Source: an optimization exercise on an open RTL-to-GDS flow (aim: small area). Production flows keep margins and buffers that such runs may drop. The RTL was checked by simulation tests, not by an equivalence proof against the original design. Some runs may be left out. An edit can pass the tests and still lose a function that they never use.

==> design.v <==
module FA (input wire a, b, c, output wire s, co);
assign s = a ^ b ^ c;
assign co = (a & b) | (a & c) | (b & c);
endmodule
module HA (input wire a, b, output wire s, co);
assign s = a ^ b;
assign co = a & b;
endmodule
module MX (input wire a0, a1, s, output wire y);
assign y = s ? a1 : a0;
endmodule
module SIGMOID #(parameter [13:0] M = 14'd0) (
    input  wire [13:0] y,    
    output wire [11:0] s
);
wire [13:0] o = y ^ M;
wire neg = o[13];
wire [12:0] x = o[12:0] ^ {13{neg}};
reg [8:0] st;
reg [21:0] kt;
always @(*) begin
    case ({a12, a11, a10, a9, a8, a7})
        6'd0: begin st = 9'd256; kt = 22'd524800; end
        6'd1: begin st = 9'd254; kt = 22'd557312; end
        6'd2: begin st = 9'd250; kt = 22'd589824; end
        6'd3: begin st = 9'd244; kt = 22'd621568; end
        6'd4: begin st = 9'd237; kt = 22'd653312; end
        6'd5: begin st = 9'd228; kt = 22'd684032; end
        6'd6: begin st = 9'd218; kt = 22'd712704; end
        6'd7: begin st = 9'd207; kt = 22'd740992; end
        6'd8: begin st = 9'd195; kt = 22'd766464; end
        6'd9: begin st = 9'd183; kt = 22'd791936; end
        6'd10: begin st = 9'd171; kt = 22'd815360; end
        6'd11: begin st = 9'd159; kt = 22'd837760; end
        6'd12: begin st = 9'd147; kt = 22'd858112; end
        6'd13: begin st = 9'd135; kt = 22'd876416; end
        6'd14: begin st = 9'd124; kt = 22'd894464; end
        6'd15: begin st = 9'd113; kt = 22'd909696; end
        6'd16: begin st = 9'd103; kt = 22'd925184; end
        6'd17: begin st = 9'd93; kt = 22'd937088; end
        6'd18: begin st = 9'd84; kt = 22'd948736; end
        6'd19: begin st = 9'd76; kt = 22'd960512; end
        6'd20: begin st = 9'd68; kt = 22'd969216; end
        6'd21: begin st = 9'd61; kt = 22'd977536; end
        6'd22: begin st = 9'd55; kt = 22'd986880; end
        6'd23: begin st = 9'd49; kt = 22'd993664; end
        6'd24: begin st = 9'd44; kt = 22'd999936; end
        6'd25: begin st = 9'd39; kt = 22'd1004928; end
        6'd26: begin st = 9'd35; kt = 22'd1010944; end
        6'd27: begin st = 9'd31; kt = 22'd1014912; end
        6'd28: begin st = 9'd27; kt = 22'd1016832; end
        6'd29: begin st = 9'd24; kt = 22'd1020416; end
        6'd30: begin st = 9'd22; kt = 22'd1026048; end
        6'd31: begin st = 9'd19; kt = 22'd1027200; end
        6'd32: begin st = 9'd17; kt = 22'd1029632; end
        6'd33: begin st = 9'd15; kt = 22'd1031552; end
        6'd34: begin st = 9'd13; kt = 22'd1032960; end
        6'd35: begin st = 9'd12; kt = 22'd1036288; end
        6'd36: begin st = 9'd10; kt = 22'd1035776; end
        6'd37: begin st = 9'd9; kt = 22'd1037440; end
        6'd38: begin st = 9'd8; kt = 22'd1038848; end
        6'd39: begin st = 9'd7; kt = 22'd1040000; end
        6'd40: begin st = 9'd6; kt = 22'd1039872; end
        6'd41: begin st = 9'd6; kt = 22'd1044736; end
        6'd42: begin st = 9'd5; kt = 22'd1043200; end
        6'd43: begin st = 9'd4; kt = 22'd1042432; end
        6'd44: begin st = 9'd4; kt = 22'd1044992; end
        6'd45: begin st = 9'd3; kt = 22'd1042944; end
        6'd46: begin st = 9'd3; kt = 22'd1045248; end
        6'd47: begin st = 9'd3; kt = 22'd1048064; end
        6'd48: begin st = 9'd2; kt = 22'd1043968; end
        6'd49: begin st = 9'd2; kt = 22'd1046016; end
        6'd50: begin st = 9'd2; kt = 22'd1047552; end
        6'd51: begin st = 9'd2; kt = 22'd1050112; end
        6'd52: begin st = 9'd1; kt = 22'd1044480; end
        6'd53: begin st = 9'd1; kt = 22'd1046016; end
        6'd54: begin st = 9'd1; kt = 22'd1047040; end
        6'd55: begin st = 9'd1; kt = 22'd1048064; end
        6'd56: begin st = 9'd1; kt = 22'd1049088; end
        6'd57: begin st = 9'd1; kt = 22'd1050112; end
        6'd58: begin st = 9'd1; kt = 22'd1050112; end
        6'd59: begin st = 9'd1; kt = 22'd1051136; end
        6'd60: begin st = 9'd1; kt = 22'd1051648; end
        6'd61: begin st = 9'd0; kt = 22'd1044992; end
        6'd62: begin st = 9'd0; kt = 22'd1044992; end
        6'd63: begin st = 9'd0; kt = 22'd1044992; end
        default: begin st = 9'd0; kt = 22'd0; end
    endcase
end
wire a0;
wire c1;
wire a1;
wire c2;
wire a2;
wire c3;
wire a3;
wire c4;
wire a4;
wire c5;
wire a5;
wire c6;
wire a6;
wire c7;
wire a7;
wire c8;
wire a8;
wire c9;
wire a9;
wire c10;
wire a10;
wire c11;
wire a11;
wire c12;
wire a12;
wire c13;
wire pp0_0;
wire pp0_1;
wire pp0_2;
wire pp0_3;
wire pp0_4;
wire pp0_5;
wire pp0_6;
wire pp0_7;
wire pp0_8;
wire pp1_0;
wire pp1_1;
wire pp1_2;
wire pp1_3;
wire pp1_4;
wire pp1_5;
wire pp1_6;
wire pp1_7;
wire pp1_8;
wire pp2_0;
wire pp2_1;
wire pp2_2;
wire pp2_3;
wire pp2_4;
wire pp2_5;
wire pp2_6;
wire pp2_7;
wire pp2_8;
wire pp3_0;
wire pp3_1;
wire pp3_2;
wire pp3_3;
wire pp3_4;
wire pp3_5;
wire pp3_6;
wire pp3_7;
wire pp3_8;
wire pp4_0;
wire pp4_1;
wire pp4_2;
wire pp4_3;
wire pp4_4;
wire pp4_5;
wire pp4_6;
wire pp4_7;
wire pp4_8;
wire pp5_0;
wire pp5_1;
wire pp5_2;
wire pp5_3;
wire pp5_4;
wire pp5_5;
wire pp5_6;
wire pp5_7;
wire pp5_8;
wire pp6_0;
wire pp6_1;
wire pp6_2;
wire pp6_3;
wire pp6_4;
wire pp6_5;
wire pp6_6;
wire pp6_7;
wire pp6_8;
wire n0;
wire n1;
wire n2;
wire n3;
wire n4;
wire n5;
wire n6;
wire n7;
wire n8;
wire n9;
wire n10;
wire n11;
wire n12;
wire n13;
wire n14;
wire n15;
wire n16;
wire n17;
wire n18;
wire n19;
wire n20;
wire n21;
wire n22;
wire n23;
wire n24;
wire n25;
wire n26;
wire n27;
wire n28;
wire n29;
wire n30;
wire n31;
wire n32;
wire n33;
wire n34;
wire n35;
wire n36;
wire n37;
wire n38;
wire n39;
wire n40;
wire n41;
wire n42;
wire n43;
wire n44;
wire n45;
wire n46;
wire n47;
wire n48;
wire n49;
wire n50;
wire n51;
wire n52;
wire n53;
wire n54;
wire n55;
wire n56;
wire n57;
wire n58;
wire n59;
wire n60;
wire n61;
wire n62;
wire n63;
wire n64;
wire n65;
wire n66;
wire n67;
wire n68;
wire n69;
wire n70;
wire n71;
wire n72;
wire n73;
wire n74;
wire n75;
wire n76;
wire n77;
wire n78;
wire n79;
wire n80;
wire n81;
wire n82;
wire n83;
wire n84;
wire n85;
wire n86;
wire n87;
wire n88;
wire n89;
wire n90;
wire n91;
wire n92;
wire n93;
wire n94;
wire n95;
wire n96;
wire n97;
wire n98;
wire n99;
wire n100;
wire n101;
wire n102;
wire n103;
wire n104;
wire n105;
wire n106;
wire n107;
wire n108;
wire n109;
wire n110;
wire n111;
wire n112;
wire n113;
wire n114;
wire n115;
wire n116;
wire n117;
wire n118;
wire n119;
wire n120;
wire n121;
wire n122;
wire n123;
wire n124;
wire n125;
wire n126;
wire n127;
wire n128;
wire n129;
wire n130;
wire n131;
wire n132;
wire n133;
wire n134;
wire n135;
wire n136;
wire n137;
wire n138;
wire n139;
wire n140;
wire n141;
wire n142;
wire n143;
wire n144;
wire n145;
wire n146;
wire n147;
wire n148;
wire n149;
wire n150;
wire n151;
HA ua0 (.a(x[0]), .b(neg), .s(a0), .co(c1));
HA ua1 (.a(x[1]), .b(c1), .s(a1), .co(c2));
HA ua2 (.a(x[2]), .b(c2), .s(a2), .co(c3));
HA ua3 (.a(x[3]), .b(c3), .s(a3), .co(c4));
HA ua4 (.a(x[4]), .b(c4), .s(a4), .co(c5));
HA ua5 (.a(x[5]), .b(c5), .s(a5), .co(c6));
HA ua6 (.a(x[6]), .b(c6), .s(a6), .co(c7));
HA ua7 (.a(x[7]), .b(c7), .s(a7), .co(c8));
HA ua8 (.a(x[8]), .b(c8), .s(a8), .co(c9));
HA ua9 (.a(x[9]), .b(c9), .s(a9), .co(c10));
HA ua10 (.a(x[10]), .b(c10), .s(a10), .co(c11));
HA ua11 (.a(x[11]), .b(c11), .s(a11), .co(c12));
HA ua12 (.a(x[12]), .b(c12), .s(a12), .co(c13));
assign pp0_0 = a0 & st[0];
assign pp0_1 = a0 & st[1];
assign pp0_2 = a0 & st[2];
assign pp0_3 = a0 & st[3];
assign pp0_4 = a0 & st[4];
assign pp0_5 = a0 & st[5];
assign pp0_6 = a0 & st[6];
assign pp0_7 = a0 & st[7];
assign pp0_8 = a0 & st[8];
assign pp1_0 = a1 & st[0];
assign pp1_1 = a1 & st[1];
assign pp1_2 = a1 & st[2];
assign pp1_3 = a1 & st[3];
assign pp1_4 = a1 & st[4];
assign pp1_5 = a1 & st[5];
assign pp1_6 = a1 & st[6];
assign pp1_7 = a1 & st[7];
assign pp1_8 = a1 & st[8];
assign pp2_0 = a2 & st[0];
assign pp2_1 = a2 & st[1];
assign pp2_2 = a2 & st[2];
assign pp2_3 = a2 & st[3];
assign pp2_4 = a2 & st[4];
assign pp2_5 = a2 & st[5];
assign pp2_6 = a2 & st[6];
assign pp2_7 = a2 & st[7];
assign pp2_8 = a2 & st[8];
assign pp3_0 = a3 & st[0];
assign pp3_1 = a3 & st[1];
assign pp3_2 = a3 & st[2];
assign pp3_3 = a3 & st[3];
assign pp3_4 = a3 & st[4];
assign pp3_5 = a3 & st[5];
assign pp3_6 = a3 & st[6];
assign pp3_7 = a3 & st[7];
assign pp3_8 = a3 & st[8];
assign pp4_0 = a4 & st[0];
assign pp4_1 = a4 & st[1];
assign pp4_2 = a4 & st[2];
assign pp4_3 = a4 & st[3];
assign pp4_4 = a4 & st[4];
assign pp4_5 = a4 & st[5];
assign pp4_6 = a4 & st[6];
assign pp4_7 = a4 & st[7];
assign pp4_8 = a4 & st[8];
assign pp5_0 = a5 & st[0];
assign pp5_1 = a5 & st[1];
assign pp5_2 = a5 & st[2];
assign pp5_3 = a5 & st[3];
assign pp5_4 = a5 & st[4];
assign pp5_5 = a5 & st[5];
assign pp5_6 = a5 & st[6];
assign pp5_7 = a5 & st[7];
assign pp5_8 = a5 & st[8];
assign pp6_0 = a6 & st[0];
assign pp6_1 = a6 & st[1];
assign pp6_2 = a6 & st[2];
assign pp6_3 = a6 & st[3];
assign pp6_4 = a6 & st[4];
assign pp6_5 = a6 & st[5];
assign pp6_6 = a6 & st[6];
assign pp6_7 = a6 & st[7];
assign pp6_8 = a6 & st[8];
assign n0 = ~neg;
assign n1 = pp0_0 | n0;
FA un2 (.a(pp0_1), .b(pp1_0), .c(n1), .s(n2), .co(n3));
FA un4 (.a(pp0_2), .b(pp1_1), .c(pp2_0), .s(n4), .co(n5));
FA un6 (.a(n4), .b(n3), .c(n2), .s(n6), .co(n7));
FA un8 (.a(pp0_3), .b(pp1_2), .c(pp2_1), .s(n8), .co(n9));
FA un10 (.a(pp3_0), .b(n5), .c(n8), .s(n10), .co(n11));
FA un12 (.a(n10), .b(n7), .c(n6), .s(n12), .co(n13));
FA un14 (.a(pp0_4), .b(pp1_3), .c(pp2_2), .s(n14), .co(n15));
FA un16 (.a(pp3_1), .b(pp4_0), .c(n9), .s(n16), .co(n17));
FA un18 (.a(n14), .b(n11), .c(n16), .s(n18), .co(n19));
FA un20 (.a(n18), .b(n13), .c(n12), .s(n20), .co(n21));
FA un22 (.a(pp0_5), .b(pp1_4), .c(pp2_3), .s(n22), .co(n23));
FA un24 (.a(pp3_2), .b(pp4_1), .c(pp5_0), .s(n24), .co(n25));
FA un26 (.a(n15), .b(n22), .c(n24), .s(n26), .co(n27));
FA un28 (.a(n17), .b(n26), .c(n19), .s(n28), .co(n29));
FA un30 (.a(n28), .b(n21), .c(n20), .s(n30), .co(n31));
FA un32 (.a(pp0_6), .b(pp1_5), .c(pp2_4), .s(n32), .co(n33));
FA un34 (.a(pp3_3), .b(pp4_2), .c(pp5_1), .s(n34), .co(n35));
FA un36 (.a(pp6_0), .b(n23), .c(n25), .s(n36), .co(n37));
FA un38 (.a(n32), .b(n34), .c(n27), .s(n38), .co(n39));
FA un40 (.a(n36), .b(n38), .c(n29), .s(n40), .co(n41));
FA un42 (.a(n40), .b(n31), .c(n30), .s(n42), .co(n43));
FA un44 (.a(pp0_7), .b(pp1_6), .c(pp2_5), .s(n44), .co(n45));
FA un46 (.a(pp3_4), .b(pp4_3), .c(pp5_2), .s(n46), .co(n47));
FA un48 (.a(pp6_1), .b(kt[7]), .c(n33), .s(n48), .co(n49));
FA un50 (.a(n35), .b(n44), .c(n46), .s(n50), .co(n51));
FA un52 (.a(n37), .b(n48), .c(n50), .s(n52), .co(n53));
FA un54 (.a(n39), .b(n52), .c(n41), .s(n54), .co(n55));
FA un56 (.a(n54), .b(n43), .c(n42), .s(n56), .co(n57));
FA un58 (.a(pp0_8), .b(pp1_7), .c(pp2_6), .s(n58), .co(n59));
FA un60 (.a(pp3_5), .b(pp4_4), .c(pp5_3), .s(n60), .co(n61));
FA un62 (.a(pp6_2), .b(kt[8]), .c(n45), .s(n62), .co(n63));
FA un64 (.a(n47), .b(n58), .c(n60), .s(n64), .co(n65));
FA un66 (.a(n49), .b(n51), .c(n62), .s(n66), .co(n67));
FA un68 (.a(n64), .b(n53), .c(n66), .s(n68), .co(n69));
FA un70 (.a(n68), .b(n55), .c(n57), .s(n70), .co(n71));
assign n72 = n56 | n70;
FA un73 (.a(pp1_8), .b(pp2_7), .c(pp3_6), .s(n73), .co(n74));
FA un75 (.a(pp4_5), .b(pp5_4), .c(pp6_3), .s(n75), .co(n76));
FA un77 (.a(kt[9]), .b(n59), .c(n61), .s(n77), .co(n78));
FA un79 (.a(n73), .b(n75), .c(n63), .s(n79), .co(n80));
FA un81 (.a(n65), .b(n77), .c(n67), .s(n81), .co(n82));
FA un83 (.a(n79), .b(n81), .c(n69), .s(n83), .co(n84));
FA un85 (.a(n83), .b(n71), .c(n72), .s(n85), .co(n86));
FA un87 (.a(pp2_8), .b(pp3_7), .c(pp4_6), .s(n87), .co(n88));
FA un89 (.a(pp5_5), .b(pp6_4), .c(kt[10]), .s(n89), .co(n90));
FA un91 (.a(n74), .b(n76), .c(n87), .s(n91), .co(n92));
FA un93 (.a(n89), .b(n78), .c(n91), .s(n93), .co(n94));
FA un95 (.a(n80), .b(n93), .c(n82), .s(n95), .co(n96));
FA un97 (.a(n0), .b(n84), .c(n95), .s(n97), .co(n98));
FA un99 (.a(n97), .b(n86), .c(n85), .s(n99), .co(n100));
FA un101 (.a(pp3_8), .b(pp4_7), .c(pp5_6), .s(n101), .co(n102));
FA un103 (.a(pp6_5), .b(kt[11]), .c(n88), .s(n103), .co(n104));
FA un105 (.a(n90), .b(n101), .c(n92), .s(n105), .co(n106));
FA un107 (.a(n103), .b(n94), .c(n105), .s(n107), .co(n108));
FA un109 (.a(n107), .b(n96), .c(n98), .s(n109), .co(n110));
assign n111 = n109 ^ n100;
assign n112 = n109 | n100;
FA un113 (.a(pp4_8), .b(pp5_7), .c(pp6_6), .s(n113), .co(n114));
FA un115 (.a(kt[12]), .b(n102), .c(n113), .s(n115), .co(n116));
FA un117 (.a(n104), .b(n115), .c(n106), .s(n117), .co(n118));
FA un119 (.a(n117), .b(n108), .c(n110), .s(n119), .co(n120));
assign n121 = n119 ^ n112;
assign n122 = n119 | n112;
FA un123 (.a(pp5_8), .b(pp6_7), .c(kt[13]), .s(n123), .co(n124));
FA un125 (.a(n114), .b(n123), .c(n116), .s(n125), .co(n126));
FA un127 (.a(n125), .b(n118), .c(n120), .s(n127), .co(n128));
assign n129 = n127 ^ n122;
assign n130 = n127 | n122;
FA un131 (.a(pp6_8), .b(kt[14]), .c(n124), .s(n131), .co(n132));
FA un133 (.a(n131), .b(n126), .c(n128), .s(n133), .co(n134));
assign n135 = n133 ^ n130;
assign n136 = n133 | n130;
FA un137 (.a(kt[15]), .b(n132), .c(n134), .s(n137), .co(n138));
assign n139 = n137 ^ n136;
assign n140 = n137 | n136;
FA un141 (.a(kt[16]), .b(n138), .c(n140), .s(n141), .co(n142));
FA un143 (.a(kt[17]), .b(n142), .c(n141), .s(n143), .co(n144));
FA un145 (.a(kt[18]), .b(n144), .c(n143), .s(n145), .co(n146));
FA un147 (.a(kt[19]), .b(n146), .c(n145), .s(n147), .co(n148));
FA un149 (.a(kt[20]), .b(n148), .c(n147), .s(n149), .co(n150));
assign n151 = n150 ^ n149;
wire [11:0] r = {~n151, ~n149, ~n147, ~n145, ~n143, ~n141, ~n139, ~n135, ~n129, ~n121, ~n111, n99};
wire [11:0] sx = {r[11] ^ (neg & r[10]), r[10], r[9:0] ^ {10{neg}}};
assign s = sx ^ ({12{c13}} & 12'd2048);    
endmodule
module GE13 (
    input  wire [12:0] x,
    input  wire [12:0] y,
    output wire        ge
);
wire [13:0] c;
assign c[0] = 1'b1;
genvar i;
generate for (i = 0; i < 13; i = i + 1) begin : rc
    assign c[i+1] = (x[i] & ~y[i]) | (x[i] & c[i]) | (~y[i] & c[i]);
end endgenerate
assign ge = c[13];
endmodule
module ARGMAX (
    input  wire [11:0] s1, s2, s3, s4,
    output wire [1:0]  sel
);
wire [12:0] k1 = {~(s1[11] & s1[10]), s1};
wire [12:0] k2 = {~(s2[11] & s2[10]), s2};
wire [12:0] k3 = {~(s3[11] & s3[10]), s3};
wire [12:0] k4 = {~(s4[11] & s4[10]), s4};
wire g12, g13, g14, g23, g32, g24, g42, g34, g43;
GE13 c12 (k1, k2, g12);
GE13 c13 (k1, k3, g13);
GE13 c14 (k1, k4, g14);
GE13 c23 (k2, k3, g23);
GE13 c32 (k3, k2, g32);
GE13 c24 (k2, k4, g24);
GE13 c42 (k4, k2, g42);
GE13 c34 (k3, k4, g34);
GE13 c43 (k4, k3, g43);
wire m0 = g12 & g13 & g14;
wire m1 = g23 & g24;
wire m2 = g32 & g34;
wire m3 = g42 & g43;
assign sel = (m0 & ~m1 & ~m2 & ~m3) ? 2'd0 :
             (~m0 & m1 & ~m2 & ~m3) ? 2'd1 :
             (~m0 & ~m1 & m2 & ~m3) ? 2'd2 :
             (~m0 & ~m1 & ~m2 & m3) ? 2'd3 : 2'd0;
endmodule
module LSTM_HEAD (
    input  wire        clk,
    input  wire        rst,
    input  wire        valid,
    input  wire [13:0] h_1,
    input  wire [13:0] h_2,
    input  wire [13:0] h_3,
    input  wire [13:0] h_4,
    input  wire [13:0] h_5,
    output reg  [1:0]  OUTX,
    output wire [13:0] SCORE_1,
    output wire [13:0] SCORE_2,
    output wire [13:0] SCORE_3,
    output wire [13:0] SCORE_4
);
localparam [13:0] M1 = 14'd14455;    
localparam [13:0] RY1 = 14'd14370;   
localparam [11:0] RZ1 = 12'd533;   
localparam [13:0] M2 = 14'd12978;    
localparam [13:0] RY2 = 14'd4091;   
localparam [11:0] RZ2 = 12'd344;   
localparam [13:0] M3 = 14'd13396;    
localparam [13:0] RY3 = 14'd2828;   
localparam [11:0] RZ3 = 12'd470;   
localparam [13:0] M4 = 14'd4934;    
localparam [13:0] RY4 = 14'd4514;   
localparam [11:0] RZ4 = 12'd690;   
wire [13:0] p_1, p_2, p_3, p_4;
wire n0;
wire n1;
wire n2;
wire n3;
wire n4;
wire n5;
wire n6;
wire n7;
wire n8;
wire n9;
wire n10;
wire n11;
wire n12;
wire n13;
wire n14;
wire n15;
wire n16;
wire n17;
wire n18;
wire n19;
wire n20;
wire n21;
wire n22;
wire n23;
wire n24;
wire n25;
wire n26;
wire n27;
wire n28;
wire n29;
wire n30;
wire n31;
wire n32;
wire n33;
wire n34;
wire n35;
wire n36;
wire n37;
wire n38;
wire n39;
wire n40;
wire n41;
wire n42;
wire n43;
wire n44;
wire n45;
wire n46;
wire n47;
wire n48;
wire n49;
wire n50;
wire n51;
wire n52;
wire n53;
wire n54;
wire n55;
wire n56;
wire n57;
wire n58;
wire n59;
wire n60;
wire n61;
wire n62;
wire n63;
wire n64;
wire n65;
wire n66;
wire n67;
wire n68;
wire n69;
wire n70;
wire n71;
wire n72;
wire n73;
wire n74;
wire n75;
wire n76;
wire n77;
wire n78;
wire n79;
wire n80;
wire n81;
wire n82;
wire n83;
wire n84;
wire n85;
wire n86;
wire n87;
wire n88;
wire n89;
wire n90;
wire n91;
wire n92;
wire n93;
wire n94;
wire n95;
wire n96;
wire n97;
wire n98;
wire n99;
wire n100;
wire n101;
wire n102;
wire n103;
wire n104;
wire n105;
wire n106;
wire n107;
wire n108;
wire n109;
wire n110;
wire n111;
wire n112;
wire n113;
wire n114;
wire n115;
wire n116;
wire n117;
wire n118;
wire n119;
wire n120;
wire n121;
wire n122;
wire n123;
wire n124;
wire n125;
wire n126;
wire n127;
wire n128;
wire n129;
wire n130;
wire n131;
wire n132;
wire n133;
wire n134;
wire n135;
wire n136;
wire n137;
wire n138;
wire n139;
wire n140;
wire n141;
wire n142;
wire n143;
wire n144;
wire n145;
wire n146;
wire n147;
wire n148;
wire n149;
wire n150;
wire n151;
wire n152;
wire n153;
wire n154;
wire n155;
wire n156;
wire n157;
wire n158;
wire n159;
wire n160;
wire n161;
wire n162;
wire n163;
wire n164;
wire n165;
wire n166;
wire n167;
wire n168;
wire n169;
wire n170;
wire n171;
wire n172;
wire n173;
wire n174;
wire n175;
wire n176;
wire n177;
wire n178;
wire n179;
wire n180;
wire n181;
wire n182;
wire n183;
wire n184;
wire n185;
wire n186;
wire n187;
wire n188;
wire n189;
wire n190;
wire n191;
wire n192;
wire n193;
wire n194;
wire n195;
wire n196;
wire n197;
wire n198;
wire n199;
wire n200;
wire n201;
wire n202;
wire n203;
wire n204;
wire n205;
wire n206;
wire n207;
wire n208;
wire n209;
wire n210;
wire n211;
wire n212;
wire n213;
wire n214;
wire n215;
wire n216;
wire n217;
wire n218;
wire n219;
wire n220;
wire n221;
wire n222;
wire n223;
wire n224;
wire n225;
wire n226;
wire n227;
wire n228;
wire n229;
wire n230;
wire n231;
wire n232;
wire n233;
wire n234;
wire n235;
wire n236;
wire n237;
wire n238;
wire n239;
wire n240;
wire n241;
wire n242;
wire n243;
wire n244;
wire n245;
wire n246;
wire n247;
wire n248;
wire n249;
wire n250;
wire n251;
wire n252;
wire n253;
wire n254;
wire n255;
wire n256;
wire n257;
wire n258;
wire n259;
wire n260;
wire n261;
wire n262;
wire n263;
wire n264;
wire n265;
wire n266;
wire n267;
wire n268;
wire n269;
wire n270;
wire n271;
wire n272;
wire n273;
wire n274;
wire n275;
wire n276;
wire n277;
wire n278;
wire n279;
wire n280;
wire n281;
wire n282;
wire n283;
wire n284;
wire n285;
wire n286;
wire n287;
wire n288;
wire n289;
wire n290;
wire n291;
wire n292;
wire n293;
wire n294;
wire n295;
wire n296;
wire n297;
wire n298;
wire n299;
wire n300;
wire n301;
wire n302;
wire n303;
wire n304;
wire n305;
wire n306;
wire n307;
wire n308;
wire n309;
wire n310;
wire n311;
wire n312;
wire n313;
wire n314;
wire n315;
wire n316;
wire n317;
wire n318;
wire n319;
wire n320;
wire n321;
wire n322;
wire n323;
wire n324;
wire n325;
wire n326;
wire n327;
wire n328;
wire n329;
wire n330;
wire n331;
wire n332;
wire n333;
wire n334;
wire n335;
wire n336;
wire n337;
wire n338;
wire n339;
wire n340;
wire n341;
wire n342;
wire n343;
wire n344;
wire n345;
wire n346;
wire n347;
wire n348;
wire n349;
wire n350;
wire n351;
wire n352;
wire n353;
wire n354;
wire n355;
wire n356;
wire n357;
wire n358;
wire n359;
wire n360;
wire n361;
wire n362;
wire n363;
wire n364;
wire n365;
wire n366;
wire n367;
wire n368;
wire n369;
wire n370;
wire n371;
wire n372;
wire n373;
wire n374;
wire n375;
wire n376;
wire n377;
wire n378;
wire n379;
wire n380;
wire n381;
wire n382;
wire n383;
wire n384;
wire n385;
wire n386;
wire n387;
wire n388;
wire n389;
wire n390;
wire n391;
wire n392;
wire n393;
wire n394;
wire n395;
wire n396;
wire n397;
wire n398;
wire n399;
wire n400;
wire n401;
wire n402;
wire n403;
wire n404;
wire n405;
wire n406;
wire n407;
wire n408;
wire n409;
wire n410;
wire n411;
wire n412;
wire n413;
wire n414;
wire n415;
wire n416;
wire n417;
wire n418;
wire n419;
wire n420;
wire n421;
wire n422;
wire n423;
wire n424;
wire n425;
wire n426;
wire n427;
wire n428;
wire n429;
wire n430;
wire n431;
wire n432;
wire n433;
wire n434;
wire n435;
wire n436;
wire n437;
wire n438;
wire n439;
wire n440;
wire n441;
wire n442;
wire n443;
wire n444;
wire n445;
wire n446;
wire n447;
wire n448;
wire n449;
wire n450;
wire n451;
wire n452;
wire n453;
wire n454;
wire n455;
wire n456;
wire n457;
wire n458;
wire n459;
wire n460;
wire n461;
wire n462;
wire n463;
wire n464;
wire n465;
wire n466;
wire n467;
wire n468;
wire n469;
wire n470;
wire n471;
wire n472;
wire n473;
wire n474;
wire n475;
wire n476;
wire n477;
wire n478;
wire n479;
wire n480;
wire n481;
wire n482;
wire n483;
wire n484;
wire n485;
wire n486;
wire n487;
wire n488;
wire n489;
wire n490;
wire n491;
wire n492;
wire n493;
wire n494;
wire n495;
wire n496;
wire n497;
wire n498;
wire n499;
wire n500;
wire n501;
wire n502;
wire n503;
wire n504;
wire n505;
wire n506;
wire n507;
wire n508;
wire n509;
wire n510;
wire n511;
wire n512;
wire n513;
wire n514;
wire n515;
wire n516;
wire n517;
wire n518;
wire n519;
wire n520;
wire n521;
wire n522;
wire n523;
wire n524;
wire n525;
wire n526;
wire n527;
wire n528;
wire n529;
wire n530;
wire n531;
wire n532;
wire n533;
wire n534;
wire n535;
wire n536;
wire n537;
wire n538;
wire n539;
wire n540;
wire n541;
wire n542;
wire n543;
wire n544;
wire n545;
wire n546;
wire n547;
wire n548;
wire n549;
wire n550;
wire n551;
wire n552;
wire n553;
wire n554;
wire n555;
wire n556;
wire n557;
wire n558;
wire n559;
wire n560;
wire n561;
wire n562;
wire n563;
wire n564;
wire n565;
wire n566;
wire n567;
wire n568;
wire n569;
wire n570;
wire n571;
wire n572;
wire n573;
wire n574;
wire n575;
wire n576;
wire n577;
wire n578;
wire n579;
wire n580;
wire n581;
wire n582;
wire n583;
wire n584;
wire n585;
wire n586;
wire n587;
wire n588;
wire n589;
wire n590;
wire n591;
wire n592;
wire n593;
wire n594;
wire n595;
wire n596;
wire n597;
wire n598;
wire n599;
wire n600;
wire n601;
wire n602;
wire n603;
wire n604;
wire n605;
wire n606;
wire n607;
wire n608;
wire n609;
wire n610;
wire n611;
wire n612;
wire n613;
wire n614;
wire n615;
wire n616;
wire n617;
wire n618;
wire n619;
wire n620;
wire n621;
wire n622;
wire n623;
wire n624;
wire n625;
wire n626;
wire n627;
wire n628;
wire n629;
wire n630;
wire n631;
wire n632;
wire n633;
wire n634;
wire n635;
wire n636;
wire n637;
wire n638;
wire n639;
wire n640;
wire n641;
wire n642;
wire n643;
wire n644;
wire n645;
wire n646;
wire n647;
wire n648;
wire n649;
wire n650;
wire n651;
wire n652;
wire n653;
wire n654;
wire n655;
wire n656;
wire n657;
wire n658;
wire n659;
wire n660;
wire n661;
wire n662;
wire n663;
wire n664;
wire n665;
wire n666;
wire n667;
wire n668;
wire n669;
wire n670;
wire n671;
wire n672;
wire n673;
wire n674;
wire n675;
wire n676;
wire n677;
wire n678;
wire n679;
wire n680;
wire n681;
wire n682;
wire n683;
wire n684;
wire n685;
wire n686;
wire n687;
wire n688;
wire n689;
wire n690;
wire n691;
wire n692;
wire n693;
wire n694;
wire n695;
wire n696;
wire n697;
wire n698;
wire n699;
wire n700;
wire n701;
wire n702;
wire n703;
wire n704;
wire n705;
wire n706;
wire n707;
wire n708;
wire n709;
wire n710;
wire n711;
wire n712;
wire n713;
wire n714;
wire n715;
wire n716;
wire n717;
wire n718;
wire n719;
wire n720;
wire n721;
wire n722;
wire n723;
wire n724;
wire n725;
wire n726;
wire n727;
wire n728;
wire n729;
wire n730;
wire n731;
wire n732;
wire n733;
wire n734;
wire n735;
wire n736;
wire n737;
wire n738;
wire n739;
wire n740;
wire n741;
wire n742;
wire n743;
wire n744;
wire n745;
wire n746;
wire n747;
wire n748;
wire n749;
wire n750;
wire n751;
wire n752;
wire n753;
wire n754;
wire n755;
wire n756;
wire n757;
wire n758;
wire n759;
wire n760;
wire n761;
wire n762;
wire n763;
wire n764;
wire n765;
wire n766;
wire n767;
wire n768;
wire n769;
wire n770;
wire n771;
wire n772;
wire n773;
wire n774;
wire n775;
wire n776;
wire n777;
wire n778;
wire n779;
wire n780;
wire n781;
wire n782;
wire n783;
wire n784;
wire n785;
wire n786;
wire n787;
wire n788;
wire n789;
wire n790;
wire n791;
wire n792;
wire n793;
wire n794;
wire n795;
wire n796;
wire n797;
wire n798;
wire n799;
wire n800;
wire n801;
wire n802;
wire n803;
wire n804;
wire n805;
wire n806;
wire n807;
wire n808;
wire n809;
wire n810;
wire n811;
wire n812;
wire n813;
wire n814;
wire n815;
wire n816;
wire n817;
wire n818;
wire n819;
wire n820;
wire n821;
wire n822;
wire n823;
wire n824;
wire n825;
wire n826;
wire n827;
wire n828;
wire n829;
wire n830;
wire n831;
wire n832;
wire n833;
wire n834;
wire n835;
wire n836;
wire n837;
wire n838;
wire n839;
wire n840;
wire n841;
wire n842;
wire n843;
wire n844;
wire n845;
wire n846;
wire n847;
wire n848;
wire n849;
wire n850;
wire n851;
wire n852;
wire n853;
wire n854;
wire n855;
wire n856;
wire n857;
wire n858;
wire n859;
wire n860;
wire n861;
wire n862;
wire n863;
wire n864;
wire n865;
wire n866;
wire n867;
wire n868;
wire n869;
wire n870;
wire n871;
wire n872;
wire n873;
wire n874;
wire n875;
wire n876;
wire n877;
wire n878;
wire n879;
wire n880;
wire n881;
wire n882;
wire n883;
wire n884;
wire n885;
wire n886;
wire n887;
wire n888;
wire n889;
wire n890;
wire n891;
wire n892;
wire n893;
wire n894;
wire n895;
wire n896;
wire n897;
wire n898;
wire n899;
wire n900;
wire n901;
wire n902;
wire n903;
wire n904;
wire n905;
wire n906;
wire n907;
wire n908;
wire n909;
wire n910;
wire n911;
wire n912;
wire n913;
wire n914;
wire n915;
wire n916;
wire n917;
wire n918;
wire n919;
wire n920;
wire n921;
wire n922;
wire n923;
wire n924;
wire n925;
wire n926;
wire n927;
wire n928;
wire n929;
wire n930;
wire n931;
wire n932;
wire n933;
wire n934;
wire n935;
wire n936;
wire n937;
wire n938;
wire n939;
wire n940;
wire n941;
wire n942;
wire n943;
wire n944;
wire n945;
wire n946;
wire n947;
wire n948;
wire n949;
wire n950;
wire n951;
wire n952;
wire n953;
wire n954;
wire n955;
wire n956;
wire n957;
wire n958;
wire n959;
wire n960;
wire n961;
wire n962;
wire n963;
wire n964;
wire n965;
wire n966;
wire n967;
wire n968;
wire n969;
wire n970;
wire n971;
wire n972;
wire n973;
wire n974;
wire n975;
wire n976;
wire n977;
wire n978;
wire n979;
wire n980;
wire n981;
wire n982;
wire n983;
wire n984;
wire n985;
wire n986;
wire n987;
wire n988;
wire n989;
wire n990;
wire n991;
wire n992;
wire n993;
wire n994;
wire n995;
wire n996;
wire n997;
wire n998;
wire n999;
wire n1000;
wire n1001;
wire n1002;
wire n1003;
wire n1004;
wire n1005;
wire n1006;
wire n1007;
wire n1008;
wire n1009;
wire n1010;
wire n1011;
wire n1012;
wire n1013;
wire n1014;
wire n1015;
wire n1016;
wire n1017;
wire n1018;
wire n1019;
wire n1020;
wire n1021;
wire n1022;
wire n1023;
wire n1024;
wire n1025;
wire n1026;
wire n1027;
wire n1028;
wire n1029;
wire n1030;
wire n1031;
wire n1032;
wire n1033;
wire n1034;
wire n1035;
wire n1036;
wire n1037;
wire n1038;
wire n1039;
wire n1040;
wire n1041;
wire n1042;
wire n1043;
wire n1044;
wire n1045;
wire n1046;
wire n1047;
wire n1048;
wire n1049;
wire n1050;
wire n1051;
wire n1052;
wire n1053;
wire n1054;
wire n1055;
wire n1056;
wire n1057;
wire n1058;
wire n1059;
wire n1060;
wire n1061;
wire n1062;
wire n1063;
wire n1064;
wire n1065;
wire n1066;
wire n1067;
wire n1068;
wire n1069;
wire n1070;
wire n1071;
wire n1072;
wire n1073;
wire n1074;
wire n1075;
wire n1076;
wire n1077;
wire n1078;
wire n1079;
wire n1080;
wire n1081;
wire n1082;
wire n1083;
wire n1084;
wire n1085;
wire n1086;
wire n1087;
wire n1088;
wire n1089;
wire n1090;
wire n1091;
wire n1092;
wire n1093;
wire n1094;
wire n1095;
wire n1096;
wire n1097;
wire n1098;
wire n1099;
wire n1100;
wire n1101;
wire n1102;
wire n1103;
wire n1104;
wire n1105;
wire n1106;
wire n1107;
wire n1108;
wire n1109;
wire n1110;
wire n1111;
wire n1112;
wire n1113;
wire n1114;
wire n1115;
wire n1116;
wire n1117;
wire n1118;
wire n1119;
wire n1120;
wire n1121;
wire n1122;
wire n1123;
wire n1124;
wire n1125;
wire n1126;
wire n1127;
wire n1128;
wire n1129;
wire n1130;
wire n1131;
wire n1132;
wire n1133;
wire n1134;
wire n1135;
wire n1136;
wire n1137;
wire n1138;
wire n1139;
wire n1140;
wire n1141;
wire n1142;
wire n1143;
wire n1144;
wire n1145;
wire n1146;
wire n1147;
wire n1148;
wire n1149;
wire n1150;
wire n1151;
wire n1152;
wire n1153;
wire n1154;
wire n1155;
wire n1156;
wire n1157;
wire n1158;
wire n1159;
wire n1160;
wire n1161;
wire n1162;
wire n1163;
wire n1164;
wire n1165;
wire n1166;
wire n1167;
wire n1168;
wire n1169;
wire n1170;
wire n1171;
wire n1172;
wire n1173;
wire n1174;
wire n1175;
wire n1176;
wire n1177;
wire n1178;
wire n1179;
wire n1180;
wire n1181;
wire n1182;
wire n1183;
wire n1184;
wire n1185;
wire n1186;
wire n1187;
wire n1188;
wire n1189;
wire n1190;
wire n1191;
wire n1192;
wire n1193;
wire n1194;
wire n1195;
wire n1196;
wire n1197;
wire n1198;
wire n1199;
wire n1200;
wire n1201;
wire n1202;
wire n1203;
wire n1204;
wire n1205;
wire n1206;
wire n1207;
wire n1208;
wire n1209;
wire n1210;
wire n1211;
wire n1212;
wire n1213;
wire n1214;
wire n1215;
wire n1216;
wire n1217;
wire n1218;
wire n1219;
wire n1220;
wire n1221;
wire n1222;
wire n1223;
wire n1224;
wire n1225;
wire n1226;
wire n1227;
wire n1228;
wire n1229;
wire n1230;
wire n1231;
wire n1232;
wire n1233;
wire n1234;
wire n1235;
wire n1236;
wire n1237;
wire n1238;
wire n1239;
wire n1240;
wire n1241;
wire n1242;
wire n1243;
wire n1244;
wire n1245;
wire n1246;
wire n1247;
wire n1248;
wire n1249;
wire n1250;
wire n1251;
wire n1252;
wire n1253;
wire n1254;
wire n1255;
wire n1256;
wire n1257;
wire n1258;
wire n1259;
wire n1260;
wire n1261;
wire n1262;
wire n1263;
wire n1264;
wire n1265;
wire n1266;
wire n1267;
wire n1268;
wire n1269;
wire n1270;
wire n1271;
wire n1272;
wire n1273;
wire n1274;
wire n1275;
wire n1276;
wire n1277;
wire n1278;
wire n1279;
wire n1280;
wire n1281;
wire n1282;
wire n1283;
wire n1284;
wire n1285;
wire n1286;
wire n1287;
wire n1288;
wire n1289;
wire n1290;
wire n1291;
wire n1292;
wire n1293;
wire n1294;
wire n1295;
wire n1296;
wire n1297;
wire n1298;
wire n1299;
wire n1300;
wire n1301;
wire n1302;
wire n1303;
wire n1304;
wire n1305;
wire n1306;
wire n1307;
wire n1308;
wire n1309;
wire n1310;
wire n1311;
wire n1312;
wire n1313;
wire n1314;
wire n1315;
wire n1316;
wire n1317;
wire n1318;
wire n1319;
wire n1320;
wire n1321;
wire n1322;
wire n1323;
wire n1324;
wire n1325;
wire n1326;
wire n1327;
wire n1328;
wire n1329;
wire n1330;
wire n1331;
wire n1332;
wire n1333;
wire n1334;
wire n1335;
wire n1336;
wire n1337;
wire n1338;
wire n1339;
wire n1340;
wire n1341;
wire n1342;
wire n1343;
wire n1344;
wire n1345;
wire n1346;
wire n1347;
wire n1348;
wire n1349;
wire n1350;
wire n1351;
wire n1352;
wire n1353;
wire n1354;
wire n1355;
wire n1356;
wire n1357;
wire n1358;
wire n1359;
wire n1360;
wire n1361;
wire n1362;
wire n1363;
wire n1364;
wire n1365;
wire n1366;
wire n1367;
wire n1368;
wire n1369;
wire n1370;
wire n1371;
wire n1372;
wire n1373;
wire n1374;
wire n1375;
wire n1376;
wire n1377;
wire n1378;
wire n1379;
wire n1380;
wire n1381;
wire n1382;
wire n1383;
wire n1384;
wire n1385;
wire n1386;
wire n1387;
wire n1388;
wire n1389;
wire n1390;
wire n1391;
wire n1392;
wire n1393;
wire n1394;
wire n1395;
wire n1396;
wire n1397;
wire n1398;
wire n1399;
wire n1400;
wire n1401;
wire n1402;
wire n1403;
wire n1404;
wire n1405;
wire n1406;
wire n1407;
wire n1408;
wire n1409;
wire n1410;
wire n1411;
wire n1412;
wire n1413;
wire n1414;
wire n1415;
wire n1416;
wire n1417;
wire n1418;
wire n1419;
wire n1420;
wire n1421;
wire n1422;
wire n1423;
wire n1424;
wire n1425;
wire n1426;
wire n1427;
wire n1428;
wire n1429;
wire n1430;
wire n1431;
wire n1432;
wire n1433;
wire n1434;
wire n1435;
wire n1436;
wire n1437;
wire n1438;
wire n1439;
wire n1440;
wire n1441;
wire n1442;
wire n1443;
wire n1444;
wire n1445;
wire n1446;
wire n1447;
wire n1448;
wire n1449;
wire n1450;
wire n1451;
wire n1452;
wire n1453;
wire n1454;
wire n1455;
wire n1456;
wire n1457;
wire n1458;
wire n1459;
wire n1460;
wire n1461;
wire n1462;
wire n1463;
wire n1464;
wire n1465;
wire n1466;
wire n1467;
wire n1468;
wire n1469;
wire n1470;
wire n1471;
wire n1472;
wire n1473;
wire n1474;
wire n1475;
wire n1476;
wire n1477;
wire n1478;
wire n1479;
wire n1480;
wire n1481;
wire n1482;
wire n1483;
wire n1484;
wire n1485;
wire n1486;
wire n1487;
wire n1488;
wire n1489;
wire n1490;
wire n1491;
wire n1492;
wire n1493;
wire n1494;
wire n1495;
wire n1496;
wire n1497;
wire n1498;
wire n1499;
wire n1500;
wire n1501;
wire n1502;
wire n1503;
wire n1504;
wire n1505;
wire n1506;
wire n1507;
wire n1508;
wire n1509;
wire n1510;
wire n1511;
wire n1512;
wire n1513;
wire n1514;
wire n1515;
wire n1516;
wire n1517;
wire n1518;
wire n1519;
wire n1520;
wire n1521;
wire n1522;
wire n1523;
wire n1524;
wire n1525;
wire n1526;
wire n1527;
wire n1528;
wire n1529;
wire n1530;
wire n1531;
wire n1532;
wire n1533;
wire n1534;
wire n1535;
wire n1536;
wire n1537;
wire n1538;
wire n1539;
wire n1540;
wire n1541;
wire n1542;
wire n1543;
wire n1544;
wire n1545;
wire n1546;
wire n1547;
wire n1548;
wire n1549;
wire n1550;
wire n1551;
wire n1552;
wire n1553;
wire n1554;
wire n1555;
wire n1556;
wire n1557;
wire n1558;
wire n1559;
wire n1560;
wire n1561;
wire n1562;
wire n1563;
wire n1564;
wire n1565;
wire n1566;
wire n1567;
wire n1568;
wire n1569;
wire n1570;
wire n1571;
wire n1572;
wire n1573;
wire n1574;
wire n1575;
wire n1576;
wire n1577;
wire n1578;
wire n1579;
wire n1580;
wire n1581;
wire n1582;
wire n1583;
wire n1584;
wire n1585;
wire n1586;
wire n1587;
wire n1588;
wire n1589;
wire n1590;
wire n1591;
wire n1592;
wire n1593;
wire n1594;
wire n1595;
wire n1596;
wire n1597;
wire n1598;
wire n1599;
wire n1600;
wire n1601;
wire n1602;
wire n1603;
wire n1604;
wire n1605;
wire n1606;
wire n1607;
wire n1608;
wire n1609;
wire n1610;
wire n1611;
wire n1612;
wire n1613;
wire n1614;
wire n1615;
wire n1616;
wire n1617;
wire n1618;
wire n1619;
wire n1620;
wire n1621;
wire n1622;
wire n1623;
wire n1624;
wire n1625;
wire n1626;
wire n1627;
wire n1628;
wire n1629;
wire n1630;
wire n1631;
wire n1632;
wire n1633;
wire n1634;
wire n1635;
wire n1636;
wire n1637;
wire n1638;
wire n1639;
wire n1640;
wire n1641;
wire n1642;
wire n1643;
wire n1644;
wire n1645;
wire n1646;
wire n1647;
wire n1648;
wire n1649;
wire n1650;
wire n1651;
wire n1652;
wire n1653;
wire n1654;
wire n1655;
wire n1656;
wire n1657;
wire n1658;
wire n1659;
wire n1660;
wire n1661;
wire n1662;
wire n1663;
wire n1664;
wire n1665;
wire n1666;
wire n1667;
wire n1668;
wire n1669;
wire n1670;
wire n1671;
wire n1672;
wire n1673;
wire n1674;
wire n1675;
wire n1676;
wire n1677;
wire n1678;
wire n1679;
wire n1680;
wire n1681;
wire n1682;
wire n1683;
wire n1684;
wire n1685;
wire n1686;
wire n1687;
wire n1688;
wire n1689;
wire n1690;
wire n1691;
wire n1692;
wire n1693;
wire n1694;
wire n1695;
wire n1696;
wire n1697;
wire n1698;
HA un2 (.a(h_5[1]), .b(h_3[0]), .s(n2), .co(n3));
FA un4 (.a(h_5[2]), .b(h_3[1]), .c(n3), .s(n4), .co(n5));
FA un6 (.a(h_5[3]), .b(h_3[2]), .c(n5), .s(n6), .co(n7));
FA un8 (.a(h_5[4]), .b(h_3[3]), .c(n7), .s(n8), .co(n9));
FA un10 (.a(h_5[5]), .b(h_3[4]), .c(n9), .s(n10), .co(n11));
FA un12 (.a(h_5[6]), .b(h_3[5]), .c(n11), .s(n12), .co(n13));
FA un14 (.a(h_5[7]), .b(h_3[6]), .c(n13), .s(n14), .co(n15));
FA un16 (.a(h_5[8]), .b(h_3[7]), .c(n15), .s(n16), .co(n17));
FA un18 (.a(h_5[9]), .b(h_3[8]), .c(n17), .s(n18), .co(n19));
FA un20 (.a(h_5[10]), .b(h_3[9]), .c(n19), .s(n20), .co(n21));
FA un22 (.a(h_5[11]), .b(h_3[10]), .c(n21), .s(n22), .co(n23));
FA un24 (.a(h_5[12]), .b(h_3[11]), .c(n23), .s(n24), .co(n25));
FA un26 (.a(h_3[12]), .b(n0), .c(n25), .s(n26), .co(n27));
FA un28 (.a(n1), .b(n27), .c(n26), .s(n28), .co(n29));
HA un32 (.a(h_2[0]), .b(h_4[0]), .s(n32), .co(n33));
FA un34 (.a(h_2[1]), .b(h_4[1]), .c(n33), .s(n34), .co(n35));
FA un36 (.a(h_2[2]), .b(h_4[2]), .c(n35), .s(n36), .co(n37));
FA un38 (.a(h_2[3]), .b(h_4[3]), .c(n37), .s(n38), .co(n39));
FA un40 (.a(h_2[4]), .b(h_4[4]), .c(n39), .s(n40), .co(n41));
FA un42 (.a(h_2[5]), .b(h_4[5]), .c(n41), .s(n42), .co(n43));
FA un44 (.a(h_2[6]), .b(h_4[6]), .c(n43), .s(n44), .co(n45));
FA un46 (.a(h_2[7]), .b(h_4[7]), .c(n45), .s(n46), .co(n47));
FA un48 (.a(h_2[8]), .b(h_4[8]), .c(n47), .s(n48), .co(n49));
FA un50 (.a(h_2[9]), .b(h_4[9]), .c(n49), .s(n50), .co(n51));
FA un52 (.a(h_2[10]), .b(h_4[10]), .c(n51), .s(n52), .co(n53));
FA un54 (.a(h_2[11]), .b(h_4[11]), .c(n53), .s(n54), .co(n55));
FA un56 (.a(h_2[12]), .b(h_4[12]), .c(n55), .s(n56), .co(n57));
FA un58 (.a(n30), .b(n31), .c(n57), .s(n58), .co(n59));
HA un60 (.a(h_3[0]), .b(h_4[0]), .s(n60), .co(n61));
FA un62 (.a(h_3[1]), .b(h_4[1]), .c(n61), .s(n62), .co(n63));
FA un64 (.a(h_3[2]), .b(h_4[2]), .c(n63), .s(n64), .co(n65));
FA un66 (.a(h_3[3]), .b(h_4[3]), .c(n65), .s(n66), .co(n67));
FA un68 (.a(h_3[4]), .b(h_4[4]), .c(n67), .s(n68), .co(n69));
FA un70 (.a(h_3[5]), .b(h_4[5]), .c(n69), .s(n70), .co(n71));
FA un72 (.a(h_3[6]), .b(h_4[6]), .c(n71), .s(n72), .co(n73));
FA un74 (.a(h_3[7]), .b(h_4[7]), .c(n73), .s(n74), .co(n75));
FA un76 (.a(h_3[8]), .b(h_4[8]), .c(n75), .s(n76), .co(n77));
FA un78 (.a(h_3[9]), .b(h_4[9]), .c(n77), .s(n78), .co(n79));
FA un80 (.a(h_3[10]), .b(h_4[10]), .c(n79), .s(n80), .co(n81));
FA un82 (.a(h_3[11]), .b(h_4[11]), .c(n81), .s(n82), .co(n83));
FA un84 (.a(h_3[12]), .b(h_4[12]), .c(n83), .s(n84), .co(n85));
FA un86 (.a(n1), .b(n31), .c(n85), .s(n86), .co(n87));
FA un103 (.a(h_2[3]), .b(n89), .c(n102), .s(n103), .co(n104));
FA un105 (.a(h_2[4]), .b(n90), .c(n104), .s(n105), .co(n106));
FA un107 (.a(h_2[5]), .b(n91), .c(n106), .s(n107), .co(n108));
FA un109 (.a(h_2[6]), .b(n92), .c(n108), .s(n109), .co(n110));
FA un111 (.a(h_2[7]), .b(n93), .c(n110), .s(n111), .co(n112));
FA un113 (.a(h_2[8]), .b(n94), .c(n112), .s(n113), .co(n114));
FA un115 (.a(h_2[9]), .b(n95), .c(n114), .s(n115), .co(n116));
FA un117 (.a(h_2[10]), .b(n96), .c(n116), .s(n117), .co(n118));
FA un119 (.a(h_2[11]), .b(n97), .c(n118), .s(n119), .co(n120));
FA un121 (.a(h_2[12]), .b(n98), .c(n120), .s(n121), .co(n122));
FA un123 (.a(n30), .b(n99), .c(n122), .s(n123), .co(n124));
FA un125 (.a(n100), .b(n124), .c(n123), .s(n125), .co(n126));
FA un127 (.a(h_1[13]), .b(n126), .c(n125), .s(n127), .co(n128));
FA un144 (.a(h_2[1]), .b(n130), .c(n143), .s(n144), .co(n145));
FA un146 (.a(h_2[2]), .b(n131), .c(n145), .s(n146), .co(n147));
FA un148 (.a(h_2[3]), .b(n132), .c(n147), .s(n148), .co(n149));
FA un150 (.a(h_2[4]), .b(n133), .c(n149), .s(n150), .co(n151));
FA un152 (.a(h_2[5]), .b(n134), .c(n151), .s(n152), .co(n153));
FA un154 (.a(h_2[6]), .b(n135), .c(n153), .s(n154), .co(n155));
FA un156 (.a(h_2[7]), .b(n136), .c(n155), .s(n156), .co(n157));
FA un158 (.a(h_2[8]), .b(n137), .c(n157), .s(n158), .co(n159));
FA un160 (.a(h_2[9]), .b(n138), .c(n159), .s(n160), .co(n161));
FA un162 (.a(h_2[10]), .b(n139), .c(n161), .s(n162), .co(n163));
FA un164 (.a(h_2[11]), .b(n140), .c(n163), .s(n164), .co(n165));
FA un166 (.a(h_2[12]), .b(n141), .c(n165), .s(n166), .co(n167));
FA un168 (.a(h_5[13]), .b(n30), .c(n167), .s(n168), .co(n169));
HA un171 (.a(h_1[2]), .b(h_4[0]), .s(n171), .co(n172));
FA un173 (.a(h_1[3]), .b(h_4[1]), .c(n172), .s(n173), .co(n174));
FA un175 (.a(h_1[4]), .b(h_4[2]), .c(n174), .s(n175), .co(n176));
FA un177 (.a(h_1[5]), .b(h_4[3]), .c(n176), .s(n177), .co(n178));
FA un179 (.a(h_1[6]), .b(h_4[4]), .c(n178), .s(n179), .co(n180));
FA un181 (.a(h_1[7]), .b(h_4[5]), .c(n180), .s(n181), .co(n182));
FA un183 (.a(h_1[8]), .b(h_4[6]), .c(n182), .s(n183), .co(n184));
FA un185 (.a(h_1[9]), .b(h_4[7]), .c(n184), .s(n185), .co(n186));
FA un187 (.a(h_1[10]), .b(h_4[8]), .c(n186), .s(n187), .co(n188));
FA un189 (.a(h_1[11]), .b(h_4[9]), .c(n188), .s(n189), .co(n190));
FA un191 (.a(h_1[12]), .b(h_4[10]), .c(n190), .s(n191), .co(n192));
FA un193 (.a(h_4[11]), .b(n170), .c(n192), .s(n193), .co(n194));
FA un195 (.a(h_4[12]), .b(n194), .c(n193), .s(n195), .co(n196));
FA un197 (.a(n31), .b(n196), .c(n195), .s(n197), .co(n198));
FA un214 (.a(h_5[3]), .b(n200), .c(n213), .s(n214), .co(n215));
FA un216 (.a(h_5[4]), .b(n201), .c(n215), .s(n216), .co(n217));
FA un218 (.a(h_5[5]), .b(n202), .c(n217), .s(n218), .co(n219));
FA un220 (.a(h_5[6]), .b(n203), .c(n219), .s(n220), .co(n221));
FA un222 (.a(h_5[7]), .b(n204), .c(n221), .s(n222), .co(n223));
FA un224 (.a(h_5[8]), .b(n205), .c(n223), .s(n224), .co(n225));
FA un226 (.a(h_5[9]), .b(n206), .c(n225), .s(n226), .co(n227));
FA un228 (.a(h_5[10]), .b(n207), .c(n227), .s(n228), .co(n229));
FA un230 (.a(h_5[11]), .b(n208), .c(n229), .s(n230), .co(n231));
FA un232 (.a(h_5[12]), .b(n209), .c(n231), .s(n232), .co(n233));
FA un234 (.a(n0), .b(n210), .c(n233), .s(n234), .co(n235));
FA un236 (.a(n211), .b(n235), .c(n234), .s(n236), .co(n237));
FA un238 (.a(h_3[13]), .b(n237), .c(n236), .s(n238), .co(n239));
HA un243 (.a(h_5[1]), .b(h_1[0]), .s(n243), .co(n244));
FA un245 (.a(h_1[1]), .b(n244), .c(n240), .s(n245), .co(n246));
FA un247 (.a(h_1[2]), .b(n214), .c(n246), .s(n247), .co(n248));
FA un249 (.a(h_1[3]), .b(n216), .c(n248), .s(n249), .co(n250));
FA un251 (.a(h_1[4]), .b(n218), .c(n250), .s(n251), .co(n252));
FA un253 (.a(h_1[5]), .b(n220), .c(n252), .s(n253), .co(n254));
FA un255 (.a(h_1[6]), .b(n222), .c(n254), .s(n255), .co(n256));
FA un257 (.a(h_1[7]), .b(n224), .c(n256), .s(n257), .co(n258));
FA un259 (.a(h_1[8]), .b(n226), .c(n258), .s(n259), .co(n260));
FA un261 (.a(h_1[9]), .b(n228), .c(n260), .s(n261), .co(n262));
FA un263 (.a(h_1[10]), .b(n230), .c(n262), .s(n263), .co(n264));
FA un265 (.a(h_1[11]), .b(n232), .c(n264), .s(n265), .co(n266));
FA un267 (.a(h_1[12]), .b(n266), .c(n241), .s(n267), .co(n268));
FA un269 (.a(n170), .b(n268), .c(n242), .s(n269), .co(n270));
FA un271 (.a(n238), .b(n270), .c(n269), .s(n271), .co(n272));
FA un273 (.a(n239), .b(n272), .c(n271), .s(n273), .co(n274));
HA un276 (.a(h_5[0]), .b(n62), .s(n276), .co(n277));
FA un278 (.a(n2), .b(n277), .c(n64), .s(n278), .co(n279));
FA un280 (.a(n4), .b(n279), .c(n66), .s(n280), .co(n281));
FA un282 (.a(n6), .b(n68), .c(n281), .s(n282), .co(n283));
FA un284 (.a(n8), .b(n70), .c(n283), .s(n284), .co(n285));
FA un286 (.a(n10), .b(n72), .c(n285), .s(n286), .co(n287));
FA un288 (.a(n12), .b(n74), .c(n287), .s(n288), .co(n289));
FA un290 (.a(n14), .b(n76), .c(n289), .s(n290), .co(n291));
FA un292 (.a(n16), .b(n78), .c(n291), .s(n292), .co(n293));
FA un294 (.a(n18), .b(n80), .c(n293), .s(n294), .co(n295));
FA un296 (.a(n20), .b(n82), .c(n295), .s(n296), .co(n297));
FA un298 (.a(n22), .b(n84), .c(n297), .s(n298), .co(n299));
FA un300 (.a(n24), .b(n86), .c(n299), .s(n300), .co(n301));
FA un302 (.a(n275), .b(n87), .c(n301), .s(n302), .co(n303));
FA un304 (.a(n28), .b(n303), .c(n302), .s(n304), .co(n305));
FA un306 (.a(n29), .b(n305), .c(n304), .s(n306), .co(n307));
HA un308 (.a(h_5[0]), .b(n60), .s(n308), .co(n309));
FA un310 (.a(h_5[1]), .b(n309), .c(n62), .s(n310), .co(n311));
FA un312 (.a(h_5[2]), .b(n64), .c(n311), .s(n312), .co(n313));
FA un314 (.a(h_5[3]), .b(n313), .c(n66), .s(n314), .co(n315));
FA un316 (.a(h_5[4]), .b(n68), .c(n315), .s(n316), .co(n317));
FA un318 (.a(h_5[5]), .b(n70), .c(n317), .s(n318), .co(n319));
FA un320 (.a(h_5[6]), .b(n72), .c(n319), .s(n320), .co(n321));
FA un322 (.a(h_5[7]), .b(n74), .c(n321), .s(n322), .co(n323));
FA un324 (.a(h_5[8]), .b(n76), .c(n323), .s(n324), .co(n325));
FA un326 (.a(h_5[9]), .b(n78), .c(n325), .s(n326), .co(n327));
FA un328 (.a(h_5[10]), .b(n80), .c(n327), .s(n328), .co(n329));
FA un330 (.a(h_5[11]), .b(n82), .c(n329), .s(n330), .co(n331));
FA un332 (.a(h_5[12]), .b(n84), .c(n331), .s(n332), .co(n333));
FA un334 (.a(n0), .b(n86), .c(n333), .s(n334), .co(n335));
FA un336 (.a(n87), .b(n335), .c(n334), .s(n336), .co(n337));
FA un355 (.a(n339), .b(n354), .c(n173), .s(n355), .co(n356));
FA un357 (.a(n340), .b(n175), .c(n356), .s(n357), .co(n358));
FA un359 (.a(n341), .b(n358), .c(n177), .s(n359), .co(n360));
FA un361 (.a(n342), .b(n179), .c(n360), .s(n361), .co(n362));
FA un363 (.a(n343), .b(n181), .c(n362), .s(n363), .co(n364));
FA un365 (.a(n344), .b(n183), .c(n364), .s(n365), .co(n366));
FA un367 (.a(n345), .b(n185), .c(n366), .s(n367), .co(n368));
FA un369 (.a(n346), .b(n187), .c(n368), .s(n369), .co(n370));
FA un371 (.a(n347), .b(n189), .c(n370), .s(n371), .co(n372));
FA un373 (.a(n348), .b(n191), .c(n372), .s(n373), .co(n374));
FA un375 (.a(n350), .b(n374), .c(n349), .s(n375), .co(n376));
FA un377 (.a(n352), .b(n376), .c(n351), .s(n377), .co(n378));
FA un379 (.a(h_2[13]), .b(n197), .c(n378), .s(n379), .co(n380));
FA un381 (.a(n198), .b(n380), .c(n379), .s(n381), .co(n382));
FA un400 (.a(h_2[5]), .b(n399), .c(n384), .s(n400), .co(n401));
FA un402 (.a(h_2[6]), .b(n385), .c(n401), .s(n402), .co(n403));
FA un404 (.a(h_2[7]), .b(n403), .c(n386), .s(n404), .co(n405));
FA un406 (.a(h_2[8]), .b(n387), .c(n405), .s(n406), .co(n407));
FA un408 (.a(h_2[9]), .b(n388), .c(n407), .s(n408), .co(n409));
FA un410 (.a(h_2[10]), .b(n389), .c(n409), .s(n410), .co(n411));
FA un412 (.a(h_2[11]), .b(n390), .c(n411), .s(n412), .co(n413));
FA un414 (.a(h_2[12]), .b(n391), .c(n413), .s(n414), .co(n415));
FA un416 (.a(n30), .b(n392), .c(n415), .s(n416), .co(n417));
FA un418 (.a(n393), .b(n417), .c(n416), .s(n418), .co(n419));
FA un420 (.a(n394), .b(n419), .c(n418), .s(n420), .co(n421));
FA un422 (.a(n395), .b(n421), .c(n420), .s(n422), .co(n423));
FA un424 (.a(n396), .b(n423), .c(n422), .s(n424), .co(n425));
FA un426 (.a(n397), .b(n425), .c(n424), .s(n426), .co(n427));
FA un482 (.a(n89), .b(n339), .c(n312), .s(n482), .co(n483));
FA un485 (.a(h_3[0]), .b(n340), .c(n353), .s(n485), .co(n486));
FA un487 (.a(n485), .b(n314), .c(n483), .s(n487), .co(n488));
FA un490 (.a(h_3[1]), .b(h_5[0]), .c(n88), .s(n490), .co(n491));
FA un492 (.a(n341), .b(n490), .c(n486), .s(n492), .co(n493));
FA un494 (.a(n428), .b(n492), .c(n488), .s(n494), .co(n495));
FA un496 (.a(n316), .b(n489), .c(n494), .s(n496), .co(n497));
FA un498 (.a(h_3[2]), .b(n89), .c(n2), .s(n498), .co(n499));
FA un500 (.a(n491), .b(n398), .c(n498), .s(n500), .co(n501));
FA un502 (.a(n500), .b(n493), .c(n429), .s(n502), .co(n503));
FA un504 (.a(n502), .b(n495), .c(n318), .s(n504), .co(n505));
FA un507 (.a(h_3[3]), .b(n90), .c(n129), .s(n507), .co(n508));
FA un509 (.a(n507), .b(n499), .c(n4), .s(n509), .co(n510));
FA un511 (.a(n501), .b(n509), .c(n431), .s(n511), .co(n512));
FA un513 (.a(n511), .b(n430), .c(n503), .s(n513), .co(n514));
FA un515 (.a(n513), .b(n320), .c(n505), .s(n515), .co(n516));
FA un518 (.a(h_3[4]), .b(n91), .c(n432), .s(n518), .co(n519));
FA un520 (.a(n508), .b(n518), .c(n6), .s(n520), .co(n521));
FA un522 (.a(n510), .b(n520), .c(n434), .s(n522), .co(n523));
FA un524 (.a(n512), .b(n522), .c(n514), .s(n524), .co(n525));
FA un526 (.a(n433), .b(n524), .c(n322), .s(n526), .co(n527));
FA un529 (.a(h_3[5]), .b(n92), .c(n383), .s(n529), .co(n530));
FA un531 (.a(n519), .b(n529), .c(n435), .s(n531), .co(n532));
FA un533 (.a(n531), .b(n521), .c(n8), .s(n533), .co(n534));
FA un535 (.a(n533), .b(n437), .c(n523), .s(n535), .co(n536));
FA un537 (.a(n535), .b(n525), .c(n436), .s(n537), .co(n538));
FA un539 (.a(n537), .b(n324), .c(n527), .s(n539), .co(n540));
FA un542 (.a(h_3[6]), .b(n93), .c(n88), .s(n542), .co(n543));
FA un544 (.a(n542), .b(n530), .c(n384), .s(n544), .co(n545));
FA un546 (.a(n544), .b(n438), .c(n532), .s(n546), .co(n547));
FA un548 (.a(n546), .b(n10), .c(n534), .s(n548), .co(n549));
FA un550 (.a(n548), .b(n536), .c(n440), .s(n550), .co(n551));
FA un552 (.a(n550), .b(n439), .c(n538), .s(n552), .co(n553));
FA un554 (.a(n552), .b(n326), .c(n540), .s(n554), .co(n555));
FA un557 (.a(h_3[7]), .b(n94), .c(n89), .s(n557), .co(n558));
FA un559 (.a(n142), .b(n543), .c(n557), .s(n559), .co(n560));
FA un561 (.a(n559), .b(n385), .c(n545), .s(n561), .co(n562));
FA un563 (.a(n561), .b(n547), .c(n441), .s(n563), .co(n564));
FA un565 (.a(n563), .b(n12), .c(n549), .s(n565), .co(n566));
FA un567 (.a(n565), .b(n443), .c(n551), .s(n567), .co(n568));
FA un569 (.a(n567), .b(n442), .c(n553), .s(n569), .co(n570));
FA un571 (.a(n569), .b(n328), .c(n555), .s(n571), .co(n572));
FA un575 (.a(h_3[8]), .b(n95), .c(n90), .s(n575), .co(n576));
FA un577 (.a(n558), .b(n575), .c(n444), .s(n577), .co(n578));
FA un579 (.a(n560), .b(n577), .c(n562), .s(n579), .co(n580));
FA un581 (.a(n386), .b(n579), .c(n445), .s(n581), .co(n582));
FA un583 (.a(n564), .b(n581), .c(n14), .s(n583), .co(n584));
FA un585 (.a(n566), .b(n583), .c(n447), .s(n585), .co(n586));
FA un587 (.a(n568), .b(n585), .c(n446), .s(n587), .co(n588));
FA un589 (.a(n570), .b(n587), .c(n330), .s(n589), .co(n590));
FA un591 (.a(n572), .b(n574), .c(n589), .s(n591), .co(n592));
FA un593 (.a(h_2[0]), .b(h_3[9]), .c(n96), .s(n593), .co(n594));
FA un595 (.a(n91), .b(n576), .c(n593), .s(n595), .co(n596));
FA un597 (.a(n595), .b(n448), .c(n578), .s(n597), .co(n598));
FA un599 (.a(n597), .b(n387), .c(n580), .s(n599), .co(n600));
FA un601 (.a(n599), .b(n449), .c(n582), .s(n601), .co(n602));
FA un603 (.a(n601), .b(n16), .c(n584), .s(n603), .co(n604));
FA un605 (.a(n603), .b(n451), .c(n586), .s(n605), .co(n606));
FA un607 (.a(n605), .b(n450), .c(n588), .s(n607), .co(n608));
FA un609 (.a(n607), .b(n332), .c(n590), .s(n609), .co(n610));
FA un611 (.a(n592), .b(n609), .c(n591), .s(n611), .co(n612));
FA un613 (.a(h_2[1]), .b(h_3[10]), .c(n97), .s(n613), .co(n614));
FA un615 (.a(n92), .b(n594), .c(n613), .s(n615), .co(n616));
FA un617 (.a(n596), .b(n615), .c(n598), .s(n617), .co(n618));
FA un619 (.a(n452), .b(n617), .c(n600), .s(n619), .co(n620));
FA un621 (.a(n388), .b(n619), .c(n453), .s(n621), .co(n622));
FA un623 (.a(n602), .b(n621), .c(n18), .s(n623), .co(n624));
FA un625 (.a(n604), .b(n623), .c(n456), .s(n625), .co(n626));
FA un627 (.a(n606), .b(n625), .c(n455), .s(n627), .co(n628));
FA un629 (.a(n608), .b(n627), .c(n610), .s(n629), .co(n630));
FA un631 (.a(n454), .b(n629), .c(n612), .s(n631), .co(n632));
HA un633 (.a(n611), .b(n631), .s(n633), .co(n634));
FA un635 (.a(h_2[2]), .b(h_3[11]), .c(n98), .s(n635), .co(n636));
FA un637 (.a(n93), .b(n614), .c(n635), .s(n637), .co(n638));
FA un639 (.a(n616), .b(n637), .c(n618), .s(n639), .co(n640));
FA un641 (.a(n457), .b(n639), .c(n620), .s(n641), .co(n642));
FA un643 (.a(n389), .b(n641), .c(n458), .s(n643), .co(n644));
FA un645 (.a(n622), .b(n643), .c(n20), .s(n645), .co(n646));
FA un647 (.a(n624), .b(n645), .c(n416), .s(n647), .co(n648));
FA un649 (.a(n626), .b(n647), .c(n628), .s(n649), .co(n650));
FA un651 (.a(n459), .b(n649), .c(n630), .s(n651), .co(n652));
FA un653 (.a(n336), .b(n651), .c(n632), .s(n653), .co(n654));
FA un657 (.a(h_2[3]), .b(h_3[12]), .c(n99), .s(n657), .co(n658));
FA un659 (.a(n94), .b(n636), .c(n657), .s(n659), .co(n660));
FA un661 (.a(n638), .b(n659), .c(n640), .s(n661), .co(n662));
FA un663 (.a(n460), .b(n661), .c(n642), .s(n663), .co(n664));
FA un665 (.a(n390), .b(n663), .c(n461), .s(n665), .co(n666));
FA un667 (.a(n644), .b(n665), .c(n22), .s(n667), .co(n668));
FA un669 (.a(n646), .b(n667), .c(n648), .s(n669), .co(n670));
FA un671 (.a(n418), .b(n669), .c(n650), .s(n671), .co(n672));
FA un673 (.a(n462), .b(n671), .c(n337), .s(n673), .co(n674));
FA un675 (.a(n652), .b(n673), .c(n654), .s(n675), .co(n676));
FA un679 (.a(h_2[4]), .b(n100), .c(n95), .s(n679), .co(n680));
FA un681 (.a(n1), .b(n658), .c(n679), .s(n681), .co(n682));
FA un683 (.a(n660), .b(n681), .c(n662), .s(n683), .co(n684));
FA un685 (.a(n463), .b(n683), .c(n664), .s(n685), .co(n686));
FA un687 (.a(n391), .b(n685), .c(n464), .s(n687), .co(n688));
FA un689 (.a(n666), .b(n687), .c(n24), .s(n689), .co(n690));
FA un691 (.a(n668), .b(n689), .c(n670), .s(n691), .co(n692));
FA un693 (.a(n420), .b(n691), .c(n672), .s(n693), .co(n694));
FA un695 (.a(n379), .b(n693), .c(n674), .s(n695), .co(n696));
FA un697 (.a(n695), .b(n676), .c(n678), .s(n697), .co(n698));
FA un699 (.a(h_1[13]), .b(h_2[5]), .c(n96), .s(n699), .co(n700));
FA un701 (.a(n680), .b(n699), .c(n682), .s(n701), .co(n702));
FA un703 (.a(n701), .b(n684), .c(n465), .s(n703), .co(n704));
FA un705 (.a(n703), .b(n392), .c(n686), .s(n705), .co(n706));
FA un707 (.a(n705), .b(n466), .c(n688), .s(n707), .co(n708));
FA un709 (.a(n707), .b(n690), .c(n275), .s(n709), .co(n710));
FA un711 (.a(n709), .b(n692), .c(n422), .s(n711), .co(n712));
FA un713 (.a(n711), .b(n694), .c(n467), .s(n713), .co(n714));
FA un715 (.a(n713), .b(n696), .c(n698), .s(n715), .co(n716));
HA un717 (.a(n697), .b(n715), .s(n717), .co(n718));
FA un719 (.a(h_2[6]), .b(n97), .c(n700), .s(n719), .co(n720));
FA un721 (.a(n719), .b(n702), .c(n468), .s(n721), .co(n722));
FA un723 (.a(n704), .b(n721), .c(n393), .s(n723), .co(n724));
FA un725 (.a(n706), .b(n723), .c(n469), .s(n725), .co(n726));
FA un727 (.a(n708), .b(n725), .c(n28), .s(n727), .co(n728));
FA un729 (.a(n710), .b(n727), .c(n712), .s(n729), .co(n730));
FA un731 (.a(n424), .b(n470), .c(n729), .s(n731), .co(n732));
FA un733 (.a(n714), .b(n731), .c(n716), .s(n733), .co(n734));
HA un735 (.a(n718), .b(n733), .s(n735), .co(n736));
FA un737 (.a(h_2[7]), .b(n98), .c(n720), .s(n737), .co(n738));
FA un739 (.a(n737), .b(n471), .c(n722), .s(n739), .co(n740));
FA un741 (.a(n739), .b(n394), .c(n724), .s(n741), .co(n742));
FA un743 (.a(n741), .b(n726), .c(n472), .s(n743), .co(n744));
FA un745 (.a(n29), .b(n743), .c(n728), .s(n745), .co(n746));
FA un747 (.a(n745), .b(n730), .c(n473), .s(n747), .co(n748));
FA un749 (.a(n732), .b(n747), .c(n734), .s(n749), .co(n750));
HA un751 (.a(n736), .b(n749), .s(n751), .co(n752));
FA un753 (.a(h_2[8]), .b(n99), .c(n738), .s(n753), .co(n754));
FA un755 (.a(n753), .b(n474), .c(n740), .s(n755), .co(n756));
FA un757 (.a(n755), .b(n395), .c(n742), .s(n757), .co(n758));
FA un759 (.a(n757), .b(n269), .c(n744), .s(n759), .co(n760));
FA un761 (.a(n759), .b(n746), .c(n475), .s(n761), .co(n762));
FA un763 (.a(n748), .b(n761), .c(n750), .s(n763), .co(n764));
HA un765 (.a(n752), .b(n763), .s(n765), .co(n766));
FA un767 (.a(h_2[9]), .b(n100), .c(n754), .s(n767), .co(n768));
FA un769 (.a(n767), .b(n476), .c(n756), .s(n769), .co(n770));
FA un771 (.a(n769), .b(n396), .c(n758), .s(n771), .co(n772));
FA un773 (.a(n771), .b(n760), .c(n271), .s(n773), .co(n774));
FA un775 (.a(n773), .b(n762), .c(n764), .s(n775), .co(n776));
FA un779 (.a(h_1[13]), .b(h_2[10]), .c(n768), .s(n779), .co(n780));
FA un781 (.a(n779), .b(n477), .c(n770), .s(n781), .co(n782));
FA un783 (.a(n397), .b(n781), .c(n772), .s(n783), .co(n784));
FA un785 (.a(n783), .b(n774), .c(n478), .s(n785), .co(n786));
FA un787 (.a(n785), .b(n776), .c(n778), .s(n787), .co(n788));
FA un823 (.a(h_3[1]), .b(n89), .c(n822), .s(n823), .co(n824));
FA un826 (.a(h_3[2]), .b(n353), .c(n824), .s(n826), .co(n827));
FA un829 (.a(h_3[3]), .b(n428), .c(n827), .s(n829), .co(n830));
FA un832 (.a(h_3[4]), .b(n793), .c(n429), .s(n832), .co(n833));
FA un834 (.a(n830), .b(n457), .c(n832), .s(n834), .co(n835));
FA un837 (.a(h_3[5]), .b(n338), .c(n794), .s(n837), .co(n838));
FA un839 (.a(n837), .b(n430), .c(n833), .s(n839), .co(n840));
FA un841 (.a(n460), .b(n835), .c(n839), .s(n841), .co(n842));
FA un844 (.a(h_3[6]), .b(n339), .c(n795), .s(n844), .co(n845));
FA un846 (.a(n838), .b(n844), .c(n840), .s(n846), .co(n847));
FA un848 (.a(n433), .b(n463), .c(n842), .s(n848), .co(n849));
FA un851 (.a(h_3[7]), .b(n101), .c(n796), .s(n851), .co(n852));
FA un853 (.a(n845), .b(n851), .c(n847), .s(n853), .co(n854));
FA un855 (.a(n436), .b(n465), .c(n849), .s(n855), .co(n856));
FA un858 (.a(h_3[8]), .b(n797), .c(n852), .s(n858), .co(n859));
FA un860 (.a(n798), .b(n858), .c(n854), .s(n860), .co(n861));
FA un862 (.a(n439), .b(n468), .c(n856), .s(n862), .co(n863));
FA un865 (.a(h_3[9]), .b(h_5[0]), .c(n799), .s(n865), .co(n866));
FA un867 (.a(n865), .b(n859), .c(n800), .s(n867), .co(n868));
FA un869 (.a(n867), .b(n861), .c(n442), .s(n869), .co(n870));
FA un871 (.a(n471), .b(n863), .c(n869), .s(n871), .co(n872));
FA un874 (.a(h_3[10]), .b(n243), .c(n383), .s(n874), .co(n875));
FA un876 (.a(n874), .b(n866), .c(n801), .s(n876), .co(n877));
FA un878 (.a(n876), .b(n802), .c(n868), .s(n878), .co(n879));
FA un880 (.a(n878), .b(n446), .c(n870), .s(n880), .co(n881));
FA un882 (.a(n474), .b(n872), .c(n880), .s(n882), .co(n883));
HA un884 (.a(n873), .b(n882), .s(n884), .co(n885));
FA un886 (.a(h_3[11]), .b(n875), .c(n384), .s(n886), .co(n887));
FA un888 (.a(n245), .b(n886), .c(n803), .s(n888), .co(n889));
FA un890 (.a(n877), .b(n888), .c(n804), .s(n890), .co(n891));
FA un892 (.a(n879), .b(n890), .c(n450), .s(n892), .co(n893));
FA un894 (.a(n881), .b(n476), .c(n892), .s(n894), .co(n895));
FA un896 (.a(n883), .b(n885), .c(n894), .s(n896), .co(n897));
FA un898 (.a(h_3[12]), .b(n385), .c(n887), .s(n898), .co(n899));
FA un900 (.a(n247), .b(n898), .c(n805), .s(n900), .co(n901));
FA un902 (.a(n889), .b(n900), .c(n806), .s(n902), .co(n903));
FA un904 (.a(n891), .b(n902), .c(n455), .s(n904), .co(n905));
FA un906 (.a(n893), .b(n477), .c(n895), .s(n906), .co(n907));
FA un908 (.a(n904), .b(n897), .c(n906), .s(n908), .co(n909));
HA un910 (.a(n896), .b(n908), .s(n910), .co(n911));
FA un912 (.a(n1), .b(n899), .c(n386), .s(n912), .co(n913));
FA un914 (.a(n249), .b(n912), .c(n807), .s(n914), .co(n915));
FA un916 (.a(n901), .b(n914), .c(n808), .s(n916), .co(n917));
FA un918 (.a(n903), .b(n916), .c(n905), .s(n918), .co(n919));
FA un920 (.a(n459), .b(n479), .c(n907), .s(n920), .co(n921));
FA un922 (.a(n918), .b(n909), .c(n920), .s(n922), .co(n923));
HA un924 (.a(n911), .b(n922), .s(n924), .co(n925));
FA un926 (.a(n387), .b(n913), .c(n251), .s(n926), .co(n927));
FA un928 (.a(n926), .b(n809), .c(n915), .s(n928), .co(n929));
FA un930 (.a(n928), .b(n811), .c(n917), .s(n930), .co(n931));
FA un932 (.a(n930), .b(n810), .c(n919), .s(n932), .co(n933));
FA un934 (.a(n462), .b(n921), .c(n932), .s(n934), .co(n935));
FA un936 (.a(n923), .b(n934), .c(n925), .s(n936), .co(n937));
FA un938 (.a(n388), .b(n253), .c(n927), .s(n938), .co(n939));
FA un940 (.a(n938), .b(n812), .c(n929), .s(n940), .co(n941));
FA un942 (.a(n940), .b(n813), .c(n931), .s(n942), .co(n943));
FA un944 (.a(n942), .b(n933), .c(n379), .s(n944), .co(n945));
FA un946 (.a(n935), .b(n944), .c(n937), .s(n946), .co(n947));
FA un950 (.a(n389), .b(n255), .c(n939), .s(n950), .co(n951));
FA un952 (.a(n950), .b(n814), .c(n941), .s(n952), .co(n953));
FA un954 (.a(n952), .b(n815), .c(n943), .s(n954), .co(n955));
FA un956 (.a(n954), .b(n945), .c(n467), .s(n956), .co(n957));
FA un958 (.a(n956), .b(n947), .c(n949), .s(n958), .co(n959));
FA un960 (.a(n390), .b(n257), .c(n951), .s(n960), .co(n961));
FA un962 (.a(n960), .b(n816), .c(n953), .s(n962), .co(n963));
FA un964 (.a(n962), .b(n334), .c(n955), .s(n964), .co(n965));
FA un966 (.a(n964), .b(n470), .c(n957), .s(n966), .co(n967));
FA un970 (.a(n391), .b(n259), .c(n961), .s(n970), .co(n971));
FA un972 (.a(n970), .b(n123), .c(n963), .s(n972), .co(n973));
FA un974 (.a(n972), .b(n965), .c(n817), .s(n974), .co(n975));
FA un976 (.a(n974), .b(n967), .c(n969), .s(n976), .co(n977));
FA un978 (.a(n392), .b(n261), .c(n971), .s(n978), .co(n979));
FA un980 (.a(n978), .b(n125), .c(n973), .s(n980), .co(n981));
FA un982 (.a(n980), .b(n818), .c(n975), .s(n982), .co(n983));
FA un986 (.a(n393), .b(n263), .c(n979), .s(n986), .co(n987));
FA un988 (.a(n986), .b(n981), .c(n819), .s(n988), .co(n989));
FA un990 (.a(n988), .b(n983), .c(n985), .s(n990), .co(n991));
FA un992 (.a(n394), .b(n265), .c(n987), .s(n992), .co(n993));
FA un994 (.a(n992), .b(n820), .c(n989), .s(n994), .co(n995));
HA un996 (.a(n994), .b(n991), .s(n996), .co(n997));
FA un998 (.a(n395), .b(n993), .c(n267), .s(n998), .co(n999));
FA un1000 (.a(n998), .b(n995), .c(n997), .s(n1000), .co(n1001));
FA un1027 (.a(n89), .b(n338), .c(n1026), .s(n1027), .co(n1028));
FA un1030 (.a(n90), .b(n339), .c(n1028), .s(n1030), .co(n1031));
FA un1032 (.a(n1029), .b(n1030), .c(n1006), .s(n1032), .co(n1033));
FA un1034 (.a(h_5[0]), .b(n91), .c(n101), .s(n1034), .co(n1035));
FA un1036 (.a(n1034), .b(n1031), .c(n1007), .s(n1036), .co(n1037));
FA un1039 (.a(h_2[0]), .b(h_5[1]), .c(n92), .s(n1039), .co(n1040));
FA un1041 (.a(n1039), .b(n1035), .c(n797), .s(n1041), .co(n1042));
FA un1043 (.a(n1041), .b(n1037), .c(n1008), .s(n1043), .co(n1044));
FA un1046 (.a(h_2[1]), .b(n93), .c(n240), .s(n1046), .co(n1047));
FA un1048 (.a(n1040), .b(n1046), .c(n799), .s(n1048), .co(n1049));
FA un1050 (.a(n1042), .b(n1048), .c(n1009), .s(n1050), .co(n1051));
FA un1053 (.a(n94), .b(n1010), .c(n1011), .s(n1053), .co(n1054));
FA un1055 (.a(n214), .b(n1047), .c(n1053), .s(n1055), .co(n1056));
FA un1057 (.a(n1055), .b(n1049), .c(n801), .s(n1057), .co(n1058));
FA un1059 (.a(n1057), .b(n1012), .c(n1051), .s(n1059), .co(n1060));
FA un1062 (.a(n95), .b(n60), .c(n103), .s(n1062), .co(n1063));
FA un1064 (.a(n144), .b(n1054), .c(n216), .s(n1064), .co(n1065));
FA un1066 (.a(n1062), .b(n1056), .c(n1064), .s(n1066), .co(n1067));
FA un1068 (.a(n803), .b(n1058), .c(n1066), .s(n1068), .co(n1069));
FA un1070 (.a(n1068), .b(n1013), .c(n1060), .s(n1070), .co(n1071));
FA un1073 (.a(n96), .b(n276), .c(n105), .s(n1073), .co(n1074));
FA un1075 (.a(n146), .b(n1063), .c(n1065), .s(n1075), .co(n1076));
FA un1077 (.a(n218), .b(n1073), .c(n1067), .s(n1077), .co(n1078));
FA un1079 (.a(n1075), .b(n805), .c(n1069), .s(n1079), .co(n1080));
FA un1081 (.a(n1077), .b(n1079), .c(n1014), .s(n1081), .co(n1082));
FA un1084 (.a(n97), .b(n278), .c(n1074), .s(n1084), .co(n1085));
FA un1086 (.a(n107), .b(n148), .c(n1076), .s(n1086), .co(n1087));
FA un1088 (.a(n220), .b(n1084), .c(n1078), .s(n1088), .co(n1089));
FA un1090 (.a(n1086), .b(n807), .c(n1080), .s(n1090), .co(n1091));
FA un1092 (.a(n1088), .b(n1090), .c(n1015), .s(n1092), .co(n1093));
FA un1094 (.a(n1082), .b(n1092), .c(n1083), .s(n1094), .co(n1095));
FA un1096 (.a(n98), .b(n280), .c(n1085), .s(n1096), .co(n1097));
FA un1098 (.a(n109), .b(n150), .c(n1087), .s(n1098), .co(n1099));
FA un1100 (.a(n222), .b(n1096), .c(n1089), .s(n1100), .co(n1101));
FA un1102 (.a(n1098), .b(n809), .c(n1091), .s(n1102), .co(n1103));
FA un1104 (.a(n1100), .b(n1102), .c(n1016), .s(n1104), .co(n1105));
FA un1106 (.a(n1093), .b(n1104), .c(n1095), .s(n1106), .co(n1107));
HA un1108 (.a(n1094), .b(n1106), .s(n1108), .co(n1109));
FA un1110 (.a(n99), .b(n88), .c(n338), .s(n1110), .co(n1111));
FA un1112 (.a(n1110), .b(n282), .c(n1097), .s(n1112), .co(n1113));
FA un1114 (.a(n111), .b(n152), .c(n1099), .s(n1114), .co(n1115));
FA un1116 (.a(n224), .b(n1112), .c(n1101), .s(n1116), .co(n1117));
FA un1118 (.a(n1114), .b(n812), .c(n1103), .s(n1118), .co(n1119));
FA un1120 (.a(n1116), .b(n1118), .c(n1017), .s(n1120), .co(n1121));
FA un1122 (.a(n1105), .b(n1120), .c(n1107), .s(n1122), .co(n1123));
HA un1124 (.a(n1109), .b(n1122), .s(n1124), .co(n1125));
FA un1126 (.a(n100), .b(n89), .c(n339), .s(n1126), .co(n1127));
FA un1128 (.a(n1111), .b(n1126), .c(n284), .s(n1128), .co(n1129));
FA un1130 (.a(n1113), .b(n113), .c(n154), .s(n1130), .co(n1131));
FA un1132 (.a(n1115), .b(n226), .c(n1128), .s(n1132), .co(n1133));
FA un1134 (.a(n1130), .b(n1117), .c(n1132), .s(n1134), .co(n1135));
FA un1136 (.a(n814), .b(n1119), .c(n1134), .s(n1136), .co(n1137));
FA un1138 (.a(n1136), .b(n1018), .c(n1121), .s(n1138), .co(n1139));
FA un1140 (.a(n1138), .b(n1123), .c(n1125), .s(n1140), .co(n1141));
FA un1142 (.a(h_1[13]), .b(n90), .c(n340), .s(n1142), .co(n1143));
FA un1144 (.a(n1127), .b(n1142), .c(n286), .s(n1144), .co(n1145));
FA un1146 (.a(n1129), .b(n115), .c(n156), .s(n1146), .co(n1147));
FA un1148 (.a(n1131), .b(n228), .c(n1133), .s(n1148), .co(n1149));
FA un1150 (.a(n1144), .b(n1146), .c(n1135), .s(n1150), .co(n1151));
FA un1152 (.a(n1148), .b(n816), .c(n1137), .s(n1152), .co(n1153));
FA un1154 (.a(n1150), .b(n1152), .c(n1019), .s(n1154), .co(n1155));
FA un1156 (.a(n1139), .b(n1154), .c(n1141), .s(n1156), .co(n1157));
HA un1158 (.a(n1140), .b(n1156), .s(n1158), .co(n1159));
FA un1160 (.a(n91), .b(n341), .c(n1143), .s(n1160), .co(n1161));
FA un1162 (.a(n1160), .b(n288), .c(n1145), .s(n1162), .co(n1163));
FA un1164 (.a(n117), .b(n158), .c(n1147), .s(n1164), .co(n1165));
FA un1166 (.a(n230), .b(n1162), .c(n1149), .s(n1166), .co(n1167));
FA un1168 (.a(n1164), .b(n1151), .c(n1166), .s(n1168), .co(n1169));
FA un1170 (.a(n123), .b(n1153), .c(n1168), .s(n1170), .co(n1171));
FA un1172 (.a(n1170), .b(n302), .c(n1155), .s(n1172), .co(n1173));
FA un1174 (.a(n1172), .b(n1157), .c(n1159), .s(n1174), .co(n1175));
FA un1176 (.a(n92), .b(n342), .c(n1161), .s(n1176), .co(n1177));
FA un1178 (.a(n1176), .b(n290), .c(n1163), .s(n1178), .co(n1179));
FA un1180 (.a(n119), .b(n160), .c(n1165), .s(n1180), .co(n1181));
FA un1182 (.a(n232), .b(n1178), .c(n1167), .s(n1182), .co(n1183));
FA un1184 (.a(n1180), .b(n1169), .c(n1182), .s(n1184), .co(n1185));
FA un1186 (.a(n125), .b(n1171), .c(n1184), .s(n1186), .co(n1187));
FA un1188 (.a(n1186), .b(n304), .c(n1173), .s(n1188), .co(n1189));
FA un1190 (.a(n1188), .b(n1175), .c(n1174), .s(n1190), .co(n1191));
FA un1192 (.a(n93), .b(n343), .c(n1177), .s(n1192), .co(n1193));
FA un1194 (.a(n1192), .b(n292), .c(n1179), .s(n1194), .co(n1195));
FA un1196 (.a(n121), .b(n162), .c(n1181), .s(n1196), .co(n1197));
FA un1198 (.a(n1194), .b(n1183), .c(n1196), .s(n1198), .co(n1199));
FA un1200 (.a(n241), .b(n1185), .c(n1198), .s(n1200), .co(n1201));
FA un1202 (.a(n1187), .b(n1200), .c(n819), .s(n1202), .co(n1203));
FA un1204 (.a(n1202), .b(n1189), .c(n1020), .s(n1204), .co(n1205));
FA un1208 (.a(n94), .b(n344), .c(n1193), .s(n1208), .co(n1209));
FA un1210 (.a(n1208), .b(n294), .c(n1195), .s(n1210), .co(n1211));
FA un1212 (.a(n164), .b(n1197), .c(n1021), .s(n1212), .co(n1213));
FA un1214 (.a(n1210), .b(n1199), .c(n242), .s(n1214), .co(n1215));
FA un1216 (.a(n1212), .b(n1201), .c(n820), .s(n1216), .co(n1217));
FA un1218 (.a(n1214), .b(n1203), .c(n1216), .s(n1218), .co(n1219));
FA un1220 (.a(n1218), .b(n1022), .c(n1205), .s(n1220), .co(n1221));
HA un1222 (.a(n1220), .b(n1207), .s(n1222), .co(n1223));
FA un1224 (.a(n95), .b(n345), .c(n1209), .s(n1224), .co(n1225));
FA un1226 (.a(n1224), .b(n296), .c(n1211), .s(n1226), .co(n1227));
FA un1228 (.a(n166), .b(n1213), .c(n1023), .s(n1228), .co(n1229));
FA un1230 (.a(n1226), .b(n238), .c(n1215), .s(n1230), .co(n1231));
FA un1232 (.a(n1228), .b(n1217), .c(n1230), .s(n1232), .co(n1233));
FA un1234 (.a(n1219), .b(n1232), .c(n1221), .s(n1234), .co(n1235));
HA un1236 (.a(n1234), .b(n1223), .s(n1236), .co(n1237));
FA un1238 (.a(n96), .b(n346), .c(n1225), .s(n1238), .co(n1239));
FA un1240 (.a(n1238), .b(n298), .c(n1227), .s(n1240), .co(n1241));
FA un1242 (.a(n168), .b(n239), .c(n127), .s(n1242), .co(n1243));
FA un1244 (.a(n1229), .b(n1240), .c(n1231), .s(n1244), .co(n1245));
FA un1246 (.a(n1242), .b(n1233), .c(n1244), .s(n1246), .co(n1247));
FA un1248 (.a(n1246), .b(n1235), .c(n1237), .s(n1248), .co(n1249));
FA un1250 (.a(n97), .b(n347), .c(n1239), .s(n1250), .co(n1251));
FA un1252 (.a(n1250), .b(n169), .c(n128), .s(n1252), .co(n1253));
FA un1254 (.a(n300), .b(n1241), .c(n1243), .s(n1254), .co(n1255));
FA un1256 (.a(n1252), .b(n1245), .c(n1254), .s(n1256), .co(n1257));
FA un1258 (.a(n1247), .b(n1256), .c(n1249), .s(n1258), .co(n1259));
FA un1260 (.a(n98), .b(n348), .c(n1251), .s(n1260), .co(n1261));
FA un1262 (.a(n1260), .b(n1253), .c(n1024), .s(n1262), .co(n1263));
FA un1264 (.a(n1255), .b(n1262), .c(n1257), .s(n1264), .co(n1265));
FA un1266 (.a(n1264), .b(n1259), .c(n1258), .s(n1266), .co(n1267));
FA un1268 (.a(n99), .b(n350), .c(n1261), .s(n1268), .co(n1269));
FA un1270 (.a(n1268), .b(n1263), .c(n1025), .s(n1270), .co(n1271));
FA un1272 (.a(n1265), .b(n1270), .c(n1267), .s(n1272), .co(n1273));
FA un1311 (.a(h_2[0]), .b(n89), .c(n1277), .s(n1311), .co(n1312));
FA un1313 (.a(n1311), .b(n36), .c(n1310), .s(n1313), .co(n1314));
FA un1315 (.a(h_4[0]), .b(h_2[1]), .c(n90), .s(n1315), .co(n1316));
FA un1317 (.a(n129), .b(n1315), .c(n1312), .s(n1317), .co(n1318));
FA un1319 (.a(n1278), .b(n1317), .c(n1314), .s(n1319), .co(n1320));
FA un1321 (.a(n38), .b(n1313), .c(n1319), .s(n1321), .co(n1322));
FA un1323 (.a(h_4[1]), .b(n91), .c(n1277), .s(n1323), .co(n1324));
FA un1325 (.a(n1010), .b(n1316), .c(n1323), .s(n1325), .co(n1326));
FA un1327 (.a(n1318), .b(n1279), .c(n1325), .s(n1327), .co(n1328));
FA un1329 (.a(n1327), .b(n1320), .c(n40), .s(n1329), .co(n1330));
FA un1332 (.a(h_4[2]), .b(n92), .c(n1280), .s(n1332), .co(n1333));
FA un1334 (.a(n1332), .b(n1324), .c(n1278), .s(n1334), .co(n1335));
FA un1336 (.a(n103), .b(n1326), .c(n1334), .s(n1336), .co(n1337));
FA un1338 (.a(n1281), .b(n1328), .c(n1336), .s(n1338), .co(n1339));
FA un1340 (.a(n1338), .b(n42), .c(n1330), .s(n1340), .co(n1341));
FA un1343 (.a(h_4[3]), .b(h_5[0]), .c(h_2[0]), .s(n1343), .co(n1344));
FA un1345 (.a(n93), .b(n199), .c(n1282), .s(n1345), .co(n1346));
FA un1347 (.a(n1343), .b(n1333), .c(n1345), .s(n1347), .co(n1348));
FA un1349 (.a(n1347), .b(n1279), .c(n105), .s(n1349), .co(n1350));
FA un1351 (.a(n1335), .b(n1349), .c(n1337), .s(n1351), .co(n1352));
FA un1353 (.a(n1283), .b(n1339), .c(n1351), .s(n1353), .co(n1354));
FA un1355 (.a(n1353), .b(n44), .c(n1341), .s(n1355), .co(n1356));
FA un1358 (.a(h_4[4]), .b(h_5[1]), .c(h_2[1]), .s(n1358), .co(n1359));
FA un1360 (.a(n94), .b(n200), .c(n1284), .s(n1360), .co(n1361));
FA un1362 (.a(n1344), .b(n1358), .c(n1346), .s(n1362), .co(n1363));
FA un1364 (.a(n1360), .b(n1348), .c(n1362), .s(n1364), .co(n1365));
FA un1366 (.a(n1364), .b(n1350), .c(n1281), .s(n1366), .co(n1367));
FA un1368 (.a(n107), .b(n1352), .c(n1366), .s(n1368), .co(n1369));
FA un1370 (.a(n1285), .b(n1354), .c(n1368), .s(n1370), .co(n1371));
FA un1372 (.a(n1370), .b(n46), .c(n1356), .s(n1372), .co(n1373));
FA un1375 (.a(h_2[0]), .b(h_4[5]), .c(h_5[2]), .s(n1375), .co(n1376));
FA un1377 (.a(h_2[2]), .b(n95), .c(n201), .s(n1377), .co(n1378));
FA un1379 (.a(n1286), .b(n129), .c(n1359), .s(n1379), .co(n1380));
FA un1381 (.a(n1375), .b(n1361), .c(n1377), .s(n1381), .co(n1382));
FA un1383 (.a(n1379), .b(n1363), .c(n1381), .s(n1383), .co(n1384));
FA un1385 (.a(n1365), .b(n1383), .c(n1283), .s(n1385), .co(n1386));
FA un1387 (.a(n109), .b(n1367), .c(n1369), .s(n1387), .co(n1388));
FA un1389 (.a(n1385), .b(n1287), .c(n1371), .s(n1389), .co(n1390));
FA un1391 (.a(n1387), .b(n1389), .c(n48), .s(n1391), .co(n1392));
FA un1393 (.a(n1373), .b(n1374), .c(n1391), .s(n1393), .co(n1394));
FA un1395 (.a(h_2[1]), .b(h_4[6]), .c(h_5[3]), .s(n1395), .co(n1396));
FA un1397 (.a(h_2[3]), .b(n96), .c(n202), .s(n1397), .co(n1398));
FA un1399 (.a(n1288), .b(n1277), .c(n1376), .s(n1399), .co(n1400));
FA un1401 (.a(n1395), .b(n1378), .c(n1397), .s(n1401), .co(n1402));
FA un1403 (.a(n1380), .b(n1399), .c(n1382), .s(n1403), .co(n1404));
FA un1405 (.a(n1401), .b(n1384), .c(n1403), .s(n1405), .co(n1406));
FA un1407 (.a(n1405), .b(n1386), .c(n1285), .s(n1407), .co(n1408));
FA un1409 (.a(n111), .b(n1388), .c(n1407), .s(n1409), .co(n1410));
FA un1411 (.a(n1289), .b(n1390), .c(n1409), .s(n1411), .co(n1412));
FA un1413 (.a(n1411), .b(n50), .c(n1392), .s(n1413), .co(n1414));
FA un1415 (.a(n1413), .b(n1394), .c(n1393), .s(n1415), .co(n1416));
FA un1417 (.a(h_2[2]), .b(h_4[7]), .c(h_5[4]), .s(n1417), .co(n1418));
FA un1419 (.a(h_1[0]), .b(n97), .c(n203), .s(n1419), .co(n1420));
FA un1421 (.a(n1290), .b(n1396), .c(n1417), .s(n1421), .co(n1422));
FA un1423 (.a(n1398), .b(n1419), .c(n1292), .s(n1423), .co(n1424));
FA un1425 (.a(n1400), .b(n1278), .c(n1421), .s(n1425), .co(n1426));
FA un1427 (.a(n1402), .b(n1423), .c(n1404), .s(n1427), .co(n1428));
FA un1429 (.a(n1425), .b(n1427), .c(n1406), .s(n1429), .co(n1430));
FA un1431 (.a(n1429), .b(n1287), .c(n113), .s(n1431), .co(n1432));
FA un1433 (.a(n1408), .b(n1410), .c(n1431), .s(n1433), .co(n1434));
FA un1435 (.a(n1291), .b(n1412), .c(n1433), .s(n1435), .co(n1436));
FA un1437 (.a(n1435), .b(n52), .c(n1414), .s(n1437), .co(n1438));
FA un1439 (.a(n1437), .b(n1416), .c(n1415), .s(n1439), .co(n1440));
FA un1441 (.a(h_2[3]), .b(h_4[8]), .c(h_5[5]), .s(n1441), .co(n1442));
FA un1443 (.a(h_1[1]), .b(n98), .c(n204), .s(n1443), .co(n1444));
FA un1445 (.a(n1293), .b(n129), .c(n1418), .s(n1445), .co(n1446));
FA un1447 (.a(n1441), .b(n1420), .c(n1443), .s(n1447), .co(n1448));
FA un1449 (.a(n1422), .b(n1445), .c(n1447), .s(n1449), .co(n1450));
FA un1451 (.a(n1424), .b(n1279), .c(n400), .s(n1451), .co(n1452));
FA un1453 (.a(n1426), .b(n1449), .c(n1428), .s(n1453), .co(n1454));
FA un1455 (.a(n1451), .b(n1430), .c(n1453), .s(n1455), .co(n1456));
FA un1457 (.a(n1455), .b(n1289), .c(n115), .s(n1457), .co(n1458));
FA un1459 (.a(n1432), .b(n1434), .c(n1457), .s(n1459), .co(n1460));
FA un1461 (.a(n1294), .b(n1459), .c(n1436), .s(n1461), .co(n1462));
FA un1463 (.a(n1461), .b(n54), .c(n1438), .s(n1463), .co(n1464));
FA un1467 (.a(h_2[4]), .b(h_4[9]), .c(h_5[6]), .s(n1467), .co(n1468));
FA un1469 (.a(n99), .b(n205), .c(n1295), .s(n1469), .co(n1470));
FA un1471 (.a(n130), .b(n171), .c(n1442), .s(n1471), .co(n1472));
FA un1473 (.a(n1467), .b(n1444), .c(n1469), .s(n1473), .co(n1474));
FA un1475 (.a(n1446), .b(n1471), .c(n1448), .s(n1475), .co(n1476));
FA un1477 (.a(n1473), .b(n1450), .c(n1475), .s(n1477), .co(n1478));
FA un1479 (.a(n1281), .b(n402), .c(n1452), .s(n1479), .co(n1480));
FA un1481 (.a(n1477), .b(n1454), .c(n1479), .s(n1481), .co(n1482));
FA un1483 (.a(n1456), .b(n1481), .c(n1291), .s(n1483), .co(n1484));
FA un1485 (.a(n117), .b(n1458), .c(n1460), .s(n1485), .co(n1486));
FA un1487 (.a(n1483), .b(n1296), .c(n1485), .s(n1487), .co(n1488));
FA un1489 (.a(n1462), .b(n1487), .c(n56), .s(n1489), .co(n1490));
FA un1491 (.a(n1464), .b(n1466), .c(n1489), .s(n1491), .co(n1492));
FA un1493 (.a(h_2[5]), .b(h_4[10]), .c(h_5[7]), .s(n1493), .co(n1494));
FA un1495 (.a(n100), .b(n206), .c(n1297), .s(n1495), .co(n1496));
FA un1497 (.a(n131), .b(n1468), .c(n1493), .s(n1497), .co(n1498));
FA un1499 (.a(n1470), .b(n1495), .c(n173), .s(n1499), .co(n1500));
FA un1501 (.a(n1472), .b(n1497), .c(n1474), .s(n1501), .co(n1502));
FA un1503 (.a(n1499), .b(n1476), .c(n1501), .s(n1503), .co(n1504));
FA un1505 (.a(n1478), .b(n1503), .c(n1283), .s(n1505), .co(n1506));
FA un1507 (.a(n404), .b(n1480), .c(n1505), .s(n1507), .co(n1508));
FA un1509 (.a(n1482), .b(n1507), .c(n1294), .s(n1509), .co(n1510));
FA un1511 (.a(n119), .b(n1484), .c(n1509), .s(n1511), .co(n1512));
FA un1513 (.a(n1486), .b(n1298), .c(n1511), .s(n1513), .co(n1514));
FA un1515 (.a(n1488), .b(n1513), .c(n58), .s(n1515), .co(n1516));
FA un1517 (.a(n1490), .b(n1492), .c(n1515), .s(n1517), .co(n1518));
HA un1519 (.a(n1491), .b(n1517), .s(n1519), .co(n1520));
FA un1521 (.a(h_1[13]), .b(h_2[6]), .c(h_4[11]), .s(n1521), .co(n1522));
FA un1523 (.a(h_5[8]), .b(n207), .c(n1299), .s(n1523), .co(n1524));
FA un1525 (.a(n132), .b(n1494), .c(n1521), .s(n1525), .co(n1526));
FA un1527 (.a(n1496), .b(n1523), .c(n1498), .s(n1527), .co(n1528));
FA un1529 (.a(n1525), .b(n175), .c(n1500), .s(n1529), .co(n1530));
FA un1531 (.a(n1527), .b(n1502), .c(n1529), .s(n1531), .co(n1532));
FA un1533 (.a(n1504), .b(n1531), .c(n1506), .s(n1533), .co(n1534));
FA un1535 (.a(n1285), .b(n406), .c(n1508), .s(n1535), .co(n1536));
FA un1537 (.a(n1533), .b(n1535), .c(n1296), .s(n1537), .co(n1538));
FA un1539 (.a(n121), .b(n1510), .c(n1512), .s(n1539), .co(n1540));
FA un1541 (.a(n1537), .b(n26), .c(n1514), .s(n1541), .co(n1542));
FA un1543 (.a(n1539), .b(n59), .c(n1541), .s(n1543), .co(n1544));
FA un1545 (.a(n1516), .b(n1543), .c(n1518), .s(n1545), .co(n1546));
HA un1547 (.a(n1520), .b(n1545), .s(n1547), .co(n1548));
FA un1549 (.a(h_2[7]), .b(h_4[12]), .c(h_5[9]), .s(n1549), .co(n1550));
FA un1551 (.a(n208), .b(n1300), .c(n133), .s(n1551), .co(n1552));
FA un1553 (.a(n1522), .b(n1549), .c(n1524), .s(n1553), .co(n1554));
FA un1555 (.a(n1551), .b(n1526), .c(n1553), .s(n1555), .co(n1556));
FA un1557 (.a(n1528), .b(n1555), .c(n1530), .s(n1557), .co(n1558));
FA un1559 (.a(n177), .b(n1557), .c(n1532), .s(n1559), .co(n1560));
FA un1561 (.a(n1559), .b(n1534), .c(n1287), .s(n1561), .co(n1562));
FA un1563 (.a(n408), .b(n1536), .c(n1561), .s(n1563), .co(n1564));
FA un1565 (.a(n1563), .b(n1298), .c(n1538), .s(n1565), .co(n1566));
FA un1567 (.a(n1021), .b(n1540), .c(n1565), .s(n1567), .co(n1568));
FA un1569 (.a(n1301), .b(n1542), .c(n1567), .s(n1569), .co(n1570));
FA un1571 (.a(n1544), .b(n1569), .c(n1546), .s(n1571), .co(n1572));
HA un1573 (.a(n1548), .b(n1571), .s(n1573), .co(n1574));
FA un1575 (.a(h_2[8]), .b(h_5[10]), .c(n209), .s(n1575), .co(n1576));
FA un1577 (.a(n31), .b(n1302), .c(n134), .s(n1577), .co(n1578));
FA un1579 (.a(n1550), .b(n1552), .c(n1575), .s(n1579), .co(n1580));
FA un1581 (.a(n1577), .b(n1554), .c(n1579), .s(n1581), .co(n1582));
FA un1583 (.a(n1556), .b(n1581), .c(n1558), .s(n1583), .co(n1584));
FA un1585 (.a(n179), .b(n1560), .c(n1583), .s(n1585), .co(n1586));
FA un1587 (.a(n1585), .b(n1289), .c(n1562), .s(n1587), .co(n1588));
FA un1589 (.a(n410), .b(n1564), .c(n1587), .s(n1589), .co(n1590));
FA un1591 (.a(n1589), .b(n26), .c(n1566), .s(n1591), .co(n1592));
FA un1593 (.a(n1023), .b(n1303), .c(n1568), .s(n1593), .co(n1594));
FA un1595 (.a(n1591), .b(n1570), .c(n1593), .s(n1595), .co(n1596));
FA un1597 (.a(n1595), .b(n1572), .c(n1574), .s(n1597), .co(n1598));
FA un1599 (.a(h_2[9]), .b(h_5[11]), .c(n210), .s(n1599), .co(n1600));
FA un1601 (.a(n1304), .b(n135), .c(n1576), .s(n1601), .co(n1602));
FA un1603 (.a(n1578), .b(n1599), .c(n1580), .s(n1603), .co(n1604));
FA un1605 (.a(n1601), .b(n1582), .c(n1603), .s(n1605), .co(n1606));
FA un1607 (.a(n1605), .b(n1584), .c(n181), .s(n1607), .co(n1608));
FA un1609 (.a(n1586), .b(n1607), .c(n1291), .s(n1609), .co(n1610));
FA un1611 (.a(n1588), .b(n412), .c(n1590), .s(n1611), .co(n1612));
FA un1613 (.a(n1609), .b(n1611), .c(n1592), .s(n1613), .co(n1614));
FA un1615 (.a(n1301), .b(n127), .c(n1594), .s(n1615), .co(n1616));
FA un1617 (.a(n1613), .b(n1596), .c(n1615), .s(n1617), .co(n1618));
FA un1619 (.a(n1617), .b(n1598), .c(n1597), .s(n1619), .co(n1620));
FA un1621 (.a(h_2[10]), .b(h_4[13]), .c(h_5[12]), .s(n1621), .co(n1622));
FA un1623 (.a(n211), .b(n136), .c(n1621), .s(n1623), .co(n1624));
FA un1625 (.a(n1600), .b(n1602), .c(n1623), .s(n1625), .co(n1626));
FA un1627 (.a(n1604), .b(n1625), .c(n1606), .s(n1627), .co(n1628));
FA un1629 (.a(n1627), .b(n183), .c(n1608), .s(n1629), .co(n1630));
FA un1631 (.a(n1629), .b(n1294), .c(n1610), .s(n1631), .co(n1632));
FA un1633 (.a(n414), .b(n1612), .c(n1631), .s(n1633), .co(n1634));
FA un1635 (.a(n1633), .b(n1303), .c(n128), .s(n1635), .co(n1636));
FA un1637 (.a(n1614), .b(n1635), .c(n1616), .s(n1637), .co(n1638));
FA un1639 (.a(n1618), .b(n1637), .c(n1620), .s(n1639), .co(n1640));
FA un1641 (.a(h_2[11]), .b(h_3[13]), .c(n0), .s(n1641), .co(n1642));
FA un1643 (.a(n137), .b(n1622), .c(n1641), .s(n1643), .co(n1644));
FA un1645 (.a(n1624), .b(n1643), .c(n1626), .s(n1645), .co(n1646));
FA un1647 (.a(n1645), .b(n1628), .c(n185), .s(n1647), .co(n1648));
FA un1649 (.a(n1630), .b(n1647), .c(n1296), .s(n1649), .co(n1650));
FA un1651 (.a(n1632), .b(n1305), .c(n1649), .s(n1651), .co(n1652));
FA un1653 (.a(n1634), .b(n1651), .c(n1636), .s(n1653), .co(n1654));
FA un1655 (.a(n1653), .b(n1638), .c(n1640), .s(n1655), .co(n1656));
FA un1659 (.a(h_2[12]), .b(n138), .c(n1642), .s(n1659), .co(n1660));
FA un1661 (.a(n1644), .b(n1659), .c(n1646), .s(n1661), .co(n1662));
FA un1663 (.a(n1661), .b(n187), .c(n1648), .s(n1663), .co(n1664));
FA un1665 (.a(n1663), .b(n1298), .c(n1650), .s(n1665), .co(n1666));
FA un1667 (.a(n1306), .b(n1652), .c(n1665), .s(n1667), .co(n1668));
FA un1669 (.a(n1667), .b(n1654), .c(n1656), .s(n1669), .co(n1670));
HA un1671 (.a(n1658), .b(n1669), .s(n1671), .co(n1672));
FA un1673 (.a(n30), .b(n139), .c(n1660), .s(n1673), .co(n1674));
FA un1675 (.a(n1673), .b(n1662), .c(n189), .s(n1675), .co(n1676));
FA un1677 (.a(n1664), .b(n1675), .c(n26), .s(n1677), .co(n1678));
FA un1679 (.a(n1666), .b(n1307), .c(n1677), .s(n1679), .co(n1680));
FA un1681 (.a(n1668), .b(n1679), .c(n1670), .s(n1681), .co(n1682));
HA un1683 (.a(n1672), .b(n1681), .s(n1683), .co(n1684));
FA un1685 (.a(n140), .b(n1674), .c(n191), .s(n1685), .co(n1686));
FA un1687 (.a(n1676), .b(n1685), .c(n1678), .s(n1687), .co(n1688));
FA un1689 (.a(n1301), .b(n1308), .c(n1680), .s(n1689), .co(n1690));
FA un1691 (.a(n1687), .b(n1689), .c(n1682), .s(n1691), .co(n1692));
assign n0 = ~h_5[13];
assign n1 = ~h_3[13];
assign n30 = ~h_2[13];
assign n31 = ~h_4[13];
assign n88 = ~h_1[0];
assign n89 = ~h_1[1];
assign n90 = ~h_1[2];
assign n91 = ~h_1[3];
assign n92 = ~h_1[4];
assign n93 = ~h_1[5];
assign n94 = ~h_1[6];
assign n95 = ~h_1[7];
assign n96 = ~h_1[8];
assign n97 = ~h_1[9];
assign n98 = ~h_1[10];
assign n99 = ~h_1[11];
assign n100 = ~h_1[12];
assign n101 = h_2[2] ^ n88;
assign n102 = h_2[2] | n88;
assign n129 = ~h_5[0];
assign n130 = ~h_5[1];
assign n131 = ~h_5[2];
assign n132 = ~h_5[3];
assign n133 = ~h_5[4];
assign n134 = ~h_5[5];
assign n135 = ~h_5[6];
assign n136 = ~h_5[7];
assign n137 = ~h_5[8];
assign n138 = ~h_5[9];
assign n139 = ~h_5[10];
assign n140 = ~h_5[11];
assign n141 = ~h_5[12];
assign n142 = h_2[0] ^ n129;
assign n143 = h_2[0] | n129;
assign n170 = ~h_1[13];
assign n199 = ~h_3[0];
assign n200 = ~h_3[1];
assign n201 = ~h_3[2];
assign n202 = ~h_3[3];
assign n203 = ~h_3[4];
assign n204 = ~h_3[5];
assign n205 = ~h_3[6];
assign n206 = ~h_3[7];
assign n207 = ~h_3[8];
assign n208 = ~h_3[9];
assign n209 = ~h_3[10];
assign n210 = ~h_3[11];
assign n211 = ~h_3[12];
assign n212 = h_5[2] ^ n199;
assign n213 = h_5[2] | n199;
assign n240 = ~n212;
assign n241 = ~n234;
assign n242 = ~n236;
assign n275 = ~n26;
assign n338 = ~h_2[0];
assign n339 = ~h_2[1];
assign n340 = ~h_2[2];
assign n341 = ~h_2[3];
assign n342 = ~h_2[4];
assign n343 = ~h_2[5];
assign n344 = ~h_2[6];
assign n345 = ~h_2[7];
assign n346 = ~h_2[8];
assign n347 = ~h_2[9];
assign n348 = ~h_2[10];
assign n349 = ~n193;
assign n350 = ~h_2[11];
assign n351 = ~n195;
assign n352 = ~h_2[12];
assign n353 = n338 ^ n171;
assign n354 = n338 | n171;
assign n383 = ~n32;
assign n384 = ~n34;
assign n385 = ~n36;
assign n386 = ~n38;
assign n387 = ~n40;
assign n388 = ~n42;
assign n389 = ~n44;
assign n390 = ~n46;
assign n391 = ~n48;
assign n392 = ~n50;
assign n393 = ~n52;
assign n394 = ~n54;
assign n395 = ~n56;
assign n396 = ~n58;
assign n397 = ~n59;
assign n398 = h_2[4] ^ n383;
assign n399 = h_2[4] | n383;
assign n428 = ~n355;
assign n429 = ~n357;
assign n430 = ~n359;
assign n431 = ~n400;
assign n432 = ~n243;
assign n433 = ~n361;
assign n434 = ~n402;
assign n435 = ~n245;
assign n436 = ~n363;
assign n437 = ~n404;
assign n438 = ~n247;
assign n439 = ~n365;
assign n440 = ~n406;
assign n441 = ~n249;
assign n442 = ~n367;
assign n443 = ~n408;
assign n444 = ~n144;
assign n445 = ~n251;
assign n446 = ~n369;
assign n447 = ~n410;
assign n448 = ~n146;
assign n449 = ~n253;
assign n450 = ~n371;
assign n451 = ~n412;
assign n452 = ~n148;
assign n453 = ~n255;
assign n454 = ~n334;
assign n455 = ~n373;
assign n456 = ~n414;
assign n457 = ~n150;
assign n458 = ~n257;
assign n459 = ~n375;
assign n460 = ~n152;
assign n461 = ~n259;
assign n462 = ~n377;
assign n463 = ~n154;
assign n464 = ~n261;
assign n465 = ~n156;
assign n466 = ~n263;
assign n467 = ~n381;
assign n468 = ~n158;
assign n469 = ~n265;
assign n470 = ~n382;
assign n471 = ~n160;
assign n472 = ~n267;
assign n473 = ~n426;
assign n474 = ~n162;
assign n475 = ~n427;
assign n476 = ~n164;
assign n477 = ~n166;
assign n478 = ~n273;
assign n479 = ~n168;
assign n480 = ~n274;
assign n481 = (n88 & n338) | (n88 & n310) | (n338 & n310);
assign n484 = n481 | n482;
assign n489 = n484 & n487;
assign n506 = (n497 & n504) | (n497 & n496) | (n504 & n496);
assign n517 = n515 | n506;
assign n528 = (n516 & n517) | (n516 & n526) | (n517 & n526);
assign n541 = n528 | n539;
assign n556 = n541 & n554;
assign n573 = n556 ^ n571;
assign n574 = n556 | n571;
assign n655 = n634 ^ n653;
assign n656 = n634 | n653;
assign n677 = n656 ^ n675;
assign n678 = n656 | n675;
assign n777 = n766 ^ n775;
assign n778 = n766 | n775;
assign n789 = h_2[11] ^ n780 ^ n479;
assign n790 = n782 ^ n789 ^ n784;
assign n791 = n480 ^ n790 ^ n786;
assign n792 = n791 ^ n788 ^ n787;
assign n793 = ~n308;
assign n794 = ~n310;
assign n795 = ~n312;
assign n796 = ~n314;
assign n797 = ~n103;
assign n798 = ~n316;
assign n799 = ~n105;
assign n800 = ~n318;
assign n801 = ~n107;
assign n802 = ~n320;
assign n803 = ~n109;
assign n804 = ~n322;
assign n805 = ~n111;
assign n806 = ~n324;
assign n807 = ~n113;
assign n808 = ~n326;
assign n809 = ~n115;
assign n810 = ~n169;
assign n811 = ~n328;
assign n812 = ~n117;
assign n813 = ~n330;
assign n814 = ~n119;
assign n815 = ~n332;
assign n816 = ~n121;
assign n817 = ~n336;
assign n818 = ~n337;
assign n819 = ~n127;
assign n820 = ~n128;
assign n821 = ~n269;
assign n822 = (h_3[0] & n88) | (h_3[0] & n142) | (n88 & n142);
assign n825 = n444 | n823;
assign n828 = (n448 & n825) | (n448 & n826) | (n825 & n826);
assign n831 = (n452 & n828) | (n452 & n829) | (n828 & n829);
assign n836 = n831 | n834;
assign n843 = n836 | n841;
assign n850 = (n846 & n843) | (n846 & n848) | (n843 & n848);
assign n857 = (n853 & n850) | (n853 & n855) | (n850 & n855);
assign n864 = (n860 & n862) | (n860 & n857) | (n862 & n857);
assign n873 = n871 | n864;
assign n948 = n936 ^ n946;
assign n949 = n936 | n946;
assign n968 = n966 ^ n959;
assign n969 = n966 | n959;
assign n984 = n982 ^ n977;
assign n985 = n982 | n977;
assign n1002 = n396 ^ n999 ^ n821;
assign n1003 = n1002 ^ n1001 ^ n1000;
assign n1004 = ~n60;
assign n1005 = ~n276;
assign n1006 = ~n278;
assign n1007 = ~n280;
assign n1008 = ~n282;
assign n1009 = ~n284;
assign n1010 = ~n101;
assign n1011 = ~n142;
assign n1012 = ~n286;
assign n1013 = ~n288;
assign n1014 = ~n290;
assign n1015 = ~n292;
assign n1016 = ~n294;
assign n1017 = ~n296;
assign n1018 = ~n298;
assign n1019 = ~n300;
assign n1020 = ~n306;
assign n1021 = ~n123;
assign n1022 = ~n307;
assign n1023 = ~n125;
assign n1024 = ~n302;
assign n1025 = ~n304;
assign n1026 = n88 & n1004;
assign n1029 = n1027 & n1005;
assign n1038 = (n1033 & n1032) | (n1033 & n1036) | (n1032 & n1036);
assign n1045 = n1038 & n1043;
assign n1052 = (n1044 & n1045) | (n1044 & n1050) | (n1045 & n1050);
assign n1061 = n1052 & n1059;
assign n1072 = n1061 & n1070;
assign n1083 = (n1071 & n1072) | (n1071 & n1081) | (n1072 & n1081);
assign n1206 = n1204 ^ n1191;
assign n1207 = n1204 | n1191;
assign n1274 = n100 ^ n352 ^ n1269;
assign n1275 = n1274 ^ n306 ^ n1271;
assign n1276 = n1275 ^ n1273 ^ n1272;
assign n1277 = ~n2;
assign n1278 = ~n4;
assign n1279 = ~n6;
assign n1280 = ~h_4[0];
assign n1281 = ~n8;
assign n1282 = ~h_4[1];
assign n1283 = ~n10;
assign n1284 = ~h_4[2];
assign n1285 = ~n12;
assign n1286 = ~h_4[3];
assign n1287 = ~n14;
assign n1288 = ~h_4[4];
assign n1289 = ~n16;
assign n1290 = ~h_4[5];
assign n1291 = ~n18;
assign n1292 = ~n398;
assign n1293 = ~h_4[6];
assign n1294 = ~n20;
assign n1295 = ~h_4[7];
assign n1296 = ~n22;
assign n1297 = ~h_4[8];
assign n1298 = ~n24;
assign n1299 = ~h_4[9];
assign n1300 = ~h_4[10];
assign n1301 = ~n28;
assign n1302 = ~h_4[11];
assign n1303 = ~n29;
assign n1304 = ~h_4[12];
assign n1305 = ~n416;
assign n1306 = ~n418;
assign n1307 = ~n420;
assign n1308 = ~n422;
assign n1309 = ~n424;
assign n1310 = (n88 & n129) | (n88 & n34) | (n129 & n34);
assign n1331 = (n1322 & n1329) | (n1322 & n1321) | (n1329 & n1321);
assign n1342 = n1340 | n1331;
assign n1357 = n1342 | n1355;
assign n1374 = n1357 & n1372;
assign n1465 = n1463 ^ n1440;
assign n1466 = n1463 | n1440;
assign n1657 = n1639 ^ n1655;
assign n1658 = n1639 | n1655;
assign n1693 = n1684 ^ n1691;
assign n1694 = n1684 | n1691;
assign n1695 = n141 ^ n1686 ^ n349;
assign n1696 = n1695 ^ n1303 ^ n1688;
assign n1697 = n1309 ^ n1690 ^ n1696;
assign n1698 = n1697 ^ n1692 ^ n1694;
assign p_1[0] = n573;
assign p_1[1] = n591;
assign p_1[2] = n611;
assign p_1[3] = n633;
assign p_1[4] = n655;
assign p_1[5] = n677;
assign p_1[6] = n697;
assign p_1[7] = n717;
assign p_1[8] = n735;
assign p_1[9] = n751;
assign p_1[10] = n765;
assign p_1[11] = n777;
assign p_1[12] = n787;
assign p_1[13] = n792;
assign p_2[0] = n884;
assign p_2[1] = n896;
assign p_2[2] = n910;
assign p_2[3] = n924;
assign p_2[4] = n936;
assign p_2[5] = n948;
assign p_2[6] = n958;
assign p_2[7] = n968;
assign p_2[8] = n976;
assign p_2[9] = n984;
assign p_2[10] = n990;
assign p_2[11] = n996;
assign p_2[12] = n1000;
assign p_2[13] = n1003;
assign p_3[0] = n1108;
assign p_3[1] = n1124;
assign p_3[2] = n1140;
assign p_3[3] = n1158;
assign p_3[4] = n1174;
assign p_3[5] = n1190;
assign p_3[6] = n1206;
assign p_3[7] = n1222;
assign p_3[8] = n1236;
assign p_3[9] = n1248;
assign p_3[10] = n1258;
assign p_3[11] = n1266;
assign p_3[12] = n1272;
assign p_3[13] = n1276;
assign p_4[0] = n1439;
assign p_4[1] = n1465;
assign p_4[2] = n1491;
assign p_4[3] = n1519;
assign p_4[4] = n1547;
assign p_4[5] = n1573;
assign p_4[6] = n1597;
assign p_4[7] = n1619;
assign p_4[8] = n1639;
assign p_4[9] = n1657;
assign p_4[10] = n1671;
assign p_4[11] = n1683;
assign p_4[12] = n1693;
assign p_4[13] = n1698;
reg [13:0] y_1, y_2, y_3, y_4;
wire [13:0] yn_1, yn_2, yn_3, yn_4;
genvar gi;
generate for (gi = 0; gi < 14; gi = gi + 1) begin : ld
    MX m1 (.a0(y_1[gi]), .a1(p_1[gi]), .s(valid), .y(yn_1[gi]));
    MX m2 (.a0(y_2[gi]), .a1(p_2[gi]), .s(valid), .y(yn_2[gi]));
    MX m3 (.a0(y_3[gi]), .a1(p_3[gi]), .s(valid), .y(yn_3[gi]));
    MX m4 (.a0(y_4[gi]), .a1(p_4[gi]), .s(valid), .y(yn_4[gi]));
end endgenerate
always @(posedge clk or negedge rst) begin
    if (!rst) begin
        y_1 <= RY1; y_2 <= RY2; y_3 <= RY3; y_4 <= RY4;
    end else begin
        y_1 <= yn_1; y_2 <= yn_2; y_3 <= yn_3; y_4 <= yn_4;
    end
end
wire [11:0] s_1, s_2, s_3, s_4;
SIGMOID #(.M(M1)) sg1 (.y(y_1), .s(s_1));
SIGMOID #(.M(M2)) sg2 (.y(y_2), .s(s_2));
SIGMOID #(.M(M3)) sg3 (.y(y_3), .s(s_3));
SIGMOID #(.M(M4)) sg4 (.y(y_4), .s(s_4));
reg [11:0] z1_1, z1_2, z1_3, z1_4;
reg [11:0] z2_1, z2_2, z2_3, z2_4;
always @(posedge clk or negedge rst) begin
    if (!rst) begin
        z1_1 <= RZ1; z1_2 <= RZ2; z1_3 <= RZ3; z1_4 <= RZ4;
        z2_1 <= 12'd512; z2_2 <= 12'd512; z2_3 <= 12'd512; z2_4 <= 12'd512;
    end else begin
        z1_1 <= s_1; z1_2 <= s_2; z1_3 <= s_3; z1_4 <= s_4;
        z2_1 <= z1_1; z2_2 <= z1_2; z2_3 <= z1_3; z2_4 <= z1_4;
    end
end
assign SCORE_1 = {{2{z2_1[11] & z2_1[10]}}, z2_1};
assign SCORE_2 = {{2{z2_2[11] & z2_2[10]}}, z2_2};
assign SCORE_3 = {{2{z2_3[11] & z2_3[10]}}, z2_3};
assign SCORE_4 = {{2{z2_4[11] & z2_4[10]}}, z2_4};
wire [1:0] sel;
ARGMAX am (.s1(z2_1), .s2(z2_2), .s3(z2_3), .s4(z2_4), .sel(sel));
always @(posedge clk or negedge rst) begin
    if (!rst) OUTX <= 2'd0;
    else      OUTX <= sel;
end
endmodule
==> flow/run.sh <==
#!/bin/bash
# Own layout flow: the standard flow, except that Yosys's ABC maps the
# combinational logic for area (strash; dch; map -a) instead of for speed.
# Registers are mapped before ABC runs, so they keep the standard names and cells.
set -euo pipefail
here=$(pwd)
rm -rf "$here/scripts_area"
mkdir -p "$here/scripts_area"
cp -r "$FLOW_HOME/scripts/." "$here/scripts_area/"
cp "$here/flow/abc_area.script" "$here/scripts_area/abc_area.script"
bash standard.sh finish ABC_AREA=1 SCRIPTS_DIR="$here/scripts_area" > "$here/orfs_make.log" 2>&1 || { tail -50 "$here/orfs_make.log"; exit 1; }
tail -5 "$here/orfs_make.log"
==> flow/abc_area.script <==
strash
dch
map -a
==> standard.sh <==
#!/bin/bash
# synth_recipe.tcl (not shown) runs the flow's synth.tcl, then flattens the netlist and writes it again
# the make line also repeats each setting of config.mk as NAME=value (left out here)
make -C /OpenROAD-flow-scripts/flow DESIGN_CONFIG=/design/flow/config.mk WORK_HOME=/design/flow/orfs CLKGATE_MAP_FILE= SYNTH_SCRIPT=/design/flow/synth_recipe.tcl "${@:-finish}"
==> config.mk <==
export PLATFORM = sky130hd
export DESIGN_NAME = LSTM_HEAD
export DESIGN_NICKNAME = LSTM_HEAD
export VERILOG_FILES = /design/flow/design.v
export SDC_FILE = /design/flow/constraint.sdc
export NUM_CORES = 4
export LEC_CHECK = 0
export ABC_AREA = 1
export CAP_MARGIN = 20
export CORE_MARGIN = 2
export CORE_UTILIZATION = 40
export SLEW_MARGIN = 20
export SYNTH_HIERARCHICAL = 1
export SYNTH_MINIMUM_KEEP_SIZE = 0
==> constraint.sdc <==
create_clock -name core_clock -period 20.0 [get_ports {clk}]
set_input_delay 4.0000 -clock core_clock [delete_from_list [all_inputs] [get_ports {clk}]]
set_output_delay 4.0000 -clock core_clock [all_outputs]
set_load 0.01 [all_outputs]
==> summary.txt, run 1 <==
Run status
  – Outcome: finished clean

Cells and area
  – Seq area share: between 10 and 15%
  – Clk cell area share: ~1.5%
  – Final instance area: ~38000 µm²
  – Non-clk invs: roughly 540
  – Buffering overhead: under 10%
  – Multi-input comb cells: 2471
  – Final nets: ~4500
  – Fraction of area in multi-input gates: between 70% and 80%
  – Clock buffers: 17
  – Area of the multi-input gates: 28600 µm²
  – Commonest non-fill, non-tap cell in the layout: fa_1

Die
  – DIE WIDTH: 298 µm
  – Row count: 107
  – Tap cells: 1144
  – Io pins: between 100 and 150
  – Core ar.: around 85000 µm²
  – Die ar.: between 80000 and 90000 µm²

Logic synthesis
  – Mux cell area share after synthesis: ~1.8%
  – Adder-cell area share of the yosys netlist: about three fifths
  – Leading area contributor after synthesis: fa_1
  – Simple-Gate Fraction of Synth Area: around 7.7%
  – Synth cell types: 43
  – Ys flop type: dfrtp_1
  – Syn Nets: about 4300
  – Cells after Synth: 3170
  – Register area share after synthesis: 11.3%
  – Commonest cells in the synthesized netlist: fa_1 (954), clkinv_1 (541), nor2_1 (461)
  – Main combinational cell family by area after synthesis: adder cells
  – Compound-Gate Fraction of Synth Area: approximately 9.3%
  – Ranking of synthesized cells by area: fa_1 (55%), dfrtp_1 (7.6%), clkinv_1 (5.9%)
  – Number of enable flip-flop cells after synthesis: 0
  – Synth top area share: a little under three fifths

Worst setup path
  – Crit-path most repeated cell: fa_1
  – Reg-to-Reg End: z1_1[11]$_DFF_PN0_
  – Worst EP required: 20.39 ns
  – WP buf/inv: 5
  – Critical path class: in -> reg
  – Slowest cell on crit path: clkdlybuf4s50_1
  – R2R cell count: 45
  – Critical Path AT: 16.83 ns
  – Slowest stage delay, CP: a little under 0.6 ns
  – Worst r2r src: y_1[13]$_DFF_PN1_
  – Levels on crit path: 37
  – R2R Setup Slk: roughly 5.2 ns

Timing
  – Final setup viols: 0
  – Worst Max-Slew Pin Slew: 0.958 ns
  – Max Clk Rate: 60.8 MHz
  – Max Slew Vio Count: 0
  – Unrepaired setup endpoints after global routing: no

Placed design
  – Place WS: 3.21 ns
  – Buffers added on ports: 130

Min path
  – Hold Crit Start: z1_3[11]$_DFF_PN0_
  – Hold EP: z2_3[11]$_DFF_PN0_

Global routing
  – Total gr overflow: 0
  – Pin count of the biggest net entering global routing: between 80 and 90
  – Busiest grt layer: met2
  – First-pass GRT wire length: 172000 µm

Clocking
  – Clock latency (worst-skew pair): 0.47 ns
  – Cts-stage hold buffer count: 0
  – Post-cts resize count: 0
  – CTS max path bufs: 2

Flow run
  – MaxCap Viol Count: 0

Detailed routing
  – First-pass DRT Iterations: 5
  – Vias per cell: around 5.5
  – Starting DRT DRC Count: ~2200
  – Met1 wire length: about 46000 µm
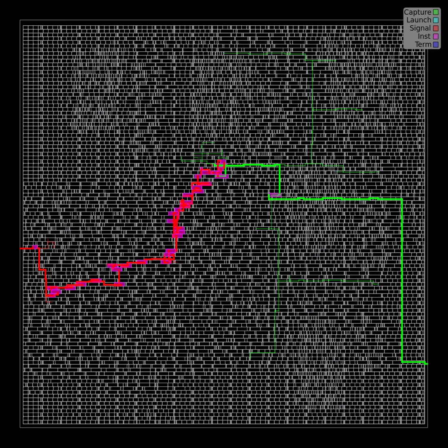
Figure 1: run 1, worst path highlighted.
Worst Setup Slack, final: 3.56 ns
Finished Layout Cells: 4496
Setup TNS: 0 ns
Final Util: 44.5%
fin crit period: 16.44 ns

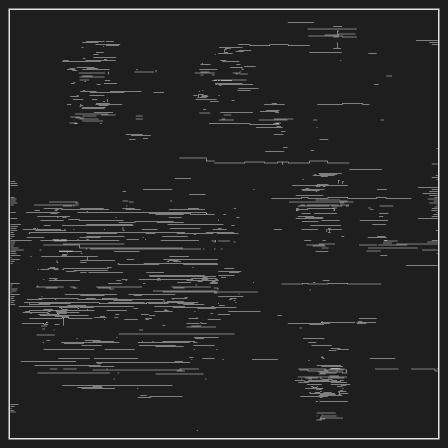
Figure 2: run 1, the metal 3 layer.
nets with wire on the layer: 501
main direction: horizontal
wire length on this layer: 7880 µm
share of all routed wire: 7.1%
routed vias: 24802
met3 GRT Util: 4.44%

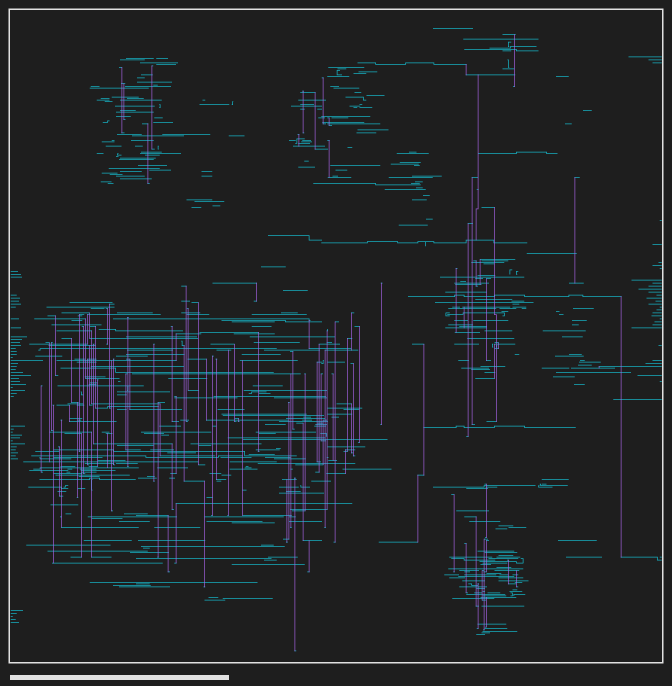
Figure 3: run 1, metal layers overlaid.
The bar under the picture is 100 µm long. Only two layers are drawn.
| layer | colour | wire length |
|---|---|---|
| M3 | cyan | 7880 µm |
| M4 | purple | 4630 µm |

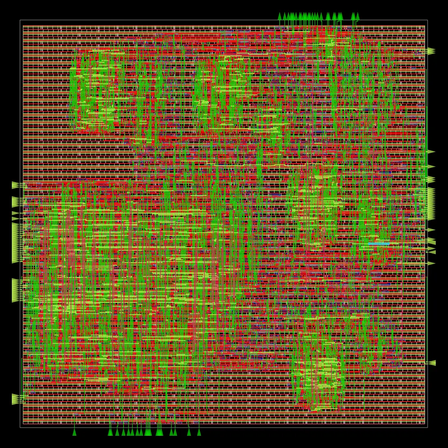
Figure 4: run 1, the routed nets.
Routed WL: 110000 µm
Met3 Wirelength: 7880 µm
drt wl/cell: 24.6 µm
Tot GR Track Use: 25.9%
routed wl met2: 51800 µm

--- run 2: outline of the changes from run 1 ---
design.v: 3354 -> 3142 lines; modules unchanged: 3
  SIGMOID: edited, 482 -> 476 lines
  GE13: edited, 13 -> 13 lines
  ARGMAX: edited, 27 -> 28 lines
  LSTM_HEAD: edited, 2821 -> 2614 lines
==> module ARGMAX as of run 2 <==
module ARGMAX (
    input  wire [11:0] s1, s2, s3, s4,
    output wire [1:0]  sel
);
wire [12:0] k1 = {~(s1[11] & s1[10]), s1};
wire [12:0] k2 = {~(s2[11] & s2[10]), s2};
wire [12:0] k3 = {~(s3[11] & s3[10]), s3};
wire [12:0] k4 = {~(s4[11] & s4[10]), s4};
wire [12:0] n2 = ~k2, n3 = ~k3, n4 = ~k4;
wire g12, g13, g14, g23, g32, g24, g42, g34, g43;
GE13 c12 (k1, n2, g12);
GE13 c13 (k1, n3, g13);
GE13 c14 (k1, n4, g14);
GE13 c23 (k2, n3, g23);
GE13 c32 (k3, n2, g32);
GE13 c24 (k2, n4, g24);
GE13 c42 (k4, n2, g42);
GE13 c34 (k3, n4, g34);
GE13 c43 (k4, n3, g43);
wire m0 = g12 & g13 & g14;
wire m1 = g23 & g24;
wire m2 = g32 & g34;
wire m3 = g42 & g43;
assign sel = (m0 & ~m1 & ~m2 & ~m3) ? 2'd0 :
             (~m0 & m1 & ~m2 & ~m3) ? 2'd1 :
             (~m0 & ~m1 & m2 & ~m3) ? 2'd2 :
             (~m0 & ~m1 & ~m2 & m3) ? 2'd3 : 2'd0;
endmodule
==> module GE13 as of run 2 <==
module GE13 (
    input  wire [12:0] x,
    input  wire [12:0] yn,    
    output wire        ge
);
wire [13:0] c;
assign c[0] = 1'b1;
genvar i;
generate for (i = 0; i < 13; i = i + 1) begin : rc
    assign c[i+1] = (x[i] & yn[i]) | (x[i] & c[i]) | (yn[i] & c[i]);
end endgenerate
assign ge = c[13];
endmodule
==> flow/run.sh (replaced) <==
#!/bin/bash
# Own layout flow: the standard flow (standard.sh), with three changes in how
# the layout is made:
#  - Yosys's ABC maps the combinational logic for area (strash; dch; map -a)
#    instead of for speed; registers are mapped before ABC runs, so they keep
#    the standard synthesis's names and cells;
#  - the port buffers are sky130_fd_sc_hd__buf_1 cells;
#  - clock tree synthesis inserts no dummy loads.
set -euo pipefail
here=$(pwd)
rm -rf "$here/scripts_area"
mkdir -p "$here/scripts_area"
cp -r "$FLOW_HOME/scripts/." "$here/scripts_area/"
cp "$here/flow/abc_area.script" "$here/scripts_area/abc_area.script"
bash standard.sh finish ABC_AREA=1 SCRIPTS_DIR="$here/scripts_area" \
  "BUFFER_PORTS_ARGS=-buffer_cell sky130_fd_sc_hd__buf_1" \
  "CTS_ARGS=-sink_clustering_enable -repair_clock_nets -buf_list sky130_fd_sc_hd__clkbuf_8 -sink_clustering_size 24 -dont_use_dummy_load" \
  > "$here/orfs_make.log" 2>&1 || { tail -50 "$here/orfs_make.log"; exit 1; }
tail -5 "$here/orfs_make.log"
--- a/config.mk
+++ b/config.mk
@@ -7,8 +7,8 @@
 export LEC_CHECK = 0
 export ABC_AREA = 1
-export CAP_MARGIN = 20
+export CAP_MARGIN = 10
 export CORE_MARGIN = 2
-export CORE_UTILIZATION = 40
-export SLEW_MARGIN = 20
+export CORE_UTILIZATION = 50
+export SLEW_MARGIN = 10
 export SYNTH_HIERARCHICAL = 1
 export SYNTH_MINIMUM_KEEP_SIZE = 0
==> run 2 against run 1 <==
  * First-iteration DRC count rose by 8.3%
  * Synthesized area is 4.1% lower
  * Global-route usage rose by 7.5 points
  * Die area fell by 23%
  * Routed wire length is 2.7% lower
  * Cell count decreased by 11%
  * Design area down 7.7%
  * Synthesized cell count decreased by 6.5%
  * Critical path type unchanged
  * Largest cell class unchanged
==> summary.txt, run 2 <==
Timing
  – Normalized max-slew margin: 21.9%
  – Fin crit period: ~16 ns
  – Max Clk Rate: between 60 and 70 MHz
  – Worst Setup Slack, final: 3.53 ns
  – Final hold viol count: 0
  – Worst hold slack: 0.322 ns
  – Final setup viols: 0
  – Worst Max-Slew Pin Slew: 1.17 ns
  – Setup TNS: 0 ns
  – Unrepaired setup endpoints after global routing: no
  – Max Slew Vio Count: 0

Global routing
  – Total gr overflow: 0
  – Pin count of the biggest net entering global routing: a little under 80
  – First-pass GRT wire length: around 170000 µm
  – Tot GR Track Use: between 30% and 40%
  – Busiest grt layer: met2

Logic synthesis
  – Ys flop type: dfrtp_1
  – Synth top area share: 55.4%
  – Adder-cell area share of the yosys netlist: approximately three fifths
  – Number of enable flip-flop cells after synthesis: 0
  – Syn Nets: 4093
  – Simple-Gate Fraction of Synth Area: 8.43%
  – Ranking of synthesized cells by area: fa_1 (55%), dfrtp_1 (7.2%), ha_1 (5.3%)
  – Synth cell types: 44
  – Commonest cells in the synthesized netlist: fa_1 (917), clkinv_1 (374), nand2_1 (359)
  – Compound-Gate Fraction of Synth Area: a little under a tenth
  – Mux cell area share after synthesis: under 10%
  – Main combinational cell family by area after synthesis: adder cells
  – Leading area contributor after synthesis: fa_1
  – Register area share after synthesis: between 10% and 20%
  – Cells after Synth: 2963

Worst setup path
  – Critical Path AT: around 17 ns
  – Slowest stage delay, CP: ~0.62 ns
  – Levels on crit path: 36
  – R2R Setup Slk: roughly 4.5 ns
  – Critical path class: in -> reg
  – Crit-path most repeated cell: fa_1
  – Slowest cell on crit path: fa_1
  – Worst EP required: 20.40 ns
  – Worst r2r src: y_4[13]$_DFF_PN1_
  – Reg-to-Reg End: z1_4[11]$_DFF_PN0_
  – R2R cell count: between 40 and 50
  – WP buf/inv: 6

Flow run
  – MaxCap Viol Count: 0

Cells and area
  – Seq area share: approximately 11%
  – Fill cell count: around 5900
  – Clk cell area share: less than 1%
  – Final nets: between 4000 and 5000
  – Final instance area: ~35000 µm²
  – Commonest non-fill, non-tap cell in the layout: fa_1
  – Area growth syn-to-layout: 5.97%
  – Area of the multi-input gates: 27700 µm²
  – Share of layout cells above drive strength 1: 5.75%
  – Clock buffers: 17
  – Fraction of area in multi-input gates: between 70% and 80%
  – Non-clk invs: 374
  – Finished Layout Cells: ~4000
  – Multi-input comb cells: between 2000 and 2500
  – Buffering overhead: 2.05%
  – Final Util: a little over half

Detailed routing
  – Routed wl met2: 50200 µm
  – Drt wl/cell: about 27 µm
  – Met3 Wirelength: 8900 µm
  – Met1 wire length: 44600 µm
  – ANT nets after route: 0
  – Starting DRT DRC Count: approximately 2400
  – Vias per cell: around 6
  – Top sig layer: met5
  – First-pass DRT Iterations: 6

Run status
  – Outcome: finished clean

Clocking
  – Total CTS buffers: 17
  – Cts-stage hold buffer count: 0
  – Clock latency (worst-skew pair): 0.50 ns
  – CTS max path bufs: 2
  – Post-cts resize count: 0

Die
  – Die ar.: ~68000 µm²
  – Io pins: between 100 and 150
  – Core ar.: approximately 66000 µm²
  – Tap cells: approximately 860
  – DIE WIDTH: 261 µm
  – Starting Density: between 50 and 60%
  – Row count: 94

Placed design
  – Place WS: between 2 and 3 ns
  – Buffers added on ports: 130
  – Final GP Congestion: approximately 1.0
  – Post-Place Cell Area: 34900 µm²

Min path
  – Worst hold stages: 0
  – Hold EP: z2_1[7]$_DFF_PN0_
  – Hold Crit Start: z1_1[7]$_DFF_PN0_
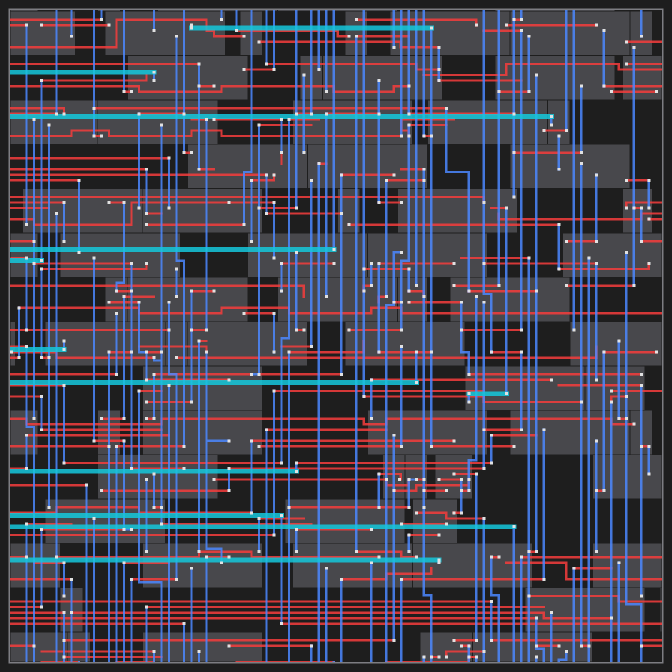
Figure 5: run 2, a small window of the routed layout.
Region (111, 58) to (151, 98) µm. Cells in grey, sequential cells in the stronger grey; small squares are vias.
| layer | colour |
|---|---|
| M2 | blue |
| M1 | red |
| M3 | cyan |
sequential cells in the window: 0
cells with their middle in the window: 65
most frequent: fa_1 (44), clkinv_1 (12), o21ai_0 (2)

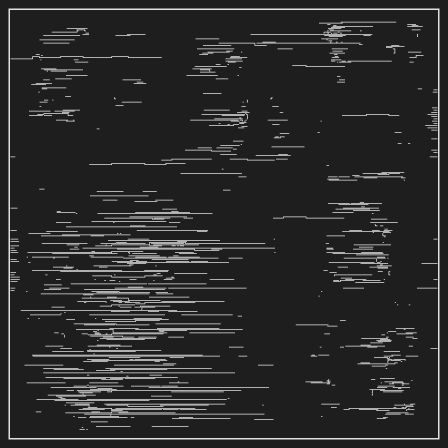
Figure 6: run 2, the metal 3 layer.
wire length on this layer: 8900 µm
nets with wire on the layer: 471
met3 GRT Util: 6.99%
Routed WL: 107000 µm
routed vias: 24295

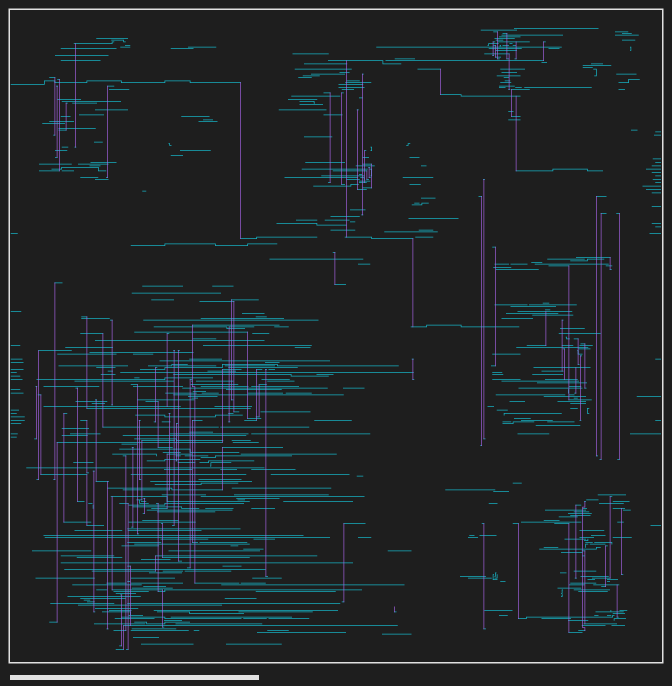
Figure 7: run 2, metal layers overlaid.
The bar under the picture is 100 µm long. Only two layers are drawn.
| layer | colour | wire length |
|---|---|---|
| M4 | purple | 3670 µm |
| M3 | cyan | 8900 µm |

==> inputs of run 3 (changes only) <==
--- a/flow/run.sh
+++ b/flow/run.sh
@@ -14,6 +14,6 @@
 cp "$here/flow/abc_area.script" "$here/scripts_area/abc_area.script"
 bash standard.sh finish ABC_AREA=1 SCRIPTS_DIR="$here/scripts_area" \
   "BUFFER_PORTS_ARGS=-buffer_cell sky130_fd_sc_hd__buf_1" \
-  "CTS_ARGS=-sink_clustering_enable -repair_clock_nets -buf_list sky130_fd_sc_hd__clkbuf_8 -sink_clustering_size 24 -dont_use_dummy_load" \
+  "CTS_ARGS=-sink_clustering_enable -repair_clock_nets -buf_list sky130_fd_sc_hd__clkbuf_8 -dont_use_dummy_load" \
   > "$here/orfs_make.log" 2>&1 || { tail -50 "$here/orfs_make.log"; exit 1; }
 tail -5 "$here/orfs_make.log"
--- a/config.mk
+++ b/config.mk
@@ -6,9 +6,9 @@
 export NUM_CORES = 4
 export LEC_CHECK = 0
 export ABC_AREA = 1
-export CAP_MARGIN = 10
+export CAP_MARGIN = 20
 export CORE_MARGIN = 2
 export CORE_UTILIZATION = 50
-export SLEW_MARGIN = 10
+export SLEW_MARGIN = 20
 export SYNTH_HIERARCHICAL = 1
 export SYNTH_MINIMUM_KEEP_SIZE = 0
==> run 3 against run 2 <==
  * Still clean
  * Sequential share of layout area about the same
  * Core utilization about the same
  * Sequential cell count unchanged
  * Non-clock buffer count up 1
  * Design area about the same
  * Synthesized area unchanged
  * Critical path depth unchanged
  * Highest routed layer unchanged
==> summary.txt, run 3 <==
Cells and area
  – Clock buffers: 17
  – Non-clk invs: 374
  – Multi-input comb cells: 2427
  – Commonest non-fill, non-tap cell in the layout: fa_1
  – Area of the multi-input gates: 27700 µm²
  – Final nets: about 4300
  – Final Util: a little over half
  – Buffering overhead: 2.06%
  – Final instance area: 35100 µm²

Timing
  – Max Slew Vio Count: 0
  – Worst hold slack: 0.322 ns
  – Worst Max-Slew Pin Slew: 1.19 ns
  – Setup TNS: 0 ns
  – Unrepaired setup endpoints after global routing: no
  – Final setup viols: 0
  – Max Clk Rate: 60.8 MHz
  – Fin crit period: about 16 ns
  – Normalized max-slew margin: between 20% and 30%

Global routing
  – Met3 GRT Util: 6.99%
  – Tot GR Track Use: about 33%
  – First-pass GRT wire length: roughly 170000 µm
  – Pin count of the biggest net entering global routing: 79
  – Total gr overflow: 0

Min path
  – Hold Crit Start: z1_1[7]$_DFF_PN0_
  – Hold EP: z2_1[7]$_DFF_PN0_
  – Worst hold stages: 0

Die
  – Core ar.: ~66000 µm²
  – Tap cells: 864
  – DIE WIDTH: 261 µm
  – Io pins: 131

Worst setup path
  – Crit-path most repeated cell: fa_1
  – Critical Path AT: between 15 and 20 ns
  – Slowest cell on crit path: fa_1
  – R2R Setup Slk: 4.45 ns
  – Worst r2r src: y_4[13]$_DFF_PN1_
  – Critical path class: in -> reg
  – Slowest stage delay, CP: 0.62 ns
  – R2R cell count: ~40

Clocking
  – Clock latency (worst-skew pair): 0.50 ns
  – Cts-stage hold buffer count: 0
  – Post-cts resize count: 0

Detailed routing
  – Met1 wire length: around 44000 µm
  – Routed wl met2: roughly 50000 µm
  – ANT nets after route: 0
  – Vias per cell: ~6.1
  – Starting DRT DRC Count: approximately 2300
  – Top sig layer: met5

Logic synthesis
  – Synth top area share: 55.4%
  – Cells after Synth: about 3000
  – Leading area contributor after synthesis: fa_1
  – Commonest cells in the synthesized netlist: fa_1 (917), clkinv_1 (374), nand2_1 (359)
  – Number of enable flip-flop cells after synthesis: 0
  – Mux cell area share after synthesis: about 1.9%
  – Register area share after synthesis: around an eighth
  – Ranking of synthesized cells by area: fa_1 (55%), dfrtp_1 (7.2%), ha_1 (5.3%)
  – Main combinational cell family by area after synthesis: adder cells

Placed design
  – Post-Place Cell Area: 34900 µm²
  – Place WS: about 3 ns

Run status
  – Outcome: finished clean

Flow run
  – MaxCap Viol Count: 0
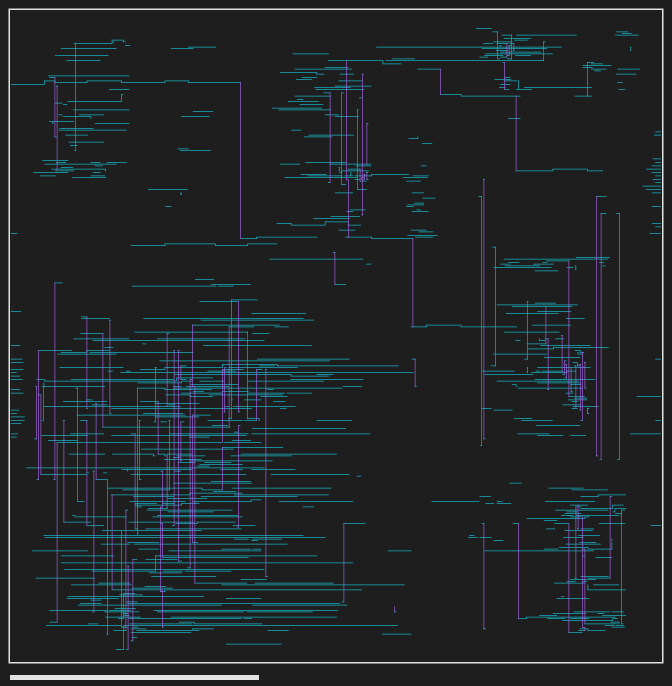
Figure 8: run 3, metal layers overlaid.
The bar under the picture is 100 µm long. Only two layers are drawn.
routed vias: 24254
drt wl/cell: 26.9 µm
Routed WL: 108000 µm

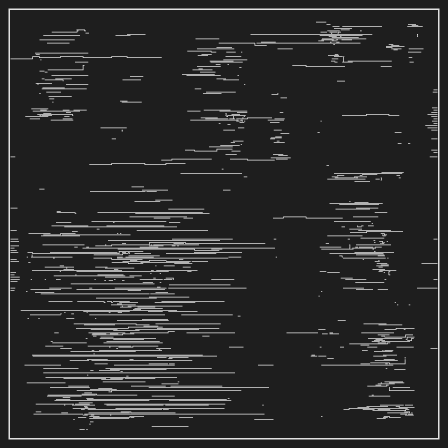
Figure 9: run 3, the metal 3 layer.
nets with wire on the layer: 489
longest straight run: 117 µm
share of all routed wire: 8.6%
wire length on this layer: 9210 µm

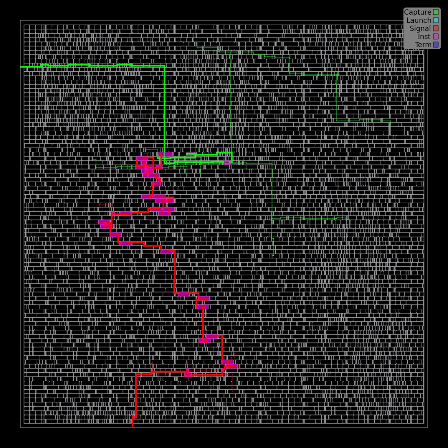
Figure 10: run 3, worst path highlighted.
Worst Setup Slack, final: 3.54 ns
Finished Layout Cells: 3998

==> run 4: too many edits to list; what changed since run 3 <==
design.v: 3142 -> 3111 lines; modules unchanged: 6
  LSTM_HEAD: edited, 2614 -> 2583 lines
==> run 4 against run 3 <==
  * Still clean
  * Highest routed layer is now met4
  * Clock skew grew 0.034 ns
  * Sequential share of layout area is essentially flat
  * Critical endpoint is now y_3[13]$_DFF_PN0_
  * Via count grew 0.29%
  * Register-to-register slack lost 0.17 ns
==> summary.txt, run 4 <==
Logic synthesis
  – Cells after Synth: 2957
  – Simple-Gate Fraction of Synth Area: approximately 8.4%
  – Number of enable flip-flop cells after synthesis: 0
  – Ranking of synthesized cells by area: fa_1 (55%), dfrtp_1 (8.0%), ha_1 (5.4%)
  – Main combinational cell family by area after synthesis: adder cells
  – Synth cell types: 41
  – Synth top area share: 55.3%
  – Mux cell area share after synthesis: 1.91%

Placed design
  – Post-Place Cell Area: between 30000 and 40000 µm²
  – Final GP Congestion: between 1 and 1.5
  – Place WS: 2.09 ns

Timing
  – Setup TNS: 0 ns
  – Normalized max-slew margin: 25.4%
  – Fin crit period: about 17 ns

Cells and area
  – Final instance area: 35100 µm²
  – Final nets: between 4000 and 5000
  – Buffering overhead: roughly 2.4%
  – Area of the multi-input gates: roughly 28000 µm²
  – Non-clk invs: ~370

Detailed routing
  – Met3 Wirelength: around 11000 µm
  – Met1 wire length: 42800 µm
  – First-pass DRT Iterations: 7
  – Starting DRT DRC Count: around 2100
  – ANT nets after route: 0

Worst setup path
  – R2R Setup Slk: ~4.3 ns
  – Worst EP required: about 20 ns
  – WP buf/inv: 7
  – Levels on crit path: 42

Global routing
  – Busiest grt layer: met2

Die
  – Die ar.: between 60000 and 70000 µm²
  – Core ar.: between 60000 and 70000 µm²

Run status
  – Outcome: finished clean

Min path
  – Worst hold stages: 0

Clocking
  – Post-cts resize count: 0
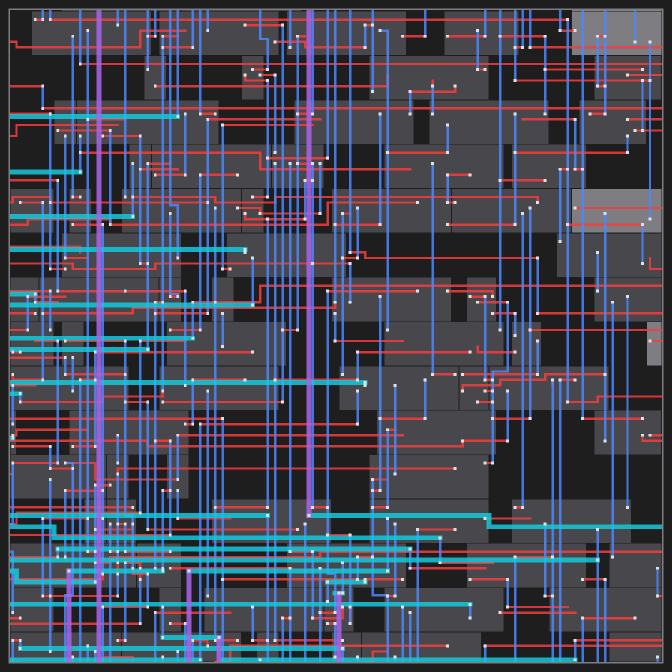
Figure 11: run 4, a small window of the routed layout.
Region (110, 58) to (150, 98) µm. Cells in grey, sequential cells in the stronger grey; small squares are vias.

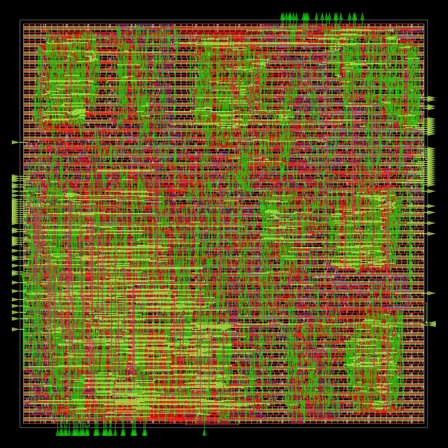
Figure 12: run 4, the routed nets.
top sig layer: met4
routed wl met2: 49500 µm
Tot GR Track Use: 33.2%
Routed WL: 107000 µm

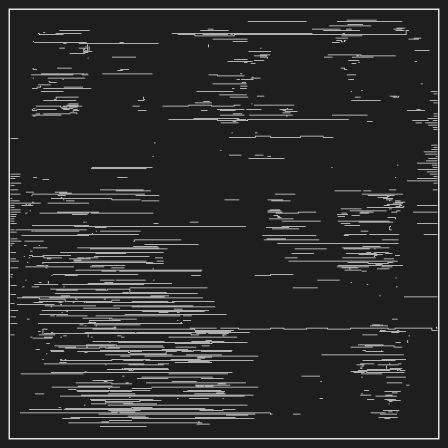
Figure 13: run 4, the metal 3 layer.
share of all routed wire: 9.9%
nets with wire on the layer: 481
wire length on this layer: 10500 µm
longest straight run: 112 µm
met3 GRT Util: 8.61%
routed vias: 24325


==> notes/layouts.md <==
Pictures saved along the way, in no particular order.

Signal metal coverage by tile.
(a)
30 x 30 tiles, from white (low) to dark blue (high), scaled to the fullest tile. Values are wire area over tile area, all layers added.
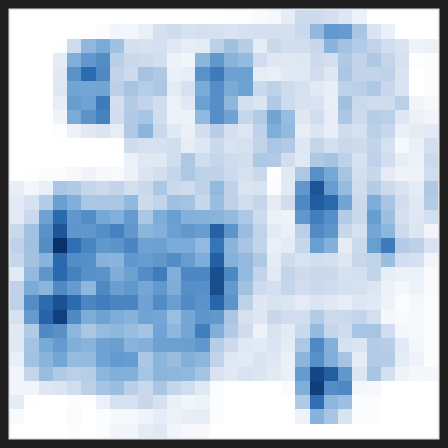
(b)
26 x 26 tiles, from white (low) to dark blue (high), scaled to the fullest tile. Values are wire area over tile area, all layers added.
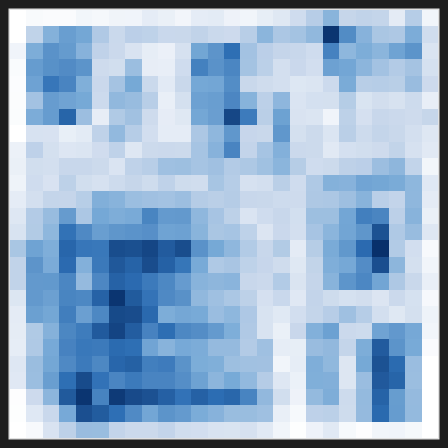
Run 1 is (a).
Run 2 is (b).

-- port drivers added, routing unchanged --
Ports are ideal in the flow. The routed layouts listed here were re-timed in OpenROAD. Step 1: set_driving_cell puts a clkbuf_16 on clk and a buf_2 on each other input, an assumption about the parent block. Step 2 times the ports against the registers' clock, not the clock port: input delays grow and output delays shrink by t, the midpoint of the rising clock arrivals with the driver on. Slacks: no drivers / after step 1 / after step 2; pairs: no drivers / after step 1.
run	t, ns	setup slack, ns	worst setup path at the end
run 1	0.523	3.558 / 3.594 / 3.071	input to register
run 2	0.536	3.532 / 3.557 / 3.021	input to register
run 3	0.538	3.539 / 3.564 / 3.027	input to register
run 4	0.537	2.615 / 2.654 / 2.116	input to register
After both steps setup and hold are still met in every run listed. For run 3, which loses most, drivers alone change the setup slack by +0.025 ns; drivers and shift together by -0.512 ns.
